Source: an optimization exercise on an open RTL-to-GDS flow (aim: small area, a short achievable clock period and few clock cycles per item). Production flows keep margins and buffers that such runs may drop.
RTL that was checked went through simulation tests only; none was proved equivalent to the original.
The series may have gaps, and a smaller design here may also do less where the tests do not look.
The RTL of runs 3 to 6 was laid out without a check of its function.

## flow/design.v

```verilog
module tff(q,t,c,r);
    output q;
    input t,c,r;
    reg q;
    always @ (posedge c, posedge r)
    begin
        if (r) q <= 1'b1;
        else if (t==1'b1) q <= ~q;
    end
endmodule
module tff1(q,t,c,r);
    output q;
    input t,c,r;
    reg q;
    always @ (posedge c, posedge r)
    begin
        if (r) q <= 1'b0;
        else if (t==1'b1) q <= ~q;
    end
endmodule
module random(o,clk,reset);
    output [3:0]o;      input clk; input reset;
    wire t0,t1,t2,t3;
    xor (t0,o[3],o[2]);
    assign t1=o[0];
    assign t2=o[1];
    assign t3=o[2];
    tff u1(o[0],t0,clk,reset);
    tff1 u2(o[1],t1,clk,reset);
    tff1 u3(o[2],t2,clk,reset);
    tff1 u4(o[3],t3,clk,reset);
endmodule
module sbox
	(
    clk,
    reset,
    nibblesi_8,
	mask,
	start,
    nibblesq_8,
	done
	);
   input clk;
   input reset;
   input [7:0] nibblesi_8;
   input [7:0] mask;
   input 	  start;
   output [7:0]  nibblesq_8;
   output done;
   reg [ 11:0] nibblesq_12;
   reg [ 11:0] nibblesq_12_next;
   reg [3:0] y1;
   reg [3:0] y2;
   reg [3:0] y3;
   reg [3:0] y1_next;
   reg [3:0] y2_next;
   reg [3:0] y3_next;
   wire [3:0] n1;
   wire [3:0] n2;
   wire [3:0] n3;
   assign n1[3:0] = mask[3:0] ^ mask[7:4];  
   assign n2[3:0] = nibblesi_8[7:4] ^ mask[7:4];
   assign n3[3:0] = nibblesi_8[3:0] ^ mask[3:0];
   assign done = (ctlstate == STATE_FINISH);
   assign nibblesq_8[7:4] = nibblesq_12[11:8];
   assign nibblesq_8[3:0] = nibblesq_12[7:4] ^ nibblesq_12[3:0];
	parameter STATE_IDLE = 4'h0;
	parameter STATE_SBOXG = 4'h1;
	parameter STATE_SBOXF = 4'h2;
	parameter STATE_FINISH = 4'h3;
	reg [3:0] 	 ctlstate, ctlstate_next;
	function [3:0] G1;  
	input [7:0] G1input;
	begin
		G1[3] = G1input[6]^G1input[5]^G1input[4];  
		G1[2] = 1'b1^G1input[6]^G1input[5];  
		G1[1] = 1'b1^G1input[7]^G1input[5]^(G1input[6]&G1input[4])^(G1input[6]&G1input[0])^(G1input[2]&G1input[4])^(G1input[5]&G1input[4])^(G1input[5]&G1input[0])^(G1input[1]&G1input[4]);  
		G1[0] = 1'b1^G1input[4]^(G1input[7]&G1input[6])^(G1input[7]&G1input[2])^(G1input[3]&G1input[6])^(G1input[7]&G1input[5])^(G1input[7]&G1input[1])^(G1input[3]&G1input[5])^(G1input[6]&G1input[5])^(G1input[6]&G1input[1])^(G1input[2]&G1input[5]);  
	end
	endfunction
	function [3:0] G2;   
	input [7:0] G2input;
	begin
		G2[3] = G2input[2]^G2input[1]^G2input[0];  
		G2[2] = G2input[2]^G2input[1];  
		G2[1] = G2input[3]^G2input[1]^(G2input[2]&G2input[0])^(G2input[2]&G2input[4])^(G2input[6]&G2input[0])^(G2input[1]&G2input[0])^(G2input[1]&G2input[4])^(G2input[5]&G2input[0]);  
		G2[0] = G2input[0]^(G2input[3]&G2input[2])^(G2input[3]&G2input[6])^(G2input[7]&G2input[2])^(G2input[3]&G2input[1])^(G2input[3]&G2input[5])^(G2input[7]&G2input[1])^(G2input[2]&G2input[1])^(G2input[2]&G2input[5])^(G2input[6]&G2input[1]);  
	end
	endfunction
	function [3:0] G3;   
	input [7:0] G3input;
	begin
		G3[3] = G3input[6]^G3input[5]^G3input[4];  
		G3[2] = G3input[6]^G3input[5];  
		G3[1] = G3input[7]^G3input[5]^(G3input[6]&G3input[4])^(G3input[6]&G3input[0])^(G3input[2]&G3input[4])^(G3input[5]&G3input[4])^(G3input[5]&G3input[0])^(G3input[1]&G3input[4]);  
		G3[0] = G3input[4]^(G3input[7]&G3input[6])^(G3input[7]&G3input[2])^(G3input[3]&G3input[6])^(G3input[7]&G3input[5])^(G3input[7]&G3input[1])^(G3input[3]&G3input[5])^(G3input[6]&G3input[5])^(G3input[6]&G3input[1])^(G3input[2]&G3input[5]);  
	end
	endfunction
	function [3:0] F1;   
	input [7:0] F1input;
	begin
		F1[3] = F1input[6]^F1input[5]^F1input[4]^(F1input[7]&F1input[4])^(F1input[7]&F1input[0])^(F1input[3]&F1input[4]);	 
		F1[2] = F1input[7]^(F1input[5]&F1input[4])^(F1input[5]&F1input[0])^(F1input[1]&F1input[4]);	 
		F1[1] = F1input[6]^F1input[5]^(F1input[7]&F1input[4])^(F1input[7]&F1input[0])^(F1input[3]&F1input[4]);	 
		F1[0] = F1input[5]^(F1input[6]&F1input[4])^(F1input[6]&F1input[0])^(F1input[2]&F1input[4]);	 
	end
	endfunction
	function [3:0] F2;   
	input [7:0] F2input;
	begin
		F2[3] = F2input[2]^F2input[1]^F2input[0]^(F2input[3]&F2input[0])^(F2input[3]&F2input[4])^(F2input[7]&F2input[0]);	 
		F2[2] = F2input[3]^(F2input[1]&F2input[0])^(F2input[1]&F2input[4])^(F2input[5]&F2input[0]);	 
		F2[1] = F2input[2]^F2input[1]^(F2input[3]&F2input[0])^(F2input[3]&F2input[4])^(F2input[7]&F2input[0]);	 
		F2[0] = F2input[1]^(F2input[2]&F2input[0])^(F2input[6]&F2input[0])^(F2input[2]&F2input[4]);	 
	end
	endfunction
	function [3:0] F3;   
	input [7:0] F3input;
	begin	
		F3[3] = F3input[6]^F3input[5]^F3input[4]^(F3input[7]&F3input[4])^(F3input[7]&F3input[0])^(F3input[3]&F3input[4]);	 
		F3[2] = F3input[7]^(F3input[5]&F3input[4])^(F3input[5]&F3input[0])^(F3input[1]&F3input[4]);	 
		F3[1] = F3input[6]^F3input[5]^(F3input[7]&F3input[4])^(F3input[7]&F3input[0])^(F3input[3]&F3input[4]);	 
		F3[0] = F3input[5]^(F3input[6]&F3input[4])^(F3input[6]&F3input[0])^(F3input[2]&F3input[4]);	 
	end
	endfunction
	always @(posedge clk, posedge reset)
	if (reset)
	begin
		ctlstate <= STATE_IDLE;
		nibblesq_12 <= 12'h0;
		y1 <= 4'h0;
		y2 <= 4'h0;
		y3 <= 4'h0;
	end
	else
	begin
		ctlstate <= ctlstate_next;
		nibblesq_12 <= nibblesq_12_next;
		y1 <= y1_next;
		y2 <= y2_next;
		y3 <= y3_next; 
	end
	always @(*)
	begin
	y1_next   = y1;
	y2_next   = y2;
	y3_next   = y3;
	ctlstate_next = ctlstate;
	nibblesq_12_next = nibblesq_12;
	case (ctlstate)
		STATE_IDLE:
		begin
			ctlstate_next = start ? STATE_SBOXG : STATE_IDLE;
		end
		STATE_SBOXG:
		begin
			y1_next = G1({n2[3:0],n3[3:0]});
			y2_next = G2({n1[3:0],n3[3:0]});
			y3_next = G3({n1[3:0],n2[3:0]});
			ctlstate_next = STATE_SBOXF;
		end
		STATE_SBOXF:
		begin
			nibblesq_12_next[3:0] = F1({y2[3:0],y1[3:0]});	 
			nibblesq_12_next[7:4] = F2({y3[3:0],y1[3:0]});  
			nibblesq_12_next[11:8] = F3({y3[3:0],y2[3:0]});  
			ctlstate_next = STATE_FINISH;
		end
		STATE_FINISH:
		begin
			ctlstate_next = STATE_IDLE;
		end
	endcase
	end
endmodule
module led_serial
   (
    clk,
    reset,
    keyi,  
    datai,  
    dataq,  
    start,
    done);
   input clk;
   input reset;
   input  [127:0] keyi;
   input  [ 63:0] datai;
   output [ 63:0] dataq;
   input 	  start;
   output 	  done;
   reg  [7:0]  mask;
   wire [7:0]  mask_wire;
    random core_0 (.clk (clk),.reset (reset),.o (mask_wire[3:0]));
    random core_1 (.clk (clk),.reset (reset),.o (mask_wire[7:4]));
	always @(posedge clk)
	begin
		mask <= mask_wire;
	end
   reg [ 63:0] 	 state, state_next;
   reg [127:0] 	 key, key_next;
   reg [  5:0] 	 rc, rc_next;
   reg [127:0]   state_shared, state_shared_next;
   reg [255:0] 	 key_shared, key_shared_next;
   reg [7:0] 	temp_reg1;
   reg [7:0] 	temp_reg2;
   reg [7:0] 	temp_reg3;
   reg [7:0] 	temp_reg4;
   reg [7:0] 	temp_reg5;
   parameter CMD_IDLE = 4'h0;
   parameter CMD_LOAD = 4'h1;
   parameter CMD_ADDSHARE_NIBBLE = 4'h2;
   parameter CMD_ADDSHARE_KEY = 4'h3;
   parameter CMD_ADDCONSTANT = 4'h4;
   parameter CMD_SBOX_CAL = 4'h5;
   parameter CMD_SBOX_SHIFT = 4'h6;
   parameter CMD_SHIFTROW = 4'h7;
   parameter CMD_MIXCOLCOMPUTE = 4'h8;
   parameter CMD_MIXCOLROTATE = 4'h9;
   parameter CMD_ADDKEY = 4'hA;
    parameter CMD_BACK_SHARE = 4'hb;
   reg [3:0] 	 cmd;
   parameter STATE_IDLE = 4'h0;
   parameter STATE_LOAD = 4'h1;
   parameter STATE_ADDSHARE_NIBBLE = 4'h2;
   parameter STATE_ADDSHARE_KEY = 4'h3;
   parameter STATE_INIT = 4'h4;
   parameter STATE_ADDCONSTANT= 4'h5;
   parameter STATE_SBOX_CAL= 4'h6;
   parameter STATE_SBOX_SHIFT= 4'h7;
   parameter STATE_SHIFTROW = 5'h8;
   parameter STATE_MIXCOL0 = 5'h9;
   parameter STATE_MIXCOL1 = 5'hA;
   parameter STATE_MIXCOL2 = 5'hB;
   parameter STATE_MIXCOL3 = 5'hC;
   parameter STATE_MIXCOL4 = 5'hD;
   parameter STATE_NEXTROUND = 5'hE;
   parameter STATE_ADDKEY = 5'hF;
   parameter STATE_NEXTSTEP = 5'h10;
   parameter STATE_BACK_SHARE = 5'h11;
   reg [4:0] 	 ctlstate, ctlstate_next;
   reg [3:0] 	 bcount, bcount_next;   
   reg [3:0] 	 rcount, rcount_next;   
   reg [3:0] 	 scount, scount_next;   
   reg [4:0] 	 keycount, keycount_next;  
   wire sbox_start;
   assign sbox_start = (ctlstate == STATE_SBOX_CAL);
   wire sbox_done;
   wire [7:0] sbox_out;
   sbox s( .clk(clk), .reset(reset), .nibblesi_8(state_shared[(15-(0 + 4*0))*8+7:(15-(0 + 4*0))*8]), .mask(mask), .start(sbox_start), .nibblesq_8(sbox_out), .done(sbox_done));   
   function [7:0] logic_round;
      input [7:0] d;
      input [7:0] k;
	  begin
	  logic_round = d ^ k;
	  end
   endfunction  
   function [7:0] logic_addconst_decode; 
      input [3:0] d;
      case (d)	
    	4'h0: logic_addconst_decode = {4'h8 ^ mask[3:0],mask[3:0]};
	4'h1: logic_addconst_decode = {{1'b0,rc[5:3]}^mask[3:0],mask[3:0]};
	4'h2: logic_addconst_decode = {4'h0 ^ mask[3:0],mask[3:0]};
	4'h3: logic_addconst_decode = {4'h0 ^ mask[3:0],mask[3:0]};
	4'h4: logic_addconst_decode = {4'h9 ^ mask[3:0],mask[3:0]};
	4'h5: logic_addconst_decode = {{1'b0,rc[2:0]}^mask[3:0],mask[3:0]};
	4'h6: logic_addconst_decode = {4'h0 ^ mask[3:0],mask[3:0]};
	4'h7: logic_addconst_decode = {4'h0 ^ mask[3:0],mask[3:0]};
	4'h8: logic_addconst_decode = {4'h2 ^ mask[3:0],mask[3:0]};
	4'h9: logic_addconst_decode = {{1'b0,rc[5:3]}^mask[3:0],mask[3:0]};
	4'ha: logic_addconst_decode = {4'h0 ^ mask[3:0],mask[3:0]};
	4'hb: logic_addconst_decode = {4'h0 ^ mask[3:0],mask[3:0]};
	4'hc: logic_addconst_decode = {4'h3 ^ mask[3:0],mask[3:0]};
	4'hd: logic_addconst_decode = {{1'b0,rc[2:0]}^mask[3:0],mask[3:0]};
	4'he: logic_addconst_decode = {4'h0 ^ mask[3:0],mask[3:0]};
	4'hf: logic_addconst_decode = {4'h0 ^ mask[3:0],mask[3:0]};
      endcase  
   endfunction
   function automatic [3:0] logic_fmul2;
      input [3:0] d;
      logic_fmul2 = {d[2],d[1],d[3]^d[0],d[3]};
   endfunction  
   function [3:0] logic_fmul4;
      input [3:0] d;
      logic_fmul4 = logic_fmul2(logic_fmul2(d));
   endfunction  
   always @(posedge clk, posedge reset)
     if (reset)
       begin
	  ctlstate <= STATE_IDLE;
	  key      <= 128'h0;
	  key_shared <= 256'h0;
	  state    <= 64'h0;
	  state_shared <= 128'h0;
	  rc       <= 6'h1;
	  bcount   <= 4'h0;
	  rcount   <= 4'h0;
	  scount   <= 4'h0;
      keycount <= 5'h0;   
       end
     else
       begin
	  ctlstate <= ctlstate_next;
	  key      <= key_next;
	  key_shared <= key_shared_next;
	  state    <= state_next;
	  state_shared <= state_shared_next;
	  rc       <= rc_next;
	  bcount   <= bcount_next;
	  rcount   <= rcount_next;
	  scount   <= scount_next;	 
      keycount <= keycount_next; 
       end
   always @(*)
     begin
	bcount_next   = bcount;
	rcount_next   = rcount;
	scount_next   = scount;
	keycount_next = keycount;
	ctlstate_next = ctlstate;
	cmd           = CMD_IDLE;
	case (ctlstate)
	  STATE_IDLE:
	    begin
	       cmd = CMD_IDLE;
	       bcount_next = 4'h0;
	       rcount_next = 4'h0;
	       scount_next = 4'h0;
	       ctlstate_next = start ? STATE_LOAD : STATE_IDLE;	       
	    end
	  STATE_LOAD:
	    begin
	       cmd = CMD_LOAD;
	       ctlstate_next = STATE_ADDSHARE_NIBBLE;  
	    end
	   STATE_ADDSHARE_NIBBLE:
	    begin
	       cmd = CMD_ADDSHARE_NIBBLE;
	       bcount_next = (bcount == 4'hf) ? 4'h0 : (bcount + 1);
	       ctlstate_next = (bcount == 4'hf) ? STATE_ADDSHARE_KEY :STATE_ADDSHARE_NIBBLE;	
	    end
	   STATE_ADDSHARE_KEY:
	    begin
	       cmd = CMD_ADDSHARE_KEY;
	       keycount_next   = (keycount == 5'h1f) ? 5'h0 : (keycount + 1);  
	       ctlstate_next = (keycount == 5'h1f) ? STATE_INIT : STATE_ADDSHARE_KEY;	
	    end
	  STATE_INIT:	 
	    begin
	       cmd = CMD_ADDKEY;
	       bcount_next = (bcount == 4'hf) ? 4'h0 : (bcount + 1);
	       ctlstate_next = (bcount == 4'hf) ? STATE_ADDCONSTANT : STATE_INIT;	       
	    end
	 STATE_ADDCONSTANT:
	    begin
	       cmd = CMD_ADDCONSTANT;
	       bcount_next = (bcount == 4'hf) ? 4'h0 : (bcount + 1);
	       ctlstate_next = (bcount == 4'hf) ? STATE_SBOX_CAL: STATE_ADDCONSTANT;	       
	    end
	 STATE_SBOX_CAL:
	     begin
		   cmd = CMD_SBOX_CAL;
		   ctlstate_next = (sbox_done==1)? STATE_SBOX_SHIFT : STATE_SBOX_CAL;
	    end
	 STATE_SBOX_SHIFT:
	     begin
	       cmd = CMD_SBOX_SHIFT;
	       bcount_next = (bcount == 4'hf) ? 4'h0 : (bcount + 1);
	       ctlstate_next = (bcount == 4'hf) ? STATE_SHIFTROW : STATE_SBOX_CAL;	       
	    end
	  STATE_SHIFTROW:
	    begin
	       cmd = CMD_SHIFTROW;
	       ctlstate_next = STATE_MIXCOL0;	       
	    end
	  STATE_MIXCOL0:
	    begin
	       cmd = CMD_MIXCOLCOMPUTE;
	       ctlstate_next = STATE_MIXCOL1;	       
	    end
	  STATE_MIXCOL1:
	    begin
	       cmd = CMD_MIXCOLCOMPUTE;
	       ctlstate_next = STATE_MIXCOL2;	       
	    end
	  STATE_MIXCOL2:
	    begin
	       cmd = CMD_MIXCOLCOMPUTE;
	       ctlstate_next = STATE_MIXCOL3;	       
	    end
	  STATE_MIXCOL3:
	    begin
	       cmd = CMD_MIXCOLCOMPUTE;
	       ctlstate_next = STATE_MIXCOL4;	       
	    end
	  STATE_MIXCOL4:
	    begin
	       cmd = CMD_MIXCOLROTATE;
	       bcount_next = (bcount == 4'h3) ? 4'h0 : (bcount + 1);
	       ctlstate_next = (bcount == 4'h3) ? STATE_NEXTROUND : STATE_MIXCOL0;
	    end
	  STATE_NEXTROUND:
	    begin
	       rcount_next = (rcount == 4'h3) ? 4'h0 : (rcount + 1);
	       ctlstate_next = (rcount == 4'h3) ? STATE_ADDKEY : STATE_ADDCONSTANT;
	    end
	  STATE_ADDKEY:
	    begin
	       cmd = CMD_ADDKEY;
	       bcount_next = (bcount == 4'hf) ? 4'h0 : (bcount + 1);
	       ctlstate_next = (bcount == 4'hf) ? STATE_NEXTSTEP : STATE_ADDKEY;
	    end
	  STATE_NEXTSTEP:
	    begin
	       scount_next = (scount == 4'hb) ? 4'h0 : (scount + 1);
	       ctlstate_next = (scount == 4'hb) ? STATE_BACK_SHARE: STATE_ADDCONSTANT;	       
	    end
	  STATE_BACK_SHARE:
	    begin
		   cmd = CMD_BACK_SHARE;
	       bcount_next = (bcount == 4'hf) ? 4'h0 : (bcount + 1);
		   ctlstate_next = (bcount == 4'hf) ? STATE_IDLE : STATE_BACK_SHARE;
		end
	endcase  
     end
   assign done = (ctlstate == STATE_IDLE);
   assign dataq = state_next;   
   always @(*)
     begin
	temp_reg1 = 8'h0;
	temp_reg2 = 8'h0;
	temp_reg3 = 8'h0;
	temp_reg4 = 8'h0;
	temp_reg5 = 8'h0;
	state_next = state;
	state_shared_next = state_shared;
	key_next      = key;
	key_shared_next = key_shared;
 	rc_next       = rc;
	case (cmd)
	  CMD_IDLE:
	    begin
	    end
	  CMD_LOAD:
	    begin
	       rc_next = 6'h1;
	       key_next = keyi;
	       state_next = datai;	       
	    end
	  CMD_ADDSHARE_NIBBLE:
	      begin
	       state_shared_next[(15-(3 + 4*3))*8+7:(15-(3 + 4*3))*8] = {state[(15-(0 + 4*0))*4+3:(15-(0 + 4*0))*4] ^ mask[3:0],mask[3:0]};
		   state_shared_next[(15-(2 + 4*3))*8+7:(15-(2 + 4*3))*8] = state_shared[(15-(3 + 4*3))*8+7:(15-(3 + 4*3))*8];
	       state_shared_next[(15-(1 + 4*3))*8+7:(15-(1 + 4*3))*8] = state_shared[(15-(2 + 4*3))*8+7:(15-(2 + 4*3))*8];
	       state_shared_next[(15-(0 + 4*3))*8+7:(15-(0 + 4*3))*8] = state_shared[(15-(1 + 4*3))*8+7:(15-(1 + 4*3))*8];    
	       state_shared_next[(15-(3 + 4*2))*8+7:(15-(3 + 4*2))*8] = state_shared[(15-(0 + 4*3))*8+7:(15-(0 + 4*3))*8];
	       state_shared_next[(15-(2 + 4*2))*8+7:(15-(2 + 4*2))*8] = state_shared[(15-(3 + 4*2))*8+7:(15-(3 + 4*2))*8];
	       state_shared_next[(15-(1 + 4*2))*8+7:(15-(1 + 4*2))*8] = state_shared[(15-(2 + 4*2))*8+7:(15-(2 + 4*2))*8];
	       state_shared_next[(15-(0 + 4*2))*8+7:(15-(0 + 4*2))*8] = state_shared[(15-(1 + 4*2))*8+7:(15-(1 + 4*2))*8];
	       state_shared_next[(15-(3 + 4*1))*8+7:(15-(3 + 4*1))*8] = state_shared[(15-(0 + 4*2))*8+7:(15-(0 + 4*2))*8];
	       state_shared_next[(15-(2 + 4*1))*8+7:(15-(2 + 4*1))*8] = state_shared[(15-(3 + 4*1))*8+7:(15-(3 + 4*1))*8];
	       state_shared_next[(15-(1 + 4*1))*8+7:(15-(1 + 4*1))*8] = state_shared[(15-(2 + 4*1))*8+7:(15-(2 + 4*1))*8];
	       state_shared_next[(15-(0 + 4*1))*8+7:(15-(0 + 4*1))*8] = state_shared[(15-(1 + 4*1))*8+7:(15-(1 + 4*1))*8];
	       state_shared_next[(15-(3 + 4*0))*8+7:(15-(3 + 4*0))*8] = state_shared[(15-(0 + 4*1))*8+7:(15-(0 + 4*1))*8];
	       state_shared_next[(15-(2 + 4*0))*8+7:(15-(2 + 4*0))*8] = state_shared[(15-(3 + 4*0))*8+7:(15-(3 + 4*0))*8];
	       state_shared_next[(15-(1 + 4*0))*8+7:(15-(1 + 4*0))*8] = state_shared[(15-(2 + 4*0))*8+7:(15-(2 + 4*0))*8];
	       state_shared_next[(15-(0 + 4*0))*8+7:(15-(0 + 4*0))*8] = state_shared[(15-(1 + 4*0))*8+7:(15-(1 + 4*0))*8];
	       state_next[(15-(3 + 4*3))*4+3:(15-(3 + 4*3))*4] = 4'b0;
	       state_next[(15-(2 + 4*3))*4+3:(15-(2 + 4*3))*4] = state[(15-(3 + 4*3))*4+3:(15-(3 + 4*3))*4];
	       state_next[(15-(1 + 4*3))*4+3:(15-(1 + 4*3))*4] = state[(15-(2 + 4*3))*4+3:(15-(2 + 4*3))*4];
	       state_next[(15-(0 + 4*3))*4+3:(15-(0 + 4*3))*4] = state[(15-(1 + 4*3))*4+3:(15-(1 + 4*3))*4];    
	       state_next[(15-(3 + 4*2))*4+3:(15-(3 + 4*2))*4] = state[(15-(0 + 4*3))*4+3:(15-(0 + 4*3))*4];
	       state_next[(15-(2 + 4*2))*4+3:(15-(2 + 4*2))*4] = state[(15-(3 + 4*2))*4+3:(15-(3 + 4*2))*4];
	       state_next[(15-(1 + 4*2))*4+3:(15-(1 + 4*2))*4] = state[(15-(2 + 4*2))*4+3:(15-(2 + 4*2))*4];
	       state_next[(15-(0 + 4*2))*4+3:(15-(0 + 4*2))*4] = state[(15-(1 + 4*2))*4+3:(15-(1 + 4*2))*4];
	       state_next[(15-(3 + 4*1))*4+3:(15-(3 + 4*1))*4] = state[(15-(0 + 4*2))*4+3:(15-(0 + 4*2))*4];
	       state_next[(15-(2 + 4*1))*4+3:(15-(2 + 4*1))*4] = state[(15-(3 + 4*1))*4+3:(15-(3 + 4*1))*4];
	       state_next[(15-(1 + 4*1))*4+3:(15-(1 + 4*1))*4] = state[(15-(2 + 4*1))*4+3:(15-(2 + 4*1))*4];
	       state_next[(15-(0 + 4*1))*4+3:(15-(0 + 4*1))*4] = state[(15-(1 + 4*1))*4+3:(15-(1 + 4*1))*4];
	       state_next[(15-(3 + 4*0))*4+3:(15-(3 + 4*0))*4] = state[(15-(0 + 4*1))*4+3:(15-(0 + 4*1))*4];
	       state_next[(15-(2 + 4*0))*4+3:(15-(2 + 4*0))*4] = state[(15-(3 + 4*0))*4+3:(15-(3 + 4*0))*4];
	       state_next[(15-(1 + 4*0))*4+3:(15-(1 + 4*0))*4] = state[(15-(2 + 4*0))*4+3:(15-(2 + 4*0))*4];
	       state_next[(15-(0 + 4*0))*4+3:(15-(0 + 4*0))*4] = state[(15-(1 + 4*0))*4+3:(15-(1 + 4*0))*4];
		end
    CMD_ADDSHARE_KEY:   
		begin
	       key_shared_next[(31-(3 + 4*3 + 16*1))*8+ 7:(31-(3 + 4*3 + 16*1))*8] = {key[(31-(0 + 4*0 + 16*0))*4+3:(31-(0 + 4*0 + 16*0))*4] ^ mask[7:4],mask[7:4]};
	       key_shared_next[(31-(0 + 4*0 + 16*1))*8+ 7:(31-(0 + 4*0 + 16*1))*8] = key_shared[(31-(1 + 4*0 + 16*1))*8 + 7:(31-(1 + 4*0 + 16*1))*8]; 
	       key_shared_next[(31-(1 + 4*0 + 16*1))*8+ 7:(31-(1 + 4*0 + 16*1))*8] = key_shared[(31-(2 + 4*0 + 16*1))*8 + 7:(31-(2 + 4*0 + 16*1))*8]; 
	       key_shared_next[(31-(2 + 4*0 + 16*1))*8+ 7:(31-(2 + 4*0 + 16*1))*8] = key_shared[(31-(3 + 4*0 + 16*1))*8 + 7:(31-(3 + 4*0 + 16*1))*8]; 
	       key_shared_next[(31-(3 + 4*0 + 16*1))*8+ 7:(31-(3 + 4*0 + 16*1))*8] = key_shared[(31-(0 + 4*1 + 16*1))*8 + 7:(31-(0 + 4*1 + 16*1))*8]; 
	       key_shared_next[(31-(0 + 4*1 + 16*1))*8+ 7:(31-(0 + 4*1 + 16*1))*8] = key_shared[(31-(1 + 4*1 + 16*1))*8 + 7:(31-(1 + 4*1 + 16*1))*8]; 
	       key_shared_next[(31-(1 + 4*1 + 16*1))*8+ 7:(31-(1 + 4*1 + 16*1))*8] = key_shared[(31-(2 + 4*1 + 16*1))*8 + 7:(31-(2 + 4*1 + 16*1))*8]; 
	       key_shared_next[(31-(2 + 4*1 + 16*1))*8+ 7:(31-(2 + 4*1 + 16*1))*8] = key_shared[(31-(3 + 4*1 + 16*1))*8 + 7:(31-(3 + 4*1 + 16*1))*8]; 
	       key_shared_next[(31-(3 + 4*1 + 16*1))*8+ 7:(31-(3 + 4*1 + 16*1))*8] = key_shared[(31-(0 + 4*2 + 16*1))*8 + 7:(31-(0 + 4*2 + 16*1))*8]; 
	       key_shared_next[(31-(0 + 4*2 + 16*1))*8+ 7:(31-(0 + 4*2 + 16*1))*8] = key_shared[(31-(1 + 4*2 + 16*1))*8 + 7:(31-(1 + 4*2 + 16*1))*8]; 
	       key_shared_next[(31-(1 + 4*2 + 16*1))*8+ 7:(31-(1 + 4*2 + 16*1))*8] = key_shared[(31-(2 + 4*2 + 16*1))*8 + 7:(31-(2 + 4*2 + 16*1))*8]; 
	       key_shared_next[(31-(2 + 4*2 + 16*1))*8+ 7:(31-(2 + 4*2 + 16*1))*8] = key_shared[(31-(3 + 4*2 + 16*1))*8 + 7:(31-(3 + 4*2 + 16*1))*8]; 
	       key_shared_next[(31-(3 + 4*2 + 16*1))*8+ 7:(31-(3 + 4*2 + 16*1))*8] = key_shared[(31-(0 + 4*3 + 16*1))*8 + 7:(31-(0 + 4*3 + 16*1))*8]; 
	       key_shared_next[(31-(0 + 4*3 + 16*1))*8+ 7:(31-(0 + 4*3 + 16*1))*8] = key_shared[(31-(1 + 4*3 + 16*1))*8 + 7:(31-(1 + 4*3 + 16*1))*8]; 
	       key_shared_next[(31-(1 + 4*3 + 16*1))*8+ 7:(31-(1 + 4*3 + 16*1))*8] = key_shared[(31-(2 + 4*3 + 16*1))*8 + 7:(31-(2 + 4*3 + 16*1))*8]; 
	       key_shared_next[(31-(2 + 4*3 + 16*1))*8+ 7:(31-(2 + 4*3 + 16*1))*8] = key_shared[(31-(3 + 4*3 + 16*1))*8 + 7:(31-(3 + 4*3 + 16*1))*8]; 
	       key_shared_next[(31-(0 + 4*0 + 16*0))*8+ 7:(31-(0 + 4*0 + 16*0))*8] = key_shared[(31-(1 + 4*0 + 16*0))*8 + 7:(31-(1 + 4*0 + 16*0))*8]; 
	       key_shared_next[(31-(1 + 4*0 + 16*0))*8+ 7:(31-(1 + 4*0 + 16*0))*8] = key_shared[(31-(2 + 4*0 + 16*0))*8 + 7:(31-(2 + 4*0 + 16*0))*8]; 
	       key_shared_next[(31-(2 + 4*0 + 16*0))*8+ 7:(31-(2 + 4*0 + 16*0))*8] = key_shared[(31-(3 + 4*0 + 16*0))*8 + 7:(31-(3 + 4*0 + 16*0))*8]; 
	       key_shared_next[(31-(3 + 4*0 + 16*0))*8+ 7:(31-(3 + 4*0 + 16*0))*8] = key_shared[(31-(0 + 4*1 + 16*0))*8 + 7:(31-(0 + 4*1 + 16*0))*8]; 
	       key_shared_next[(31-(0 + 4*1 + 16*0))*8+ 7:(31-(0 + 4*1 + 16*0))*8] = key_shared[(31-(1 + 4*1 + 16*0))*8 + 7:(31-(1 + 4*1 + 16*0))*8]; 
	       key_shared_next[(31-(1 + 4*1 + 16*0))*8+ 7:(31-(1 + 4*1 + 16*0))*8] = key_shared[(31-(2 + 4*1 + 16*0))*8 + 7:(31-(2 + 4*1 + 16*0))*8]; 
	       key_shared_next[(31-(2 + 4*1 + 16*0))*8+ 7:(31-(2 + 4*1 + 16*0))*8] = key_shared[(31-(3 + 4*1 + 16*0))*8 + 7:(31-(3 + 4*1 + 16*0))*8]; 
	       key_shared_next[(31-(3 + 4*1 + 16*0))*8+ 7:(31-(3 + 4*1 + 16*0))*8] = key_shared[(31-(0 + 4*2 + 16*0))*8 + 7:(31-(0 + 4*2 + 16*0))*8]; 
	       key_shared_next[(31-(0 + 4*2 + 16*0))*8+ 7:(31-(0 + 4*2 + 16*0))*8] = key_shared[(31-(1 + 4*2 + 16*0))*8 + 7:(31-(1 + 4*2 + 16*0))*8]; 
	       key_shared_next[(31-(1 + 4*2 + 16*0))*8+ 7:(31-(1 + 4*2 + 16*0))*8] = key_shared[(31-(2 + 4*2 + 16*0))*8 + 7:(31-(2 + 4*2 + 16*0))*8]; 
	       key_shared_next[(31-(2 + 4*2 + 16*0))*8+ 7:(31-(2 + 4*2 + 16*0))*8] = key_shared[(31-(3 + 4*2 + 16*0))*8 + 7:(31-(3 + 4*2 + 16*0))*8]; 
	       key_shared_next[(31-(3 + 4*2 + 16*0))*8+ 7:(31-(3 + 4*2 + 16*0))*8] = key_shared[(31-(0 + 4*3 + 16*0))*8 + 7:(31-(0 + 4*3 + 16*0))*8]; 
	       key_shared_next[(31-(0 + 4*3 + 16*0))*8+ 7:(31-(0 + 4*3 + 16*0))*8] = key_shared[(31-(1 + 4*3 + 16*0))*8 + 7:(31-(1 + 4*3 + 16*0))*8]; 
	       key_shared_next[(31-(1 + 4*3 + 16*0))*8+ 7:(31-(1 + 4*3 + 16*0))*8] = key_shared[(31-(2 + 4*3 + 16*0))*8 + 7:(31-(2 + 4*3 + 16*0))*8]; 
	       key_shared_next[(31-(2 + 4*3 + 16*0))*8+ 7:(31-(2 + 4*3 + 16*0))*8] = key_shared[(31-(3 + 4*3 + 16*0))*8 + 7:(31-(3 + 4*3 + 16*0))*8]; 
	       key_shared_next[(31-(3 + 4*3 + 16*0))*8+ 7:(31-(3 + 4*3 + 16*0))*8] = key_shared[(31-(0 + 4*0 + 16*1))*8 + 7:(31-(0 + 4*0 + 16*1))*8]; 
	       key_next[(31-(0 + 4*0 + 16*0))*4+3:(31-(0 + 4*0 + 16*0))*4] = key[(31-(1 + 4*0 + 16*0))*4+3:(31-(1 + 4*0 + 16*0))*4]; 
	       key_next[(31-(1 + 4*0 + 16*0))*4+3:(31-(1 + 4*0 + 16*0))*4] = key[(31-(2 + 4*0 + 16*0))*4+3:(31-(2 + 4*0 + 16*0))*4]; 
	       key_next[(31-(2 + 4*0 + 16*0))*4+3:(31-(2 + 4*0 + 16*0))*4] = key[(31-(3 + 4*0 + 16*0))*4+3:(31-(3 + 4*0 + 16*0))*4]; 
	       key_next[(31-(3 + 4*0 + 16*0))*4+3:(31-(3 + 4*0 + 16*0))*4] = key[(31-(0 + 4*1 + 16*0))*4+3:(31-(0 + 4*1 + 16*0))*4]; 
	       key_next[(31-(0 + 4*1 + 16*0))*4+3:(31-(0 + 4*1 + 16*0))*4] = key[(31-(1 + 4*1 + 16*0))*4+3:(31-(1 + 4*1 + 16*0))*4]; 
	       key_next[(31-(1 + 4*1 + 16*0))*4+3:(31-(1 + 4*1 + 16*0))*4] = key[(31-(2 + 4*1 + 16*0))*4+3:(31-(2 + 4*1 + 16*0))*4]; 
	       key_next[(31-(2 + 4*1 + 16*0))*4+3:(31-(2 + 4*1 + 16*0))*4] = key[(31-(3 + 4*1 + 16*0))*4+3:(31-(3 + 4*1 + 16*0))*4]; 
	       key_next[(31-(3 + 4*1 + 16*0))*4+3:(31-(3 + 4*1 + 16*0))*4] = key[(31-(0 + 4*2 + 16*0))*4+3:(31-(0 + 4*2 + 16*0))*4]; 
	       key_next[(31-(0 + 4*2 + 16*0))*4+3:(31-(0 + 4*2 + 16*0))*4] = key[(31-(1 + 4*2 + 16*0))*4+3:(31-(1 + 4*2 + 16*0))*4]; 
	       key_next[(31-(1 + 4*2 + 16*0))*4+3:(31-(1 + 4*2 + 16*0))*4] = key[(31-(2 + 4*2 + 16*0))*4+3:(31-(2 + 4*2 + 16*0))*4]; 
	       key_next[(31-(2 + 4*2 + 16*0))*4+3:(31-(2 + 4*2 + 16*0))*4] = key[(31-(3 + 4*2 + 16*0))*4+3:(31-(3 + 4*2 + 16*0))*4]; 
	       key_next[(31-(3 + 4*2 + 16*0))*4+3:(31-(3 + 4*2 + 16*0))*4] = key[(31-(0 + 4*3 + 16*0))*4+3:(31-(0 + 4*3 + 16*0))*4]; 
	       key_next[(31-(0 + 4*3 + 16*0))*4+3:(31-(0 + 4*3 + 16*0))*4] = key[(31-(1 + 4*3 + 16*0))*4+3:(31-(1 + 4*3 + 16*0))*4]; 
	       key_next[(31-(1 + 4*3 + 16*0))*4+3:(31-(1 + 4*3 + 16*0))*4] = key[(31-(2 + 4*3 + 16*0))*4+3:(31-(2 + 4*3 + 16*0))*4]; 
	       key_next[(31-(2 + 4*3 + 16*0))*4+3:(31-(2 + 4*3 + 16*0))*4] = key[(31-(3 + 4*3 + 16*0))*4+3:(31-(3 + 4*3 + 16*0))*4]; 
	       key_next[(31-(3 + 4*3 + 16*0))*4+3:(31-(3 + 4*3 + 16*0))*4] = key[(31-(0 + 4*0 + 16*1))*4+3:(31-(0 + 4*0 + 16*1))*4]; 
	       key_next[(31-(0 + 4*0 + 16*1))*4+3:(31-(0 + 4*0 + 16*1))*4] = key[(31-(1 + 4*0 + 16*1))*4+3:(31-(1 + 4*0 + 16*1))*4]; 
	       key_next[(31-(1 + 4*0 + 16*1))*4+3:(31-(1 + 4*0 + 16*1))*4] = key[(31-(2 + 4*0 + 16*1))*4+3:(31-(2 + 4*0 + 16*1))*4]; 
	       key_next[(31-(2 + 4*0 + 16*1))*4+3:(31-(2 + 4*0 + 16*1))*4] = key[(31-(3 + 4*0 + 16*1))*4+3:(31-(3 + 4*0 + 16*1))*4]; 
	       key_next[(31-(3 + 4*0 + 16*1))*4+3:(31-(3 + 4*0 + 16*1))*4] = key[(31-(0 + 4*1 + 16*1))*4+3:(31-(0 + 4*1 + 16*1))*4]; 
	       key_next[(31-(0 + 4*1 + 16*1))*4+3:(31-(0 + 4*1 + 16*1))*4] = key[(31-(1 + 4*1 + 16*1))*4+3:(31-(1 + 4*1 + 16*1))*4]; 
	       key_next[(31-(1 + 4*1 + 16*1))*4+3:(31-(1 + 4*1 + 16*1))*4] = key[(31-(2 + 4*1 + 16*1))*4+3:(31-(2 + 4*1 + 16*1))*4]; 
	       key_next[(31-(2 + 4*1 + 16*1))*4+3:(31-(2 + 4*1 + 16*1))*4] = key[(31-(3 + 4*1 + 16*1))*4+3:(31-(3 + 4*1 + 16*1))*4]; 
	       key_next[(31-(3 + 4*1 + 16*1))*4+3:(31-(3 + 4*1 + 16*1))*4] = key[(31-(0 + 4*2 + 16*1))*4+3:(31-(0 + 4*2 + 16*1))*4]; 
	       key_next[(31-(0 + 4*2 + 16*1))*4+3:(31-(0 + 4*2 + 16*1))*4] = key[(31-(1 + 4*2 + 16*1))*4+3:(31-(1 + 4*2 + 16*1))*4]; 
	       key_next[(31-(1 + 4*2 + 16*1))*4+3:(31-(1 + 4*2 + 16*1))*4] = key[(31-(2 + 4*2 + 16*1))*4+3:(31-(2 + 4*2 + 16*1))*4]; 
	       key_next[(31-(2 + 4*2 + 16*1))*4+3:(31-(2 + 4*2 + 16*1))*4] = key[(31-(3 + 4*2 + 16*1))*4+3:(31-(3 + 4*2 + 16*1))*4]; 
	       key_next[(31-(3 + 4*2 + 16*1))*4+3:(31-(3 + 4*2 + 16*1))*4] = key[(31-(0 + 4*3 + 16*1))*4+3:(31-(0 + 4*3 + 16*1))*4]; 
	       key_next[(31-(0 + 4*3 + 16*1))*4+3:(31-(0 + 4*3 + 16*1))*4] = key[(31-(1 + 4*3 + 16*1))*4+3:(31-(1 + 4*3 + 16*1))*4]; 
	       key_next[(31-(1 + 4*3 + 16*1))*4+3:(31-(1 + 4*3 + 16*1))*4] = key[(31-(2 + 4*3 + 16*1))*4+3:(31-(2 + 4*3 + 16*1))*4]; 
	       key_next[(31-(2 + 4*3 + 16*1))*4+3:(31-(2 + 4*3 + 16*1))*4] = key[(31-(3 + 4*3 + 16*1))*4+3:(31-(3 + 4*3 + 16*1))*4]; 
	       key_next[(31-(3 + 4*3 + 16*1))*4+3:(31-(3 + 4*3 + 16*1))*4] = 4'b0;
	    end   
	  CMD_ADDKEY:
	    begin
	       state_shared_next[(15-(3 + 4*3))*8+7:(15-(3 + 4*3))*8] = state_shared[(15-(0 + 4*0))*8+7:(15-(0 + 4*0))*8] ^ key_shared[(31-(0 + 4*0 + 16*0))*8 + 7:(31-(0 + 4*0 + 16*0))*8];
	       state_shared_next[(15-(2 + 4*3))*8+7:(15-(2 + 4*3))*8] = state_shared[(15-(3 + 4*3))*8+7:(15-(3 + 4*3))*8];
	       state_shared_next[(15-(1 + 4*3))*8+7:(15-(1 + 4*3))*8] = state_shared[(15-(2 + 4*3))*8+7:(15-(2 + 4*3))*8];
	       state_shared_next[(15-(0 + 4*3))*8+7:(15-(0 + 4*3))*8] = state_shared[(15-(1 + 4*3))*8+7:(15-(1 + 4*3))*8];    
	       state_shared_next[(15-(3 + 4*2))*8+7:(15-(3 + 4*2))*8] = state_shared[(15-(0 + 4*3))*8+7:(15-(0 + 4*3))*8];
	       state_shared_next[(15-(2 + 4*2))*8+7:(15-(2 + 4*2))*8] = state_shared[(15-(3 + 4*2))*8+7:(15-(3 + 4*2))*8];
	       state_shared_next[(15-(1 + 4*2))*8+7:(15-(1 + 4*2))*8] = state_shared[(15-(2 + 4*2))*8+7:(15-(2 + 4*2))*8];
	       state_shared_next[(15-(0 + 4*2))*8+7:(15-(0 + 4*2))*8] = state_shared[(15-(1 + 4*2))*8+7:(15-(1 + 4*2))*8];
	       state_shared_next[(15-(3 + 4*1))*8+7:(15-(3 + 4*1))*8] = state_shared[(15-(0 + 4*2))*8+7:(15-(0 + 4*2))*8];
	       state_shared_next[(15-(2 + 4*1))*8+7:(15-(2 + 4*1))*8] = state_shared[(15-(3 + 4*1))*8+7:(15-(3 + 4*1))*8];
	       state_shared_next[(15-(1 + 4*1))*8+7:(15-(1 + 4*1))*8] = state_shared[(15-(2 + 4*1))*8+7:(15-(2 + 4*1))*8];
	       state_shared_next[(15-(0 + 4*1))*8+7:(15-(0 + 4*1))*8] = state_shared[(15-(1 + 4*1))*8+7:(15-(1 + 4*1))*8];
	       state_shared_next[(15-(3 + 4*0))*8+7:(15-(3 + 4*0))*8] = state_shared[(15-(0 + 4*1))*8+7:(15-(0 + 4*1))*8];
	       state_shared_next[(15-(2 + 4*0))*8+7:(15-(2 + 4*0))*8] = state_shared[(15-(3 + 4*0))*8+7:(15-(3 + 4*0))*8];
	       state_shared_next[(15-(1 + 4*0))*8+7:(15-(1 + 4*0))*8] = state_shared[(15-(2 + 4*0))*8+7:(15-(2 + 4*0))*8];
	       state_shared_next[(15-(0 + 4*0))*8+7:(15-(0 + 4*0))*8] = state_shared[(15-(1 + 4*0))*8+7:(15-(1 + 4*0))*8];
	       key_shared_next[(31-(0 + 4*0 + 16*0))*8+ 7:(31-(0 + 4*0 + 16*0))*8] = key_shared[(31-(1 + 4*0 + 16*0))*8 + 7:(31-(1 + 4*0 + 16*0))*8]; 
	       key_shared_next[(31-(1 + 4*0 + 16*0))*8+ 7:(31-(1 + 4*0 + 16*0))*8] = key_shared[(31-(2 + 4*0 + 16*0))*8 + 7:(31-(2 + 4*0 + 16*0))*8]; 
	       key_shared_next[(31-(2 + 4*0 + 16*0))*8+ 7:(31-(2 + 4*0 + 16*0))*8] = key_shared[(31-(3 + 4*0 + 16*0))*8 + 7:(31-(3 + 4*0 + 16*0))*8]; 
	       key_shared_next[(31-(3 + 4*0 + 16*0))*8+ 7:(31-(3 + 4*0 + 16*0))*8] = key_shared[(31-(0 + 4*1 + 16*0))*8 + 7:(31-(0 + 4*1 + 16*0))*8]; 
	       key_shared_next[(31-(0 + 4*1 + 16*0))*8+ 7:(31-(0 + 4*1 + 16*0))*8] = key_shared[(31-(1 + 4*1 + 16*0))*8 + 7:(31-(1 + 4*1 + 16*0))*8]; 
	       key_shared_next[(31-(1 + 4*1 + 16*0))*8+ 7:(31-(1 + 4*1 + 16*0))*8] = key_shared[(31-(2 + 4*1 + 16*0))*8 + 7:(31-(2 + 4*1 + 16*0))*8]; 
	       key_shared_next[(31-(2 + 4*1 + 16*0))*8+ 7:(31-(2 + 4*1 + 16*0))*8] = key_shared[(31-(3 + 4*1 + 16*0))*8 + 7:(31-(3 + 4*1 + 16*0))*8]; 
	       key_shared_next[(31-(3 + 4*1 + 16*0))*8+ 7:(31-(3 + 4*1 + 16*0))*8] = key_shared[(31-(0 + 4*2 + 16*0))*8 + 7:(31-(0 + 4*2 + 16*0))*8]; 
	       key_shared_next[(31-(0 + 4*2 + 16*0))*8+ 7:(31-(0 + 4*2 + 16*0))*8] = key_shared[(31-(1 + 4*2 + 16*0))*8 + 7:(31-(1 + 4*2 + 16*0))*8]; 
	       key_shared_next[(31-(1 + 4*2 + 16*0))*8+ 7:(31-(1 + 4*2 + 16*0))*8] = key_shared[(31-(2 + 4*2 + 16*0))*8 + 7:(31-(2 + 4*2 + 16*0))*8]; 
	       key_shared_next[(31-(2 + 4*2 + 16*0))*8+ 7:(31-(2 + 4*2 + 16*0))*8] = key_shared[(31-(3 + 4*2 + 16*0))*8 + 7:(31-(3 + 4*2 + 16*0))*8]; 
	       key_shared_next[(31-(3 + 4*2 + 16*0))*8+ 7:(31-(3 + 4*2 + 16*0))*8] = key_shared[(31-(0 + 4*3 + 16*0))*8 + 7:(31-(0 + 4*3 + 16*0))*8]; 
	       key_shared_next[(31-(0 + 4*3 + 16*0))*8+ 7:(31-(0 + 4*3 + 16*0))*8] = key_shared[(31-(1 + 4*3 + 16*0))*8 + 7:(31-(1 + 4*3 + 16*0))*8]; 
	       key_shared_next[(31-(1 + 4*3 + 16*0))*8+ 7:(31-(1 + 4*3 + 16*0))*8] = key_shared[(31-(2 + 4*3 + 16*0))*8 + 7:(31-(2 + 4*3 + 16*0))*8]; 
	       key_shared_next[(31-(2 + 4*3 + 16*0))*8+ 7:(31-(2 + 4*3 + 16*0))*8] = key_shared[(31-(3 + 4*3 + 16*0))*8 + 7:(31-(3 + 4*3 + 16*0))*8]; 
	       key_shared_next[(31-(3 + 4*3 + 16*0))*8+ 7:(31-(3 + 4*3 + 16*0))*8] = key_shared[(31-(0 + 4*0 + 16*1))*8 + 7:(31-(0 + 4*0 + 16*1))*8];
	       key_shared_next[(31-(0 + 4*0 + 16*1))*8+ 7:(31-(0 + 4*0 + 16*1))*8] = key_shared[(31-(1 + 4*0 + 16*1))*8 + 7:(31-(1 + 4*0 + 16*1))*8]; 
	       key_shared_next[(31-(1 + 4*0 + 16*1))*8+ 7:(31-(1 + 4*0 + 16*1))*8] = key_shared[(31-(2 + 4*0 + 16*1))*8 + 7:(31-(2 + 4*0 + 16*1))*8]; 
	       key_shared_next[(31-(2 + 4*0 + 16*1))*8+ 7:(31-(2 + 4*0 + 16*1))*8] = key_shared[(31-(3 + 4*0 + 16*1))*8 + 7:(31-(3 + 4*0 + 16*1))*8]; 
	       key_shared_next[(31-(3 + 4*0 + 16*1))*8+ 7:(31-(3 + 4*0 + 16*1))*8] = key_shared[(31-(0 + 4*1 + 16*1))*8 + 7:(31-(0 + 4*1 + 16*1))*8]; 
	       key_shared_next[(31-(0 + 4*1 + 16*1))*8+ 7:(31-(0 + 4*1 + 16*1))*8] = key_shared[(31-(1 + 4*1 + 16*1))*8 + 7:(31-(1 + 4*1 + 16*1))*8]; 
	       key_shared_next[(31-(1 + 4*1 + 16*1))*8+ 7:(31-(1 + 4*1 + 16*1))*8] = key_shared[(31-(2 + 4*1 + 16*1))*8 + 7:(31-(2 + 4*1 + 16*1))*8]; 
	       key_shared_next[(31-(2 + 4*1 + 16*1))*8+ 7:(31-(2 + 4*1 + 16*1))*8] = key_shared[(31-(3 + 4*1 + 16*1))*8 + 7:(31-(3 + 4*1 + 16*1))*8]; 
	       key_shared_next[(31-(3 + 4*1 + 16*1))*8+ 7:(31-(3 + 4*1 + 16*1))*8] = key_shared[(31-(0 + 4*2 + 16*1))*8 + 7:(31-(0 + 4*2 + 16*1))*8]; 
	       key_shared_next[(31-(0 + 4*2 + 16*1))*8+ 7:(31-(0 + 4*2 + 16*1))*8] = key_shared[(31-(1 + 4*2 + 16*1))*8 + 7:(31-(1 + 4*2 + 16*1))*8]; 
	       key_shared_next[(31-(1 + 4*2 + 16*1))*8+ 7:(31-(1 + 4*2 + 16*1))*8] = key_shared[(31-(2 + 4*2 + 16*1))*8 + 7:(31-(2 + 4*2 + 16*1))*8]; 
	       key_shared_next[(31-(2 + 4*2 + 16*1))*8+ 7:(31-(2 + 4*2 + 16*1))*8] = key_shared[(31-(3 + 4*2 + 16*1))*8 + 7:(31-(3 + 4*2 + 16*1))*8]; 
	       key_shared_next[(31-(3 + 4*2 + 16*1))*8+ 7:(31-(3 + 4*2 + 16*1))*8] = key_shared[(31-(0 + 4*3 + 16*1))*8 + 7:(31-(0 + 4*3 + 16*1))*8]; 
	       key_shared_next[(31-(0 + 4*3 + 16*1))*8+ 7:(31-(0 + 4*3 + 16*1))*8] = key_shared[(31-(1 + 4*3 + 16*1))*8 + 7:(31-(1 + 4*3 + 16*1))*8]; 
	       key_shared_next[(31-(1 + 4*3 + 16*1))*8+ 7:(31-(1 + 4*3 + 16*1))*8] = key_shared[(31-(2 + 4*3 + 16*1))*8 + 7:(31-(2 + 4*3 + 16*1))*8]; 
	       key_shared_next[(31-(2 + 4*3 + 16*1))*8+ 7:(31-(2 + 4*3 + 16*1))*8] = key_shared[(31-(3 + 4*3 + 16*1))*8 + 7:(31-(3 + 4*3 + 16*1))*8]; 
	       key_shared_next[(31-(3 + 4*3 + 16*1))*8+ 7:(31-(3 + 4*3 + 16*1))*8] = key_shared[(31-(0 + 4*0 + 16*0))*8 + 7:(31-(0 + 4*0 + 16*0))*8];
	    end
	  CMD_ADDCONSTANT:	 
	    begin
	       state_shared_next[(15-(3 + 4*3))*8+7:(15-(3 + 4*3))*8] = logic_round(state_shared[(15-(0 + 4*0))*8+7:(15-(0 + 4*0))*8], logic_addconst_decode(bcount));  
	       state_shared_next[(15-(2 + 4*3))*8+7:(15-(2 + 4*3))*8] = state_shared[(15-(3 + 4*3))*8+7:(15-(3 + 4*3))*8];
	       state_shared_next[(15-(1 + 4*3))*8+7:(15-(1 + 4*3))*8] = state_shared[(15-(2 + 4*3))*8+7:(15-(2 + 4*3))*8];
	       state_shared_next[(15-(0 + 4*3))*8+7:(15-(0 + 4*3))*8] = state_shared[(15-(1 + 4*3))*8+7:(15-(1 + 4*3))*8];    
	       state_shared_next[(15-(3 + 4*2))*8+7:(15-(3 + 4*2))*8] = state_shared[(15-(0 + 4*3))*8+7:(15-(0 + 4*3))*8];
	       state_shared_next[(15-(2 + 4*2))*8+7:(15-(2 + 4*2))*8] = state_shared[(15-(3 + 4*2))*8+7:(15-(3 + 4*2))*8];
	       state_shared_next[(15-(1 + 4*2))*8+7:(15-(1 + 4*2))*8] = state_shared[(15-(2 + 4*2))*8+7:(15-(2 + 4*2))*8];
	       state_shared_next[(15-(0 + 4*2))*8+7:(15-(0 + 4*2))*8] = state_shared[(15-(1 + 4*2))*8+7:(15-(1 + 4*2))*8];
	       state_shared_next[(15-(3 + 4*1))*8+7:(15-(3 + 4*1))*8] = state_shared[(15-(0 + 4*2))*8+7:(15-(0 + 4*2))*8];
	       state_shared_next[(15-(2 + 4*1))*8+7:(15-(2 + 4*1))*8] = state_shared[(15-(3 + 4*1))*8+7:(15-(3 + 4*1))*8];
	       state_shared_next[(15-(1 + 4*1))*8+7:(15-(1 + 4*1))*8] = state_shared[(15-(2 + 4*1))*8+7:(15-(2 + 4*1))*8];
	       state_shared_next[(15-(0 + 4*1))*8+7:(15-(0 + 4*1))*8] = state_shared[(15-(1 + 4*1))*8+7:(15-(1 + 4*1))*8];
	       state_shared_next[(15-(3 + 4*0))*8+7:(15-(3 + 4*0))*8] = state_shared[(15-(0 + 4*1))*8+7:(15-(0 + 4*1))*8];
	       state_shared_next[(15-(2 + 4*0))*8+7:(15-(2 + 4*0))*8] = state_shared[(15-(3 + 4*0))*8+7:(15-(3 + 4*0))*8];
	       state_shared_next[(15-(1 + 4*0))*8+7:(15-(1 + 4*0))*8] = state_shared[(15-(2 + 4*0))*8+7:(15-(2 + 4*0))*8];
	       state_shared_next[(15-(0 + 4*0))*8+7:(15-(0 + 4*0))*8] = state_shared[(15-(1 + 4*0))*8+7:(15-(1 + 4*0))*8];
	    end
	 CMD_SBOX_CAL:
		begin  
		end
	 CMD_SBOX_SHIFT:
		begin 
		   state_shared_next[(15-(3 + 4*3))*8+7:(15-(3 + 4*3))*8] = sbox_out;
	       state_shared_next[(15-(2 + 4*3))*8+7:(15-(2 + 4*3))*8] = state_shared[(15-(3 + 4*3))*8+7:(15-(3 + 4*3))*8];
	       state_shared_next[(15-(1 + 4*3))*8+7:(15-(1 + 4*3))*8] = state_shared[(15-(2 + 4*3))*8+7:(15-(2 + 4*3))*8];
	       state_shared_next[(15-(0 + 4*3))*8+7:(15-(0 + 4*3))*8] = state_shared[(15-(1 + 4*3))*8+7:(15-(1 + 4*3))*8];    
	       state_shared_next[(15-(3 + 4*2))*8+7:(15-(3 + 4*2))*8] = state_shared[(15-(0 + 4*3))*8+7:(15-(0 + 4*3))*8];
	       state_shared_next[(15-(2 + 4*2))*8+7:(15-(2 + 4*2))*8] = state_shared[(15-(3 + 4*2))*8+7:(15-(3 + 4*2))*8];
	       state_shared_next[(15-(1 + 4*2))*8+7:(15-(1 + 4*2))*8] = state_shared[(15-(2 + 4*2))*8+7:(15-(2 + 4*2))*8];
	       state_shared_next[(15-(0 + 4*2))*8+7:(15-(0 + 4*2))*8] = state_shared[(15-(1 + 4*2))*8+7:(15-(1 + 4*2))*8];
	       state_shared_next[(15-(3 + 4*1))*8+7:(15-(3 + 4*1))*8] = state_shared[(15-(0 + 4*2))*8+7:(15-(0 + 4*2))*8];
	       state_shared_next[(15-(2 + 4*1))*8+7:(15-(2 + 4*1))*8] = state_shared[(15-(3 + 4*1))*8+7:(15-(3 + 4*1))*8];
	       state_shared_next[(15-(1 + 4*1))*8+7:(15-(1 + 4*1))*8] = state_shared[(15-(2 + 4*1))*8+7:(15-(2 + 4*1))*8];
	       state_shared_next[(15-(0 + 4*1))*8+7:(15-(0 + 4*1))*8] = state_shared[(15-(1 + 4*1))*8+7:(15-(1 + 4*1))*8];
	       state_shared_next[(15-(3 + 4*0))*8+7:(15-(3 + 4*0))*8] = state_shared[(15-(0 + 4*1))*8+7:(15-(0 + 4*1))*8];
	       state_shared_next[(15-(2 + 4*0))*8+7:(15-(2 + 4*0))*8] = state_shared[(15-(3 + 4*0))*8+7:(15-(3 + 4*0))*8];
	       state_shared_next[(15-(1 + 4*0))*8+7:(15-(1 + 4*0))*8] = state_shared[(15-(2 + 4*0))*8+7:(15-(2 + 4*0))*8];
	       state_shared_next[(15-(0 + 4*0))*8+7:(15-(0 + 4*0))*8] = state_shared[(15-(1 + 4*0))*8+7:(15-(1 + 4*0))*8];	  
		end
	  CMD_SHIFTROW:
	    begin
	       rc_next = {rc[4:0], (1'b1 ^ rc[4] ^ rc[5])};  
	       state_shared_next[(15-(0 + 4*0))*8+7:(15-(0 + 4*0))*8] = state_shared[(15-(0 + 4*0))*8+7:(15-(0 + 4*0))*8];
	       state_shared_next[(15-(1 + 4*0))*8+7:(15-(1 + 4*0))*8] = state_shared[(15-(1 + 4*0))*8+7:(15-(1 + 4*0))*8];
	       state_shared_next[(15-(2 + 4*0))*8+7:(15-(2 + 4*0))*8] = state_shared[(15-(2 + 4*0))*8+7:(15-(2 + 4*0))*8];
	       state_shared_next[(15-(3 + 4*0))*8+7:(15-(3 + 4*0))*8] = state_shared[(15-(3 + 4*0))*8+7:(15-(3 + 4*0))*8];
	       state_shared_next[(15-(0 + 4*1))*8+7:(15-(0 + 4*1))*8] = state_shared[(15-(1 + 4*1))*8+7:(15-(1 + 4*1))*8];
	       state_shared_next[(15-(1 + 4*1))*8+7:(15-(1 + 4*1))*8] = state_shared[(15-(2 + 4*1))*8+7:(15-(2 + 4*1))*8];
	       state_shared_next[(15-(2 + 4*1))*8+7:(15-(2 + 4*1))*8] = state_shared[(15-(3 + 4*1))*8+7:(15-(3 + 4*1))*8];
	       state_shared_next[(15-(3 + 4*1))*8+7:(15-(3 + 4*1))*8] = state_shared[(15-(0 + 4*1))*8+7:(15-(0 + 4*1))*8];
	       state_shared_next[(15-(0 + 4*2))*8+7:(15-(0 + 4*2))*8] = state_shared[(15-(2 + 4*2))*8+7:(15-(2 + 4*2))*8];
	       state_shared_next[(15-(1 + 4*2))*8+7:(15-(1 + 4*2))*8] = state_shared[(15-(3 + 4*2))*8+7:(15-(3 + 4*2))*8];
	       state_shared_next[(15-(2 + 4*2))*8+7:(15-(2 + 4*2))*8] = state_shared[(15-(0 + 4*2))*8+7:(15-(0 + 4*2))*8];
	       state_shared_next[(15-(3 + 4*2))*8+7:(15-(3 + 4*2))*8] = state_shared[(15-(1 + 4*2))*8+7:(15-(1 + 4*2))*8];
	       state_shared_next[(15-(0 + 4*3))*8+7:(15-(0 + 4*3))*8] = state_shared[(15-(3 + 4*3))*8+7:(15-(3 + 4*3))*8];
	       state_shared_next[(15-(1 + 4*3))*8+7:(15-(1 + 4*3))*8] = state_shared[(15-(0 + 4*3))*8+7:(15-(0 + 4*3))*8];
	       state_shared_next[(15-(2 + 4*3))*8+7:(15-(2 + 4*3))*8] = state_shared[(15-(1 + 4*3))*8+7:(15-(1 + 4*3))*8];
	       state_shared_next[(15-(3 + 4*3))*8+7:(15-(3 + 4*3))*8] = state_shared[(15-(2 + 4*3))*8+7:(15-(2 + 4*3))*8];	       
	    end
	  CMD_MIXCOLCOMPUTE:
	    begin
	       state_shared_next[(15-(0 + 4*0))*8+7:(15-(0 + 4*0))*8] = state_shared[(15-(0 + 4*1))*8+7:(15-(0 + 4*1))*8];
	       state_shared_next[(15-(0 + 4*1))*8+7:(15-(0 + 4*1))*8] = state_shared[(15-(0 + 4*2))*8+7:(15-(0 + 4*2))*8];
	       state_shared_next[(15-(0 + 4*2))*8+7:(15-(0 + 4*2))*8] = state_shared[(15-(0 + 4*3))*8+7:(15-(0 + 4*3))*8];
		   temp_reg1 = state_shared[(15-(0 + 4*0))*8+7:(15-(0 + 4*0))*8];
		   temp_reg2 = state_shared[(15-(0 + 4*1))*8+7:(15-(0 + 4*1))*8];
		   temp_reg3 = state_shared[(15-(0 + 4*2))*8+7:(15-(0 + 4*2))*8];
		   temp_reg4 = state_shared[(15-(0 + 4*3))*8+7:(15-(0 + 4*3))*8];
	       temp_reg5[7:4] = logic_fmul4(temp_reg1[7:4]) ^
				   temp_reg2[7:4] ^
				   logic_fmul2(temp_reg3[7:4]) ^
				   logic_fmul2(temp_reg4[7:4]);
			temp_reg5[3:0] = logic_fmul4(temp_reg1[3:0]) ^
				   temp_reg2[3:0] ^
				   logic_fmul2(temp_reg3[3:0]) ^
				   logic_fmul2(temp_reg4[3:0]);
			state_shared_next[(15-(0 + 4*3))*8+7:(15-(0 + 4*3))*8] = temp_reg5;
	    end
	  CMD_MIXCOLROTATE:
	    begin
	       state_shared_next[(15-(0 + 4*0))*8+7:(15-(0 + 4*0))*8] = state_shared[(15-(1 + 4*0))*8+7:(15-(1 + 4*0))*8];
	       state_shared_next[(15-(1 + 4*0))*8+7:(15-(1 + 4*0))*8] = state_shared[(15-(2 + 4*0))*8+7:(15-(2 + 4*0))*8];
	       state_shared_next[(15-(2 + 4*0))*8+7:(15-(2 + 4*0))*8] = state_shared[(15-(3 + 4*0))*8+7:(15-(3 + 4*0))*8];
	       state_shared_next[(15-(3 + 4*0))*8+7:(15-(3 + 4*0))*8] = state_shared[(15-(0 + 4*0))*8+7:(15-(0 + 4*0))*8];
	       state_shared_next[(15-(0 + 4*1))*8+7:(15-(0 + 4*1))*8] = state_shared[(15-(1 + 4*1))*8+7:(15-(1 + 4*1))*8];
	       state_shared_next[(15-(1 + 4*1))*8+7:(15-(1 + 4*1))*8] = state_shared[(15-(2 + 4*1))*8+7:(15-(2 + 4*1))*8];
	       state_shared_next[(15-(2 + 4*1))*8+7:(15-(2 + 4*1))*8] = state_shared[(15-(3 + 4*1))*8+7:(15-(3 + 4*1))*8];
	       state_shared_next[(15-(3 + 4*1))*8+7:(15-(3 + 4*1))*8] = state_shared[(15-(0 + 4*1))*8+7:(15-(0 + 4*1))*8];
	       state_shared_next[(15-(0 + 4*2))*8+7:(15-(0 + 4*2))*8] = state_shared[(15-(1 + 4*2))*8+7:(15-(1 + 4*2))*8];
	       state_shared_next[(15-(1 + 4*2))*8+7:(15-(1 + 4*2))*8] = state_shared[(15-(2 + 4*2))*8+7:(15-(2 + 4*2))*8];
	       state_shared_next[(15-(2 + 4*2))*8+7:(15-(2 + 4*2))*8] = state_shared[(15-(3 + 4*2))*8+7:(15-(3 + 4*2))*8];
	       state_shared_next[(15-(3 + 4*2))*8+7:(15-(3 + 4*2))*8] = state_shared[(15-(0 + 4*2))*8+7:(15-(0 + 4*2))*8];
	       state_shared_next[(15-(0 + 4*3))*8+7:(15-(0 + 4*3))*8] = state_shared[(15-(1 + 4*3))*8+7:(15-(1 + 4*3))*8];
	       state_shared_next[(15-(1 + 4*3))*8+7:(15-(1 + 4*3))*8] = state_shared[(15-(2 + 4*3))*8+7:(15-(2 + 4*3))*8];
	       state_shared_next[(15-(2 + 4*3))*8+7:(15-(2 + 4*3))*8] = state_shared[(15-(3 + 4*3))*8+7:(15-(3 + 4*3))*8];
	       state_shared_next[(15-(3 + 4*3))*8+7:(15-(3 + 4*3))*8] = state_shared[(15-(0 + 4*3))*8+7:(15-(0 + 4*3))*8];
	    end
		CMD_BACK_SHARE:
	    begin
		   temp_reg1 = state_shared[(15-(0 + 4*0))*8+7:(15-(0 + 4*0))*8];
	      state_next[(15-(3 + 4*3))*4+3:(15-(3 + 4*3))*4] = temp_reg1[7:4]^temp_reg1[3:0];
	       state_next[(15-(2 + 4*3))*4+3:(15-(2 + 4*3))*4] = state[(15-(3 + 4*3))*4+3:(15-(3 + 4*3))*4];
	       state_next[(15-(1 + 4*3))*4+3:(15-(1 + 4*3))*4] = state[(15-(2 + 4*3))*4+3:(15-(2 + 4*3))*4];
	       state_next[(15-(0 + 4*3))*4+3:(15-(0 + 4*3))*4] = state[(15-(1 + 4*3))*4+3:(15-(1 + 4*3))*4];    
	       state_next[(15-(3 + 4*2))*4+3:(15-(3 + 4*2))*4] = state[(15-(0 + 4*3))*4+3:(15-(0 + 4*3))*4];
	       state_next[(15-(2 + 4*2))*4+3:(15-(2 + 4*2))*4] = state[(15-(3 + 4*2))*4+3:(15-(3 + 4*2))*4];
	       state_next[(15-(1 + 4*2))*4+3:(15-(1 + 4*2))*4] = state[(15-(2 + 4*2))*4+3:(15-(2 + 4*2))*4];
	       state_next[(15-(0 + 4*2))*4+3:(15-(0 + 4*2))*4] = state[(15-(1 + 4*2))*4+3:(15-(1 + 4*2))*4];
	       state_next[(15-(3 + 4*1))*4+3:(15-(3 + 4*1))*4] = state[(15-(0 + 4*2))*4+3:(15-(0 + 4*2))*4];
	       state_next[(15-(2 + 4*1))*4+3:(15-(2 + 4*1))*4] = state[(15-(3 + 4*1))*4+3:(15-(3 + 4*1))*4];
	       state_next[(15-(1 + 4*1))*4+3:(15-(1 + 4*1))*4] = state[(15-(2 + 4*1))*4+3:(15-(2 + 4*1))*4];
	       state_next[(15-(0 + 4*1))*4+3:(15-(0 + 4*1))*4] = state[(15-(1 + 4*1))*4+3:(15-(1 + 4*1))*4];
	       state_next[(15-(3 + 4*0))*4+3:(15-(3 + 4*0))*4] = state[(15-(0 + 4*1))*4+3:(15-(0 + 4*1))*4];
	       state_next[(15-(2 + 4*0))*4+3:(15-(2 + 4*0))*4] = state[(15-(3 + 4*0))*4+3:(15-(3 + 4*0))*4];
	       state_next[(15-(1 + 4*0))*4+3:(15-(1 + 4*0))*4] = state[(15-(2 + 4*0))*4+3:(15-(2 + 4*0))*4];
	       state_next[(15-(0 + 4*0))*4+3:(15-(0 + 4*0))*4] = state[(15-(1 + 4*0))*4+3:(15-(1 + 4*0))*4];
		   state_shared_next[(15-(3 + 4*3))*8+7:(15-(3 + 4*3))*8] = 8'h0;
		   state_shared_next[(15-(2 + 4*3))*8+7:(15-(2 + 4*3))*8] = state_shared[(15-(3 + 4*3))*8+7:(15-(3 + 4*3))*8];
	       state_shared_next[(15-(1 + 4*3))*8+7:(15-(1 + 4*3))*8] = state_shared[(15-(2 + 4*3))*8+7:(15-(2 + 4*3))*8];
	       state_shared_next[(15-(0 + 4*3))*8+7:(15-(0 + 4*3))*8] = state_shared[(15-(1 + 4*3))*8+7:(15-(1 + 4*3))*8];    
	       state_shared_next[(15-(3 + 4*2))*8+7:(15-(3 + 4*2))*8] = state_shared[(15-(0 + 4*3))*8+7:(15-(0 + 4*3))*8];
	       state_shared_next[(15-(2 + 4*2))*8+7:(15-(2 + 4*2))*8] = state_shared[(15-(3 + 4*2))*8+7:(15-(3 + 4*2))*8];
	       state_shared_next[(15-(1 + 4*2))*8+7:(15-(1 + 4*2))*8] = state_shared[(15-(2 + 4*2))*8+7:(15-(2 + 4*2))*8];
	       state_shared_next[(15-(0 + 4*2))*8+7:(15-(0 + 4*2))*8] = state_shared[(15-(1 + 4*2))*8+7:(15-(1 + 4*2))*8];
	       state_shared_next[(15-(3 + 4*1))*8+7:(15-(3 + 4*1))*8] = state_shared[(15-(0 + 4*2))*8+7:(15-(0 + 4*2))*8];
	       state_shared_next[(15-(2 + 4*1))*8+7:(15-(2 + 4*1))*8] = state_shared[(15-(3 + 4*1))*8+7:(15-(3 + 4*1))*8];
	       state_shared_next[(15-(1 + 4*1))*8+7:(15-(1 + 4*1))*8] = state_shared[(15-(2 + 4*1))*8+7:(15-(2 + 4*1))*8];
	       state_shared_next[(15-(0 + 4*1))*8+7:(15-(0 + 4*1))*8] = state_shared[(15-(1 + 4*1))*8+7:(15-(1 + 4*1))*8];
	       state_shared_next[(15-(3 + 4*0))*8+7:(15-(3 + 4*0))*8] = state_shared[(15-(0 + 4*1))*8+7:(15-(0 + 4*1))*8];
	       state_shared_next[(15-(2 + 4*0))*8+7:(15-(2 + 4*0))*8] = state_shared[(15-(3 + 4*0))*8+7:(15-(3 + 4*0))*8];
	       state_shared_next[(15-(1 + 4*0))*8+7:(15-(1 + 4*0))*8] = state_shared[(15-(2 + 4*0))*8+7:(15-(2 + 4*0))*8];
	       state_shared_next[(15-(0 + 4*0))*8+7:(15-(0 + 4*0))*8] = state_shared[(15-(1 + 4*0))*8+7:(15-(1 + 4*0))*8];
	    end
	endcase
     end
endmodule
```

## flow/config.mk

```make
export PLATFORM = sky130hd
export DESIGN_NAME = led_serial
export DESIGN_NICKNAME = led_serial
export VERILOG_FILES = /design/flow/design.v
export SDC_FILE = /design/flow/constraint.sdc
export NUM_CORES = 4
export LEC_CHECK = 0
export CAP_MARGIN = 20
export CORE_MARGIN = 2
export CORE_UTILIZATION = 40
export PLACE_DENSITY = 0.6
export SLEW_MARGIN = 20
```

## flow/run.sh

```bash
#!/bin/bash
# synth_recipe.tcl (not shown) runs the flow's synth.tcl, then flattens the netlist and writes it again
# the make line also repeats each setting of config.mk as NAME=value (left out here)
make -C /OpenROAD-flow-scripts/flow DESIGN_CONFIG=/design/flow/config.mk WORK_HOME=/design/flow/orfs CLKGATE_MAP_FILE= SYNTH_SCRIPT=/design/flow/synth_recipe.tcl finish
```

## flow/constraint.sdc

```tcl
create_clock -name core_clock -period 6.0 [get_ports {clk}]
set_input_delay 1.2000 -clock core_clock [delete_from_list [all_inputs] [get_ports {clk}]]
set_output_delay 1.2000 -clock core_clock [all_outputs]
set_load 0.01 [all_outputs]
```

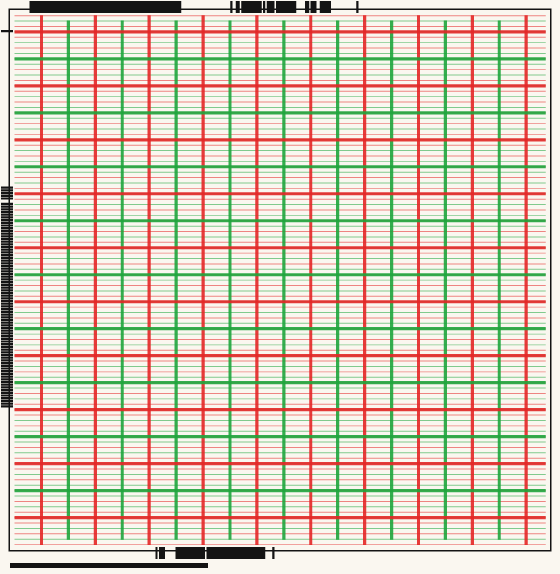
**Above:** run 1 (PDN straps and rails).
Bar = 100 µm. Pins as bars on the die edge.
VDD -> green
VSS -> red
rows = 98
met4 straps = 19
Core ar.: 0.0714 mm²
DIE WIDTH: 272 µm

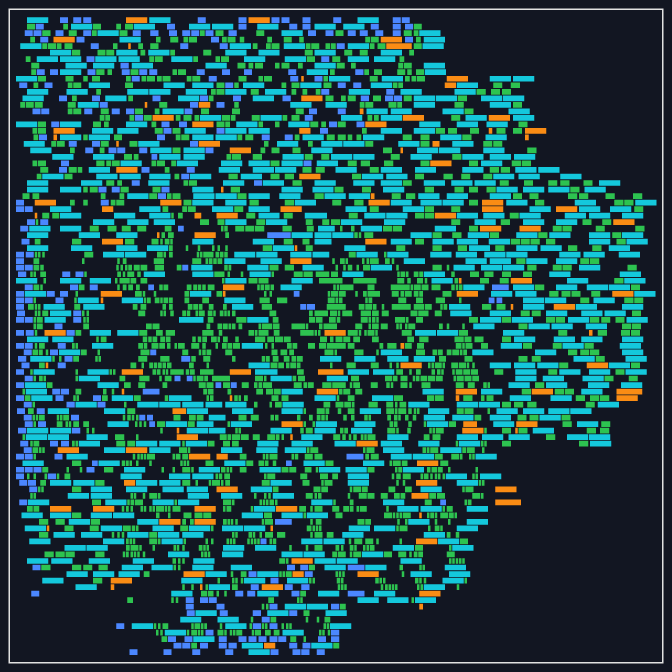
**Above:** run 1 (placement by cell class).
clock drivers and dummy loads -> orange  # cells 125, share of their area 7.0%
other buffers and delay cells -> blue  # cells 287, share of their area 8.7%
flip-flops -> cyan  # cells 646, share of their area 49%
all other logic -> green  # cells 1626, share of their area 36%
Seq area share: 0.469
final core occ: 0.482
Core Rows: 98
Design Area, Final: 0.0344 mm²

==> summary.txt, run 1 <==
Status
  – Status: timing/DRC/antenna clean

Clocking
  – Clk Tree Root Cell: clkbuf_16
  – CTS Buf Count: between 70 and 80
  – Hold bufs inserted after CTS: 0
  – Clock Path Buffers: 3
  – CTS tree: built
  – CTS resizes: 0
  – Postcts setup bufs: 0
  – Clock sinks: 646
  – H-Tree Depth: 3
  – Clk slew on worst S/H paths: around 60 ps
  – Worst-Skew Late Latency: 620 ps

Floorplan
  – Die area: roughly 0.074 mm²
  – Tapcells inserted: 950
  – Top Ports: between 200 and 300
  – Initial Utilization: 0.403

STA
  – RSZ-0062 raised after global routing: false
  – TNS Setup: 0 ps
  – Fin crit period: 5080 ps
  – Highest clock rate: about 200 MHz
  – # setup viols final: 0
  – Final-report max-slew violation count: 0
  – Final hold violations: 0
  – Final Cycle Share: 0.846
  – Worst slew pin tran: approximately 1100 ps

Global routing
  – Vias in the first global route: approximately 20000
  – Routing usage on met1: 0.263
  – M3 GR Usage: 0.0358
  – Met2 Use GR: 0.301
  – GRT Total Usage: 0.192
  – Maximum number of pins on one net before global-route repair: approximately 200
  – Initial antenna violation count: 11
  – First-pass GRT wire length: 114000 µm
  – Grt total ovfl: 0
  – Gr busiest metal: met2

Final layout
  – Inverters: 66
  – Multi-input gates: about 1600
  – Register area: 0.0161 mm²
  – Count of nets after finishing: between 2000 and 3000
  – Clock-cell share: 0.0673
  – Multi-input combinational cell area: approximately 0.012 mm²
  – Fraction of area in multi-input gates: 0.337
  – Fillers: 6406
  – Clk_buf instances: 106
  – ANT cells: 8
  – Fraction of layout cells with a size suffix above 1: 0.162
  – Most frequent cells in the layout: dfrtp_1, nand2_1, mux2_2
  – Signal buf overhead: 0.0844

Synth
  – Yosys cell types: 70
  – Top FF cell, synth: dfrtp_1
  – Yosys warnings: 4
  – Cells after Synth: between 2000 and 2500
  – Syn avg cell area: around 12 µm²
  – Post-synth EDFFs: 0
  – Sequential share of the synthesized area: 0.561
  – Async SR Flop Fraction: 0.988
  – Area of the mapped netlist: approximately 0.029 mm²
  – Seq cells post-synth: 646

Placed design
  – Port Buffers: about 260
  – DP HPWL: roughly 46000 µm
  – RePlAce Congestion: around 0.85

Detailed routing
  – Post-Route WL: just over 70000 µm
  – DRC viols: 0
  – DR vias: 20000
  – Vias/cell: ~5.5
  – First-pass iteration count of the detailed router: 8
  – DRT iter0 DRCs: ~1800
  – WL/cell: approximately 20 µm

Setup path
  – CP required: around 4800 ps
  – Arrival time of the worst setup path: between 3000 and 4000 ps
  – Worst-case reg-to-reg path depth: 7
  – R2r startpoint: ctlstate[4]
  – Worst Setup EP: dataq[1]
  – Kind of critical path: flop to output port
  – CP endpoint kind: output port
  – CP Launch Type: flop
  – FF-to-FF End: state_shared[5]

Worst hold path
  – Hold Path Stages: 0
  – Worst hold endpoint: mask[3]
  – Hold_sp: core_0.u4.q

Job
  – Max-Cap Viols: 0
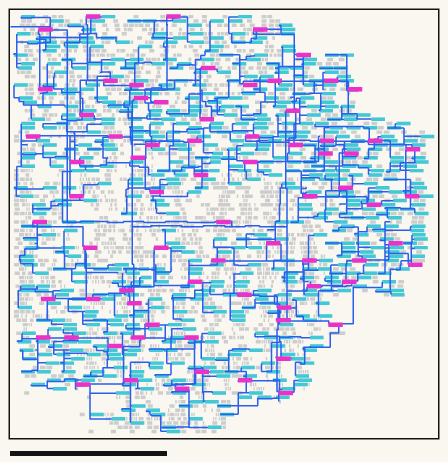
**Above:** run 1 (clock distribution).
Bar = 100 µm.
flip-flops -> cyan  # count 646
cells driving clock nets -> magenta  # count 73
clock wires -> blue  # length 8490 µm
routed clock nets = 74
flops lie = widely spread
worst clock skew: 26.8 ps

## run 1: worst max-delay path: stages (launching register included)
cell	delay, ps
dfrtp_1	890
nand2b_1	460
nor2_4	290
buf_12	610
a22oi_1	190
o21ai_0	150
clkdlybuf4s50_1	590
## run 1: state kept, by name, summed over array words and instances, names as in the netlist, 5 cells and up
| register | count |
|---|---|
| rc | 6 |
| state_shared | 128 |
| keycount | 5 |
| mask | 8 |
| s.nibblesq_12 | 12 |
| key | 128 |
| key_shared | 256 |
| ctlstate | 5 |
| state | 64 |
## run 1: metrics by stage
stage                     instances  hold slack, ps  instance area (µm²)  setup WS [ps]
final                          3642             391                34400            922
after global routing           3642             392                34400            632
after CTS                      3633             392                34300            881
after detailed placement       3508             378                32000           1550
after global placement         3508             373                32000           1650
after floorplan                2466             365                28800          -3910
## run 1: logic make-up (layout without fill, tap and decap cells)
| kind of cell | after synthesis | after routing | synth area share |
|---|---|---|---|
| AND/OR/NAND/NOR | 637 | 637 | 0.102 |
| other | 0 | 8 | 0 |
| buffers and inverters | 260 | 478 | 0.0393 |
| AO/OA/AOI/OAI | 475 | 475 | 0.130 |
| XOR/XNOR | 132 | 132 | 0.0452 |
| flip-flops | 646 | 646 | 0.561 |
| multiplexers | 298 | 298 | 0.115 |
| adder cells (fa/ha/maj) | 18 | 18 | 0.00783 |
## run 1: layer usage
metal | vias up | wire (µm)
met5 | - | 35
met4 | 6 | 2160
met3 | 122 | 4020
met2 | 581 | 34100
met1 | 10100 | 31600
li1 | 9235 | -
## run 1: cell usage after synthesis, drive strengths merged, types with 5 or more instances
master,count,area [µm²]
and3,131,820
clkbuf,105,394
mux2,270,3040
nand3,23,115
dfxtp,8,160
nand2b,13,81.3
a31oi,20,125
mux2i,28,280
a21oi,52,260
nor3,17,95.1
nand2,354,1330
a22oi,81,608
nor2,65,244
inv,66,248
a221o,128,1280
a22o,12,105
buf,89,488
ha,18,225
a222oi,53,531
a221oi,6,52.6
dfrtp,635,15900
xnor2,80,742
o221ai,9,85.1
o22ai,5,31.3
o21ai,78,390
o31ai,5,42.5
nor2b,8,50.1
xor2,48,469
## Run 2: files that changed since run 1, shown whole
==> flow/design.v <==
module rng(clk, reset, o);
   input clk;
   input reset;
   output [127:0] o;
   localparam [127:0] RULE150 = 128'b00001010000011000000000000000000000000000000000100110000010000000000001000000000000000000000000100000000000100000100000001000000;
   localparam [127:0] SEED    = 128'h9e3779b97f4a7c15f39cc0605cedc835;
   reg  [127:0] s;
   wire [127:0] l = {s[126:0], 1'b0};
   wire [127:0] r = {1'b0, s[127:1]};
   always @(posedge clk, posedge reset)
     if (reset) s <= SEED;
     else       s <= l ^ r ^ (s & RULE150);
   assign o = s;
endmodule
module sbox_g(a, b, mask, y1, y2, y3);
   input  [3:0] a;       
   input  [3:0] b;       
   input  [7:0] mask;
   output [3:0] y1, y2, y3;
   wire [3:0] n1 = mask[3:0] ^ mask[7:4];
   wire [3:0] n2 = a ^ mask[7:4];
   wire [3:0] n3 = b ^ mask[3:0];
	function [3:0] G1;  
	input [7:0] G1input;
	begin
		G1[3] = G1input[6]^G1input[5]^G1input[4];  
		G1[2] = 1'b1^G1input[6]^G1input[5];  
		G1[1] = 1'b1^G1input[7]^G1input[5]^(G1input[6]&G1input[4])^(G1input[6]&G1input[0])^(G1input[2]&G1input[4])^(G1input[5]&G1input[4])^(G1input[5]&G1input[0])^(G1input[1]&G1input[4]);  
		G1[0] = 1'b1^G1input[4]^(G1input[7]&G1input[6])^(G1input[7]&G1input[2])^(G1input[3]&G1input[6])^(G1input[7]&G1input[5])^(G1input[7]&G1input[1])^(G1input[3]&G1input[5])^(G1input[6]&G1input[5])^(G1input[6]&G1input[1])^(G1input[2]&G1input[5]);  
	end
	endfunction
	function [3:0] G2;   
	input [7:0] G2input;
	begin
		G2[3] = G2input[2]^G2input[1]^G2input[0];  
		G2[2] = G2input[2]^G2input[1];  
		G2[1] = G2input[3]^G2input[1]^(G2input[2]&G2input[0])^(G2input[2]&G2input[4])^(G2input[6]&G2input[0])^(G2input[1]&G2input[0])^(G2input[1]&G2input[4])^(G2input[5]&G2input[0]);  
		G2[0] = G2input[0]^(G2input[3]&G2input[2])^(G2input[3]&G2input[6])^(G2input[7]&G2input[2])^(G2input[3]&G2input[1])^(G2input[3]&G2input[5])^(G2input[7]&G2input[1])^(G2input[2]&G2input[1])^(G2input[2]&G2input[5])^(G2input[6]&G2input[1]);  
	end
	endfunction
	function [3:0] G3;   
	input [7:0] G3input;
	begin
		G3[3] = G3input[6]^G3input[5]^G3input[4];  
		G3[2] = G3input[6]^G3input[5];  
		G3[1] = G3input[7]^G3input[5]^(G3input[6]&G3input[4])^(G3input[6]&G3input[0])^(G3input[2]&G3input[4])^(G3input[5]&G3input[4])^(G3input[5]&G3input[0])^(G3input[1]&G3input[4]);  
		G3[0] = G3input[4]^(G3input[7]&G3input[6])^(G3input[7]&G3input[2])^(G3input[3]&G3input[6])^(G3input[7]&G3input[5])^(G3input[7]&G3input[1])^(G3input[3]&G3input[5])^(G3input[6]&G3input[5])^(G3input[6]&G3input[1])^(G3input[2]&G3input[5]);  
	end
	endfunction
   assign y1 = G1({n2, n3});
   assign y2 = G2({n1, n3});
   assign y3 = G3({n1, n2});
endmodule
module sbox_f(y1, y2, y3, a, b);
   input  [3:0] y1, y2, y3;
   output [3:0] a, b;
	function [3:0] F1;   
	input [7:0] F1input;
	begin
		F1[3] = F1input[6]^F1input[5]^F1input[4]^(F1input[7]&F1input[4])^(F1input[7]&F1input[0])^(F1input[3]&F1input[4]);	 
		F1[2] = F1input[7]^(F1input[5]&F1input[4])^(F1input[5]&F1input[0])^(F1input[1]&F1input[4]);	 
		F1[1] = F1input[6]^F1input[5]^(F1input[7]&F1input[4])^(F1input[7]&F1input[0])^(F1input[3]&F1input[4]);	 
		F1[0] = F1input[5]^(F1input[6]&F1input[4])^(F1input[6]&F1input[0])^(F1input[2]&F1input[4]);	 
	end
	endfunction
	function [3:0] F2;   
	input [7:0] F2input;
	begin
		F2[3] = F2input[2]^F2input[1]^F2input[0]^(F2input[3]&F2input[0])^(F2input[3]&F2input[4])^(F2input[7]&F2input[0]);	 
		F2[2] = F2input[3]^(F2input[1]&F2input[0])^(F2input[1]&F2input[4])^(F2input[5]&F2input[0]);	 
		F2[1] = F2input[2]^F2input[1]^(F2input[3]&F2input[0])^(F2input[3]&F2input[4])^(F2input[7]&F2input[0]);	 
		F2[0] = F2input[1]^(F2input[2]&F2input[0])^(F2input[6]&F2input[0])^(F2input[2]&F2input[4]);	 
	end
	endfunction
	function [3:0] F3;   
	input [7:0] F3input;
	begin	
		F3[3] = F3input[6]^F3input[5]^F3input[4]^(F3input[7]&F3input[4])^(F3input[7]&F3input[0])^(F3input[3]&F3input[4]);	 
		F3[2] = F3input[7]^(F3input[5]&F3input[4])^(F3input[5]&F3input[0])^(F3input[1]&F3input[4]);	 
		F3[1] = F3input[6]^F3input[5]^(F3input[7]&F3input[4])^(F3input[7]&F3input[0])^(F3input[3]&F3input[4]);	 
		F3[0] = F3input[5]^(F3input[6]&F3input[4])^(F3input[6]&F3input[0])^(F3input[2]&F3input[4]);	 
	end
	endfunction
   assign a = F3({y3, y2});
   assign b = F2({y3, y1}) ^ F1({y2, y1});
endmodule
module led_serial
   (
    clk,
    reset,
    keyi,
    datai,
    dataq,
    start,
    done);
   input          clk;
   input          reset;
   input  [127:0] keyi;
   input  [ 63:0] datai;
   output [ 63:0] dataq;
   input          start;
   output         done;
   wire [127:0] g;
   rng u_rng (.clk(clk), .reset(reset), .o(g));
   reg        done_r;    
   reg        lk2;       
   reg        gph;       
   reg        fph;       
   reg        fin;       
   reg  [5:0] rc;        
   reg  [1:0] rs;        
   reg        kp;        
   wire go   = done_r & start;
   wire last = (rc == 6'h04);       
   always @(posedge clk, posedge reset)
     if (reset) begin
        done_r <= 1'b1;
        lk2    <= 1'b0;
        gph    <= 1'b0;
        fph    <= 1'b0;
        fin    <= 1'b0;
        rc     <= 6'h0;
        rs     <= 2'h0;
        kp     <= 1'b0;
     end else begin
        done_r <= (done_r & ~start) | fin;
        lk2    <= go;
        gph    <= lk2 | (fph & ~last);
        fph    <= gph;
        fin    <= fph & last;
        if (lk2) begin
           rc <= 6'h1;
           rs <= 2'h0;
           kp <= 1'b0;
        end else if (fph) begin
           rc <= {rc[4:0], ~(rc[5] ^ rc[4])};
           rs <= rs + 2'h1;
           if (rs == 2'h3) kp <= ~kp;
        end
     end
   assign done = done_r;
   reg  [63:0] ka0, ka1, kb0, kb1;
   wire        kload = go | lk2;
   wire [63:0] kin   = lk2 ? keyi[63:0] : keyi[127:64];
   always @(posedge clk) begin
      ka0 <= kload ? (kin ^ g[127:64]) : kb0;
      ka1 <= kload ? g[127:64]         : kb1;
      kb0 <= ka0;
      kb1 <= ka1;
   end
   reg  [63:0] s0, s1;
   wire        ak  = (gph & (rs == 2'h0)) | fin;
   wire [63:0] k0  = ak ? (kp ? ka0 : kb0) : 64'h0;
   wire [63:0] k1  = ak ? (kp ? ka1 : kb1) : 64'h0;
   wire [5:0]  rcg = gph ? rc : 6'h0;
   reg  [63:0] ac;
   always @(*) begin
      ac = 64'h0;
      ac[63-4*(0) -: 4]  = {gph, 3'b000};
      ac[63-4*(1) -: 4]  = {1'b0, rcg[5:3]};
      ac[63-4*(4) -: 4]  = {gph, 2'b00, gph};
      ac[63-4*(5) -: 4]  = {1'b0, rcg[2:0]};
      ac[63-4*(8) -: 4]  = {2'b00, gph, 1'b0};
      ac[63-4*(9) -: 4]  = {1'b0, rcg[5:3]};
      ac[63-4*(12) -: 4] = {2'b00, gph, gph};
      ac[63-4*(13) -: 4] = {1'b0, rcg[2:0]};
   end
   wire [63:0] t0  = s0 ^ k0 ^ ac;
   wire [63:0] t1  = s1 ^ k1;
   reg  [63:0] y1, y2, y3;
   wire [63:0] y1n, y2n, y3n;
   wire [63:0] f0, f1;
   genvar i;
   generate
      for (i = 0; i < 16; i = i + 1) begin : sb
         sbox_g ug (.a(t0[63-4*(i) -: 4]), .b(t1[63-4*(i) -: 4]), .mask(g[8*i+7:8*i]),
                    .y1(y1n[63-4*(i) -: 4]), .y2(y2n[63-4*(i) -: 4]), .y3(y3n[63-4*(i) -: 4]));
         sbox_f uf (.y1(y1[63-4*(i) -: 4]), .y2(y2[63-4*(i) -: 4]), .y3(y3[63-4*(i) -: 4]),
                    .a(f0[63-4*(i) -: 4]), .b(f1[63-4*(i) -: 4]));
      end
   endgenerate
   always @(posedge clk) begin
      y1 <= y1n;
      y2 <= y2n;
      y3 <= y3n;
   end
   function [3:0] gm2;
      input [3:0] d;
      gm2 = {d[2], d[1], d[3] ^ d[0], d[3]};
   endfunction
   function [63:0] srmc;
      input [63:0] x;
      reg [3:0] c0, c1, c2, c3, n;
      integer j, k;
      begin
         srmc = 64'h0;
         for (j = 0; j < 4; j = j + 1) begin
            c0 = x[63-4*(j) -: 4];
            c1 = x[63-4*(4 + ((j + 1) % 4)) -: 4];
            c2 = x[63-4*(8 + ((j + 2) % 4)) -: 4];
            c3 = x[63-4*(12 + ((j + 3) % 4)) -: 4];
            for (k = 0; k < 4; k = k + 1) begin
               n = gm2(gm2(c0)) ^ c1 ^ gm2(c2) ^ gm2(c3);
               c0 = c1; c1 = c2; c2 = c3; c3 = n;
            end
            srmc[63-4*(j) -: 4]      = c0;
            srmc[63-4*(4 + j) -: 4]  = c1;
            srmc[63-4*(8 + j) -: 4]  = c2;
            srmc[63-4*(12 + j) -: 4] = c3;
         end
      end
   endfunction
   wire [63:0] m0 = srmc(f0);
   wire [63:0] m1 = srmc(f1);
   always @(posedge clk) begin
      s0 <= lk2 ? (datai ^ g[63:0]) : m0;
      s1 <= lk2 ? g[63:0]           : m1;
   end
   reg [63:0] dq;
   always @(posedge clk)
     if (fin) dq <= t0 ^ t1;
   assign dataq = dq;
endmodule
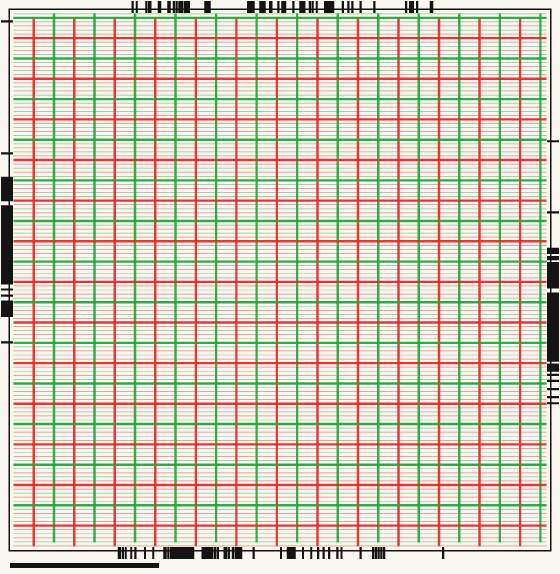
**Above:** run 2 (PDN straps and rails).
Bar = 100 µm. Pins as bars on the die edge.
VSS -> red
VDD -> green
rows = 131
met5 straps = 26
signal pins = 260
met4 straps = 26
DIE WIDTH: 362 µm

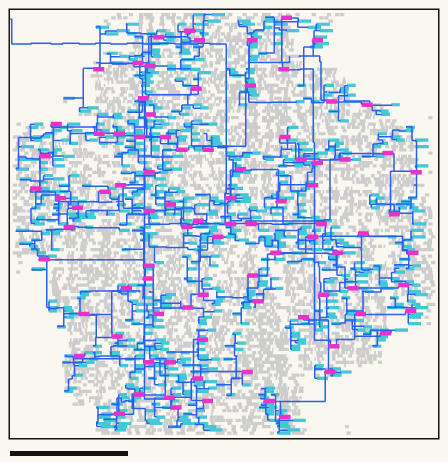
**Above:** run 2 (clock distribution).
Bar = 100 µm.
clock wires -> blue  # length 11200 µm
cells driving clock nets -> magenta  # count 88
flip-flops -> cyan  # count 782
routed clock nets = 89
flops lie = widely spread
Worst-Skew Late Latency: 730 ps
worst clock skew: 45.4 ps

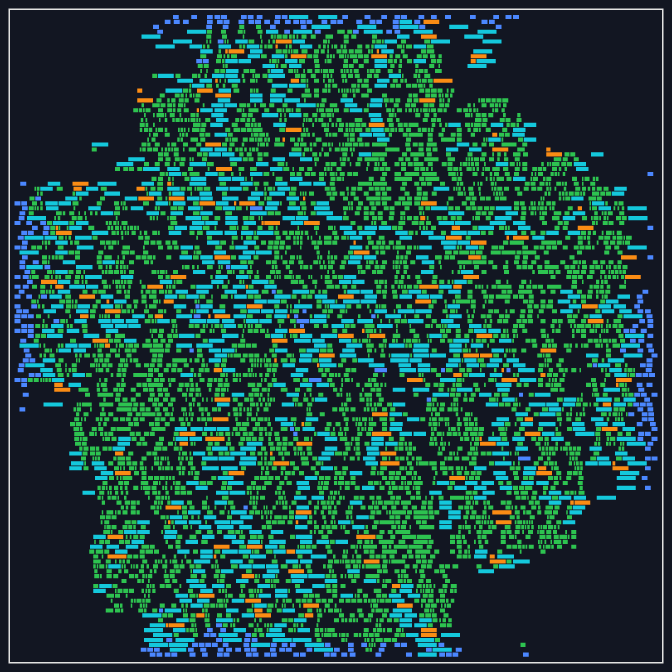
**Above:** run 2 (placement by cell class).
clock drivers and dummy loads -> orange  # cells 165, share of their area 5.6%
all other logic -> green  # cells 4431, share of their area 59%
other buffers and delay cells -> blue  # cells 282, share of their area 5.1%
flip-flops -> cyan  # cells 782, share of their area 31%

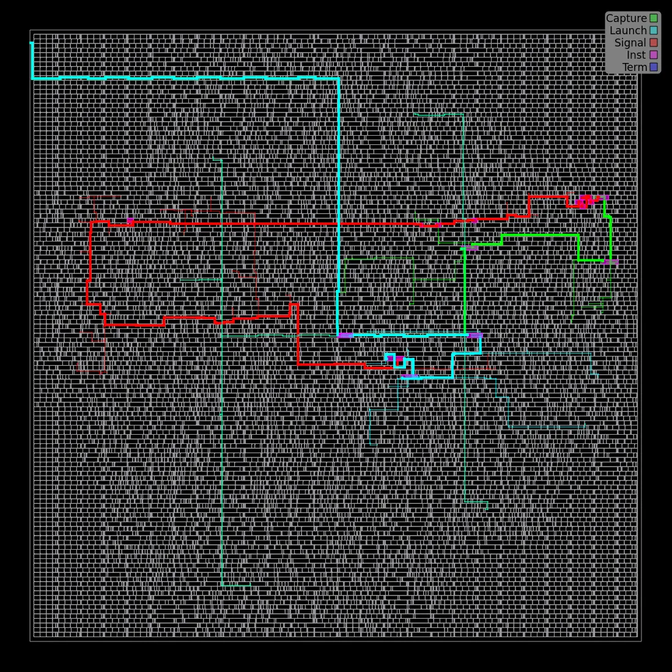
**Above:** run 2 (the worst timing path).
Final WS setup: 1850 ps
TNS Setup: 0 ps

==> summary.txt, run 2 <==
Status
  – Status: timing/DRC/antenna clean

Setup path
  – CP cell instances: mux2i_1 > nor2_1 > xnor2_1 > xor2_1 > ha_1 > xor2_1 > xnor2_1 > xnor2_1 > xnor2_1
  – Kind of critical path: flop to flop
  – Most frequent CP cell: xnor2_1
  – CP endpoint kind: flop
  – CP delay by family, top: XOR/XNOR gates
  – Arrival time of the worst setup path: 4750 ps (+870 ps)
  – CP Launch Type: flop
  – Largest stage delay on the critical path: 960 ps (+70 ps)
  – Crit path max fanout: 39
  – Slowest-stage cell, CP: dfrtp_4
  – WP buf/inv: 0 (-2)
  – CP required: 6600 ps (+1800 ps)

STA
  – # setup viols final: 0 (unchanged)
  – Fin crit period: 4150 ps (-928 ps)
  – Final-report max-slew violation count: 0 (unchanged)
  – RSZ-0062 raised after global routing: false
  – Worst slew pin tran: 1090 ps (+21.2 ps)
  – Max_slew headroom: 0.269
  – Final Cycle Share: 0.692 (-0.155)
  – Final hold violations: 0 (unchanged)
  – Highest clock rate: 241 MHz (+22%)

Final layout
  – Commonest non-fill, non-tap cell in the layout: xnor2_1
  – Area growth, synth to finish: 13.4%
  – Max FFs per register: 128 (-50%)
  – Fraction of layout cells with a size suffix above 1: 0.0675 (-0.0946)
  – Count of nets after finishing: 5879 (+110%)
  – Largest Register: u_rng.s
  – Fillers: 12100 (+90%)
  – Most frequent cells in the layout: xnor2_1, xor2_1, dfxtp_1

Placed design
  – Port Buffers: 259 (unchanged)
  – RePlAce Congestion: 0.921 (+8.0%)
  – DP HPWL: 123000 µm (+170%)

Synth
  – Sequential share of the synthesized area: 0.334 (-0.227)
  – Yosys cell types: 74 (+5.7%)
  – Post-synth EDFFs: 64 (+64)
  – Seq cells post-synth: 782 (+21%)
  – Cells after Synth: 5526 (+120%)
  – Top cells by area, synth: dfxtp_1, xnor2_1, xor2_1, mux2i_1, edfxtp_1
  – Largest area contributor in the netlist: dfxtp_1
  – Async SR Flop Fraction: 0.182 (-0.806)
  – Syn avg cell area: 9.25 µm² (-21%)
  – Top-count cell post-synth: xnor2_1
  – Synth cell count leaders: xnor2_1, xor2_1, dfxtp_1
  – Area of the mapped netlist: 0.0511 mm² (+78%)
  – Share of the synthesized area in the top cell type: 0.225 (-0.327)
  – Top FF cell, synth: dfxtp_1
  – Yosys warnings: 4 (unchanged)

Floorplan
  – Core ar.: 0.127 mm² (+78%)
  – Initial Utilization: 0.402 (-0.000882)
  – Top Ports: 260 (unchanged)
  – Die area: 0.131 mm² (+77%)
  – Core Rows: 131 (+34%)

Global routing
  – Initial antenna violation count: 6 (-5)
  – GRT Total Usage: 0.238 (+0.0454)
  – Vias in the first global route: 35800 (+77%)
  – Grt total ovfl: 0 (unchanged)
  – First-pass GRT wire length: 234000 µm (+100%)
  – Maximum number of pins on one net before global-route repair: 197 (+1.0%)

Clocking
  – Hold bufs inserted after CTS: 0 (unchanged)
  – H-Tree Depth: 3 (unchanged)
  – CTS resizes: 0 (unchanged)
  – Clock sinks: 782 (+21%)
  – Clk slew on worst S/H paths: 60 ps (about the same)
  – Postcts setup bufs: 0 (unchanged)
  – Clk Tree Root Cell: clkbuf_16
  – Clock Path Buffers: 3 (unchanged)
  – CTS tree: built
  – CTS Buf Count: 88 (+21%)

Detailed routing
  – WL/cell: 21.7 µm (+9.7%)
  – First-pass iteration count of the detailed router: 5 (-3)
  – DRT iter0 DRCs: 2843 (+55%)
  – DRC viols: 0 (unchanged)
  – Vias/cell: 5.18 (-5.9%)
  – Post-Route WL: 159000 µm (+120%)
  – Antenna-violating nets left: 0
  – DR vias: 37900 (+89%)

Job
  – Max-Cap Viols: 0 (unchanged)

Worst hold path
  – Min-Delay Path Class: flop to flop
Testbench counts for the RTL of run 2, summed over its fixed seeds: cycles 4,752, items 48.
==> run 2: stage by stage <==
stage                     instances  instance area, µm²  hold WS [ps]  utilization  setup slack [ps]
after floorplan                5526               51100           331            -              1110
after global placement         7157               54800           334        0.431              1960
after detailed placement       7157               54800           336        0.431              1920
after CTS                      7322               58000           330        0.456              1870
after global routing           7322               58000           344        0.456              1580
final                          7325               58000           317        0.456              1850
==> run 2: path summary, 6_finish.rpt <==
path	slack (ps)	start	cells past startpoint	endpoint
worst max-delay path	1850	kp	9	y1[56]
worst min-delay path	320	ka1[34]	0	kb1[34]
worst max register to register	1850	kp	9	y1[56]
worst min register to register	320	ka1[34]	0	kb1[34]
max in group asynchronous	4010	reset	3	lk2
min in group asynchronous	900	reset	2	u_rng.s[20]
==> run 2: cell type report <==
class | instances | area, µm² | area share
Multi-Input combinational cell | 4258 | 32200 | 0.555
Sequential cell | 782 | 17100 | 0.295
Timing Repair Buffer | 282 | 2830 | 0.0488
Clock buffer | 127 | 2640 | 0.0456
Tap cell | 1662 | 2080 | 0.0358
Inverter | 173 | 654 | 0.0113
Clock inverter | 38 | 482 | 0.00830
Antenna cell | 3 | 7.51 | 0.000129
==> run 2: worst reg2reg max path, cell delays in order (launching register included) <==
cell     delay, ps
dfrtp_4        960
mux2i_1        890
nor2_1         140
xnor2_1        350
xor2_1         810
ha_1           310
xor2_1         180
xnor2_1        150
xnor2_1        150
xnor2_1         90
==> run 2: layer usage <==
layer | vias to the layer above | share of wire | GRT usage
li1 | 18300 | - | -
met1 | 18400 | 0.47 | 0.337
met2 | 1026 | 0.44 | 0.370
met3 | 177 | 0.059 | 0.0360
met4 | 2 | 0.031 | 0.0770
met5 | - | 0.00013 | 0
==> run 2: cells by family (layout without fill, tap and decap cells) <==
family / Yosys count / count (layout) / synth area share
XOR/XNOR: 1954 / 1954 / 0.354
AND/OR/NAND/NOR: 1066 / 1066 / 0.0931
AO/OA/AOI/OAI: 852 / 852 / 0.0987
flip-flops: 782 / 782 / 0.334
buffers and inverters: 486 / 620 / 0.0371
multiplexers: 286 / 286 / 0.0582
adder cells (fa/ha/maj): 100 / 100 / 0.0244
other: 0 / 3 / 0
## Run 3: files that changed since run 2, shown whole
==> flow/design.v <==
module rng(clk, reset, o, x);
   input clk;
   input reset;
   output [127:0] o;
   output [127:0] x;
   localparam [127:0] RULE150 = 128'b00000000000000000001000000000000000000000000000000000000000000000000000000000000000000000000000100000000100000000000000000000000;
   localparam [127:0] SEED    = 128'h9e3779b97f4a7c15f39cc0605cedc835;
   reg  [127:0] s;
   assign x = {s[126:0], 1'b0} ^ {1'b0, s[127:1]};
   always @(posedge clk, posedge reset)
     if (reset) s <= SEED;
     else       s <= x ^ (s & RULE150);
   assign o = s;
endmodule
module sbox_g(a, b, m3, m4, n1, y1, y2, y3);
   input  [3:0] a;       
   input  [3:0] b;       
   input  [3:0] m3, m4;  
   input  [3:0] n1;      
   output [3:0] y1, y2, y3;
   wire [3:0] n2 = a ^ m4;
   wire [3:0] n3 = b ^ m3;
   function [3:0] H;
      input [3:0] p;
      input [3:0] q;
      reg ap, aq;
      begin
         ap = p[2] ^ p[1];
         aq = q[2] ^ q[1];
         H[3] = ap ^ p[0];
         H[2] = ap;
         H[1] = p[3] ^ p[1] ^ (ap & (p[0] ^ q[0])) ^ (aq & p[0]);
         H[0] = p[0] ^ (p[3] & (ap ^ aq)) ^ (q[3] & ap) ^
                (p[2] & (p[1] ^ q[1])) ^ (q[2] & p[1]);
      end
   endfunction
   assign y1 = H(n2, n3) ^ 4'b0111;
   assign y2 = H(n3, n1);
   assign y3 = H(n1, n2);
endmodule
module sbox_f(y1, y2, y3, a, b);
   input  [3:0] y1, y2, y3;
   output [3:0] a, b;
   function [3:0] K;
      input [3:0] p;
      input [3:0] q;
      reg t, u;
      begin
         t = p[0] ^ q[0];
         u = (p[3] & t) ^ (q[3] & p[0]);
         K[1] = p[2] ^ p[1] ^ u;
         K[3] = p[2] ^ p[1] ^ p[0] ^ u;
         K[2] = p[3] ^ (p[1] & t) ^ (q[1] & p[0]);
         K[0] = p[1] ^ (p[2] & t) ^ (q[2] & p[0]);
      end
   endfunction
   assign a = K(y3, y2);
   assign b = K(y1, y3) ^ K(y2, y1);
endmodule
module led_serial
   (
    clk,
    reset,
    keyi,
    datai,
    dataq,
    start,
    done);
   input          clk;
   input          reset;
   input  [127:0] keyi;
   input  [ 63:0] datai;
   output [ 63:0] dataq;
   input          start;
   output         done;
   wire [127:0] g, gx;
   rng u_rng (.clk(clk), .reset(reset), .o(g), .x(gx));
   reg        done_r;    
   reg        lk2;       
   reg        gph;       
   reg        fph;       
   reg        fin;       
   reg  [5:0] rc;        
   reg  [1:0] rs;        
   reg        kp;        
   wire go   = done_r & start;
   wire last = (rc == 6'h04);       
   always @(posedge clk, posedge reset)
     if (reset) begin
        done_r <= 1'b1;
        lk2    <= 1'b0;
        gph    <= 1'b0;
        fph    <= 1'b0;
        fin    <= 1'b0;
        rc     <= 6'h0;
        rs     <= 2'h0;
        kp     <= 1'b0;
     end else begin
        done_r <= (done_r & ~start) | fin;
        lk2    <= go;
        gph    <= lk2 | (fph & ~last);
        fph    <= gph;
        fin    <= fph & last;
        if (lk2) begin
           rc <= 6'h1;
           rs <= 2'h0;
           kp <= 1'b0;
        end else if (fph) begin
           rc <= {rc[4:0], ~(rc[5] ^ rc[4])};
           rs <= rs + 2'h1;
           if (rs == 2'h3) kp <= ~kp;
        end
     end
   assign done = done_r;
   reg  [63:0] ka0, ka1, kb0, kb1;
   wire        kload = go | lk2;
   wire [63:0] kin   = lk2 ? keyi[63:0] : keyi[127:64];
   always @(posedge clk) begin
      ka0 <= kload ? (kin ^ g[127:64]) : kb0;
      ka1 <= kload ? g[127:64]         : kb1;
      kb0 <= ka0;
      kb1 <= ka1;
   end
   reg  [63:0] s0, s1;
   wire        ak  = (gph & (rs == 2'h0)) | fin;
   wire [63:0] k0  = ak ? (kp ? ka0 : kb0) : 64'h0;
   wire [63:0] k1  = ak ? (kp ? ka1 : kb1) : 64'h0;
   wire [5:0]  rcg = gph ? rc : 6'h0;
   reg  [63:0] ac;
   always @(*) begin
      ac = 64'h0;
      ac[63-4*(0) -: 4]  = {gph, 3'b000};
      ac[63-4*(1) -: 4]  = {1'b0, rcg[5:3]};
      ac[63-4*(4) -: 4]  = {gph, 2'b00, gph};
      ac[63-4*(5) -: 4]  = {1'b0, rcg[2:0]};
      ac[63-4*(8) -: 4]  = {2'b00, gph, 1'b0};
      ac[63-4*(9) -: 4]  = {1'b0, rcg[5:3]};
      ac[63-4*(12) -: 4] = {2'b00, gph, gph};
      ac[63-4*(13) -: 4] = {1'b0, rcg[2:0]};
   end
   wire [63:0] t0  = s0 ^ k0 ^ ac;
   wire [63:0] t1  = s1 ^ k1;
   reg  [63:0] y1, y2, y3;
   wire [63:0] y1n, y2n, y3n;
   wire [63:0] f0, f1;
   genvar i;
   generate
      for (i = 0; i < 16; i = i + 1) begin : sb
         sbox_g ug (.a(t0[63-4*(i) -: 4]), .b(t1[63-4*(i) -: 4]),
                    .m4({g[8*i+0], g[8*i+1], g[8*i+4], g[8*i+5]}),
                    .m3({g[8*i+2], g[8*i+3], g[8*i+6], g[8*i+7]}),
                    .n1({gx[8*i+1], gx[8*i+2], gx[8*i+5], gx[8*i+6]}),
                    .y1(y1n[63-4*(i) -: 4]), .y2(y2n[63-4*(i) -: 4]), .y3(y3n[63-4*(i) -: 4]));
         sbox_f uf (.y1(y1[63-4*(i) -: 4]), .y2(y2[63-4*(i) -: 4]), .y3(y3[63-4*(i) -: 4]),
                    .a(f0[63-4*(i) -: 4]), .b(f1[63-4*(i) -: 4]));
      end
   endgenerate
   always @(posedge clk) begin
      y1 <= y1n;
      y2 <= y2n;
      y3 <= y3n;
   end
   function [3:0] gm2;
      input [3:0] d;
      gm2 = {d[2], d[1], d[3] ^ d[0], d[3]};
   endfunction
   function [63:0] srmc;
      input [63:0] x;
      reg [3:0] c0, c1, c2, c3, n;
      integer j, k;
      begin
         srmc = 64'h0;
         for (j = 0; j < 4; j = j + 1) begin
            c0 = x[63-4*(j) -: 4];
            c1 = x[63-4*(4 + ((j + 1) % 4)) -: 4];
            c2 = x[63-4*(8 + ((j + 2) % 4)) -: 4];
            c3 = x[63-4*(12 + ((j + 3) % 4)) -: 4];
            for (k = 0; k < 4; k = k + 1) begin
               n = gm2(gm2(c0)) ^ c1 ^ gm2(c2) ^ gm2(c3);
               c0 = c1; c1 = c2; c2 = c3; c3 = n;
            end
            srmc[63-4*(j) -: 4]      = c0;
            srmc[63-4*(4 + j) -: 4]  = c1;
            srmc[63-4*(8 + j) -: 4]  = c2;
            srmc[63-4*(12 + j) -: 4] = c3;
         end
      end
   endfunction
   wire [63:0] m0 = srmc(f0);
   wire [63:0] m1 = srmc(f1);
   always @(posedge clk) begin
      s0 <= lk2 ? (datai ^ g[63:0]) : m0;
      s1 <= lk2 ? g[63:0]           : m1;
   end
   reg [63:0] dq;
   always @(posedge clk)
     if (fin) dq <= t0 ^ t1;
   assign dataq = dq;
endmodule
==> flow/config.mk <==
export PLATFORM = sky130hd
export DESIGN_NAME = led_serial
export DESIGN_NICKNAME = led_serial
export VERILOG_FILES = /design/flow/design.v
export SDC_FILE = /design/flow/constraint.sdc
export NUM_CORES = 4
export LEC_CHECK = 0
export CAP_MARGIN = 20
export CORE_MARGIN = 2
export CORE_UTILIZATION = 40
export PLACE_DENSITY = 0.6
export SETUP_SLACK_MARGIN = 2.5
export SLEW_MARGIN = 20
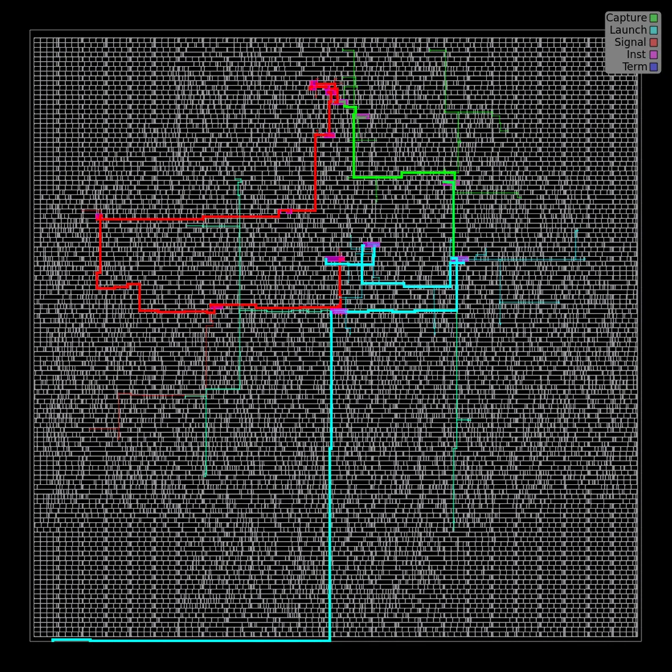
**Above:** run 3 (the worst timing path).
Final Non-Filler Cells: 7051
Final WS setup: 2540 ps

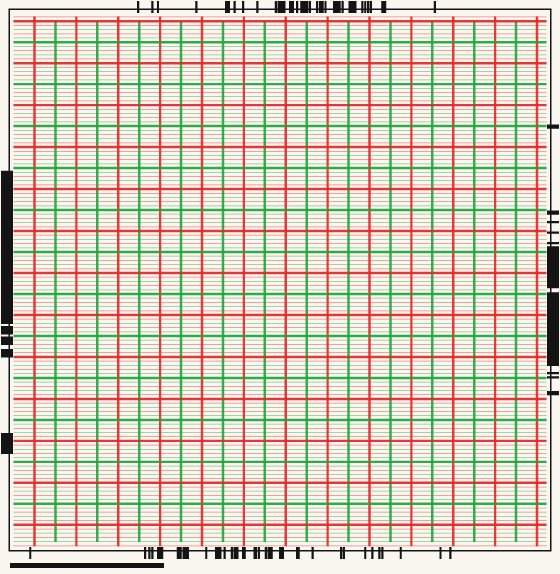
**Above:** run 3 (PDN straps and rails).
Bar = 100 µm. Pins as bars on the die edge.
VSS -> red
VDD -> green
met4 straps = 25
met5 straps = 25
signal pins = 260
rows = 126
Die Height: 350 µm
Core ar.: 0.118 mm²
DIE WIDTH: 350 µm

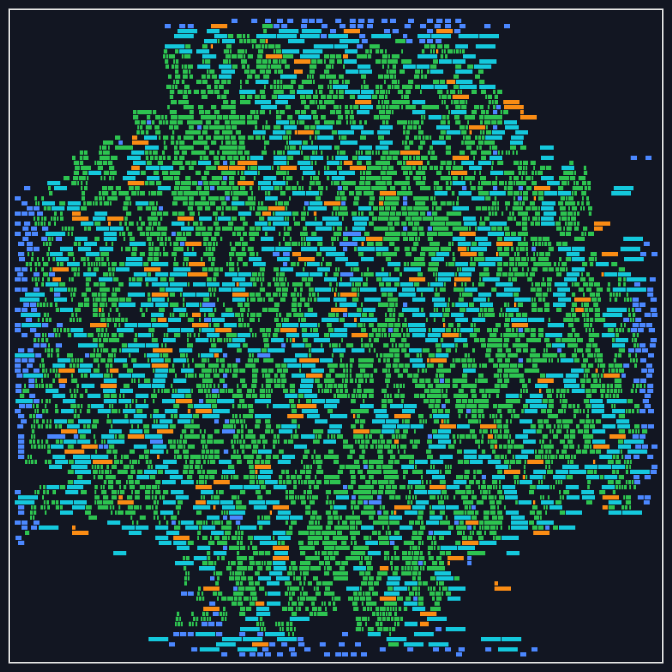
**Above:** run 3 (placement by cell class).
flip-flops -> cyan  # cells 782, share of their area 31%
other buffers and delay cells -> blue  # cells 351, share of their area 6.3%
clock drivers and dummy loads -> orange  # cells 171, share of their area 5.8%
all other logic -> green  # cells 4144, share of their area 57%
Core Rows: 126
Seq area share: 0.301
Design Area, Final: 0.0571 mm²
final core occ: 0.482

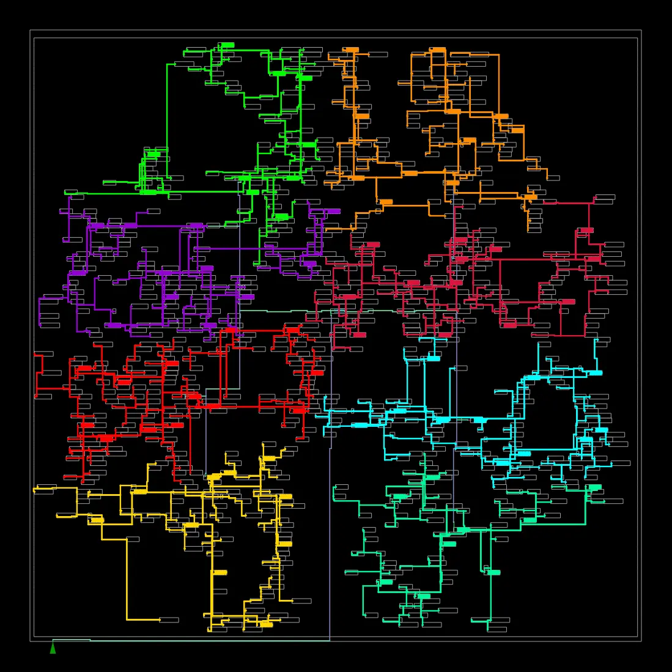
**Above:** run 3 (the clock tree on the layout).
Clk Tree Root Cell: clkbuf_16
H-Tree Depth: 3

==> summary.txt, run 3 <==
Clocking
  – Clk slew on worst S/H paths: 60 ps (about the same)
  – CTS tree: built
  – CTS Buf Count: 91 (+3.4%)
  – Worst-Skew Late Latency: 680 ps (-50 ps)
  – Clock Path Buffers: 3 (unchanged)
  – Clock sinks: 782 (unchanged)

Detailed routing
  – WL/cell: 22.1 µm (+1.8%)
  – Post-Route WL: 156000 µm (-2.0%)
  – DRC viols: 0 (unchanged)
  – Vias/cell: 5.16 (-0.42%)
  – First-pass iteration count of the detailed router: 6 (+1)
  – DRT iter0 DRCs: 3196 (+12%)
  – Antenna-violating nets left: 0 (unchanged)
  – DR vias: 36400 (-4.1%)

Setup path
  – CP required: 6540 ps (-60 ps)
  – Arrival time of the worst setup path: 4010 ps (-740 ps)
  – Worst Setup EP: y3[40]
  – CP startpoint: kp
  – CP Launch Type: flop
  – Crit path max fanout: 8 (-79%)
  – Kind of critical path: flop to flop
  – FF-to-FF End: y3[40]
  – R2r startpoint: kp
  – Worst-case reg-to-reg path depth: 9 (unchanged)
  – CP endpoint kind: flop
  – R2r setup slk: 2540 ps (+690 ps)

Status
  – Status: timing/DRC/antenna clean

STA
  – Worst clock skew: 30.1 ps (-15.3 ps)
  – TNS Setup: 0 ps (unchanged)
  – Final-report max-slew violation count: 0 (unchanged)
  – Worst hold slack: 339 ps (+21.7 ps)
  – Highest clock rate: 289 MHz (+20%)
  – Worst slew pin tran: 1080 ps (-8.23 ps)
  – Final hold violations: 0 (unchanged)
  – Max_slew headroom: 0.275 (+0.00552)
  – Fin crit period: 3460 ps (-686 ps)
  – Final Cycle Share: 0.577 (-0.114)
  – # setup viols final: 0 (unchanged)
  – RSZ-0062 raised after global routing: true

Synth
  – Area of the mapped netlist: 0.0479 mm² (-6.4%)
  – Post-Synth XOR/XNOR Area: 0.336 (-0.0178)
  – Top-count cell post-synth: xnor2_1
  – Top FF cell, synth: dfxtp_1
  – Mux share of post-synthesis cell area: 0.0532 (-0.00499)
  – Largest area contributor in the netlist: dfxtp_1
  – Seq cells post-synth: 782 (unchanged)
  – Cells after Synth: 5244 (-5.1%)
  – Syn avg cell area: 9.13 µm² (-1.4%)
  – Post-synth EDFFs: 64 (unchanged)
  – Yosys cell types: 82 (+11%)
  – Simple-gate share of the synthesized area: 0.109 (+0.0159)
  – Sequential share of the synthesized area: 0.357 (+0.0228)
  – Share of the synthesized area in the top cell type: 0.241 (+0.0154)
  – Largest family of logic cells by synthesized area: XOR/XNOR gates
  – Async SR Flop Fraction: 0.182 (unchanged)
  – Synth Area in Adders: 0.000784 (-0.0236)
  – Post-synthesis compound-gate area fraction: 0.103 (+0.00430)
  – Top cells by area, synth: dfxtp_1, xnor2_1, xor2_1, nand2_1, mux2i_1
  – Yosys warnings: 4 (unchanged)
  – Synth cell count leaders: xnor2_1, nand2_1, xor2_1

Global routing
  – Vias in the first global route: 34300 (-4.0%)
  – First-pass GRT wire length: 226000 µm (-3.6%)
  – Initial antenna violation count: 3 (-3)
  – GRT Total Usage: 0.247 (+0.00939)
  – Grt total ovfl: 0 (unchanged)
  – Maximum number of pins on one net before global-route repair: 136 (-31%)

Placed design
  – DP Cell Count: 6808 (-4.9%)
  – RePlAce Congestion: 0.945 (+2.6%)
  – Cell Area, Placed: 0.0515 mm² (-6.1%)
  – Port Buffers: 259 (unchanged)
  – DP HPWL: 117000 µm (-4.6%)

Final layout
  – Area growth, synth to finish: 19.2%
  – Most frequent cells in the layout: xnor2_1, nand2_1, dfxtp_1
  – Fraction of layout cells with a size suffix above 1: 0.125 (+0.0579)
  – Max FFs per register: 128 (unchanged)
  – Largest Register: u_rng.s
  – Count of nets after finishing: 5568 (-5.3%)
  – Commonest non-fill, non-tap cell in the layout: xnor2_1

Floorplan
  – Top Ports: 260 (unchanged)
  – Die area: 0.122 mm² (-6.3%)
  – Initial Utilization: 0.404 (+0.00229)

Job
  – Max-Cap Viols: 0 (unchanged)

Worst hold path
  – Min-Delay Path Class: flop to flop
run 3: worst min-delay path by stage:
stage / endpoint / start / slack, ps / cells past startpoint
2_1_floorplan: kb0[0] / ka0[0] / 330 / 0
3_3_place_gp: kb1[40] / ka1[40] / 330 / 0
3_5_place_dp: kb0[6] / ka0[6] / 340 / 0
4_1_cts: kb0[35] / ka0[35] / 340 / 0
5_1_grt: kb1[43] / ka1[43] / 350 / 0
6_report: kb0[35] / ka0[35] / 340 / 0
run 3: critical path, stage by stage, from the launching register on:
cell	delay [ps]
dfrtp_4	580
buf_12	170
mux2i_1	540
nor2_1	120
xnor2_1	570
xor2_2	330
xor2_2	350
mux2_2	380
o32ai_1	170
xnor2_1	120
run 3: timing repair:
action / CTS / global route
gates resized for setup: 126 / 182
endpoints found under the setup margin: 131 / 108
pin swaps: 11 / 23
hold buffers: 0 / 0
setup buffers: 20 / 48
run 3: cell type report:
cell class	instances	area, µm²
diodes	3	7.51
clock buffers	136	2710
clock inverters	35	464
fillers	11000	61300
inverters	176	668
multi-input cells	3968	30600
flip-flops and latches	782	17200
well taps	1600	2000
repair buffers	351	3450
run 3: kinds of logic after synthesis:
logic type / Yosys count
XOR/XNOR: 1669
AO/OA/AOI/OAI: 829
multiplexers: 248
AND/OR/NAND/NOR: 1219
flip-flops: 782
buffers and inverters: 494
adder cells (fa/ha/maj): 3
run 3: through the flow:
step	worst slack, ps	util
floorplan	2520	-
global placement	1860	0.435
detailed placement	1870	0.435
CTS	2500	0.470
global route	2400	0.482
finish	2540	0.482
run 3: routing by layer:
metal	wire, µm	share of wire	GRT usage	vias up
met3	10700	0.069	0.0360	180
li1	-	-	-	17400
met5	14	0.000090	0	-
met1	70300	0.45	0.348	17600
met2	70200	0.45	0.392	1181
met4	4420	0.028	0.0715	2
## Run 4: what changed since run 3
--- a/flow/design.v
+++ b/flow/design.v
@@ -84,6 +84,9 @@
    reg  [1:0] rs;        
    reg        kp;        
+   reg        aka;       
+   reg        akb;       
    wire go   = done_r & start;
    wire last = (rc == 6'h04);       
+   wire stp  = fph & ~last & (rs == 2'h3);    
    always @(posedge clk, posedge reset)
      if (reset) begin
@@ -96,4 +99,6 @@
         rs     <= 2'h0;
         kp     <= 1'b0;
+        aka    <= 1'b0;
+        akb    <= 1'b0;
      end else begin
         done_r <= (done_r & ~start) | fin;
@@ -102,4 +107,6 @@
         fph    <= gph;
         fin    <= fph & last;
+        aka    <= stp & ~kp;
+        akb    <= lk2 | (stp & kp) | (fph & last);
         if (lk2) begin
            rc <= 6'h1;
@@ -123,7 +130,6 @@
    end
    reg  [63:0] s0, s1;
-   wire        ak  = (gph & (rs == 2'h0)) | fin;
-   wire [63:0] k0  = ak ? (kp ? ka0 : kb0) : 64'h0;
-   wire [63:0] k1  = ak ? (kp ? ka1 : kb1) : 64'h0;
+   wire [63:0] k0  = ({64{aka}} & ka0) | ({64{akb}} & kb0);
+   wire [63:0] k1  = ({64{aka}} & ka1) | ({64{akb}} & kb1);
    wire [5:0]  rcg = gph ? rc : 6'h0;
    reg  [63:0] ac;
--- a/flow/config.mk
+++ b/flow/config.mk
@@ -10,4 +10,4 @@
 export CORE_UTILIZATION = 40
 export PLACE_DENSITY = 0.6
-export SETUP_SLACK_MARGIN = 2.5
+export SETUP_SLACK_MARGIN = 3.5
 export SLEW_MARGIN = 20
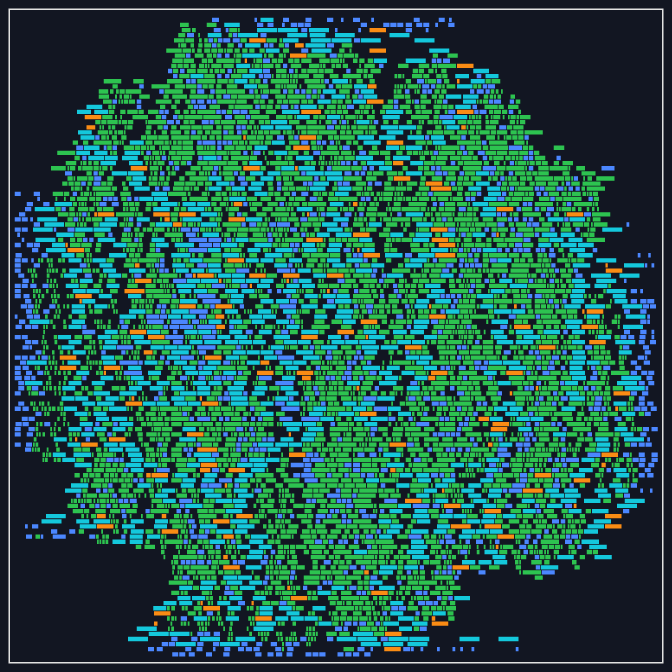
**Above:** run 4 (placement by cell class).
flip-flops -> cyan  # cells 784, share of their area 25%
clock drivers and dummy loads -> orange  # cells 168, share of their area 4.5%
all other logic -> green  # cells 4018, share of their area 55%
other buffers and delay cells -> blue  # cells 1139, share of their area 16%
Core ar.: 0.116 mm²
Seq area share: 0.246
final core occ: 0.611
Design Area, Final: 0.0712 mm²
Core Rows: 125

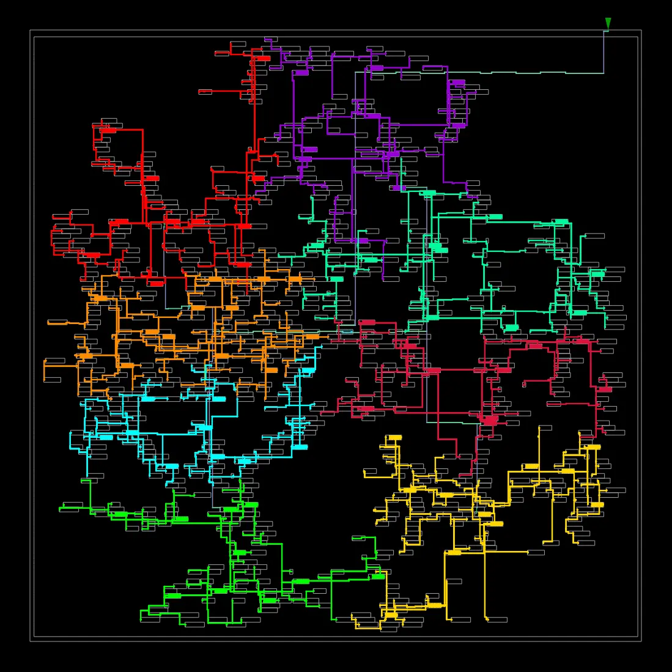
**Above:** run 4 (the clock tree on the layout).
Seq Cell Count: 784
CTS Buf Count: 89
clock sinks: 784

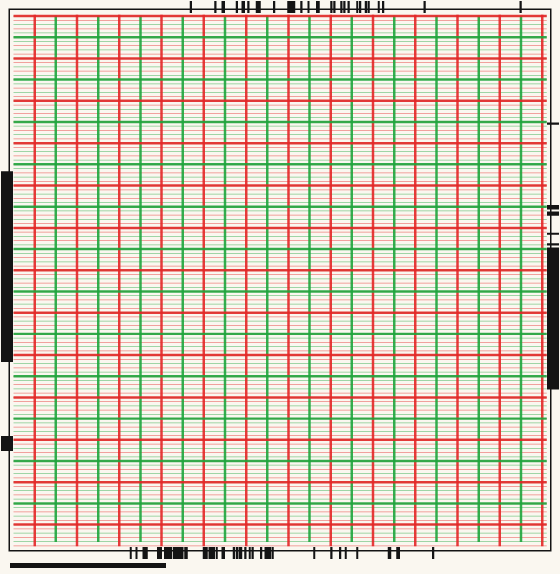
**Above:** run 4 (PDN straps and rails).
Bar = 100 µm. Pins as bars on the die edge.
VSS -> red
VDD -> green
met1 rails = 126
rows = 125
signal pins = 260
met4 straps = 25

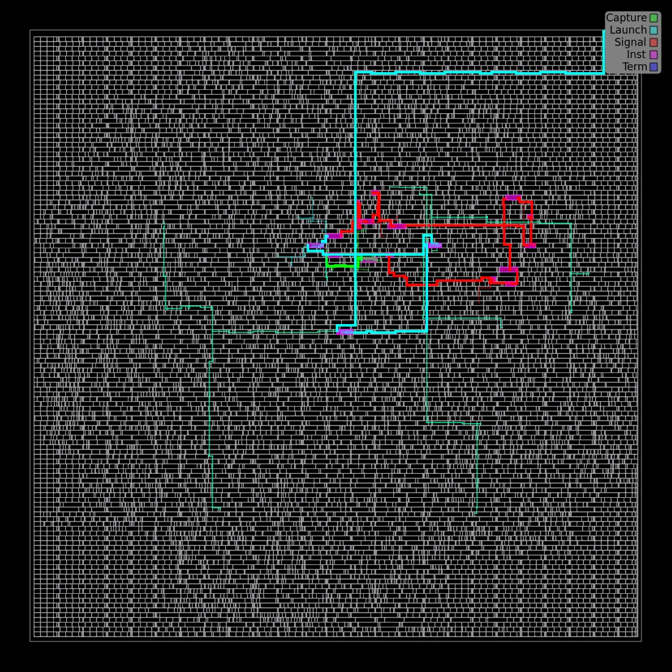
**Above:** run 4 (the worst timing path).
fin crit period: 3170 ps
Final WS setup: 2830 ps

==> summary.txt, run 4 <==
Worst hold path
  – Min-Delay Path Class: flop to flop
  – Worst hold endpoint: kb1[18]
  – Hold_sp: ka1[18]
  – Hold Path Stages: 0 (unchanged)

Global routing
  – GRT Total Usage: 0.285 (+0.0373)
  – Grt total ovfl: 0 (unchanged)
  – Initial antenna violation count: 5 (+2)
  – First-pass GRT wire length: 255000 µm (+13%)
  – Vias in the first global route: 38900 (+13%)

Setup path
  – WP buf/inv: 3 (+2)
  – Most frequent CP cell: xnor2_2
  – R2r startpoint: y1[24]
  – CP cell instances: buf_4 > nand3b_1 > o211ai_1 > xnor2_2 > buf_6 > xor2_4 > xnor2_2 > xnor2_1 > xnor3_2 > xnor2_4 > xnor2_2 > buf_4 > mux2_2
  – CP endpoint kind: flop
  – R2r setup slk: 2830 ps (+300 ps)
  – Slowest-stage cell, CP: xnor3_2
  – CP Launch Type: flop
  – CP required: 6570 ps (+30 ps)
  – Arrival time of the worst setup path: 3740 ps (-270 ps)
  – Kind of critical path: flop to flop
  – Largest stage delay on the critical path: 460 ps (-120 ps)
  – CP delay by family, top: XOR/XNOR gates

STA
  – Highest clock rate: 316 MHz (+9.3%)
  – Max_slew headroom: 0.254 (-0.0208)
  – # setup viols final: 0 (unchanged)
  – TNS Setup: 0 ps (unchanged)
  – Worst slew pin tran: 1120 ps (+38.9 ps)
  – Final-report max-slew violation count: 0 (unchanged)
  – Worst clock skew: 36.1 ps (+6.03 ps)
  – Final Cycle Share: 0.528 (-0.0493)
  – Final hold violations: 0 (unchanged)

Final layout
  – Max FFs per register: 128 (unchanged)
  – Most frequent cells in the layout: nand2_1, buf_4, xnor2_1
  – Multi-input combinational cell area: 0.0373 mm² (+22%)
  – Largest Register: u_rng.s
  – Fraction of layout cells with a size suffix above 1: 0.411 (+0.285)
  – Count of nets after finishing: 6229 (+12%)
  – Fillers: 8791 (-20%)
  – Register area: 0.0175 mm² (+1.8%)

Floorplan
  – Top Ports: 260 (unchanged)
  – DIE WIDTH: 347 µm (-0.96%)
  – Die Height: 347 µm (-0.96%)
  – Die area: 0.120 mm² (-1.9%)

Synth
  – Synth cell count leaders: xnor2_1, nand2_1, xor2_1
  – Seq cells post-synth: 784 (+0.26%)
  – Top FF cell, synth: dfxtp_1
  – Top cells by area, synth: dfxtp_1, xnor2_1, xor2_1, nand2_1, edfxtp_1
  – Area of the mapped netlist: 0.0469 mm² (-1.9%)
  – Share of the synthesized area in the top cell type: 0.246 (+0.00476)
  – Cells after Synth: 5122 (-2.3%)
  – Largest area contributor in the netlist: dfxtp_1
  – Yosys cell types: 82 (unchanged)
  – Syn avg cell area: 9.17 µm² (+0.40%)
  – Post-synth EDFFs: 64 (unchanged)
  – Async SR Flop Fraction: 0.184 (+0.00209)
  – Sequential share of the synthesized area: 0.365 (+0.00813)

Placed design
  – DP HPWL: 121000 µm (+3.5%)
  – RePlAce Congestion: 0.951 (+0.64%)

Clocking
  – Clock Path Buffers: 3 (unchanged)
  – H-Tree Depth: 3 (unchanged)
  – Clk slew on worst S/H paths: 60 ps (about the same)
  – CTS tree: built
  – Worst-Skew Late Latency: 690 ps (about the same)
  – Clk Tree Root Cell: clkbuf_16

Status
  – Status: timing/DRC/antenna clean

Detailed routing
  – DR vias: 41600 (+14%)
  – Vias/cell: 5.44 (+5.6%)
  – Antenna-violating nets left: 0 (unchanged)
  – First-pass iteration count of the detailed router: 6 (unchanged)
  – WL/cell: 24.5 µm (+11%)
  – DRC viols: 0 (unchanged)
  – DRT iter0 DRCs: 4424 (+38%)
  – Post-Route WL: 187000 µm (+20%)
-- run 4: through the flow --
step	area, µm²	cells	setup slack [ps]	hold slack, ps	util
3_3_place_gp	51700	6603	2170	333	0.445
3_5_place_dp	51700	6603	2110	336	0.445
5_1_grt	71100	7633	2740	352	0.611
6_report	71200	7634	2830	341	0.611
2_1_floorplan	48600	5122	3040	331	-
4_1_cts	65900	7374	2910	342	0.566
-- run 4: timing repair --
item / 4_1_cts / 5_1_grt
buffers inserted: 596 / 253
resized for setup: 1375 / 609
pin swaps: 499 / 545
endpoints found under the setup margin: 508 / 273
cloned: 7 / 6
endpoints found under the hold margin: 0 / 0
-- run 4: how the worst max path moves through the flow --
stage,cells after the start,end,start,slack (ps)
final,13,s1[17],y1[24],2830
after global routing,13,s1[17],y1[24],2740
after CTS,12,s1[0],y2[48],2910
after detailed placement,9,y3[4],akb,2110
after global placement,9,y3[4],akb,2170
after floorplan,12,s1[0],y2[26],3040
-- run 4: layout make-up --
type	count	share of cell area
diodes	1	0.0000352
clock buffers	124	0.0368
clock inverters	44	0.00670
inverters	156	0.00846
multi-input cells	3862	0.524
flip-flops and latches	784	0.246
well taps	1524	0.0268
repair buffers	1139	0.151
-- run 4: logic make-up (layout without fill, tap and decap cells) --
kind of cell,after synthesis,count (layout),synth area share
adder cells (fa/ha/maj),2,2,0.000533
multiplexers,147,147,0.0323
buffers and inverters,477,1463,0.0405
XOR/XNOR,1707,1707,0.339
other,0,1,0
AND/OR/NAND/NOR,1091,1092,0.101
AO/OA/AOI/OAI,914,914,0.121
flip-flops,784,784,0.365
-- run 4: worst reg2reg max path: stages (launching register included) --
cell and delay [ps]:
dfxtp_4 350, buf_4 140, nand3b_1 90, o211ai_1 150, xnor2_2 220, buf_6 170, xor2_4 310, xnor2_2 130
xnor2_1 230, xnor3_2 460, xnor2_4 170, xnor2_2 170, buf_4 180, mux2_2 280
-- run 4: per-layer routing --
layer	global-route usage	wire [µm]
met1	0.389	75700
met2	0.442	83400
met3	0.0470	16200
met4	0.127	11500
met5	0	0
## Run 5: what changed since run 4
--- a/flow/config.mk
+++ b/flow/config.mk
@@ -10,4 +10,4 @@
 export CORE_UTILIZATION = 40
 export PLACE_DENSITY = 0.6
-export SETUP_SLACK_MARGIN = 3.5
+export SETUP_SLACK_MARGIN = 3.0
 export SLEW_MARGIN = 20
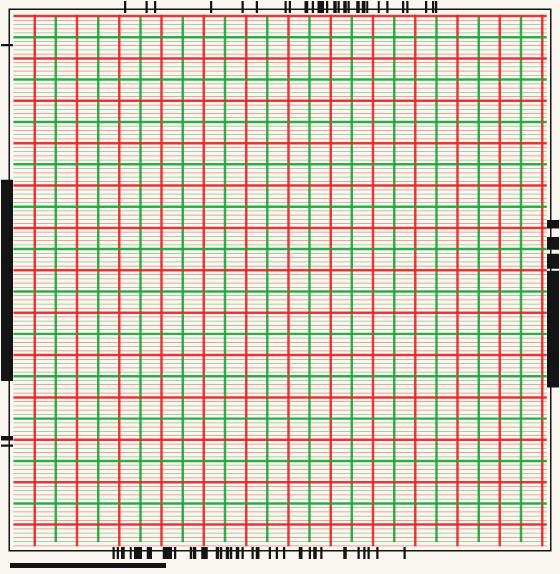
**Above:** run 5 (PDN straps and rails).
Bar = 100 µm. Pins as bars on the die edge.
VSS -> red
VDD -> green
rows = 125
signal pins = 260

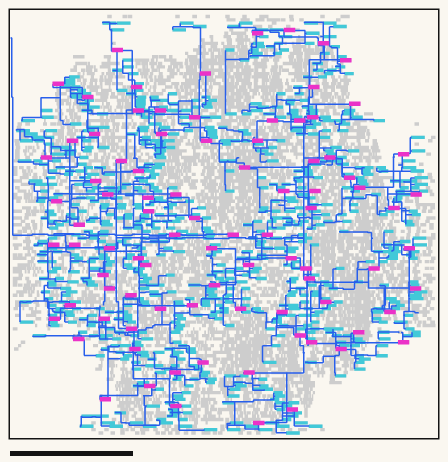
**Above:** run 5 (clock distribution).
Bar = 100 µm.
flip-flops -> cyan  # count 784
cells driving clock nets -> magenta  # count 89
clock wires -> blue  # length 10800 µm
routed clock nets = 90
Worst-Skew Late Latency: 680 ps

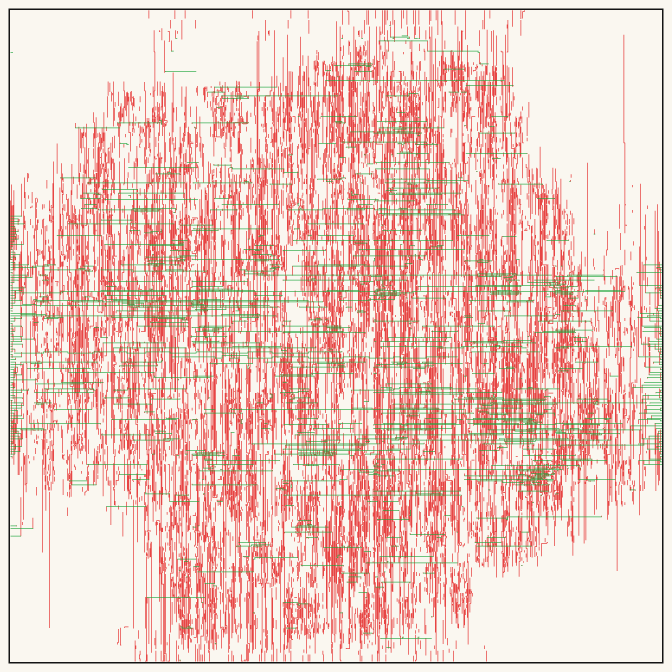
**Above:** run 5 (signal wires by layer).
Only two layers are drawn.
met3 -> green  # wire length 12600 µm
met2 -> red  # wire length 74.3 mm
WL/cell: 23.3 µm
DR vias: 38000

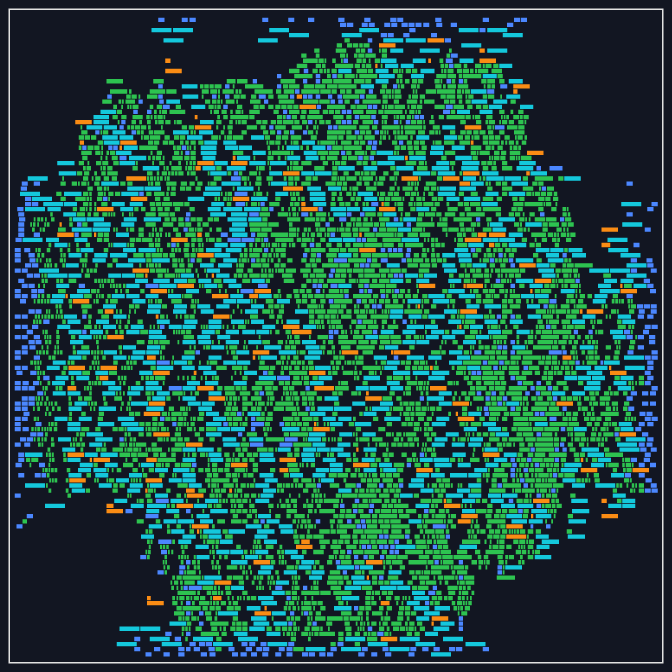
**Above:** run 5 (placement by cell class).
all other logic -> green  # cells 4018, share of their area 56%
other buffers and delay cells -> blue  # cells 614, share of their area 9.4%
flip-flops -> cyan  # cells 784, share of their area 29%
clock drivers and dummy loads -> orange  # cells 168, share of their area 5.0%

==> summary.txt, run 5 <==
Global routing
  – Maximum number of pins on one net before global-route repair: 228
  – Grt total ovfl: 0 (unchanged)
  – Vias in the first global route: 34900 (-10%)
  – First-pass GRT wire length: 231000 µm (-9.7%)
  – GRT Total Usage: 0.257 (-0.0271)
  – Initial antenna violation count: 5 (unchanged)

Status
  – Status: timing/DRC/antenna clean

Setup path
  – R2r startpoint: y1[24]
  – FF-to-FF End: s1[2]
  – CP endpoint kind: flop
  – R2r setup slk: 2750 ps (-80 ps)
  – Most frequent CP cell: xnor2_2
  – CP required: 6570 ps (about the same)
  – CP cell instances: buf_6 > mux2_2 > a22o_1 > xor2_2 > buf_4 > buf_6 > xnor2_2 > xnor2_1 > xnor3_2 > xnor2_4 > xnor2_2 > xnor2_2 > mux2_4
  – Worst-case reg-to-reg path depth: 13
  – Largest stage delay on the critical path: 460 ps (about the same)
  – Kind of critical path: flop to flop
  – Slowest-stage cell, CP: xnor3_2
  – Crit path max fanout: 8
  – CP Launch Type: flop
  – Arrival time of the worst setup path: 3820 ps (+80 ps)

Final layout
  – Fraction of layout cells with a size suffix above 1: 0.246 (-0.165)
  – Most frequent cells in the layout: xnor2_1, nand2_1, dfxtp_1
  – Count of nets after finishing: 5704 (-8.4%)
  – Design Area, Final: 0.0615 mm² (-14%)
  – Final Non-Filler Cells: 7109 (-6.9%)
  – Area growth, synth to finish: 31.0%
  – Max FFs per register: 128 (unchanged)
  – Final core occ: 0.529 (-0.0828)
  – Commonest non-fill, non-tap cell in the layout: xnor2_1
  – Largest Register: u_rng.s

Synth
  – Async SR Flop Fraction: 0.184 (unchanged)
  – Synth cell count leaders: xnor2_1, nand2_1, xor2_1
  – Area of the mapped netlist: 0.0469 mm² (unchanged)
  – Share of the synthesized area in the top cell type: 0.246 (unchanged)
  – Top FF cell, synth: dfxtp_1
  – Sequential share of the synthesized area: 0.365 (unchanged)
  – Top cells by area, synth: dfxtp_1, xnor2_1, xor2_1, nand2_1, edfxtp_1
  – Seq cells post-synth: 784 (unchanged)
  – Top-count cell post-synth: xnor2_1
  – Largest area contributor in the netlist: dfxtp_1
  – Yosys warnings: 4
  – Post-synth EDFFs: 64 (unchanged)
  – Cells after Synth: 5122 (unchanged)
  – Yosys cell types: 82 (unchanged)
  – Syn avg cell area: 9.17 µm² (unchanged)

Worst hold path
  – Hold_sp: ka1[35]
  – Worst hold endpoint: kb1[35]
  – Min-Delay Path Class: flop to flop
  – Hold Path Stages: 0 (unchanged)

Clocking
  – Hold bufs inserted after CTS: 0
  – CTS Buf Count: 89 (unchanged)
  – CTS tree: built
  – Clock Path Buffers: 3 (unchanged)
  – Clock sinks: 784 (unchanged)
  – Clk slew on worst S/H paths: 60 ps (about the same)
  – Clk Tree Root Cell: clkbuf_16
  – H-Tree Depth: 3 (unchanged)

Detailed routing
  – Antenna-violating nets left: 0 (unchanged)
  – DRT iter0 DRCs: 3891 (-12%)
  – Post-Route WL: 166000 µm (-11%)
  – DRC viols: 0 (unchanged)
  – Vias/cell: 5.35 (-1.7%)
  – First-pass iteration count of the detailed router: 6 (unchanged)

Floorplan
  – Die Height: 347 µm (unchanged)
  – Initial Utilization: 0.403
  – Core Rows: 125 (unchanged)
  – DIE WIDTH: 347 µm (unchanged)
  – Die area: 0.120 mm² (unchanged)
  – Top Ports: 260 (unchanged)
  – Core ar.: 0.116 mm² (unchanged)

STA
  – Fin crit period: 3250 ps (+79.2 ps)
  – Max_slew headroom: 0.272 (+0.0183)
  – Worst hold slack: 338 ps (-3.20 ps)
  – Highest clock rate: 308 MHz (-2.4%)
  – Final-report max-slew violation count: 0 (unchanged)
  – Final hold violations: 0 (unchanged)
  – # setup viols final: 0 (unchanged)
  – Worst clock skew: 35.5 ps (-0.659 ps)
  – RSZ-0062 raised after global routing: true
  – Final Cycle Share: 0.541 (+0.0132)
  – Worst slew pin tran: 1090 ps (-27.4 ps)
  – TNS Setup: 0 ps (unchanged)

Placed design
  – DP HPWL: 119000 µm (-1.9%)
  – Port Buffers: 259
  – Cell Area, Placed: 0.0504 mm² (-2.5%)
  – RePlAce Congestion: 0.941 (-1.0%)
  – DP Cell Count: 6599 (-0.061%)

Job
  – Max-Cap Viols: 0
run 5: kinds of logic (layout without fill, tap and decap cells):
logic type	Yosys count	in the layout	synth area share
simple gates	1091	1092	0.101
flops	784	784	0.365
buf+inv	477	938	0.0405
other cells	0	1	0
xor+xnor	1707	1707	0.339
compound gates	914	914	0.121
mux	147	147	0.0323
fa+ha+maj	2	2	0.000533
run 5: worst max-delay path by stage:
stage | start | endpoint | slack (ps) | cells past startpoint
after floorplan | y3[4] | s1[0] | 3000 | 12
after global placement | y2[52] | s0[21] | 2160 | 11
after detailed placement | y3[28] | s0[7] | 2030 | 11
after CTS | y2[48] | s1[0] | 2840 | 13
after global routing | y1[26] | s1[2] | 2660 | 13
final | y1[24] | s1[2] | 2750 | 13
run 5: through the flow:
step / setup slack, ps
floorplan: 3000
global placement: 2160
detailed placement: 2030
CTS: 2840
global route: 2660
finish: 2750
run 5: cell type report:
cell class	count	area, µm²
clock inverters	36	384
fillers	10200	54800
well taps	1524	1910
inverters	156	598
clock buffers	132	2630
flip-flops and latches	784	17500
repair buffers	614	5620
multi-input cells	3862	32900
diodes	1	2.50
run 5: routing by layer:
metal	vias to the layer above	GRT usage	wire length (µm)
met1	18600	0.367	72500
met3	267	0.0355	12600
met2	1523	0.398	74300
li1	17600	-	-
met5	-	0	22
met4	4	0.0909	6240
run 5: timing repair:
item	4_1_cts	5_1_grt
pin swaps	129	209
hold endpoints to repair	0	0
setup endpoints to repair	236	162
gates cloned	0	1
buffers inserted	133	207
gates resized for setup	504	432
run 5: critical path: cells and delay by family, from the launching register on:
| family | cells | cell delay, ps |
|---|---|---|
| xor+xnor | 7 | 1570 |
| mux | 2 | 530 |
| buf+inv | 3 | 420 |
| flops | 1 | 380 |
| compound gates | 1 | 230 |
## Run 6: what changed since run 5
--- a/flow/config.mk
+++ b/flow/config.mk
@@ -10,4 +10,4 @@
 export CORE_UTILIZATION = 40
 export PLACE_DENSITY = 0.6
-export SETUP_SLACK_MARGIN = 3.0
+export SETUP_SLACK_MARGIN = 2.5
 export SLEW_MARGIN = 20
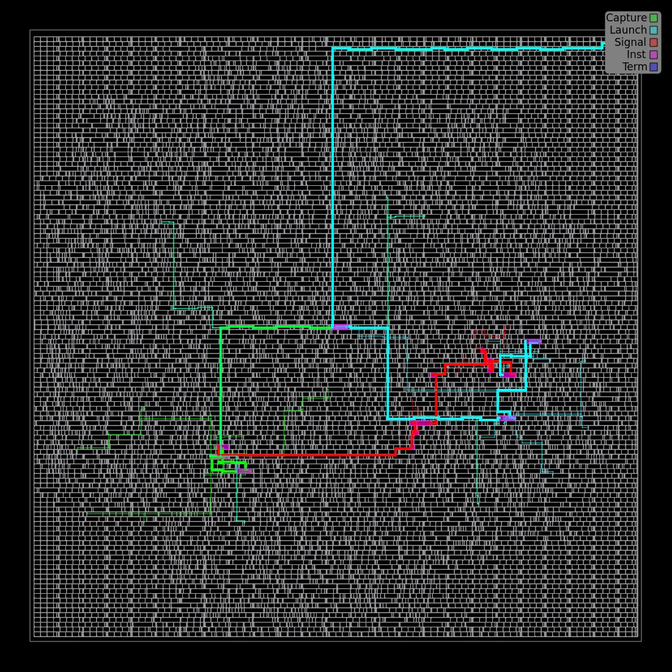
**Above:** run 6 (the worst timing path).
final core occ: 0.472
Final Non-Filler Cells: 6798
fin crit period: 3460 ps
Final WS setup: 2540 ps

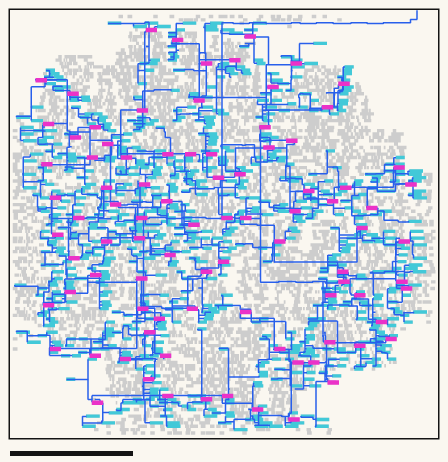
**Above:** run 6 (clock distribution).
Bar = 100 µm.
flip-flops -> cyan  # count 784
cells driving clock nets -> magenta  # count 89
clock wires -> blue  # length 11000 µm
routed clock nets = 90
worst clock skew: 28.3 ps

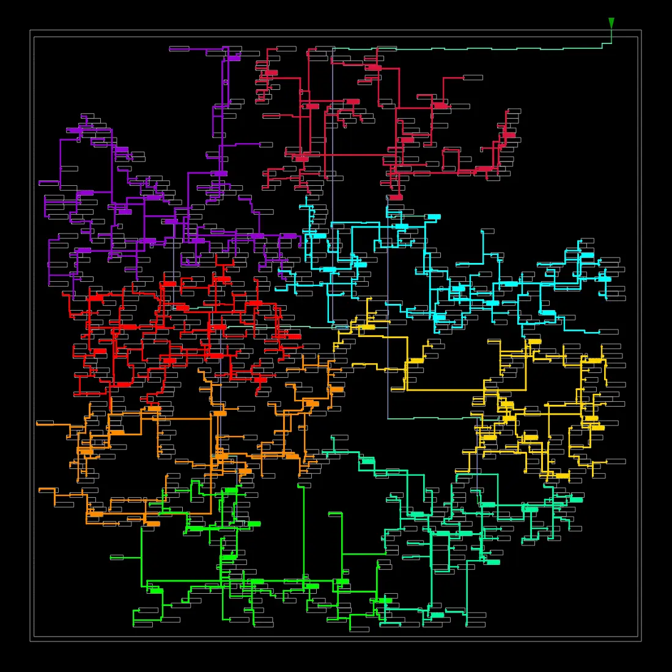
**Above:** run 6 (the clock tree on the layout).

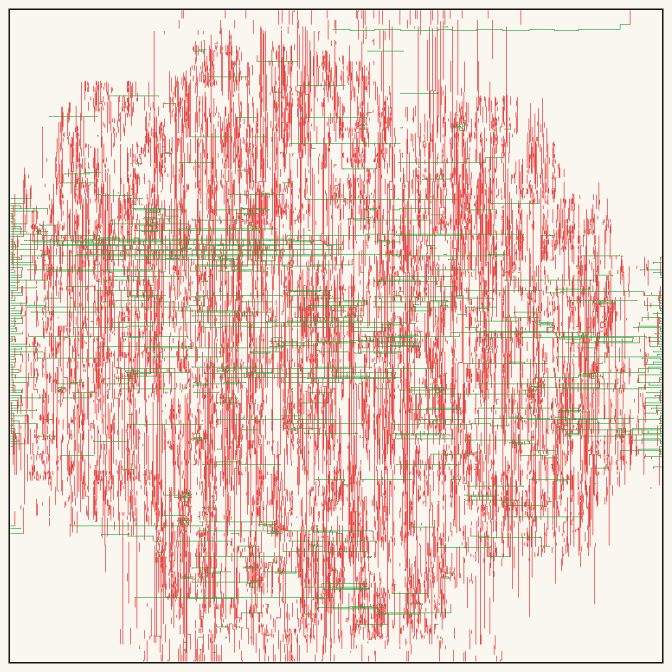
**Above:** run 6 (signal wires by layer).
Only two layers are drawn.
met2 -> red  # wire length 68.2 mm
met3 -> green  # wire length 10700 µm
Post-Route WL: 155000 µm
WL/cell: 22.8 µm
DR vias: 35700
GRT Total Usage: 0.250

==> summary.txt, run 6 <==
Synth
  – Sequential share of the synthesized area: 0.365 (unchanged)
  – Top cells by area, synth: dfxtp_1, xnor2_1, xor2_1, nand2_1, edfxtp_1
  – Yosys warnings: 4 (unchanged)
  – Top-count cell post-synth: xnor2_1
  – Post-synth EDFFs: 64 (unchanged)
  – Area of the mapped netlist: 0.0469 mm² (unchanged)
  – Seq cells post-synth: 784 (unchanged)
  – Syn avg cell area: 9.17 µm² (unchanged)
  – Cells after Synth: 5122 (unchanged)
  – Share of the synthesized area in the top cell type: 0.246 (unchanged)
  – Synth cell count leaders: xnor2_1, nand2_1, xor2_1
  – Top FF cell, synth: dfxtp_1
  – Yosys cell types: 82 (unchanged)
  – Largest area contributor in the netlist: dfxtp_1

Final layout
  – Largest Register: u_rng.s
  – Most frequent cells in the layout: xnor2_1, nand2_1, xor2_1
  – Design Area, Final: 0.0549 mm² (-11%)
  – ANT cells: 0 (-1)
  – Area growth, synth to finish: 17.0%
  – Register area: 0.0172 mm² (-1.4%)
  – Fraction of layout cells with a size suffix above 1: 0.108 (-0.137)
  – Commonest non-fill, non-tap cell in the layout: xnor2_1
  – Count of nets after finishing: 5395 (-5.4%)
  – Multi-input combinational cell area: 0.0292 mm² (-11%)
  – Fillers: 11100 (+9.0%)

STA
  – TNS Setup: 0 ps (unchanged)
  – Final Cycle Share: 0.576 (+0.0351)
  – Worst slew pin tran: 1200 ps (+112 ps)
  – Highest clock rate: 289 MHz (-6.1%)
  – Final-report max-slew violation count: 0 (unchanged)
  – # setup viols final: 0 (unchanged)
  – Worst hold slack: 346 ps (+8.42 ps)
  – Final hold violations: 0 (unchanged)
  – RSZ-0062 raised after global routing: true

Detailed routing
  – Antenna-violating nets left: 0 (unchanged)
  – Vias/cell: 5.25 (-1.9%)

Setup path
  – CP Depth: 10 (-3)
  – CP required: 6500 ps (-70 ps)
  – Kind of critical path: flop to flop
  – CP cell instances: nand2b_1 > a21boi_0 > xnor2_1 > a21oi_1 > xnor2_1 > xor3_1 > xnor2_1 > xor2_1 > nor2_1 > a21oi_1
  – Crit path max fanout: 17 (+9)
  – Most frequent CP cell: xnor2_1
  – CP Launch Type: flop
  – Largest stage delay on the critical path: 560 ps (+100 ps)
  – Arrival time of the worst setup path: 3960 ps (+140 ps)
  – WP buf/inv: 0 (-3)
  – Worst-case reg-to-reg path depth: 10 (-3)
  – Slowest-stage cell, CP: xor3_1

Placed design
  – DP HPWL: 117000 µm (-1.2%)
  – Cell Area, Placed: 0.0504 mm² (-0.16%)
  – DP Cell Count: 6599 (unchanged)
  – RePlAce Congestion: 0.957 (+1.7%)
  – Placement Setup Slack: 2090 ps (+63.6 ps)

Worst hold path
  – Hold Path Stages: 0 (unchanged)
  – Min-Delay Path Class: flop to flop

Global routing
  – Initial antenna violation count: 3 (-2)
  – Grt total ovfl: 0 (unchanged)
  – First-pass GRT wire length: 224000 µm (-3.0%)
  – Maximum number of pins on one net before global-route repair: 212 (-7.0%)
  – Vias in the first global route: 33700 (-3.4%)

Clocking
  – Clock Path Buffers: 3 (unchanged)
  – Clock sinks: 784 (unchanged)
  – Clk Tree Root Cell: clkbuf_16
  – CTS tree: built
  – Clk slew on worst S/H paths: 60 ps (about the same)
  – CTS Buf Count: 89 (unchanged)
  – H-Tree Depth: 3 (unchanged)

Status
  – Status: timing/DRC/antenna clean

Job
  – Max-Cap Viols: 0 (unchanged)

Floorplan
  – Core Rows: 125 (unchanged)
  – Initial Utilization: 0.403 (unchanged)
  – Die Height: 347 µm (unchanged)
  – Top Ports: 260 (unchanged)
  – Core ar.: 0.116 mm² (unchanged)
  – DIE WIDTH: 347 µm (unchanged)
  – Die area: 0.120 mm² (unchanged)
[run 6: cell count changes in the layout (fill, tap and decap cells not counted), moves of 20 or more]
cell,before,now
xnor2_4,62,14
xnor2_1,730,937
a22oi_1,108,147
xor2_4,27,2
a22oi_2,46,7
buf_4,304,37
dfxtp_4,64,6
xor2_1,456,549
xnor2_2,277,118
dfxtp_1,457,532
xor2_2,112,44
buf_6,21,1
nand2b_1,60,80
[run 6: per-layer routing]
metal	vias up	part of all wire	GRT usage
li1	17100	-	-
met2	1237	0.44	0.383
met5	-	0	0
met1	17200	0.46	0.361
met4	0	0.033	0.0818
met3	200	0.069	0.0339
[run 6: cells by family after synthesis]
family,after synthesis,share of synthesized area
buffers and inverters,477,0.0405
adder cells (fa/ha/maj),2,0.000533
XOR/XNOR,1707,0.339
AND/OR/NAND/NOR,1091,0.101
multiplexers,147,0.0323
AO/OA/AOI/OAI,914,0.121
flip-flops,784,0.365
[run 6: cell type report]
class                   count  area share
clock inverters            45     0.00840
repair buffers            306      0.0557
well taps                1524      0.0347
inverters                 156      0.0107
flip-flops and latches    784       0.314
multi-input cells        3861       0.531
clock buffers             122      0.0460
[run 6: path summary, 6_finish.rpt]
kind	from	endpoint
min in group asynchronous	reset	u_rng.s[85]
worst min register to register	ka0[39]	kb0[39]
max in group asynchronous	reset	u_rng.s[119]
worst max-delay path	y2[60]	s0[28]
worst min-delay path	ka0[39]	kb0[39]
worst max register to register	y2[60]	s0[28]
[run 6: what timing repair did]
action,CTS,global route
pin swaps,8,30
resized for setup,98,128
buffers inserted,8,24
setup endpoints to repair,85,88
## Run 7: what changed since run 6
--- a/flow/design.v
+++ b/flow/design.v
@@ -77,5 +77,5 @@
    rng u_rng (.clk(clk), .reset(reset), .o(g), .x(gx));
    reg        done_r;    
-   reg        lk2;       
+   reg        first;     
    reg        gph;       
    reg        fph;       
@@ -92,5 +92,5 @@
      if (reset) begin
         done_r <= 1'b1;
-        lk2    <= 1'b0;
+        first  <= 1'b0;
         gph    <= 1'b0;
         fph    <= 1'b0;
@@ -103,11 +103,11 @@
      end else begin
         done_r <= (done_r & ~start) | fin;
-        lk2    <= go;
-        gph    <= lk2 | (fph & ~last);
+        first  <= go;
+        gph    <= go | (fph & ~last);
         fph    <= gph;
         fin    <= fph & last;
-        aka    <= stp & ~kp;
-        akb    <= lk2 | (stp & kp) | (fph & last);
-        if (lk2) begin
+        aka    <= go | (stp & kp) | (fph & last);
+        akb    <= stp & ~kp;
+        if (go) begin
            rc <= 6'h1;
            rs <= 2'h0;
@@ -121,13 +121,13 @@
    assign done = done_r;
    reg  [63:0] ka0, ka1, kb0, kb1;
-   wire        kload = go | lk2;
-   wire [63:0] kin   = lk2 ? keyi[63:0] : keyi[127:64];
    always @(posedge clk) begin
-      ka0 <= kload ? (kin ^ g[127:64]) : kb0;
-      ka1 <= kload ? g[127:64]         : kb1;
-      kb0 <= ka0;
-      kb1 <= ka1;
+      ka0 <= done_r ? (keyi[127:64] ^ g[127:64]) : kb0;
+      ka1 <= done_r ? g[127:64]                  : kb1;
+      kb0 <= done_r ? (keyi[63:0] ^ g[63:0])     : ka0;
+      kb1 <= done_r ? g[63:0]                    : ka1;
    end
    reg  [63:0] s0, s1;
+   wire [63:0] u0  = first ? datai : s0;
+   wire [63:0] u1  = s1 & {64{~first}};
    wire [63:0] k0  = ({64{aka}} & ka0) | ({64{akb}} & kb0);
    wire [63:0] k1  = ({64{aka}} & ka1) | ({64{akb}} & kb1);
@@ -145,6 +145,6 @@
       ac[63-4*(13) -: 4] = {1'b0, rcg[2:0]};
    end
-   wire [63:0] t0  = s0 ^ k0 ^ ac;
-   wire [63:0] t1  = s1 ^ k1;
+   wire [63:0] t0  = u0 ^ k0 ^ ac;
+   wire [63:0] t1  = u1 ^ k1;
    reg  [63:0] y1, y2, y3;
    wire [63:0] y1n, y2n, y3n;
@@ -193,9 +193,7 @@
       end
    endfunction
-   wire [63:0] m0 = srmc(f0);
-   wire [63:0] m1 = srmc(f1);
    always @(posedge clk) begin
-      s0 <= lk2 ? (datai ^ g[63:0]) : m0;
-      s1 <= lk2 ? g[63:0]           : m1;
+      s0 <= srmc(f0);
+      s1 <= srmc(f1);
    end
    reg [63:0] dq;
--- a/flow/config.mk
+++ b/flow/config.mk
@@ -9,4 +9,6 @@
 export CORE_MARGIN = 2
 export CORE_UTILIZATION = 40
+export CTS_CLUSTER_DIAMETER = 100
+export CTS_CLUSTER_SIZE = 24
 export PLACE_DENSITY = 0.6
 export SETUP_SLACK_MARGIN = 2.5
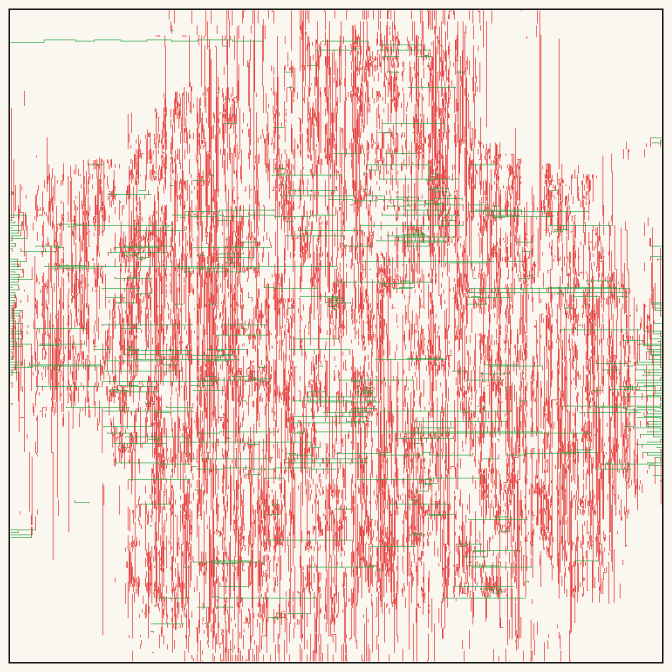
**Above:** run 7 (signal wires by layer).
Only two layers are drawn.
met3 -> green  # wire length 7140 µm
met2 -> red  # wire length 65.3 mm

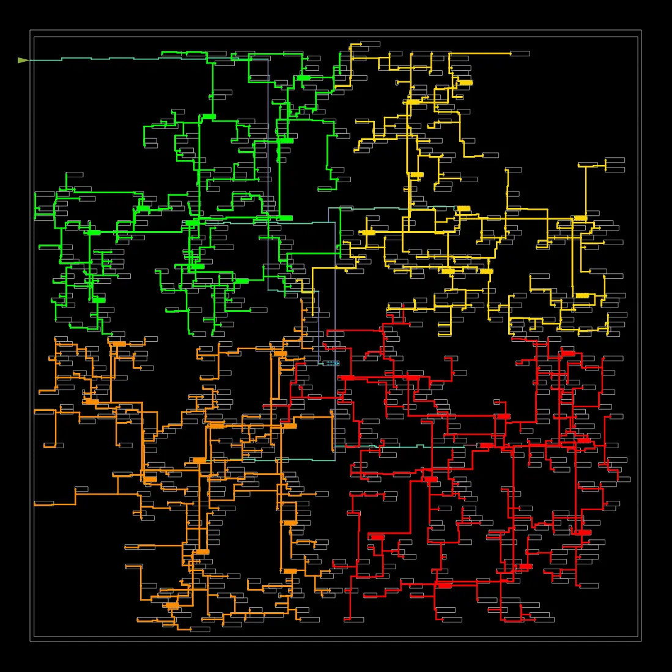
**Above:** run 7 (the clock tree on the layout).
H-Tree Depth: 2
CTS Buf Count: 42

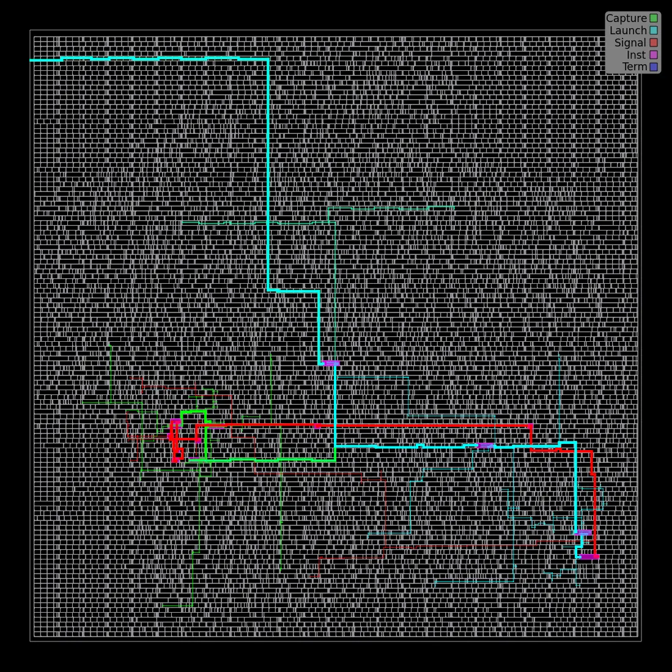
**Above:** run 7 (the worst timing path).
final core occ: 0.455
fin crit period: 3500 ps
Final Non-Filler Cells: 6381

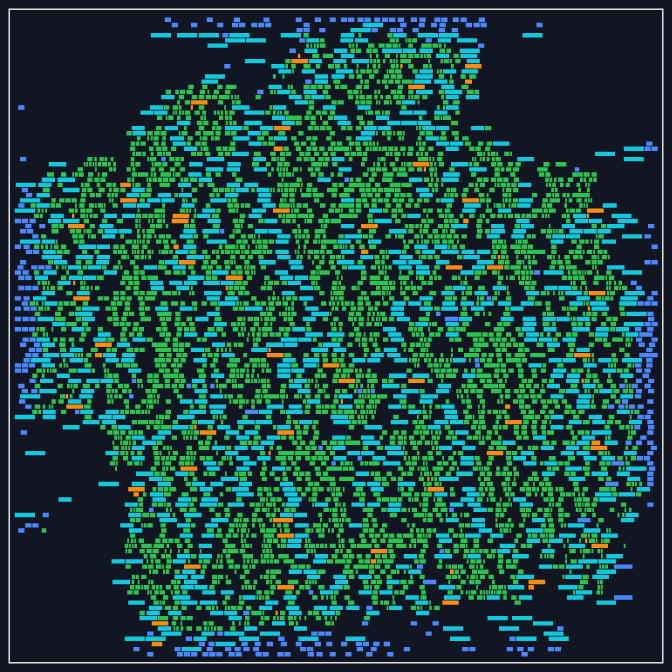
**Above:** run 7 (placement by cell class).
all other logic -> green  # cells 3715, share of their area 57%
other buffers and delay cells -> blue  # cells 291, share of their area 5.9%
clock drivers and dummy loads -> orange  # cells 77, share of their area 2.6%
flip-flops -> cyan  # cells 784, share of their area 34%

==> summary.txt, run 7 <==
Synth
  – Yosys warnings: 4 (unchanged)
  – Cells after Synth: 4785 (-6.6%)
  – Yosys cell types: 74 (-9.8%)
  – Top cells by area, synth: dfxtp_1, xnor2_1, xor2_1, edfxtp_1, dfrtp_1
  – Area of the mapped netlist: 0.0462 mm² (-1.6%)
  – Top FF cell, synth: dfxtp_1
  – Async SR Flop Fraction: 0.184
  – Sequential share of the synthesized area: 0.371 (+0.00602)
  – Seq cells post-synth: 784 (unchanged)
  – Top-count cell post-synth: xnor2_1
  – Synth cell count leaders: xnor2_1, dfxtp_1, xor2_1
  – Post-synth EDFFs: 64 (unchanged)
  – Share of the synthesized area in the top cell type: 0.250 (+0.00405)
  – Syn avg cell area: 9.65 µm² (+5.3%)
  – Largest area contributor in the netlist: dfxtp_1

Final layout
  – Area growth, synth to finish: 12.8%
  – Fillers: 10900 (-1.8%)
  – Fraction of layout cells with a size suffix above 1: 0.0992 (-0.00922)
  – Largest Register: u_rng.s
  – Commonest non-fill, non-tap cell in the layout: xnor2_1
  – Design Area, Final: 0.0521 mm² (-5.2%)
  – Max FFs per register: between 100 and 150
  – Most frequent cells in the layout: xnor2_1, dfxtp_1, xor2_1
  – Count of nets after finishing: 5031 (-6.7%)

Detailed routing
  – Vias/cell: 5.14 (-2.1%)
  – First-pass iteration count of the detailed router: 6
  – DRC viols: 0
  – Post-Route WL: 143000 µm (-7.9%)
  – DRT iter0 DRCs: between 2000 and 3000
  – DR vias: 32800 (-8.1%)
  – WL/cell: 22.4 µm (-1.9%)
  – Antenna-violating nets left: 0 (unchanged)

STA
  – # setup viols final: 0 (unchanged)
  – Final Cycle Share: 0.584 (+0.00740)
  – Final hold violations: 0 (unchanged)
  – Worst clock skew: 53.6 ps (+25.3 ps)
  – Final-report max-slew violation count: 0 (unchanged)
  – RSZ-0062 raised after global routing: true
  – Highest clock rate: 286 MHz (-1.3%)
  – TNS Setup: 0 ps (unchanged)
  – Worst slew pin tran: 926 ps (-278 ps)
  – Max_slew headroom: 0.378

Setup path
  – CP startpoint: aka
  – Arrival time of the worst setup path: 4090 ps (+130 ps)
  – Kind of critical path: flop to flop
  – Crit path max fanout: 15 (-2)
  – R2r startpoint: aka
  – CP required: 6590 ps (+90 ps)
  – CP endpoint kind: flop
  – CP Launch Type: flop

Clocking
  – Clock Path Buffers: 3 (unchanged)
  – Clk slew on worst S/H paths: 100 ps (+40 ps)
  – Clk Tree Root Cell: clkbuf_16
  – Worst-Skew Late Latency: approximately 680 ps
  – Clock sinks: 784 (unchanged)
  – CTS tree: built

Global routing
  – Maximum number of pins on one net before global-route repair: 149 (-30%)
  – Grt total ovfl: 0 (unchanged)
  – First-pass GRT wire length: 208000 µm (-7.2%)
  – Met2 Use GR: 0.384 (+0.00125)
  – Vias in the first global route: 31700 (-6.1%)
  – Routing usage on met1: 0.334 (-0.0275)
  – M3 GR Usage: 0.0244 (-0.00952)
  – Gr busiest metal: met2
  – Initial antenna violation count: 5 (+2)
  – GRT Total Usage: 0.236 (-0.0138)

Floorplan
  – Die area: 0.118 mm² (-1.6%)
  – Core ar.: 0.115 mm² (-1.6%)
  – DIE WIDTH: 344 µm (-0.80%)
  – Top Ports: 260 (unchanged)
  – Initial Utilization: 0.403 (about the same)
  – Die Height: 344 µm (-0.80%)
  – Core Rows: 124 (-0.80%)

Status
  – Status: timing/DRC/antenna clean

Placed design
  – Cell Area, Placed: 0.0497 mm² (-1.3%)
  – RePlAce Congestion: 0.924 (-3.5%)
  – Port Buffers: 259
  – DP HPWL: 109000 µm (-6.8%)

Job
  – Max-Cap Viols: 0 (unchanged)

Worst hold path
  – Hold_sp: kb1[7]
  – Min-Delay Path Class: flop to flop
Testbench counts for the RTL of run 7, summed over its fixed seeds: cycles 4,704, items 48.
run 7: kinds of logic after synthesis:
group                      share of synthesized area
DFF                                            0.371
xor gates and xnor gates                       0.351
adders and majority gates                   0.000542
buffers and inverters                         0.0342
muxes                                         0.0593
and+or+nand+nor                               0.0841
AOI/OAI and AO/OA                             0.0994
run 7: final timing paths:
kind,slack (ps),end,depth (start not counted)
setup / recovery,2500,y1[45],9
min in group asynchronous,1020,u_rng.s[6],2
max in group asynchronous,3820,aka,3
setup reg to reg,2500,y1[45],9
hold / removal,480,ka1[7],1
hold reg to reg,480,ka1[7],1
run 7: per-layer routing:
layer  share of wire  vias up
met5               0        -
met4           0.028        0
met3           0.050      138
met2            0.46      926
met1            0.46    15900
li1                -    15800
run 7: layout make-up:
cell class / instances / area [µm²] / share of cell area
Inverter: 107 / 405 / 0.00778
Clock buffer: 64 / 1170 / 0.0226
Timing Repair Buffer: 291 / 2980 / 0.0572
Antenna cell: 2 / 5.00 / 0.0000961
Sequential cell: 784 / 17200 / 0.330
Clock inverter: 13 / 155 / 0.00298
Tap cell: 1512 / 1890 / 0.0363
Multi-Input combinational cell: 3608 / 28300 / 0.543
run 7: repair_timing:
| item | in CTS | in global routing |
|---|---|---|
| pin swaps | 2 | 6 |
| endpoints found under the setup margin | 37 | 67 |
| resized for setup | 44 | 103 |
| setup buffers | 3 | 12 |
| hold buffers | 0 | 0 |
run 7: stage by stage:
| stage | setup WS (ps) | hold WS, ps | cells |
|---|---|---|---|
| 4_1_cts | 2410 | 480 | 6367 |
| 3_5_place_dp | 1840 | 462 | 6287 |
| 5_1_grt | 2350 | 485 | 6379 |
| 6_report | 2500 | 480 | 6381 |
| 2_1_floorplan | 2840 | 393 | 4785 |
| 3_3_place_gp | 1870 | 455 | 6287 |
run 7: worst max-delay path, stage by stage (launching register included):
cell     delay, ps
dfrtp_4        670
a22oi_1        610
xnor2_1        360
xnor2_1        590
xor2_2         480
nor3_1         120
a21oi_1        170
o22ai_1        100
a21oi_1        180
xnor2_1        130
## Run 8: what changed since run 7
--- a/flow/config.mk
+++ b/flow/config.mk
@@ -8,8 +8,8 @@
 export CAP_MARGIN = 20
 export CORE_MARGIN = 2
-export CORE_UTILIZATION = 40
+export CORE_UTILIZATION = 70
 export CTS_CLUSTER_DIAMETER = 100
 export CTS_CLUSTER_SIZE = 24
-export PLACE_DENSITY = 0.6
-export SETUP_SLACK_MARGIN = 2.5
+export PLACE_DENSITY = 0.85
+export SETUP_SLACK_MARGIN = 2.8
 export SLEW_MARGIN = 20
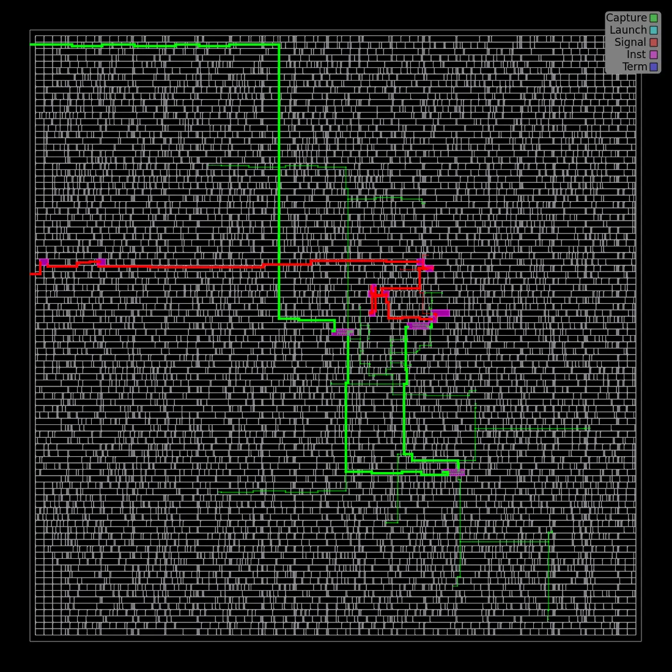
**Above:** run 8 (the worst timing path).
Final WS setup: 2670 ps
fin crit period: 3330 ps

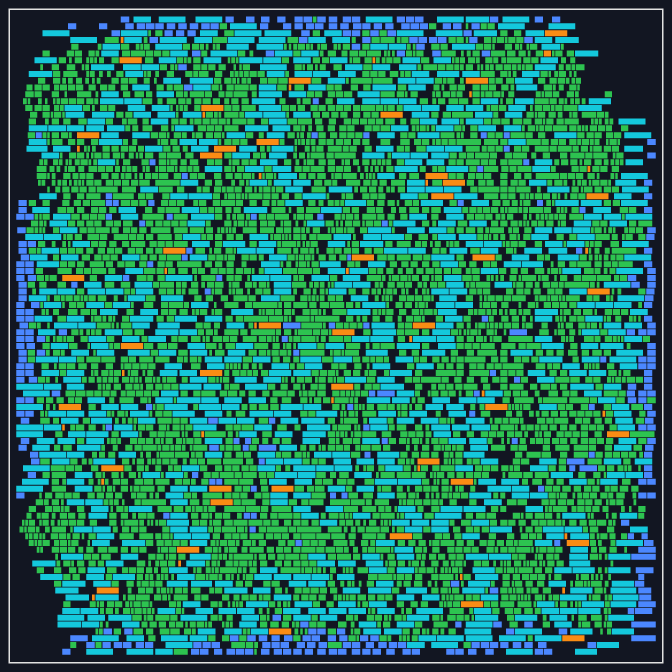
**Above:** run 8 (placement by cell class).
clock drivers and dummy loads -> orange  # cells 69, share of their area 2.2%
flip-flops -> cyan  # cells 784, share of their area 33%
all other logic -> green  # cells 3715, share of their area 57%
other buffers and delay cells -> blue  # cells 356, share of their area 6.9%

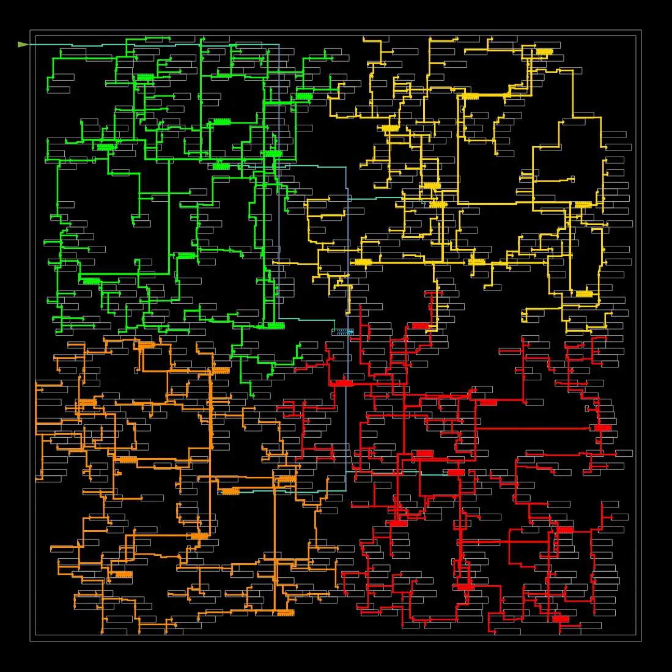
**Above:** run 8 (the clock tree on the layout).
CTS Buf Count: 38

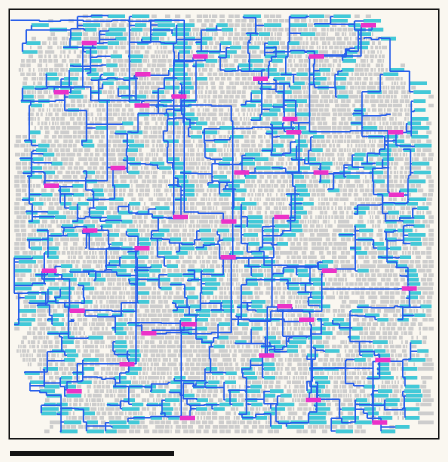
**Above:** run 8 (clock distribution).
Bar = 100 µm.
clock wires -> blue  # length 8450 µm
flip-flops -> cyan  # count 784
cells driving clock nets -> magenta  # count 38
routed clock nets = 39
flops lie = widely spread
Worst-Skew Late Latency: 620 ps
worst clock skew: 20.1 ps

==> summary.txt, run 8 <==
Setup path
  – FF-to-FF End: s1[29]
  – CP required: 6510 ps (-80 ps)
  – Worst-case reg-to-reg path depth: 9 (unchanged)
  – R2r startpoint: y2[0]
  – Crit path max fanout: 8 (-7)
  – Arrival time of the worst setup path: 3830 ps (-260 ps)
  – CP endpoint kind: flop
  – CP Launch Type: input port
  – R2r setup slk: 2670 ps (+180 ps)
  – Kind of critical path: input port to flop

Worst hold path
  – Min-Delay Path Class: flop to flop
  – Hold Path Stages: 2 (+1)
  – Hold_sp: kb0[16]
  – Worst hold endpoint: ka0[16]

Detailed routing
  – WL/cell: 23.5 µm (+5.0%)
  – DRT iter0 DRCs: 3840 (+48%)
  – DRC viols: 0 (unchanged)
  – Post-Route WL: 136000 µm (-4.7%)
  – First-pass iteration count of the detailed router: 6 (unchanged)
  – DR vias: 35100 (+7.1%)
  – Vias/cell: 6.07 (+18%)
  – Antenna-violating nets left: 0 (unchanged)

STA
  – RSZ-0062 raised after global routing: true
  – TNS Setup: 0 ps (unchanged)
  – Max_slew headroom: 0.257 (-0.121)
  – Worst slew pin tran: 1110 ps (+188 ps)
  – Highest clock rate: 301 MHz (+5.3%)
  – Final Cycle Share: 0.554 (-0.0293)
  – Final-report max-slew violation count: 0 (unchanged)
  – Final hold violations: 0 (unchanged)
  – # setup viols final: 0 (unchanged)

Global routing
  – GRT Total Usage: 0.381 (+0.145)
  – Grt total ovfl: 0 (unchanged)
  – First-pass GRT wire length: 197000 µm (-5.3%)
  – Initial antenna violation count: 4 (-1)
  – Maximum number of pins on one net before global-route repair: 153 (+2.7%)
  – Vias in the first global route: 33000 (+4.2%)

Placed design
  – DP HPWL: 95900 µm (-12%)
  – Cell Area, Placed: 0.0489 mm² (-1.6%)
  – Port Buffers: 259 (unchanged)
  – RePlAce Congestion: 0.969 (+4.9%)
  – Placement Setup Slack: 1740 ps (-98.1 ps)

Final layout
  – Design Area, Final: 0.0528 mm² (+1.3%)
  – Final core occ: 0.806 (+0.351)
  – Register area: 0.0173 mm² (+0.46%)
  – Max FFs per register: 128 (unchanged)
  – Fillers: 4024 (-63%)
  – Area growth, synth to finish: 14.3%
  – Fraction of layout cells with a size suffix above 1: 0.140 (+0.0403)
  – Largest Register: u_rng.s
  – Commonest non-fill, non-tap cell in the layout: xnor2_1
  – Most frequent cells in the layout: xnor2_1, dfxtp_1, xor2_1
  – Multi-input combinational cell area: 0.0293 mm² (+3.7%)
  – Count of nets after finishing: 5092 (+1.2%)

Clocking
  – Clk Tree Root Cell: clkbuf_16
  – Hold bufs inserted after CTS: 0 (unchanged)
  – Clock sinks: 784 (unchanged)
  – CTS tree: built
  – Clock Path Buffers: 3 (unchanged)
  – Clk slew on worst S/H paths: 100 ps (about the same)
  – H-Tree Depth: 2 (unchanged)

Floorplan
  – Top Ports: 260 (unchanged)
  – DIE WIDTH: 261 µm (-24%)
  – Die Height: 261 µm (-24%)
  – Initial Utilization: 0.705 (+0.302)
  – Core Rows: 94 (-24%)
  – Die area: 0.0681 mm² (-42%)
  – Core ar.: 0.0655 mm² (-43%)

Synth
  – Post-synth EDFFs: 64 (unchanged)
  – Yosys warnings: 4 (unchanged)
  – Area of the mapped netlist: 0.0462 mm² (unchanged)
  – Yosys cell types: 74 (unchanged)
  – Top-count cell post-synth: xnor2_1
  – Synth cell count leaders: xnor2_1, dfxtp_1, xor2_1
  – Cells after Synth: 4785 (unchanged)
  – Sequential share of the synthesized area: 0.371 (unchanged)
  – Seq cells post-synth: 784 (unchanged)
  – Syn avg cell area: 9.65 µm² (unchanged)
  – Async SR Flop Fraction: 0.184 (unchanged)
  – Share of the synthesized area in the top cell type: 0.250 (unchanged)
  – Top cells by area, synth: dfxtp_1, xnor2_1, xor2_1, edfxtp_1, dfrtp_1
  – Largest area contributor in the netlist: dfxtp_1
  – Top FF cell, synth: dfxtp_1

Job
  – Max-Cap Viols: 0 (unchanged)

Status
  – Status: timing/DRC/antenna clean
## run 8: changes by cell type in the layout (fill, tap and decap cells not counted), sizes merged
cell,previous run,this run
buf,32,95
inv,113,105
clkbuf,64,70
clkinv,5,2
bufinv,1,0
diode,2,1
## run 8: layout make-up
cell class / count / area share
diodes: 1 / 0.0000474
clock buffers: 68 / 0.0214
clock inverters: 1 / 0.000166
inverters: 107 / 0.00770
multi-input cells: 3608 / 0.555
flip-flops and latches: 784 / 0.328
well taps: 864 / 0.0205
repair buffers: 356 / 0.0672
## run 8: what timing repair did
item	CTS	global route
pin swaps	31	41
buffers inserted	38	43
setup endpoints to repair	146	89
resized for setup	161	175
## run 8: how the worst max path moves through the flow
stage,startpoint,end,slack (ps),depth (start not counted)
after floorplan,datai[13],y1[12],2840,10
after global placement,datai[25],y3[24],1760,10
after detailed placement,datai[25],y3[24],1740,10
after CTS,first,y2[12],2800,9
after global routing,datai[19],y3[16],2620,9
final,datai[19],y3[16],2670,9
## run 8: critical path, stage by stage
cell             delay, ps
clkdlybuf4s50_1        430
mux2i_1                580
xnor2_1                250
xor2_1                 610
or3_1                  210
a21oi_1                 60
a31oi_1                160
o211ai_1               160
xnor2_1                170
## run 8: stage by stage
step / hold slack, ps / instances
final: 482 / 5789
after floorplan: 393 / 4785
after CTS: 485 / 5745
after detailed placement: 467 / 5638
after global placement: 458 / 5638
after global routing: 506 / 5788
## run 8: per-layer routing
metal / share of wire / vias up / track usage
li1: - / 15900 / -
met1: 0.40 / 17100 / 0.507
met2: 0.45 / 1802 / 0.599
met3: 0.090 / 389 / 0.0655
met4: 0.059 / 0 / 0.194
met5: 0 / - / 0
## run 8: cells by family after synthesis
logic type / share of synthesized area
XOR/XNOR: 0.351
AND/OR/NAND/NOR: 0.0841
flip-flops: 0.371
AO/OA/AOI/OAI: 0.0994
buffers and inverters: 0.0342
multiplexers: 0.0593
adder cells (fa/ha/maj): 0.000542
## Run 9: what changed since run 8
--- a/flow/config.mk
+++ b/flow/config.mk
@@ -8,8 +8,8 @@
 export CAP_MARGIN = 20
 export CORE_MARGIN = 2
-export CORE_UTILIZATION = 70
+export CORE_UTILIZATION = 60
 export CTS_CLUSTER_DIAMETER = 100
 export CTS_CLUSTER_SIZE = 24
-export PLACE_DENSITY = 0.85
-export SETUP_SLACK_MARGIN = 2.8
+export PLACE_DENSITY = 0.75
+export SETUP_SLACK_MARGIN = 2.3
 export SLEW_MARGIN = 20
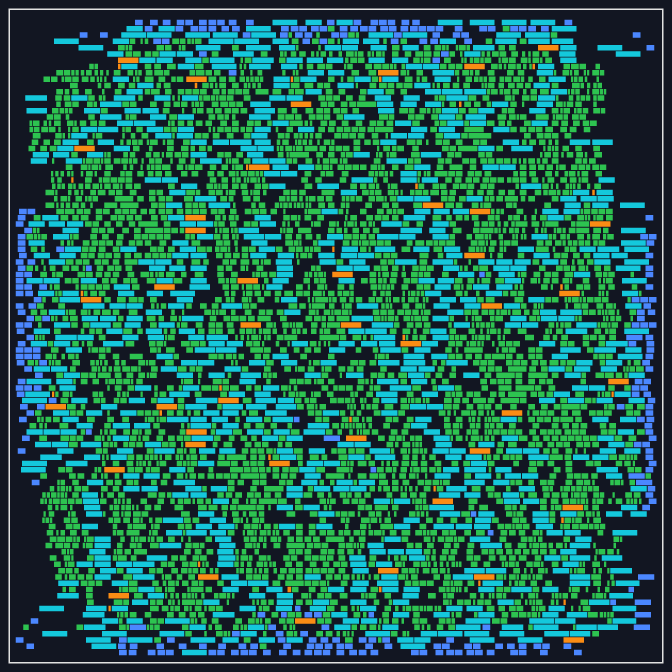
**Above:** run 9 (placement by cell class).
clock drivers and dummy loads -> orange  # cells 70, share of their area 2.4%
flip-flops -> cyan  # cells 784, share of their area 35%
other buffers and delay cells -> blue  # cells 280, share of their area 5.8%
all other logic -> green  # cells 3715, share of their area 57%
Seq area share: 0.340
final core occ: 0.664

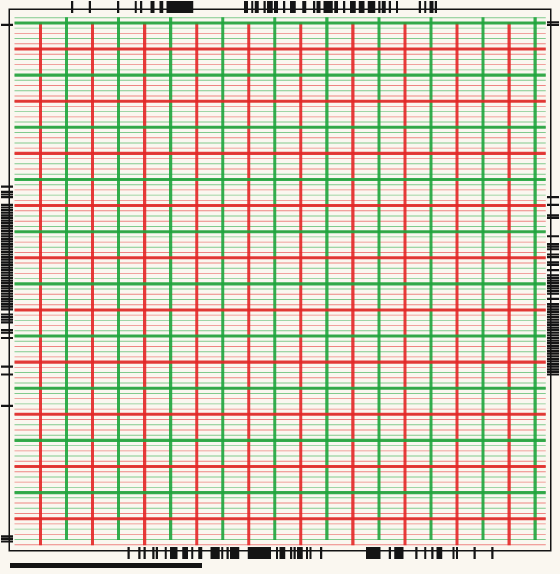
**Above:** run 9 (PDN straps and rails).
Bar = 100 µm. Pins as bars on the die edge.
VDD -> green
VSS -> red
met5 straps = 20
met4 straps = 20
rows = 101
signal pins = 260

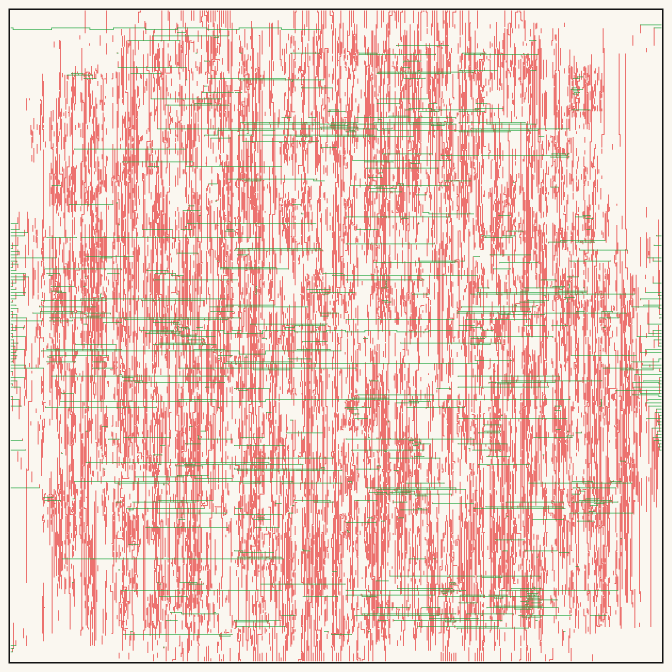
**Above:** run 9 (signal wires by layer).
Only two layers are drawn.
met2 -> red  # wire length 60.5 mm
met3 -> green  # wire length 8970 µm

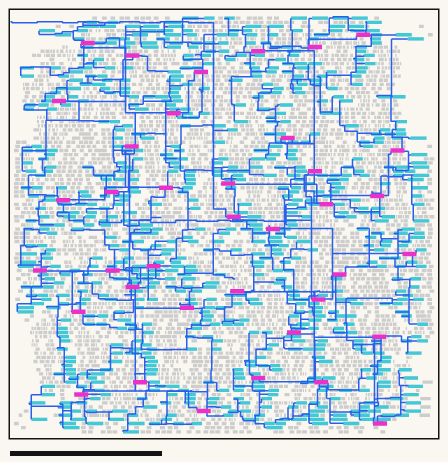
**Above:** run 9 (clock distribution).
Bar = 100 µm.
flip-flops -> cyan  # count 784
clock wires -> blue  # length 8700 µm
cells driving clock nets -> magenta  # count 38
routed clock nets = 39

==> summary.txt, run 9 <==
Final layout
  – Fraction of layout cells with a size suffix above 1: 0.0722 (-0.0673)
  – Area growth, synth to finish: 9.41%
  – Commonest non-fill, non-tap cell in the layout: xnor2_1
  – ANT cells: 0 (-1)
  – Max FFs per register: 128 (unchanged)
  – Multi-input combinational cell area: 0.0276 mm² (-5.7%)
  – Register area: 0.0172 mm² (-0.69%)
  – Fillers: 6224 (+55%)
  – Largest Register: u_rng.s
  – Final Non-Filler Cells: 5879 (+1.6%)
  – Most frequent cells in the layout: xnor2_1, dfxtp_1, xor2_1

Setup path
  – CP required: 4800 ps (-1710 ps)
  – Arrival time of the worst setup path: 2390 ps (-1440 ps)
  – Largest stage delay on the critical path: 1070 ps (+460 ps)
  – Slowest-stage cell, CP: dfstp_4
  – CP cell instances: clkdlybuf4s50_1
  – Worst-case reg-to-reg path depth: 10 (+1)
  – FF-to-FF End: y3[16]
  – R2r startpoint: first
  – WP buf/inv: 1 (unchanged)
  – CP startpoint: done_r
  – Kind of critical path: flop to output port

Detailed routing
  – Post-Route WL: 131000 µm (-3.6%)
  – DRT iter0 DRCs: 3064 (-20%)
  – Antenna-violating nets left: 0 (unchanged)
  – First-pass iteration count of the detailed router: 5 (-1)
  – Max Used Layer: met5
  – Vias/cell: 5.65 (-6.9%)
  – WL/cell: 22.3 µm (-5.1%)
  – Met3 wire length: 8970 µm (-27%)
  – Met1 WL: 57700 µm (+6.2%)
  – DRC viols: 0 (unchanged)

Clocking
  – CTS Buf Count: 38 (unchanged)
  – Clk Tree Root Cell: clkbuf_16
  – H-Tree Depth: 2 (unchanged)
  – Worst-Skew Late Latency: 630 ps (about the same)
  – Hold bufs inserted after CTS: 0 (unchanged)
  – Clock Path Buffers: 3 (unchanged)
  – CTS tree: built

Floorplan
  – Initial Utilization: 0.607 (-0.0979)
  – Die area: 0.0792 mm² (+16%)
  – Top Ports: 260 (unchanged)
  – Die Height: 281 µm (+7.9%)
  – Core Rows: 101 (+7.4%)
  – DIE WIDTH: 281 µm (+7.9%)
  – Core ar.: 0.0761 mm² (+16%)

Synth
  – Async SR Flop Fraction: 0.184 (unchanged)
  – Simple-gate share of the synthesized area: 0.0841 (unchanged)
  – Largest area contributor in the netlist: dfxtp_1
  – Share of the synthesized area in the top cell type: 0.250 (unchanged)
  – Cells after Synth: 4785 (unchanged)
  – Top-count cell post-synth: xnor2_1
  – Area of the mapped netlist: 0.0462 mm² (unchanged)
  – Mux share of post-synthesis cell area: 0.0593 (unchanged)
  – Largest family of logic cells by synthesized area: XOR/XNOR gates
  – Post-Synth XOR/XNOR Area: 0.351 (unchanged)
  – Sequential share of the synthesized area: 0.371 (unchanged)
  – Syn avg cell area: 9.65 µm² (unchanged)
  – Synth Area in Adders: 0.000542 (unchanged)
  – Top cells by area, synth: dfxtp_1, xnor2_1, xor2_1, edfxtp_1, dfrtp_1
  – Yosys warnings: 4 (unchanged)
  – Post-synth EDFFs: 64 (unchanged)
  – Post-synthesis compound-gate area fraction: 0.0994 (unchanged)

Placed design
  – RePlAce Congestion: 0.958 (-1.1%)
  – DP HPWL: 99100 µm (+3.3%)
  – DP Cell Count: 5805 (+3.0%)
  – Placement Setup Slack: 1920 ps (+174 ps)

STA
  – # setup viols final: 0 (unchanged)
  – Final WS setup: 2410 ps (-265 ps)
  – Fin crit period: 3590 ps (+265 ps)
  – Final-report max-slew violation count: 0 (unchanged)
  – Final Cycle Share: 0.599 (+0.0441)
  – Max_slew headroom: 0.264 (+0.00635)
  – TNS Setup: 0 ps (unchanged)
  – Highest clock rate: 278 MHz (-7.4%)
  – Final hold violations: 0 (unchanged)
  – RSZ-0062 raised after global routing: true

Worst hold path
  – Hold Path Stages: 2 (unchanged)
  – Worst hold endpoint: kb0[15]
  – Hold_sp: ka0[15]
  – Min-Delay Path Class: flop to flop

Global routing
  – Initial antenna violation count: 3 (-1)
  – GRT Total Usage: 0.322 (-0.0596)
  – Vias in the first global route: 31100 (-5.6%)
  – Grt total ovfl: 0 (unchanged)
  – Maximum number of pins on one net before global-route repair: 124 (-19%)

Status
  – Status: timing/DRC/antenna clean

Job
  – Max-Cap Viols: 0 (unchanged)
==> run 9: changes by cell type in the layout (fill, tap and decap cells not counted), sizes merged <==
cell / change
diode: -1
inv: -1
buf: -74
clkbuf: -1
clkinv: +1
==> run 9: cell families after synthesis <==
group,Yosys count
muxes,256
xor gates and xnor gates,1791
AOI/OAI and AO/OA,733
adders and majority gates,2
buffers and inverters,393
and+or+nand+nor,826
DFF,784
==> run 9: how the worst max path moves through the flow <==
stage	to	slack, ps	cells past startpoint
3_5_place_dp	y1[44]	1920	10
6_report	done	2410	1
3_3_place_gp	y1[44]	1950	10
5_1_grt	y3[16]	2240	10
2_1_floorplan	y1[12]	2840	10
4_1_cts	s1[0]	2300	10
==> run 9: timing repair <==
item,in CTS,in global routing
cloned,0,0
setup buffers,1,3
resized for setup,0,33
setup endpoints to repair,3,40
pin swaps,0,0
==> run 9: area by class of cell <==
class / instances / share of cell area
clock inverters: 1 / 0.0000990
inverters: 107 / 0.00802
flip-flops and latches: 784 / 0.340
repair buffers: 280 / 0.0567
multi-input cells: 3608 / 0.547
clock buffers: 69 / 0.0228
well taps: 1030 / 0.0255
==> run 9: tightest hold or removal path, cell delays in order, from the launching register on <==
cell and delay (ps):
dfxtp_1 320, nor2_1 90, a21oi_1 40
==> run 9: metrics by stage <==
stage	instance area [µm²]	hold slack [ps]
after floorplan	46200	393
after global placement	49100	457
after detailed placement	49100	468
after CTS	50300	483
after global routing	50500	500
final	50500	479
==> run 9: layer usage <==
metal / up-vias / GRT usage
met5: - / 0
met4: 2 / 0.102
met3: 160 / 0.0428
met2: 1151 / 0.517
met1: 16200 / 0.450
li1: 15800 / -
## Run 10: what changed since run 9
--- a/flow/config.mk
+++ b/flow/config.mk
@@ -12,4 +12,4 @@
 export CTS_CLUSTER_SIZE = 24
 export PLACE_DENSITY = 0.75
-export SETUP_SLACK_MARGIN = 2.3
+export SETUP_SLACK_MARGIN = 2.5
 export SLEW_MARGIN = 20
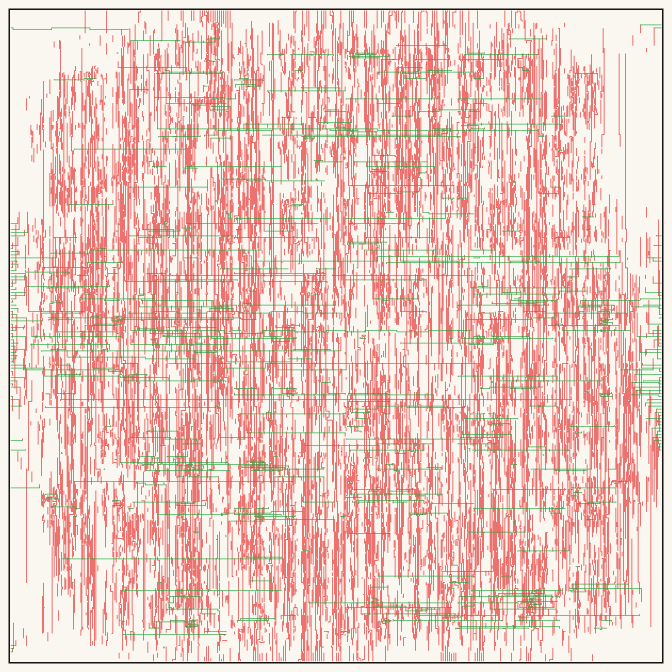
**Above:** run 10 (signal wires by layer).
Only two layers are drawn.
met2 -> red  # wire length 60.3 mm
met3 -> green  # wire length 9270 µm
Post-Route WL: 132000 µm
GRT Total Usage: 0.326

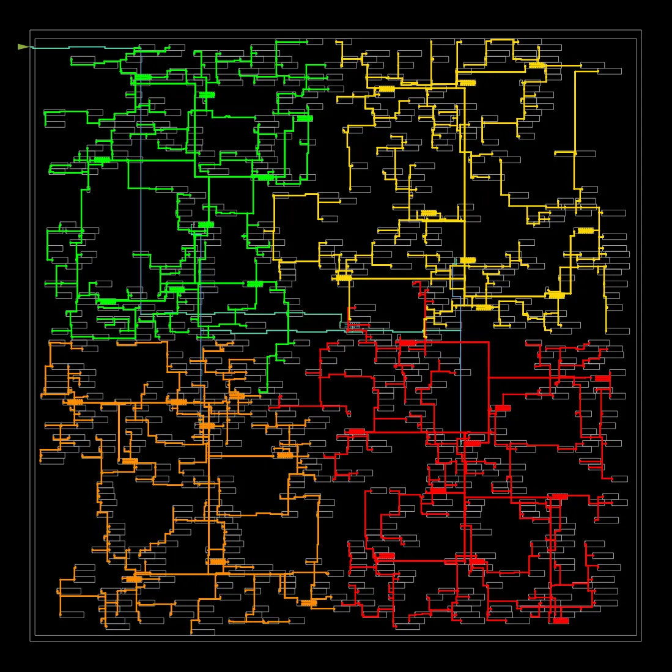
**Above:** run 10 (the clock tree on the layout).

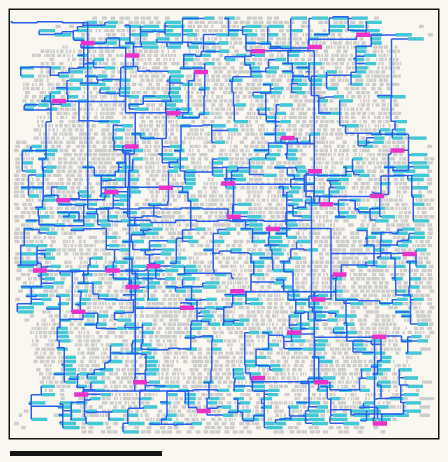
**Above:** run 10 (clock distribution).
Bar = 100 µm.
flip-flops -> cyan  # count 784
cells driving clock nets -> magenta  # count 38
clock wires -> blue  # length 8760 µm
flops lie = widely spread
worst clock skew: 28.9 ps

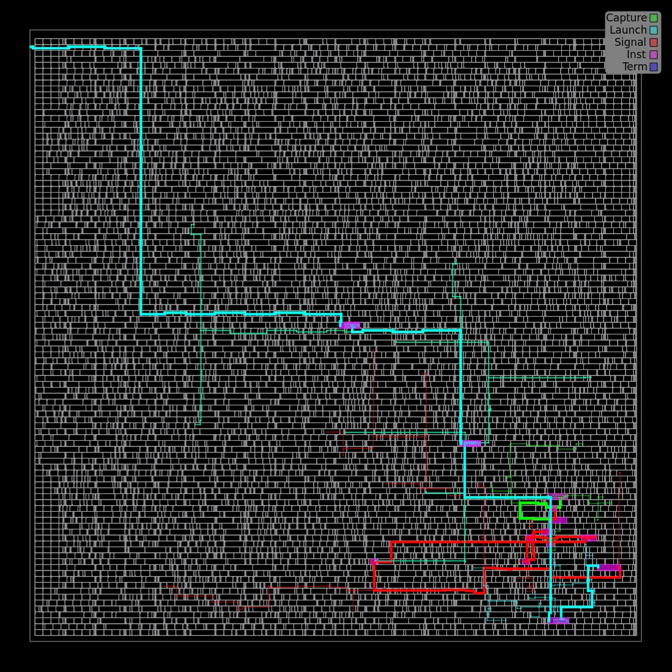
**Above:** run 10 (the worst timing path).
Final Non-Filler Cells: 5891
Final WS setup: 2560 ps
final core occ: 0.672
fin crit period: 3440 ps

==> summary.txt, run 10 <==
Status
  – Status: timing/DRC/antenna clean

STA
  – Highest clock rate: 290 MHz (+4.2%)
  – TNS Setup: 0 ps (unchanged)
  – Max_slew headroom: 0.268 (+0.00427)
  – # setup viols final: 0 (unchanged)
  – Final-report max-slew violation count: 0 (unchanged)
  – Final hold violations: 0 (unchanged)
  – Final Cycle Share: 0.574 (-0.0244)
  – RSZ-0062 raised after global routing: true
  – Worst hold slack: 484 ps (+4.62 ps)

Synth
  – Async SR Flop Fraction: 0.184 (unchanged)
  – Sequential share of the synthesized area: 0.371 (unchanged)
  – Cells after Synth: 4785 (unchanged)
  – Share of the synthesized area in the top cell type: 0.250 (unchanged)
  – Area of the mapped netlist: 0.0462 mm² (unchanged)
  – Largest area contributor in the netlist: dfxtp_1
  – Yosys warnings: 4 (unchanged)
  – Syn avg cell area: 9.65 µm² (unchanged)
  – Post-synth EDFFs: 64 (unchanged)
  – Top-count cell post-synth: xnor2_1
  – Top cells by area, synth: dfxtp_1, xnor2_1, xor2_1, edfxtp_1, dfrtp_1

Final layout
  – Area growth, synth to finish: 10.6%
  – Commonest non-fill, non-tap cell in the layout: xnor2_1
  – Fillers: 6139 (-1.4%)
  – Max FFs per register: 128 (unchanged)
  – Largest Register: u_rng.s
  – Most frequent cells in the layout: xnor2_1, dfxtp_1, xor2_1
  – Design Area, Final: 0.0511 mm² (+1.1%)

Global routing
  – Initial antenna violation count: 3 (unchanged)
  – Vias in the first global route: 31300 (+0.66%)
  – Grt total ovfl: 0 (unchanged)
  – First-pass GRT wire length: just under 200000 µm

Setup path
  – Arrival time of the worst setup path: 3990 ps (+1600 ps)
  – Kind of critical path: flop to flop
  – Worst-case reg-to-reg path depth: 9 (-1)
  – CP Launch Type: flop
  – Crit path max fanout: 20
  – R2r startpoint: aka
  – FF-to-FF End: y3[56]
  – CP required: 6550 ps (+1750 ps)

Floorplan
  – Die area: 0.0792 mm² (unchanged)
  – Core Rows: 101 (unchanged)
  – DIE WIDTH: 281 µm (unchanged)
  – Core ar.: 0.0761 mm² (unchanged)
  – Top Ports: 260 (unchanged)
  – Die Height: 281 µm (unchanged)
  – Initial Utilization: 0.607 (unchanged)

Clocking
  – CTS Buf Count: 38 (unchanged)
  – Worst-Skew Late Latency: 620 ps (about the same)
  – Clock sinks: 784
  – Clk Tree Root Cell: clkbuf_16
  – CTS tree: built
  – Hold bufs inserted after CTS: 0 (unchanged)
  – H-Tree Depth: 2 (unchanged)

Detailed routing
  – WL/cell: 22.4 µm (+0.18%)
  – Antenna-violating nets left: 0 (unchanged)
  – First-pass iteration count of the detailed router: 7 (+2)
  – DRT iter0 DRCs: 3225 (+5.3%)
  – DRC viols: 0 (unchanged)
  – Vias/cell: 5.65 (-0.16%)

Placed design
  – DP HPWL: 99100 µm (unchanged)
  – Cell Area, Placed: 0.0491 mm² (unchanged)
  – RePlAce Congestion: 0.958 (unchanged)
  – Placement Setup Slack: 1920 ps (unchanged)

Worst hold path
  – Worst hold endpoint: kb0[1]
  – Hold_sp: ka0[1]
  – Hold Path Stages: 2 (unchanged)

Job
  – Max-Cap Viols: 0 (unchanged)
-- run 10: cell counts after synthesis --
Identical to the previous run, type by type.
-- run 10: cell families after synthesis --
family,after synthesis,share of synthesized area
AO/OA/AOI/OAI,733,0.0994
XOR/XNOR,1791,0.351
adder cells (fa/ha/maj),2,0.000542
buffers and inverters,393,0.0342
flip-flops,784,0.371
multiplexers,256,0.0593
AND/OR/NAND/NOR,826,0.0841
-- run 10: worst max path at each step --
stage	startpoint	to	slack (ps)	cells past startpoint
2_1_floorplan	datai[13]	y1[12]	2840	10
3_3_place_gp	datai[45]	y1[44]	1950	10
3_5_place_dp	datai[45]	y1[44]	1920	10
4_1_cts	first	y3[16]	2490	10
5_1_grt	aka	y3[56]	2420	9
6_report	aka	y3[56]	2560	9
-- run 10: final cells by class --
type	count	area, µm²	area share
repair buffers	291	2980	0.0583
inverters	107	405	0.00793
flip-flops and latches	784	17200	0.337
clock inverters	1	5.00	0.0000980
diodes	1	2.50	0.0000490
well taps	1030	1290	0.0252
clock buffers	69	1150	0.0226
multi-input cells	3608	28100	0.549
-- run 10: what timing repair did --
| action | CTS | global route |
|---|---|---|
| gates cloned | 0 | 0 |
| pin swaps | 0 | 7 |
| buffers inserted | 5 | 10 |
| setup endpoints to repair | 53 | 60 |
| resized for setup | 22 | 85 |
-- run 10: metal layers --
layer	global-route usage	routed length, µm	vias to the layer above	share of wire
met2	0.520	60300	1164	0.46
li1	-	-	15800	-
met5	0	13	-	0.000099
met4	0.110	4770	2	0.036
met1	0.453	57500	16100	0.44
met3	0.0470	9270	186	0.070
-- run 10: critical path, stage by stage (launching register included) --
cell,delay (ps)
dfrtp_4,690
a22oi_1,580
xor2_1,150
xnor2_1,350
xor2_1,460
xor2_1,500
xnor2_1,170
nand2_1,80
xnor2_1,230
xnor2_1,140
## Run 11: what changed since run 10
--- a/flow/config.mk
+++ b/flow/config.mk
@@ -6,5 +6,5 @@
 export NUM_CORES = 4
 export LEC_CHECK = 0
-export CAP_MARGIN = 20
+export CAP_MARGIN = 5
 export CORE_MARGIN = 2
 export CORE_UTILIZATION = 60
@@ -13,3 +13,3 @@
 export PLACE_DENSITY = 0.75
 export SETUP_SLACK_MARGIN = 2.5
-export SLEW_MARGIN = 20
+export SLEW_MARGIN = 5
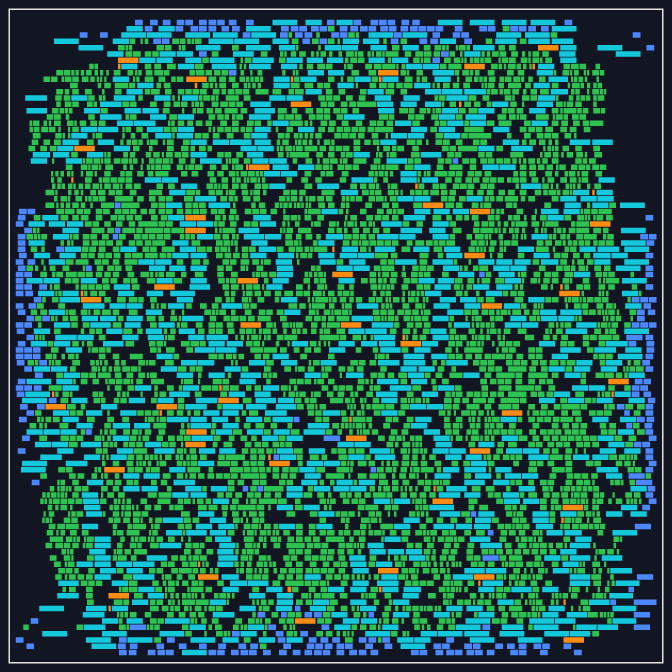
**Above:** run 11 (placement by cell class).
all other logic -> green  # cells 3715, share of their area 57%
other buffers and delay cells -> blue  # cells 291, share of their area 6.0%
clock drivers and dummy loads -> orange  # cells 70, share of their area 2.3%
flip-flops -> cyan  # cells 784, share of their area 35%

==> summary.txt, run 11 <==
Status
  – Status: timing/DRC/antenna clean

Setup path
  – Arrival time of the worst setup path: 3990 ps (about the same)
  – CP Launch Type: flop
  – Kind of critical path: flop to flop
  – R2r setup slk: about 2600 ps
  – CP endpoint kind: flop
  – Worst-case reg-to-reg path depth: 9 (unchanged)
  – CP required: 6550 ps (about the same)
  – Crit path max fanout: 20 (unchanged)

Final layout
  – Fraction of layout cells with a size suffix above 1: 0.0891
  – Register area: 0.0172 mm² (unchanged)
  – Fillers: 6139 (unchanged)
  – Final Non-Filler Cells: 5891 (unchanged)
  – Multi-input combinational cell area: 0.0281 mm² (unchanged)
  – Max FFs per register: 128 (unchanged)
  – Most frequent cells in the layout: xnor2_1, dfxtp_1, xor2_1
  – Count of nets after finishing: 5027
  – Largest Register: u_rng.s
  – Commonest non-fill, non-tap cell in the layout: xnor2_1
  – Area growth, synth to finish: 10.6% (unchanged)

Synth
  – Seq cells post-synth: between 700 and 800
  – Yosys warnings: 4 (unchanged)
  – Top cells by area, synth: dfxtp_1, xnor2_1, xor2_1, edfxtp_1, dfrtp_1
  – Share of the synthesized area in the top cell type: 0.250 (unchanged)
  – Area of the mapped netlist: 0.0462 mm² (unchanged)
  – Post-synth EDFFs: 64 (unchanged)
  – Top-count cell post-synth: xnor2_1
  – Sequential share of the synthesized area: 0.371 (unchanged)
  – Async SR Flop Fraction: 0.184 (unchanged)
  – Synth cell count leaders: xnor2_1, dfxtp_1, xor2_1
  – Syn avg cell area: 9.65 µm² (unchanged)
  – Largest area contributor in the netlist: dfxtp_1
  – Cells after Synth: 4785 (unchanged)
  – Top FF cell, synth: dfxtp_1
  – Yosys cell types: 74

STA
  – Final hold violations: 0 (unchanged)
  – TNS Setup: 0 ps (unchanged)
  – Final Cycle Share: 0.574 (unchanged)
  – # setup viols final: 0 (unchanged)
  – Worst clock skew: 28.9 ps (unchanged)
  – Fin crit period: 3440 ps (unchanged)
  – Final-report max-slew violation count: 0 (unchanged)
  – Max_slew headroom: 0.268 (unchanged)
  – Worst slew pin tran: between 1000 and 1500 ps
  – Highest clock rate: 290 MHz (unchanged)
  – RSZ-0062 raised after global routing: true

Clocking
  – Worst-Skew Late Latency: 620 ps (about the same)
  – Clk Tree Root Cell: clkbuf_16
  – Clock sinks: 784 (unchanged)
  – H-Tree Depth: 2 (unchanged)
  – Clock Path Buffers: 3
  – CTS tree: built
  – Clk slew on worst S/H paths: around 100 ps
  – CTS Buf Count: 38 (unchanged)

Placed design
  – RePlAce Congestion: 0.958 (unchanged)
  – Port Buffers: 259
  – DP HPWL: 99100 µm (unchanged)
  – DP Cell Count: just under 6000

Global routing
  – Vias in the first global route: 31300 (unchanged)
  – Grt total ovfl: 0 (unchanged)
  – Initial antenna violation count: 3 (unchanged)
  – GRT Total Usage: 0.326 (unchanged)
  – Maximum number of pins on one net before global-route repair: roughly 120
  – First-pass GRT wire length: 194000 µm (unchanged)

Detailed routing
  – DRC viols: 0 (unchanged)
  – DR vias: about 33000
  – Post-Route WL: 132000 µm (unchanged)
  – Antenna-violating nets left: 0 (unchanged)
  – First-pass iteration count of the detailed router: 7 (unchanged)
  – WL/cell: 22.4 µm (unchanged)
  – DRT iter0 DRCs: 3225 (unchanged)
  – Vias/cell: 5.65 (unchanged)

Floorplan
  – Initial Utilization: 0.607 (unchanged)
  – Die Height: 281 µm (unchanged)
  – Core Rows: 101 (unchanged)
  – Top Ports: 260 (unchanged)
  – Core ar.: 0.0761 mm² (unchanged)
  – DIE WIDTH: 281 µm (unchanged)
  – Die area: 0.0792 mm² (unchanged)

Worst hold path
  – Min-Delay Path Class: flop to flop
  – Hold Path Stages: 2 (unchanged)

Job
  – Max-Cap Viols: 0 (unchanged)
[run 11: final cells by class]
| type | count | area share |
|---|---|---|
| antenna | 1 | 0.0000490 |
| clock buffer | 69 | 0.0226 |
| inverter | 107 | 0.00793 |
| timing repair buffer | 291 | 0.0583 |
| clock inverter | 1 | 0.0000980 |
| sequential | 784 | 0.337 |
| tap | 1030 | 0.0252 |
| multi-input combinational | 3608 | 0.549 |
[run 11: logic make-up after synthesis]
| logic type | share of synthesized area |
|---|---|
| multiplexers | 0.0593 |
| AO/OA/AOI/OAI | 0.0994 |
| flip-flops | 0.371 |
| buffers and inverters | 0.0342 |
| XOR/XNOR | 0.351 |
| AND/OR/NAND/NOR | 0.0841 |
| adder cells (fa/ha/maj) | 0.000542 |
[run 11: worst paths after layout]
check                      startpoint            to
max                               aka        y3[56]
min reg2reg                    ka0[1]        kb0[1]
min in group asynchronous       reset  u_rng.s[126]
min                            ka0[1]        kb0[1]
max in group asynchronous       reset           aka
max reg2reg                       aka        y3[56]
[run 11: routing by layer]
metal  vias up  share of wire  global-route usage
met5         -       0.000099                   0
met4         2          0.036               0.110
met3       186          0.070              0.0470
met2      1164           0.46               0.520
met1     16100           0.44               0.453
li1      15800              -                   -
[run 11: timing repair]
| item | in CTS | in global routing |
|---|---|---|
| setup buffers | 5 | 10 |
| hold endpoints to repair | 0 | 0 |
| pin swaps | 0 | 7 |
| gates resized for setup | 22 | 85 |
| endpoints found under the setup margin | 53 | 60 |
| hold buffers | 0 | 0 |
[run 11: worst max-delay path, stage by stage, from the launching register on]
cell and delay, ps:
dfrtp_4 690, a22oi_1 580, xor2_1 150, xnor2_1 350, xor2_1 460, xor2_1 500
xnor2_1 170, nand2_1 80, xnor2_1 230, xnor2_1 140
[run 11: per-stage QoR]
step / instance area [µm²] / worst slack, ps / utilization / hold WS [ps]
floorplan: 46200 / 2840 / - / 393
global placement: 49100 / 1950 / 0.645 / 457
detailed placement: 49100 / 1920 / 0.645 / 468
CTS: 50500 / 2490 / 0.664 / 483
global route: 51100 / 2420 / 0.672 / 500
finish: 51100 / 2560 / 0.672 / 484
## Run 12: what changed since run 11
==> flow/flow/run.sh (new file) <==
#!/bin/bash
set -euo pipefail
export REMOVE_ABC_BUFFERS=1
bash standard.sh synth > synth.log 2>&1
bash standard.sh > layout.log 2>&1
==> flow/standard.sh (new file) <==
#!/bin/bash
# synth_recipe.tcl (not shown) runs the flow's synth.tcl, then flattens the netlist and writes it again
# the make line also repeats each setting of config.mk as NAME=value (left out here)
make -C /OpenROAD-flow-scripts/flow DESIGN_CONFIG=/design/flow/config.mk WORK_HOME=/design/flow/orfs CLKGATE_MAP_FILE= SYNTH_SCRIPT=/design/flow/synth_recipe.tcl "${@:-finish}"
--- a/flow/config.mk
+++ b/flow/config.mk
@@ -6,5 +6,5 @@
 export NUM_CORES = 4
 export LEC_CHECK = 0
-export CAP_MARGIN = 5
+export CAP_MARGIN = 20
 export CORE_MARGIN = 2
 export CORE_UTILIZATION = 60
@@ -13,3 +13,3 @@
 export PLACE_DENSITY = 0.75
 export SETUP_SLACK_MARGIN = 2.5
-export SLEW_MARGIN = 5
+export SLEW_MARGIN = 20
removed: flow/run.sh
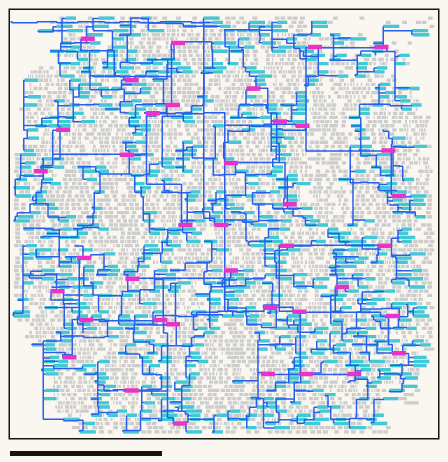
**Above:** run 12 (clock distribution).
Bar = 100 µm.
clock wires -> blue  # length 8770 µm
cells driving clock nets -> magenta  # count 39
flip-flops -> cyan  # count 784
flops lie = widely spread
worst clock skew: 27.8 ps

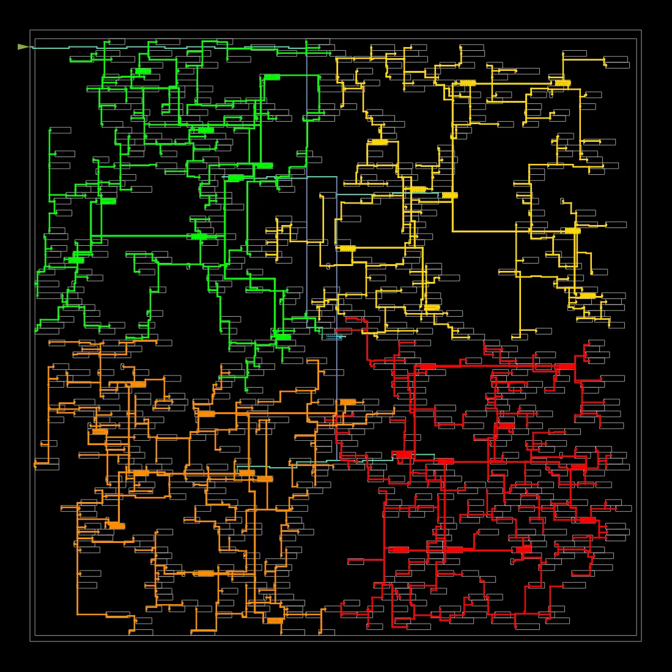
**Above:** run 12 (the clock tree on the layout).
CTS Buf Count: 39

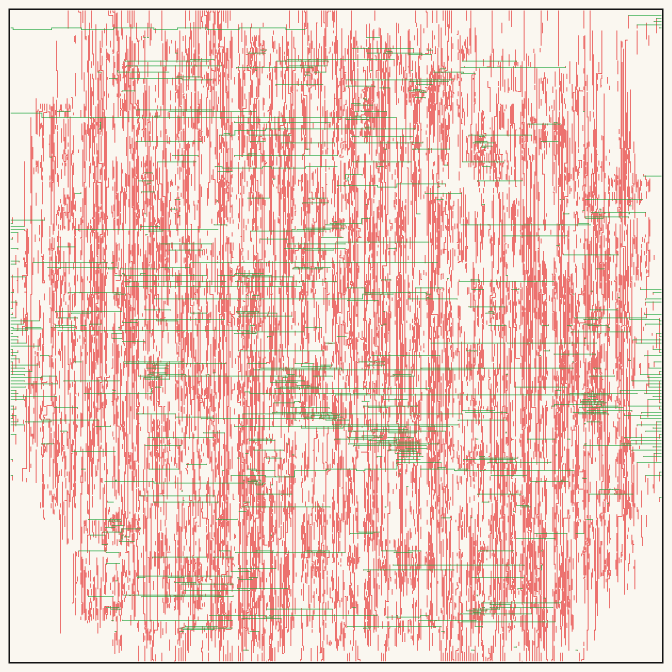
**Above:** run 12 (signal wires by layer).
Only two layers are drawn.
met2 -> red  # wire length 59.8 mm
met3 -> green  # wire length 8080 µm
WL/cell: 21.7 µm
Post-Route WL: 128000 µm
GRT Total Usage: 0.314
DR vias: 33000

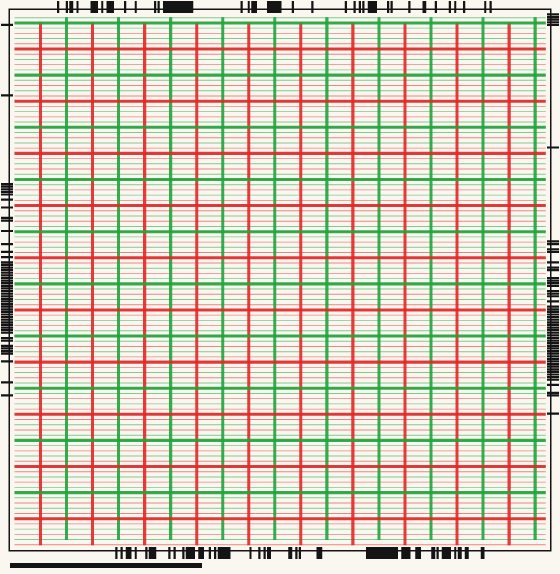
**Above:** run 12 (PDN straps and rails).
Bar = 100 µm. Pins as bars on the die edge.
VSS -> red
VDD -> green
signal pins = 260
rows = 101
Core ar.: 0.0761 mm²
Die Height: 281 µm
DIE WIDTH: 281 µm

==> summary.txt, run 12 <==
STA
  – Worst slew pin tran: 1040 ps (-61.4 ps)
  – Final hold violations: 0 (unchanged)
  – Highest clock rate: 289 MHz (-0.41%)
  – Fin crit period: 3460 ps (+14.1 ps)
  – RSZ-0062 raised after global routing: true
  – Final WS setup: 2540 ps (-14.1 ps)
  – Final Cycle Share: 0.577 (+0.00235)
  – # setup viols final: 0 (unchanged)
  – TNS Setup: 0 ps (unchanged)
  – Final-report max-slew violation count: 0 (unchanged)
  – Max_slew headroom: 0.309 (+0.0409)

Final layout
  – Max FFs per register: 128 (unchanged)
  – Area growth, synth to finish: 10.5% (about the same)
  – Fillers: 6132 (-0.11%)
  – Fraction of layout cells with a size suffix above 1: 0.0875 (-0.00155)
  – Commonest non-fill, non-tap cell in the layout: xnor2_1
  – Largest Register: u_rng.s
  – Count of nets after finishing: 5033 (+0.12%)
  – Most frequent cells in the layout: xnor2_1, dfxtp_1, xor2_1

Setup path
  – Kind of critical path: flop to flop
  – Arrival time of the worst setup path: 3970 ps (-20 ps)
  – CP Launch Type: flop
  – Crit path max fanout: 14 (-30%)
  – CP endpoint kind: flop
  – CP required: 6510 ps (-40 ps)

Detailed routing
  – First-pass iteration count of the detailed router: 5 (-2)
  – Antenna-violating nets left: 0 (unchanged)
  – Vias/cell: 5.60 (-0.79%)
  – DRT iter0 DRCs: 2627 (-19%)
  – DRC viols: 0 (unchanged)

Synth
  – Async SR Flop Fraction: 0.184 (unchanged)
  – Cells after Synth: 4785 (unchanged)
  – Syn avg cell area: 9.65 µm² (unchanged)
  – Top-count cell post-synth: xnor2_1
  – Yosys cell types: 74 (unchanged)
  – Yosys warnings: 4 (unchanged)
  – Largest area contributor in the netlist: dfxtp_1
  – Share of the synthesized area in the top cell type: 0.250 (unchanged)
  – Synth cell count leaders: xnor2_1, dfxtp_1, xor2_1
  – Top cells by area, synth: dfxtp_1, xnor2_1, xor2_1, edfxtp_1, dfrtp_1
  – Sequential share of the synthesized area: 0.371 (unchanged)
  – Area of the mapped netlist: 0.0462 mm² (unchanged)
  – Top FF cell, synth: dfxtp_1

Floorplan
  – Initial Utilization: 0.607 (unchanged)
  – Core Rows: 101 (unchanged)
  – Top Ports: 260 (unchanged)
  – Die area: 0.0792 mm² (unchanged)

Global routing
  – First-pass GRT wire length: 189000 µm (-2.6%)
  – Maximum number of pins on one net before global-route repair: 162 (+31%)
  – Initial antenna violation count: 6 (+3)
  – Grt total ovfl: 0 (unchanged)
  – Vias in the first global route: 31100 (-0.66%)

Placed design
  – DP HPWL: 96400 µm (-2.6%)
  – Placement Setup Slack: 1890 ps (-31.4 ps)
  – RePlAce Congestion: 0.960 (+0.16%)
  – Port Buffers: 259 (unchanged)

Status
  – Status: timing/DRC/antenna clean

Clocking
  – Clk Tree Root Cell: clkbuf_16
  – Clock Path Buffers: 3 (unchanged)
  – Clock sinks: 784 (unchanged)
  – Worst-Skew Late Latency: 620 ps (about the same)
  – Clk slew on worst S/H paths: 100 ps (about the same)
  – CTS tree: built

Worst hold path
  – Min-Delay Path Class: flop to flop
run 12: repair_timing:
action / 4_1_cts / 5_1_grt
setup buffers: 2 / 10
pin swaps: 0 / 3
hold buffers: 0 / 0
setup endpoints to repair: 36 / 63
gates resized for setup: 25 / 69
run 12: worst max-delay path, cell delays in order, from the launching register on:
cell and delay, ps:
dfxtp_2 490, nand2b_1 200, o21ai_0 100, a221o_1 350, a21oi_1 310, xnor2_2 210
xnor2_2 290, xnor3_2 540, xnor2_4 210, xnor3_2 510, xnor2_1 150
run 12: worst paths after layout:
check	start	end	slack, ps	depth (start not counted)
worst min-delay path	kb1[4]	ka1[4]	470	1
worst min register to register	kb1[4]	ka1[4]	470	1
min in group asynchronous	reset	u_rng.s[12]	1130	2
worst max register to register	y3[52]	s1[5]	2540	10
worst max-delay path	y3[52]	s1[5]	2540	10
max in group asynchronous	reset	u_rng.s[3]	3700	3
run 12: area by class of cell:
| class | instances | area [µm²] | area share |
|---|---|---|---|
| multi-input cells | 3608 | 28000 | 0.549 |
| flip-flops and latches | 784 | 17200 | 0.337 |
| repair buffers | 296 | 2970 | 0.0581 |
| well taps | 1030 | 1290 | 0.0252 |
| clock buffers | 69 | 1140 | 0.0224 |
| inverters | 107 | 407 | 0.00797 |
| clock inverters | 2 | 38.8 | 0.000760 |
| diodes | 2 | 5.00 | 0.0000980 |
run 12: layer usage:
layer  global-route usage  up-vias  wire length [µm]
met5                    0        -                 7
met2                0.515     1036             59800
met3               0.0391      196              8080
met4                0.108        2              4630
met1                0.430    16000             55500
li1                     -    15800                 -
run 12: kinds of logic after synthesis:
| group | after synthesis | synth area share |
|---|---|---|
| xor+xnor | 1791 | 0.351 |
| simple gates | 826 | 0.0841 |
| flops | 784 | 0.371 |
| compound gates | 733 | 0.0994 |
| buf+inv | 393 | 0.0342 |
| mux | 256 | 0.0593 |
| fa+ha+maj | 2 | 0.000542 |
run 12: stage by stage:
stage	std cells	hold slack [ps]	utilization	instance area, µm²
final	5898	472	0.671	51000
after global routing	5896	486	0.671	51000
after CTS	5886	475	0.664	50500
after detailed placement	5813	461	0.646	49100
after global placement	5813	456	0.646	49100
after floorplan	4499	438	-	45000
## Run 13: what changed since run 12
==> flow/run.sh (new file) <==
#!/bin/bash
# synth_recipe.tcl (not shown) runs the flow's synth.tcl, then flattens the netlist and writes it again
# the make line also repeats each setting of config.mk as NAME=value (left out here)
make -C /OpenROAD-flow-scripts/flow DESIGN_CONFIG=/design/flow/config.mk WORK_HOME=/design/flow/orfs CLKGATE_MAP_FILE= SYNTH_SCRIPT=/design/flow/synth_recipe.tcl finish
--- a/flow/config.mk
+++ b/flow/config.mk
@@ -8,8 +8,8 @@
 export CAP_MARGIN = 20
 export CORE_MARGIN = 2
-export CORE_UTILIZATION = 60
-export CTS_CLUSTER_DIAMETER = 100
-export CTS_CLUSTER_SIZE = 24
-export PLACE_DENSITY = 0.75
+export CORE_UTILIZATION = 55
+export CTS_CLUSTER_DIAMETER = 90
+export CTS_CLUSTER_SIZE = 20
+export PLACE_DENSITY = 0.7
 export SETUP_SLACK_MARGIN = 2.5
 export SLEW_MARGIN = 20
removed: flow/flow/run.sh
removed: flow/standard.sh
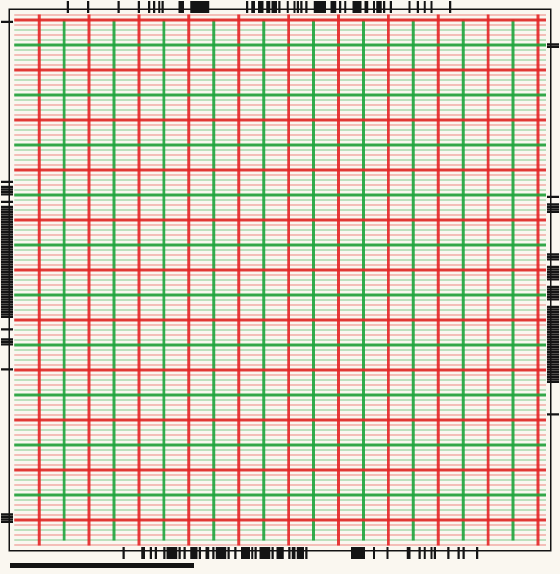
**Above:** run 13 (PDN straps and rails).
Bar = 100 µm. Pins as bars on the die edge.
VDD -> green
VSS -> red
signal pins = 260
met4 straps = 21
met5 straps = 21
DIE WIDTH: 294 µm
Core ar.: 0.0834 mm²

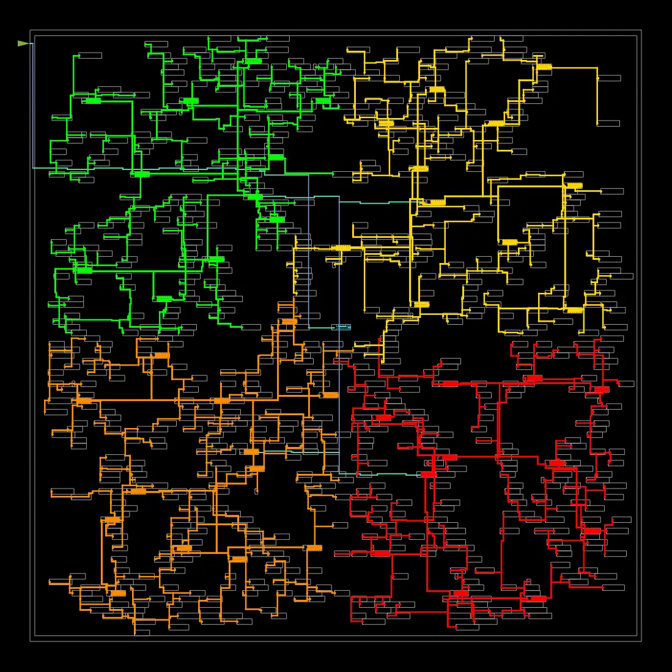
**Above:** run 13 (the clock tree on the layout).
CTS Buf Count: 47

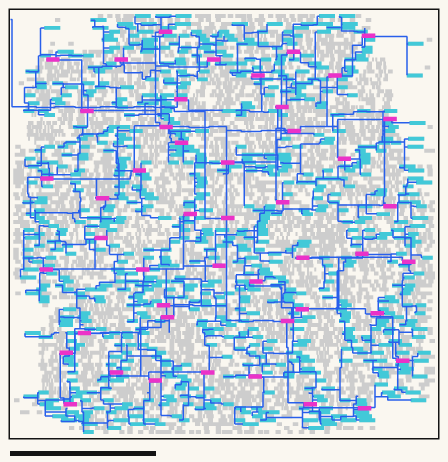
**Above:** run 13 (clock distribution).
Bar = 100 µm.
flip-flops -> cyan  # count 784
cells driving clock nets -> magenta  # count 47
clock wires -> blue  # length 9200 µm
routed clock nets = 48
Worst-Skew Late Latency: 640 ps

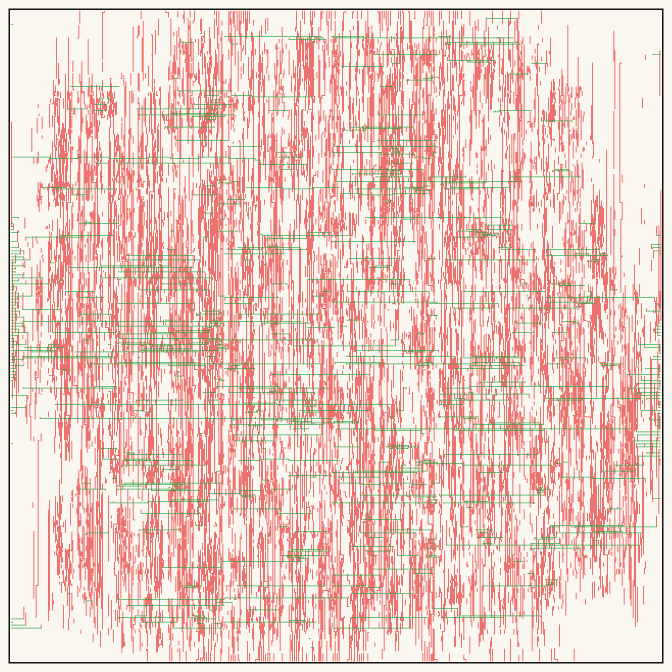
**Above:** run 13 (signal wires by layer).
Only two layers are drawn.
met2 -> red  # wire length 62.0 mm
met3 -> green  # wire length 8730 µm
Post-Route WL: 135000 µm
GRT Total Usage: 0.303

==> summary.txt, run 13 <==
Synth
  – Top-count cell post-synth: xnor2_1
  – Cells after Synth: 4785 (unchanged)
  – Top cells by area, synth: dfxtp_1, xnor2_1, xor2_1, edfxtp_1, dfrtp_1
  – Largest area contributor in the netlist: dfxtp_1
  – Yosys cell types: 74 (unchanged)
  – Sequential share of the synthesized area: 0.371 (unchanged)
  – Area of the mapped netlist: 0.0462 mm² (unchanged)
  – Syn avg cell area: 9.65 µm² (unchanged)
  – Top FF cell, synth: dfxtp_1
  – Async SR Flop Fraction: 0.184 (unchanged)
  – Synth cell count leaders: xnor2_1, dfxtp_1, xor2_1
  – Share of the synthesized area in the top cell type: 0.250 (unchanged)

STA
  – # setup viols final: 0 (unchanged)
  – Worst slew pin tran: 1090 ps (+50.2 ps)
  – Fin crit period: 3380 ps (-75.2 ps)
  – Worst clock skew: 23.9 ps (-3.80 ps)
  – Highest clock rate: 296 MHz (+2.2%)
  – Final Cycle Share: 0.564 (-0.0125)
  – Final hold violations: 0 (unchanged)
  – RSZ-0062 raised after global routing: true
  – TNS Setup: 0 ps (unchanged)

Detailed routing
  – Vias/cell: 5.59 (-0.23%)
  – First-pass iteration count of the detailed router: 5 (unchanged)
  – DRC viols: 0 (unchanged)
  – Antenna-violating nets left: 0 (unchanged)
  – DR vias: 33400 (+1.0%)
  – Max Used Layer: met4
  – Met3 wire length: 8730 µm (+8.0%)
  – DRT iter0 DRCs: 2963 (+13%)
  – Met2 wire length: 62000 µm (+3.7%)
  – WL/cell: 22.6 µm (+4.0%)

Final layout
  – Fraction of layout cells with a size suffix above 1: 0.0953 (+0.00775)
  – Register area: 0.0172 mm² (about the same)
  – Count of nets after finishing: 5049 (+0.32%)
  – Area growth, synth to finish: 11.5%
  – Most frequent cells in the layout: xnor2_1, dfxtp_1, xor2_1
  – Commonest non-fill, non-tap cell in the layout: xnor2_1
  – Max FFs per register: 128 (unchanged)
  – Fillers: 7048 (+15%)
  – Largest Register: u_rng.s

Setup path
  – CP Launch Type: input port
  – CP delay by family, top: XOR/XNOR gates
  – Most frequent CP cell: xnor2_1
  – Slowest-stage cell, CP: xor2_1
  – Largest stage delay on the critical path: 560 ps (+20 ps)
  – CP cell instances: clkdlybuf4s50_1 > mux2i_1 > xor2_1 > xnor2_1 > xnor2_1 > xor2_1 > xnor2_1 > nand2_1 > xnor2_1 > xnor2_1
  – Arrival time of the worst setup path: 3880 ps (-90 ps)
  – WP buf/inv: 1 (+1)
  – Kind of critical path: input port to flop
  – Crit path max fanout: 7 (-7)
  – R2r setup slk: 2620 ps (+80 ps)
  – FF-to-FF End: y3[52]
  – R2r startpoint: akb

Global routing
  – Met2 Use GR: 0.489 (-0.0258)
  – First-pass GRT wire length: 197000 µm (+4.1%)
  – Grt total ovfl: 0 (unchanged)
  – Gr busiest metal: met2
  – Maximum number of pins on one net before global-route repair: 134 (-17%)
  – Routing usage on met1: 0.428 (-0.00135)
  – M3 GR Usage: 0.0335 (-0.00558)
  – Vias in the first global route: 31400 (+0.85%)

Placed design
  – RePlAce Congestion: 0.942 (-1.8%)
  – Port Buffers: 259 (unchanged)
  – DP HPWL: 101000 µm (+4.2%)

Status
  – Status: timing/DRC/antenna clean

Worst hold path
  – Worst hold endpoint: ka0[0]
  – Min-Delay Path Class: flop to flop
  – Hold Path Stages: 2 (+1)
  – Hold_sp: kb0[0]

Clocking
  – Clk slew on worst S/H paths: 90 ps (about the same)
  – CTS tree: built
  – Clock sinks: 784 (unchanged)
  – Hold bufs inserted after CTS: 0 (unchanged)

Floorplan
  – Top Ports: 260 (unchanged)
==> run 13: cell counts after synthesis <==
Identical to the previous run, type by type.
==> run 13: cells by family after synthesis <==
group	after synthesis	synth area share
xor+xnor	1791	0.351
simple gates	826	0.0841
flops	784	0.371
compound gates	733	0.0994
buf+inv	393	0.0342
mux	256	0.0593
fa+ha+maj	2	0.000542
==> run 13: area by class of cell <==
| cell class | count | area share |
|---|---|---|
| antenna | 1 | 0.0000486 |
| clock buffer | 77 | 0.0258 |
| clock inverter | 10 | 0.00177 |
| inverter | 107 | 0.00795 |
| multi-input combinational | 3608 | 0.545 |
| sequential | 784 | 0.334 |
| tap | 1080 | 0.0262 |
| timing repair buffer | 304 | 0.0594 |
==> run 13: how the worst max path moves through the flow <==
stage | end | cells past startpoint | slack [ps] | startpoint
after global routing | s1[13] | 9 | 2460 | y2[0]
final | y3[8] | 10 | 2620 | datai[9]
after floorplan | y1[12] | 10 | 2840 | datai[13]
after CTS | s1[13] | 10 | 2500 | y1[20]
after global placement | y1[44] | 10 | 1880 | datai[45]
after detailed placement | y3[24] | 10 | 1830 | datai[25]
==> run 13: repair_timing <==
item,in CTS,in global routing
endpoints found under the setup margin,72,67
resized for setup,32,80
buffers inserted,5,20
pin swaps,1,7
endpoints found under the hold margin,0,0
==> run 13: tightest hold or removal path, cell delays in order, from the launching register on <==
cell and delay (ps):
dfxtp_1 320, nor2_1 80, a21oi_1 40
==> run 13: stage by stage <==
step	hold slack [ps]	instances	instance area, µm²
final	476	5971	51500
after global routing	488	5970	51500
after CTS	481	5950	50900
after detailed placement	464	5858	49200
after global placement	460	5858	49200
after floorplan	393	4785	46200
## Run 14: what changed since run 13
--- a/flow/design.v
+++ b/flow/design.v
@@ -83,7 +83,5 @@
    reg  [5:0] rc;        
    reg  [1:0] rs;        
-   reg        kp;        
-   reg        aka;       
-   reg        akb;       
+   reg        ak;        
    wire go   = done_r & start;
    wire last = (rc == 6'h04);       
@@ -98,7 +96,5 @@
         rc     <= 6'h0;
         rs     <= 2'h0;
-        kp     <= 1'b0;
-        aka    <= 1'b0;
-        akb    <= 1'b0;
+        ak     <= 1'b0;
      end else begin
         done_r <= (done_r & ~start) | fin;
@@ -107,29 +103,24 @@
         fph    <= gph;
         fin    <= fph & last;
-        aka    <= go | (stp & kp) | (fph & last);
-        akb    <= stp & ~kp;
+        ak     <= go | stp | (fph & last);
         if (go) begin
            rc <= 6'h1;
            rs <= 2'h0;
-           kp <= 1'b0;
         end else if (fph) begin
            rc <= {rc[4:0], ~(rc[5] ^ rc[4])};
            rs <= rs + 2'h1;
-           if (rs == 2'h3) kp <= ~kp;
         end
      end
    assign done = done_r;
-   reg  [63:0] ka0, ka1, kb0, kb1;
+   reg  [127:0] kr0, kr1;
    always @(posedge clk) begin
-      ka0 <= done_r ? (keyi[127:64] ^ g[127:64]) : kb0;
-      ka1 <= done_r ? g[127:64]                  : kb1;
-      kb0 <= done_r ? (keyi[63:0] ^ g[63:0])     : ka0;
-      kb1 <= done_r ? g[63:0]                    : ka1;
+      kr0 <= done_r ? (keyi ^ g) : {kr0[119:0], kr0[127:120]};
+      kr1 <= done_r ? g          : {kr1[119:0], kr1[127:120]};
    end
    reg  [63:0] s0, s1;
    wire [63:0] u0  = first ? datai : s0;
    wire [63:0] u1  = s1 & {64{~first}};
-   wire [63:0] k0  = ({64{aka}} & ka0) | ({64{akb}} & kb0);
-   wire [63:0] k1  = ({64{aka}} & ka1) | ({64{akb}} & kb1);
+   wire [63:0] k0  = {64{ak}} & kr0[127:64];
+   wire [63:0] k1  = {64{ak}} & kr1[127:64];
    wire [5:0]  rcg = gph ? rc : 6'h0;
    reg  [63:0] ac;
--- a/flow/config.mk
+++ b/flow/config.mk
@@ -8,8 +8,8 @@
 export CAP_MARGIN = 20
 export CORE_MARGIN = 2
-export CORE_UTILIZATION = 55
-export CTS_CLUSTER_DIAMETER = 90
-export CTS_CLUSTER_SIZE = 20
-export PLACE_DENSITY = 0.7
+export CORE_UTILIZATION = 60
+export CTS_CLUSTER_DIAMETER = 100
+export CTS_CLUSTER_SIZE = 24
+export PLACE_DENSITY = 0.75
 export SETUP_SLACK_MARGIN = 2.5
 export SLEW_MARGIN = 20
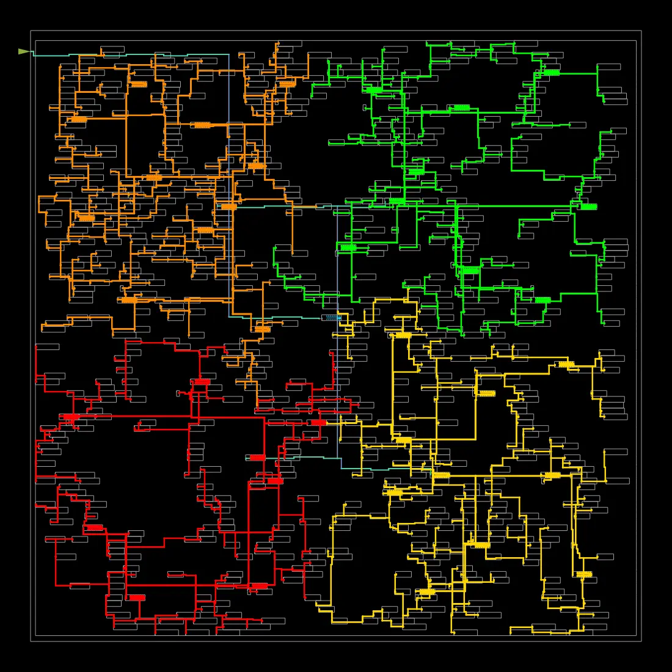
**Above:** run 14 (the clock tree on the layout).
CTS Buf Count: 39
clock sinks: 782
Seq Cell Count: 782

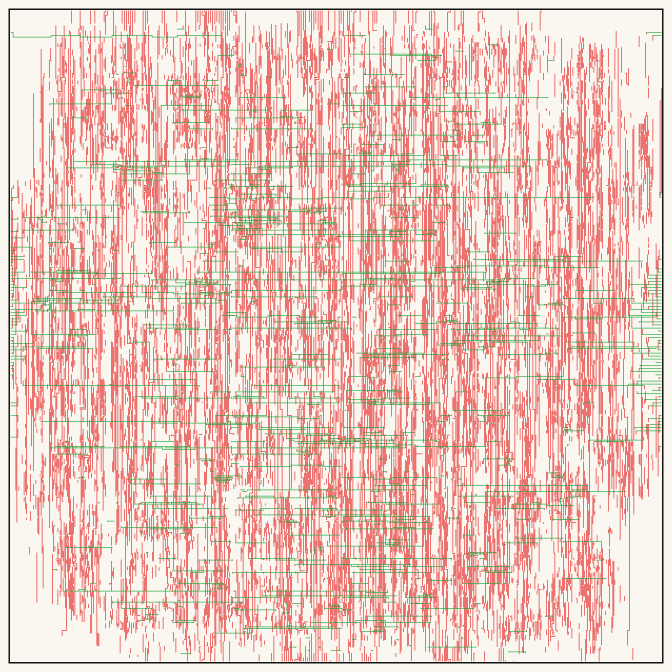
**Above:** run 14 (signal wires by layer).
Only two layers are drawn.
met3 -> green  # wire length 9850 µm
met2 -> red  # wire length 63.5 mm
Post-Route WL: 143000 µm
WL/cell: 23.4 µm
GRT Total Usage: 0.342

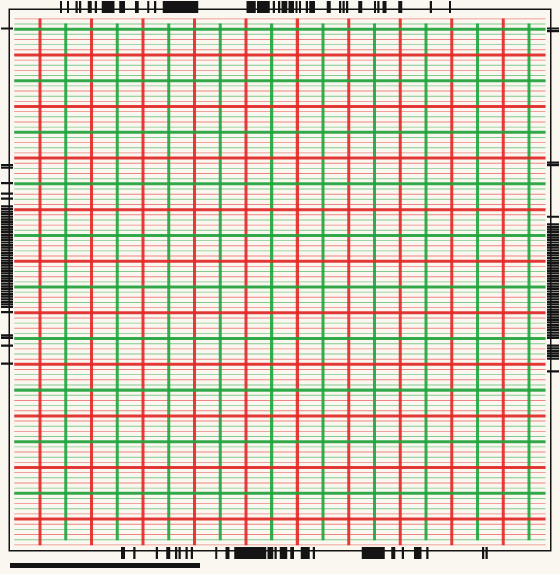
**Above:** run 14 (PDN straps and rails).
Bar = 100 µm. Pins as bars on the die edge.
VDD -> green
VSS -> red
met5 straps = 20
rows = 102
met1 rails = 103

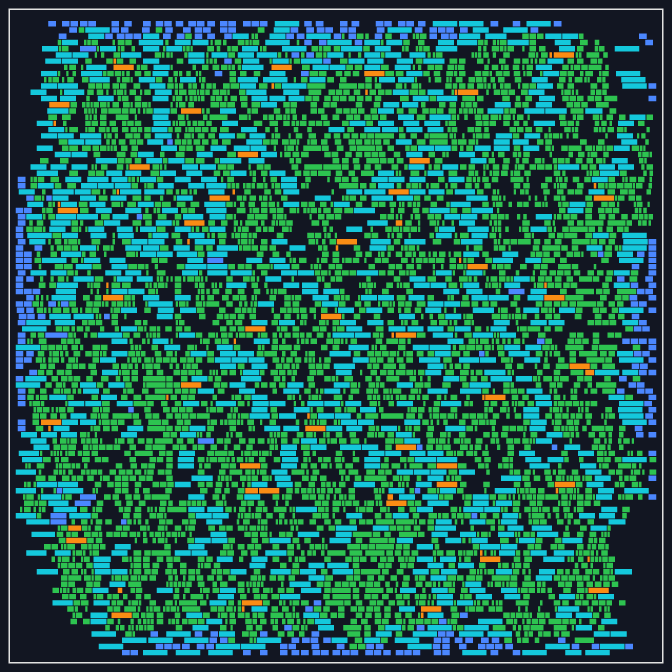
**Above:** run 14 (placement by cell class).
all other logic -> green  # cells 3914, share of their area 58%
clock drivers and dummy loads -> orange  # cells 72, share of their area 2.3%
other buffers and delay cells -> blue  # cells 281, share of their area 5.7%
flip-flops -> cyan  # cells 782, share of their area 34%
Core ar.: 0.0777 mm²
final core occ: 0.668
Design Area, Final: 0.0519 mm²

==> summary.txt, run 14 <==
Status
  – Status: timing/DRC/antenna clean

Clocking
  – Worst-Skew Late Latency: 620 ps (-20 ps)
  – Clk slew on worst S/H paths: 100 ps (about the same)
  – CTS tree: built
  – Hold bufs inserted after CTS: 0 (unchanged)

Global routing
  – Vias in the first global route: 32000 (+1.8%)
  – First-pass GRT wire length: 207000 µm (+5.2%)
  – Maximum number of pins on one net before global-route repair: 173 (+29%)

STA
  – # setup viols final: 0 (unchanged)
  – Highest clock rate: 293 MHz (-0.91%)
  – Worst clock skew: 31.3 ps (+7.35 ps)
  – TNS Setup: 0 ps (unchanged)
  – Fin crit period: 3420 ps (+31.2 ps)
  – Final Cycle Share: 0.569 (+0.00521)

Synth
  – Top cells by area, synth: xnor2_1, dfxtp_1, xor2_1, edfxtp_1, dfstp_2
  – Top FF cell, synth: dfxtp_1
  – Syn avg cell area: 9.51 µm² (-1.4%)
  – Top-count cell post-synth: xnor2_1
  – Area of the mapped netlist: 0.0473 mm² (+2.4%)
  – Cells after Synth: 4974 (+3.9%)
  – Largest area contributor in the netlist: xnor2_1
  – Async SR Flop Fraction: 0.182 (-0.00209)
  – Share of the synthesized area in the top cell type: 0.255 (+0.00578)
  – Sequential share of the synthesized area: 0.361 (-0.00992)
  – Yosys cell types: 79 (+6.8%)
  – Synth cell count leaders: xnor2_1, dfxtp_1, nand2_1

Setup path
  – CP cell instances: xnor2_1 > mux2i_1 > a22oi_2 > xnor2_4 > xnor3_1 > xnor2_1 > xnor2_1 > xnor3_1 > xnor3_1
  – CP Launch Type: flop
  – WP buf/inv: 0 (-1)
  – Kind of critical path: flop to flop
  – Slowest-stage cell, CP: xnor3_1
  – Crit path max fanout: 9 (+2)
  – Arrival time of the worst setup path: 3920 ps (+40 ps)
  – Largest stage delay on the critical path: 590 ps (+30 ps)
  – R2r startpoint: y1[40]
  – CP delay by family, top: XOR/XNOR gates

Final layout
  – Fraction of layout cells with a size suffix above 1: 0.0743 (-0.0210)
  – Count of nets after finishing: 5215 (+3.3%)
  – Fillers: 6363 (-9.7%)
  – Area growth, synth to finish: 9.68%
  – Commonest non-fill, non-tap cell in the layout: xnor2_1

Placed design
  – DP HPWL: 111000 µm (+10%)
  – RePlAce Congestion: 0.976 (+3.6%)
  – Port Buffers: 259 (unchanged)

Detailed routing
  – DRC viols: 0 (unchanged)
  – Vias/cell: 5.60 (+0.18%)
  – DRT iter0 DRCs: 3134 (+5.8%)
  – First-pass iteration count of the detailed router: 6 (+1)
  – Antenna-violating nets left: 0 (unchanged)
  – DR vias: 34100 (+2.2%)

Worst hold path
  – Min-Delay Path Class: flop to flop
  – Hold_sp: kr0[9]

Floorplan
  – Die area: between 0.08 and 0.09 mm²
  – Top Ports: 260 (unchanged)
  – DIE WIDTH: 285 µm (-3.1%)
Testbench counts for the RTL of run 14, summed over its fixed seeds: cycles 4,704, items 48.
==> run 14: changes by cell type in the layout (fill, tap and decap cells not counted), moves of 28 or more <==
cell      previous run  this run
xor2_1             503       404
a22oi_1            147        39
o21ai_0            149       186
xnor2_1           1173      1349
nand2b_1           121        90
nand2_1            249       431
a21oi_1            256       228
==> run 14: area by class of cell <==
class	instances	area, µm²	area share
multi-input cells	3788	28900	0.558
flip-flops and latches	782	17100	0.330
repair buffers	281	2880	0.0555
well taps	1040	1300	0.0251
clock buffers	66	1100	0.0212
inverters	126	477	0.00919
clock inverters	6	66.3	0.00128
diodes	3	7.51	0.000145
==> run 14: path summary, 6_finish.rpt <==
kind | end | slack [ps] | depth (start not counted)
max in group asynchronous | u_rng.s[82] | 4040 | 3
worst min register to register | kr0[17] | 450 | 2
worst max-delay path | s1[15] | 2580 | 9
worst min-delay path | kr0[17] | 450 | 2
worst max register to register | s1[15] | 2580 | 9
min in group asynchronous | u_rng.s[31] | 1110 | 3
==> run 14: tightest hold or removal path: cells and delay by family (launching register included) <==
| kind | cells | cell delay [ps] |
|---|---|---|
| AND/OR/NAND/NOR | 1 | 80 |
| AO/OA/AOI/OAI | 1 | 40 |
| flip-flops | 1 | 300 |
==> run 14: repair_timing <==
action,CTS,global route
setup endpoints to repair,40,49
gates resized for setup,12,49
setup buffers,3,1
pin swaps,1,0
==> run 14: per-stage QoR <==
step                worst slack (ps)  hold slack [ps]  area [µm²]  utilization  std cells
finish                          2580              452       51900        0.668       6092
global route                    2490              464       51900        0.668       6089
CTS                             2420              455       51600        0.663       6087
detailed placement              1850              441       50300        0.647       6012
global placement                1900              438       50300        0.647       6012
floorplan                       2850              353       47300            -       4974
==> run 14: cells by family (layout without fill, tap and decap cells) <==
group / count (synthesis) / in the layout / share of synthesized area
xor gates and xnor gates: 1868 / 1868 / 0.365
and+or+nand+nor: 1008 / 1008 / 0.0961
DFF: 782 / 782 / 0.361
AOI/OAI and AO/OA: 644 / 644 / 0.0828
buffers and inverters: 404 / 479 / 0.0343
muxes: 266 / 266 / 0.0598
adders and majority gates: 2 / 2 / 0.000529
other: 0 / 3 / 0
==> run 14: layer usage <==
layer / part of all wire / global-route usage / up-vias
li1: - / - / 16200
met3: 0.069 / 0.0358 / 228
met1: 0.43 / 0.478 / 16400
met2: 0.45 / 0.533 / 1282
met5: 0.000091 / 0 / -
met4: 0.055 / 0.164 / 2
## Run 15: what changed since run 14
--- a/flow/config.mk
+++ b/flow/config.mk
@@ -12,4 +12,4 @@
 export CTS_CLUSTER_SIZE = 24
 export PLACE_DENSITY = 0.75
-export SETUP_SLACK_MARGIN = 2.5
+export SETUP_SLACK_MARGIN = 2.65
 export SLEW_MARGIN = 20
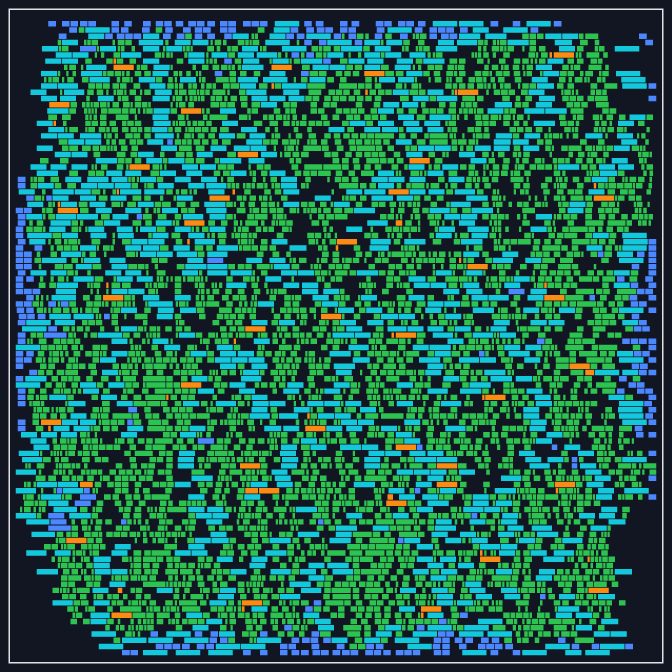
**Above:** run 15 (placement by cell class).
other buffers and delay cells -> blue  # cells 291, share of their area 5.8%
flip-flops -> cyan  # cells 782, share of their area 34%
all other logic -> green  # cells 3914, share of their area 58%
clock drivers and dummy loads -> orange  # cells 72, share of their area 2.3%
final core occ: 0.674
Design Area, Final: 0.0524 mm²

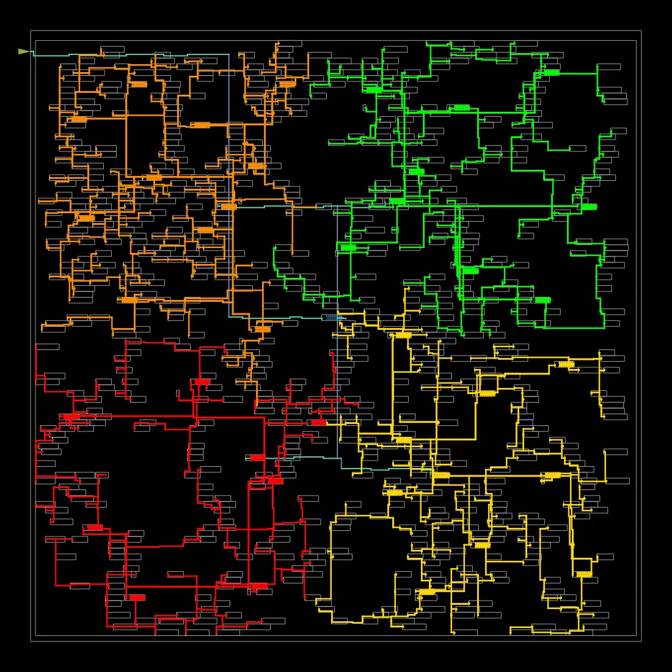
**Above:** run 15 (the clock tree on the layout).

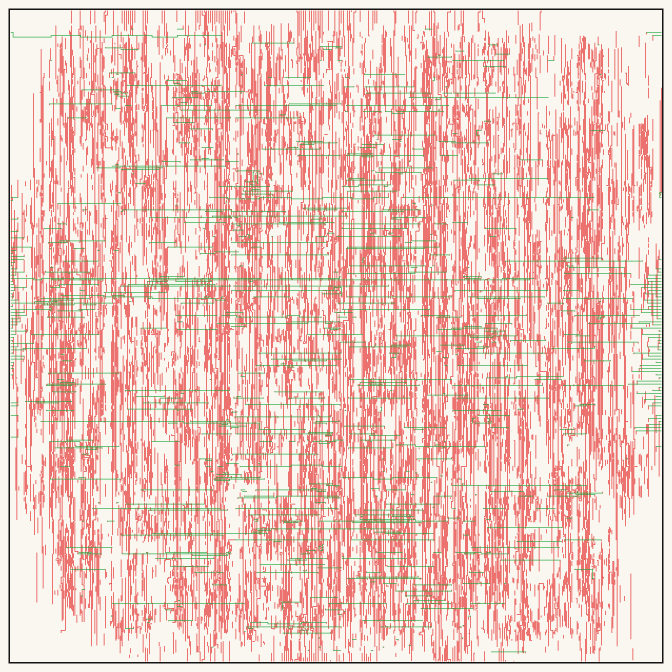
**Above:** run 15 (signal wires by layer).
Only two layers are drawn.
met2 -> red  # wire length 64.2 mm
met3 -> green  # wire length 8900 µm
GRT Total Usage: 0.345
Post-Route WL: 144000 µm

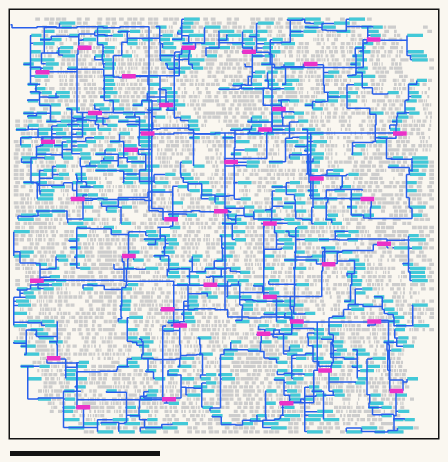
**Above:** run 15 (clock distribution).
Bar = 100 µm.
clock wires -> blue  # length 8850 µm
cells driving clock nets -> magenta  # count 39
flip-flops -> cyan  # count 782
routed clock nets = 40
flops lie = widely spread
worst clock skew: 30.7 ps
Worst-Skew Late Latency: 620 ps

==> summary.txt, run 15 <==
Floorplan
  – Die Height: ~280 µm
  – Initial Utilization: 0.609
  – Core ar.: 0.0777 mm² (unchanged)
  – DIE WIDTH: 285 µm (unchanged)
  – Top Ports: 260 (unchanged)
  – Die area: 0.0811 mm² (unchanged)
  – Core Rows: slightly above 100

Job
  – Max-Cap Viols: 0

Synth
  – Mux share of post-synthesis cell area: 0.0598 (unchanged)
  – Post-Synth XOR/XNOR Area: 0.365 (unchanged)
  – Sequential share of the synthesized area: 0.361 (unchanged)
  – Yosys cell types: 79 (unchanged)
  – Top FF cell, synth: dfxtp_1
  – Largest area contributor in the netlist: xnor2_1
  – Seq cells post-synth: just under 800
  – Synth Area in Adders: 0.000529 (unchanged)
  – Post-synthesis compound-gate area fraction: 0.0828 (unchanged)
  – Synth cell count leaders: xnor2_1, dfxtp_1, nand2_1
  – Area of the mapped netlist: 0.0473 mm² (unchanged)
  – Top-count cell post-synth: xnor2_1
  – Largest family of logic cells by synthesized area: XOR/XNOR gates
  – Syn avg cell area: 9.51 µm² (unchanged)
  – Simple-gate share of the synthesized area: 0.0961 (unchanged)
  – Yosys warnings: 4
  – Top cells by area, synth: xnor2_1, dfxtp_1, xor2_1, edfxtp_1, dfstp_2
  – Post-synth EDFFs: between 60 and 70
  – Share of the synthesized area in the top cell type: 0.255 (unchanged)
  – Async SR Flop Fraction: 0.182 (unchanged)
  – Cells after Synth: 4974 (unchanged)

Clocking
  – Clk Tree Root Cell: clkbuf_16
  – CTS tree: built
  – CTS Buf Count: 39 (unchanged)
  – Clk slew on worst S/H paths: 90 ps (about the same)
  – Hold bufs inserted after CTS: 0 (unchanged)
  – Clock Path Buffers: 3
  – Clock sinks: 782 (unchanged)
  – H-Tree Depth: 2

Setup path
  – Kind of critical path: flop to flop
  – CP endpoint kind: flop
  – CP required: around 6500 ps
  – CP startpoint: y2[60]
  – R2r startpoint: y2[60]
  – Arrival time of the worst setup path: 3800 ps (-120 ps)
  – R2r setup slk: 2700 ps (+120 ps)
  – Worst Setup EP: s1[13]
  – FF-to-FF End: s1[13]
  – CP Launch Type: flop
  – Crit path max fanout: 15 (+6)
  – Worst-case reg-to-reg path depth: 9 (unchanged)

Detailed routing
  – Vias/cell: 5.62 (+0.43%)
  – Met1 WL: 62500 µm (+1.7%)
  – DR vias: 34300 (+0.62%)
  – DRT iter0 DRCs: 2930 (-6.5%)
  – Antenna-violating nets left: 0 (unchanged)
  – Met2 wire length: 64200 µm (+1.1%)
  – Max Used Layer: met4
  – DRC viols: 0 (unchanged)
  – First-pass iteration count of the detailed router: 5 (-1)
  – Met3 wire length: 8900 µm (-9.6%)
  – WL/cell: 23.5 µm (+0.43%)

Final layout
  – Most frequent cells in the layout: xnor2_1, dfxtp_1, nand2_1
  – Count of nets after finishing: 5225 (+0.19%)
  – Fillers: 6309 (-0.85%)
  – Area growth, synth to finish: 10.7%
  – Fraction of layout cells with a size suffix above 1: 0.0876 (+0.0133)
  – Commonest non-fill, non-tap cell in the layout: xnor2_1
  – Biggest regs: kr0: 128 flops, kr1: 128 flops, u_rng.s: 128 flops

Global routing
  – Vias in the first global route: 32200 (+0.61%)
  – Maximum number of pins on one net before global-route repair: 173 (unchanged)
  – First-pass GRT wire length: 208000 µm (+0.51%)
  – Initial antenna violation count: 7
  – Grt total ovfl: 0

STA
  – # setup viols final: 0 (unchanged)
  – Final WS setup: 2700 ps (+116 ps)
  – Final hold violations: 0
  – Final Cycle Share: 0.550 (-0.0194)
  – RSZ-0062 raised after global routing: true
  – Worst slew pin tran: 1070 ps
  – Worst hold slack: 452 ps (-0.647 ps)
  – TNS Setup: 0 ps (unchanged)
  – Max_slew headroom: 0.289
  – Fin crit period: 3300 ps (-116 ps)
  – Final-report max-slew violation count: 0
  – Highest clock rate: 303 MHz (+3.5%)

Status
  – Status: timing/DRC/antenna clean

Placed design
  – DP HPWL: 111000 µm (unchanged)
  – Port Buffers: 259 (unchanged)
  – RePlAce Congestion: 0.976 (unchanged)
  – Placement Setup Slack: 1850 ps (unchanged)

Worst hold path
  – Min-Delay Path Class: flop to flop
==> run 15: cell counts after synthesis <==
Identical to the previous run, type by type.
==> run 15: worst min-delay path by stage <==
stage / startpoint / to / slack [ps] / cells after the start
after floorplan: u_rng.s[126] / u_rng.s[127] / 350 / 0
after global placement: kr1[17] / kr1[25] / 440 / 1
after detailed placement: kr1[55] / kr1[63] / 440 / 1
after CTS: kr0[55] / kr0[63] / 450 / 2
after global routing: kr0[18] / kr0[26] / 460 / 2
final: kr0[9] / kr0[17] / 450 / 2
==> run 15: layout make-up <==
type	instances	area, µm²	area share
Antenna cell	4	10.0	0.000191
Clock buffer	66	1100	0.0210
Clock inverter	6	66.3	0.00127
Inverter	126	477	0.00910
Multi-Input combinational cell	3788	29300	0.559
Sequential cell	782	17200	0.328
Tap cell	1040	1300	0.0249
Timing Repair Buffer	291	2980	0.0569
==> run 15: worst max-delay path, stage by stage, from the launching register on <==
cell	delay, ps
dfxtp_2	520
nand2b_1	180
o31ai_1	80
o31a_1	350
a311oi_4	370
xnor2_2	280
xnor3_2	550
xnor3_2	440
xor2_1	290
xnor2_1	120
==> run 15: metal layers <==
metal  vias up  track usage
met4         0        0.166
met2      1236        0.538
li1      16200            -
met3       231       0.0325
met1     16600        0.481
met5         -            0
==> run 15: what timing repair did <==
action                                  in CTS  in global routing
resized for setup                           39                 87
pin swaps                                    3                  6
setup buffers                                7                  7
endpoints found under the setup margin      80                 74
==> run 15: cell families (layout without fill, tap and decap cells) <==
kind of cell,Yosys count,in the layout
and+or+nand+nor,1008,1008
DFF,782,782
adders and majority gates,2,2
AOI/OAI and AO/OA,644,644
other,0,4
muxes,266,266
xor gates and xnor gates,1868,1868
buffers and inverters,404,489
==> run 15: through the flow <==
stage               std cells  utilization  instance area (µm²)
global placement         6012        0.647                50300
finish                   6103        0.674                52400
CTS                      6091        0.666                51800
floorplan                4974            -                47300
detailed placement       6012        0.647                50300
global route             6099        0.674                52300
## Run 16: what changed since run 15
--- a/flow/config.mk
+++ b/flow/config.mk
@@ -12,4 +12,4 @@
 export CTS_CLUSTER_SIZE = 24
 export PLACE_DENSITY = 0.75
-export SETUP_SLACK_MARGIN = 2.65
+export SETUP_SLACK_MARGIN = 3.2
 export SLEW_MARGIN = 20
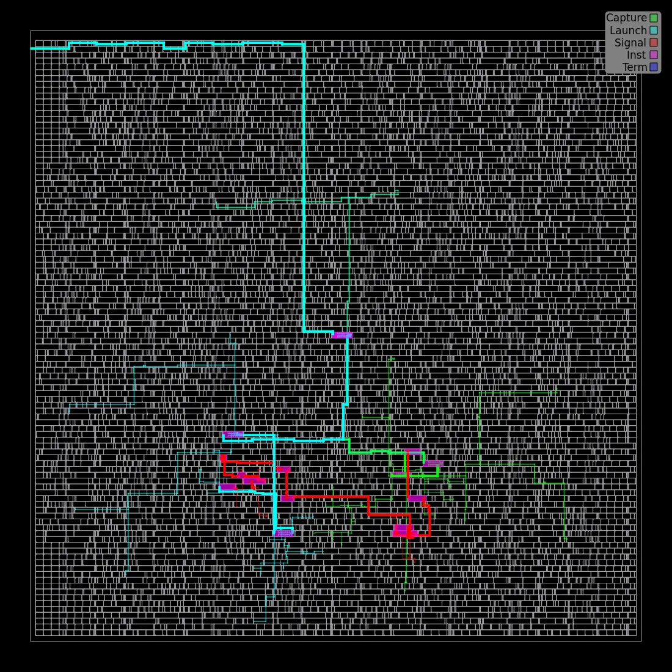
**Above:** run 16 (the worst timing path).
Final Non-Filler Cells: 6422
final core occ: 0.759
fin crit period: 3030 ps

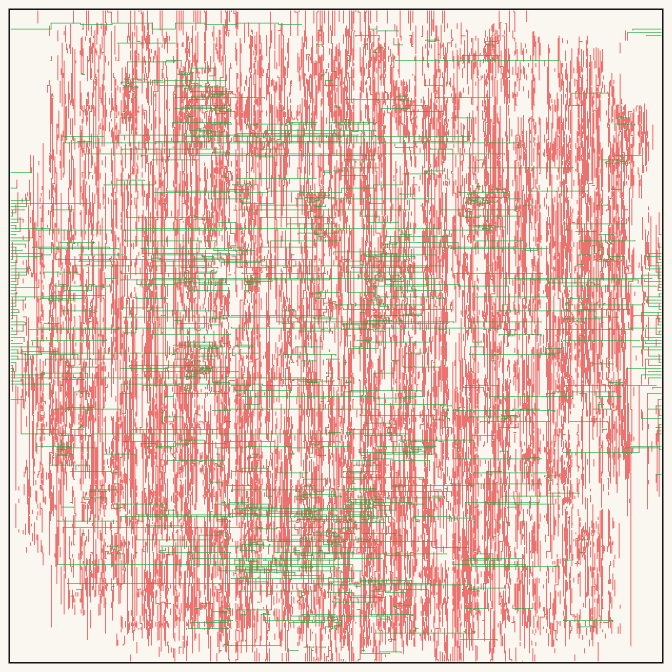
**Above:** run 16 (signal wires by layer).
Only two layers are drawn.
met3 -> green  # wire length 13300 µm
met2 -> red  # wire length 70.6 mm
DR vias: 37000
Post-Route WL: 156000 µm
WL/cell: 24.3 µm

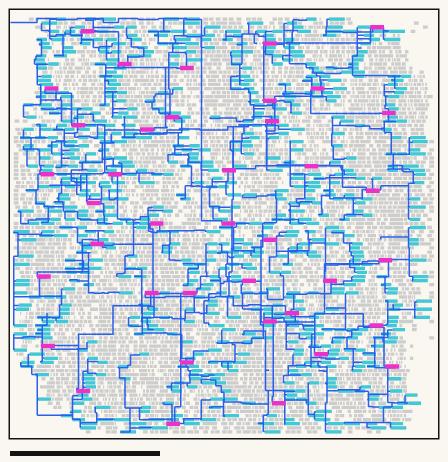
**Above:** run 16 (clock distribution).
Bar = 100 µm.
flip-flops -> cyan  # count 782
cells driving clock nets -> magenta  # count 39
clock wires -> blue  # length 8990 µm
flops lie = widely spread
routed clock nets = 40

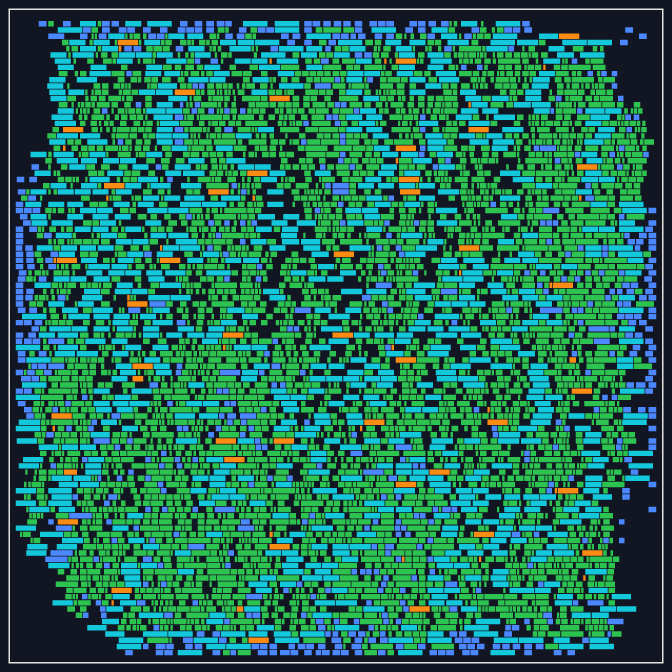
**Above:** run 16 (placement by cell class).
clock drivers and dummy loads -> orange  # cells 71, share of their area 2.0%
other buffers and delay cells -> blue  # cells 613, share of their area 10%
all other logic -> green  # cells 3914, share of their area 58%
flip-flops -> cyan  # cells 782, share of their area 30%
Core Rows: 102
Design Area, Final: 0.0590 mm²
Seq area share: 0.294

==> summary.txt, run 16 <==
Clocking
  – H-Tree Depth: 2 (unchanged)
  – Hold bufs inserted after CTS: 0 (unchanged)
  – CTS tree: built

STA
  – Final hold violations: 0 (unchanged)
  – Final-report max-slew violation count: 0 (unchanged)

Synth
  – Share of the synthesized area in the top cell type: 0.255 (unchanged)
  – Synth Area in Adders: 0.000529 (unchanged)
  – Syn avg cell area: 9.51 µm² (unchanged)
  – Mux share of post-synthesis cell area: 0.0598 (unchanged)
  – Top cells by area, synth: xnor2_1, dfxtp_1, xor2_1, edfxtp_1, dfstp_2

Final layout
  – Multi-input combinational cell area: 0.0329 mm² (+12%)
  – Non-clock buffers: 613 (+110%)
  – Commonest non-fill, non-tap cell in the layout: xnor2_1
  – Clk_buf instances: 67 (+1.5%)
  – ANT cells: 2 (-2)
  – Multi-input gates: 3788 (unchanged)

Setup path
  – Arrival time of the worst setup path: 3530 ps (-270 ps)

Floorplan
  – Die area: 0.0811 mm² (unchanged)
  – Die Height: 285 µm (unchanged)
  – DIE WIDTH: 285 µm (unchanged)
  – Core ar.: 0.0777 mm² (unchanged)

Status
  – Status: timing/DRC/antenna clean

Detailed routing
  – Antenna-violating nets left: 0 (unchanged)

Placed design
  – DP HPWL: 110000 µm (-0.48%)
## run 16: cell counts after synthesis
No cell type changed its count.
## run 16: through the flow
step	setup WS, ps	hold slack, ps
final	2970	397
after global routing	2920	405
after CTS	3090	402
after detailed placement	2150	386
after global placement	2160	361
after floorplan	3080	353
## run 16: routing by layer
layer	part of all wire	vias to the layer above	GRT usage
li1	-	16900	-
met1	0.40	18000	0.481
met2	0.45	1762	0.555
met3	0.085	368	0.0522
met4	0.060	6	0.173
met5	0.00024	-	0
## run 16: critical path, cell delays in order (launching register included)
cell     delay [ps]
dfxtp_2         470
xnor2_4         170
mux2i_1         250
a32oi_1         150
xnor2_2         290
xor2_2          310
buf_4           200
xnor3_2         330
xnor3_2         310
xnor3_1         430
## run 16: worst paths after layout
check,cells after the start,startpoint,slack [ps],end
max,9,y3[40],2970,s1[15]
min,0,gph,400,fph
min in group asynchronous,3,reset,1150,u_rng.s[29]
max in group asynchronous,3,reset,4050,u_rng.s[82]
min reg2reg,0,gph,400,fph
max reg2reg,9,y3[40],2970,s1[15]

## afterwards: timing with drivers on the ports
Ports are ideal in the flow. The routed layouts listed here were re-timed in OpenROAD. Step 1, drivers: a clkbuf_16 drives clk and a buf_2 each remaining input, both assumed. Step 2 moves the port delays by t, midway between the first and last clock arrival at a register: inputs arrive t later, outputs are due t later. That takes back most of the time a late clock gives input paths. Slacks: no drivers / after step 1 / after step 2; pairs: no drivers / after step 1.
run	shift t [ns]	setup WS [ns]	worst hold slack (ns)	latest minus earliest clock arrival (ns)
run 1	0.672	0.922 / 0.854 / 1.526	0.391 / 0.391 / 0.391	0.035 / 0.036
run 2	0.781	1.851 / 1.851 / 1.851	0.317 / 0.317 / 0.317	0.047 / 0.048
run 3	0.738	2.536 / 2.536 / 2.063	0.339 / 0.339 / 0.339	0.034 / 0.033
run 4	0.744	2.832 / 2.832 / 2.832	0.341 / 0.341 / 0.341	0.042 / 0.042
run 5	0.744	2.753 / 2.753 / 2.282	0.338 / 0.338 / 0.338	0.037 / 0.037
run 6	0.739	2.542 / 2.542 / 2.057	0.346 / 0.346 / 0.346	0.032 / 0.032
run 7	0.720	2.498 / 2.498 / 2.054	0.480 / 0.480 / 0.480	0.054 / 0.053
run 8	0.673	2.673 / 2.675 / 2.041	0.482 / 0.482 / 0.482	0.026 / 0.026
run 9	0.677	2.409 / 2.342 / 1.826	0.479 / 0.479 / 0.479	0.031 / 0.032
run 10	0.681	2.555 / 2.515 / 2.078	0.484 / 0.484 / 0.484	0.030 / 0.031
run 11	0.681	2.555 / 2.515 / 2.078	0.484 / 0.484 / 0.484	0.030 / 0.031
run 12	0.674	2.541 / 2.541 / 2.031	0.472 / 0.472 / 0.472	0.033 / 0.033
run 13	0.689	2.616 / 2.618 / 1.968	0.476 / 0.476 / 0.476	0.029 / 0.030
run 14	0.677	2.585 / 2.585 / 1.933	0.452 / 0.452 / 0.452	0.033 / 0.033
run 15	0.679	2.701 / 2.701 / 2.089	0.452 / 0.452 / 0.452	0.031 / 0.031
run 16	0.685	2.968 / 2.968 / 2.584	0.397 / 0.397 / 0.397	0.039 / 0.039
After both steps setup and hold are still met in every run listed. For run 14, which loses most, drivers alone change the setup slack by 0.000 ns; drivers and shift together by -0.652 ns.
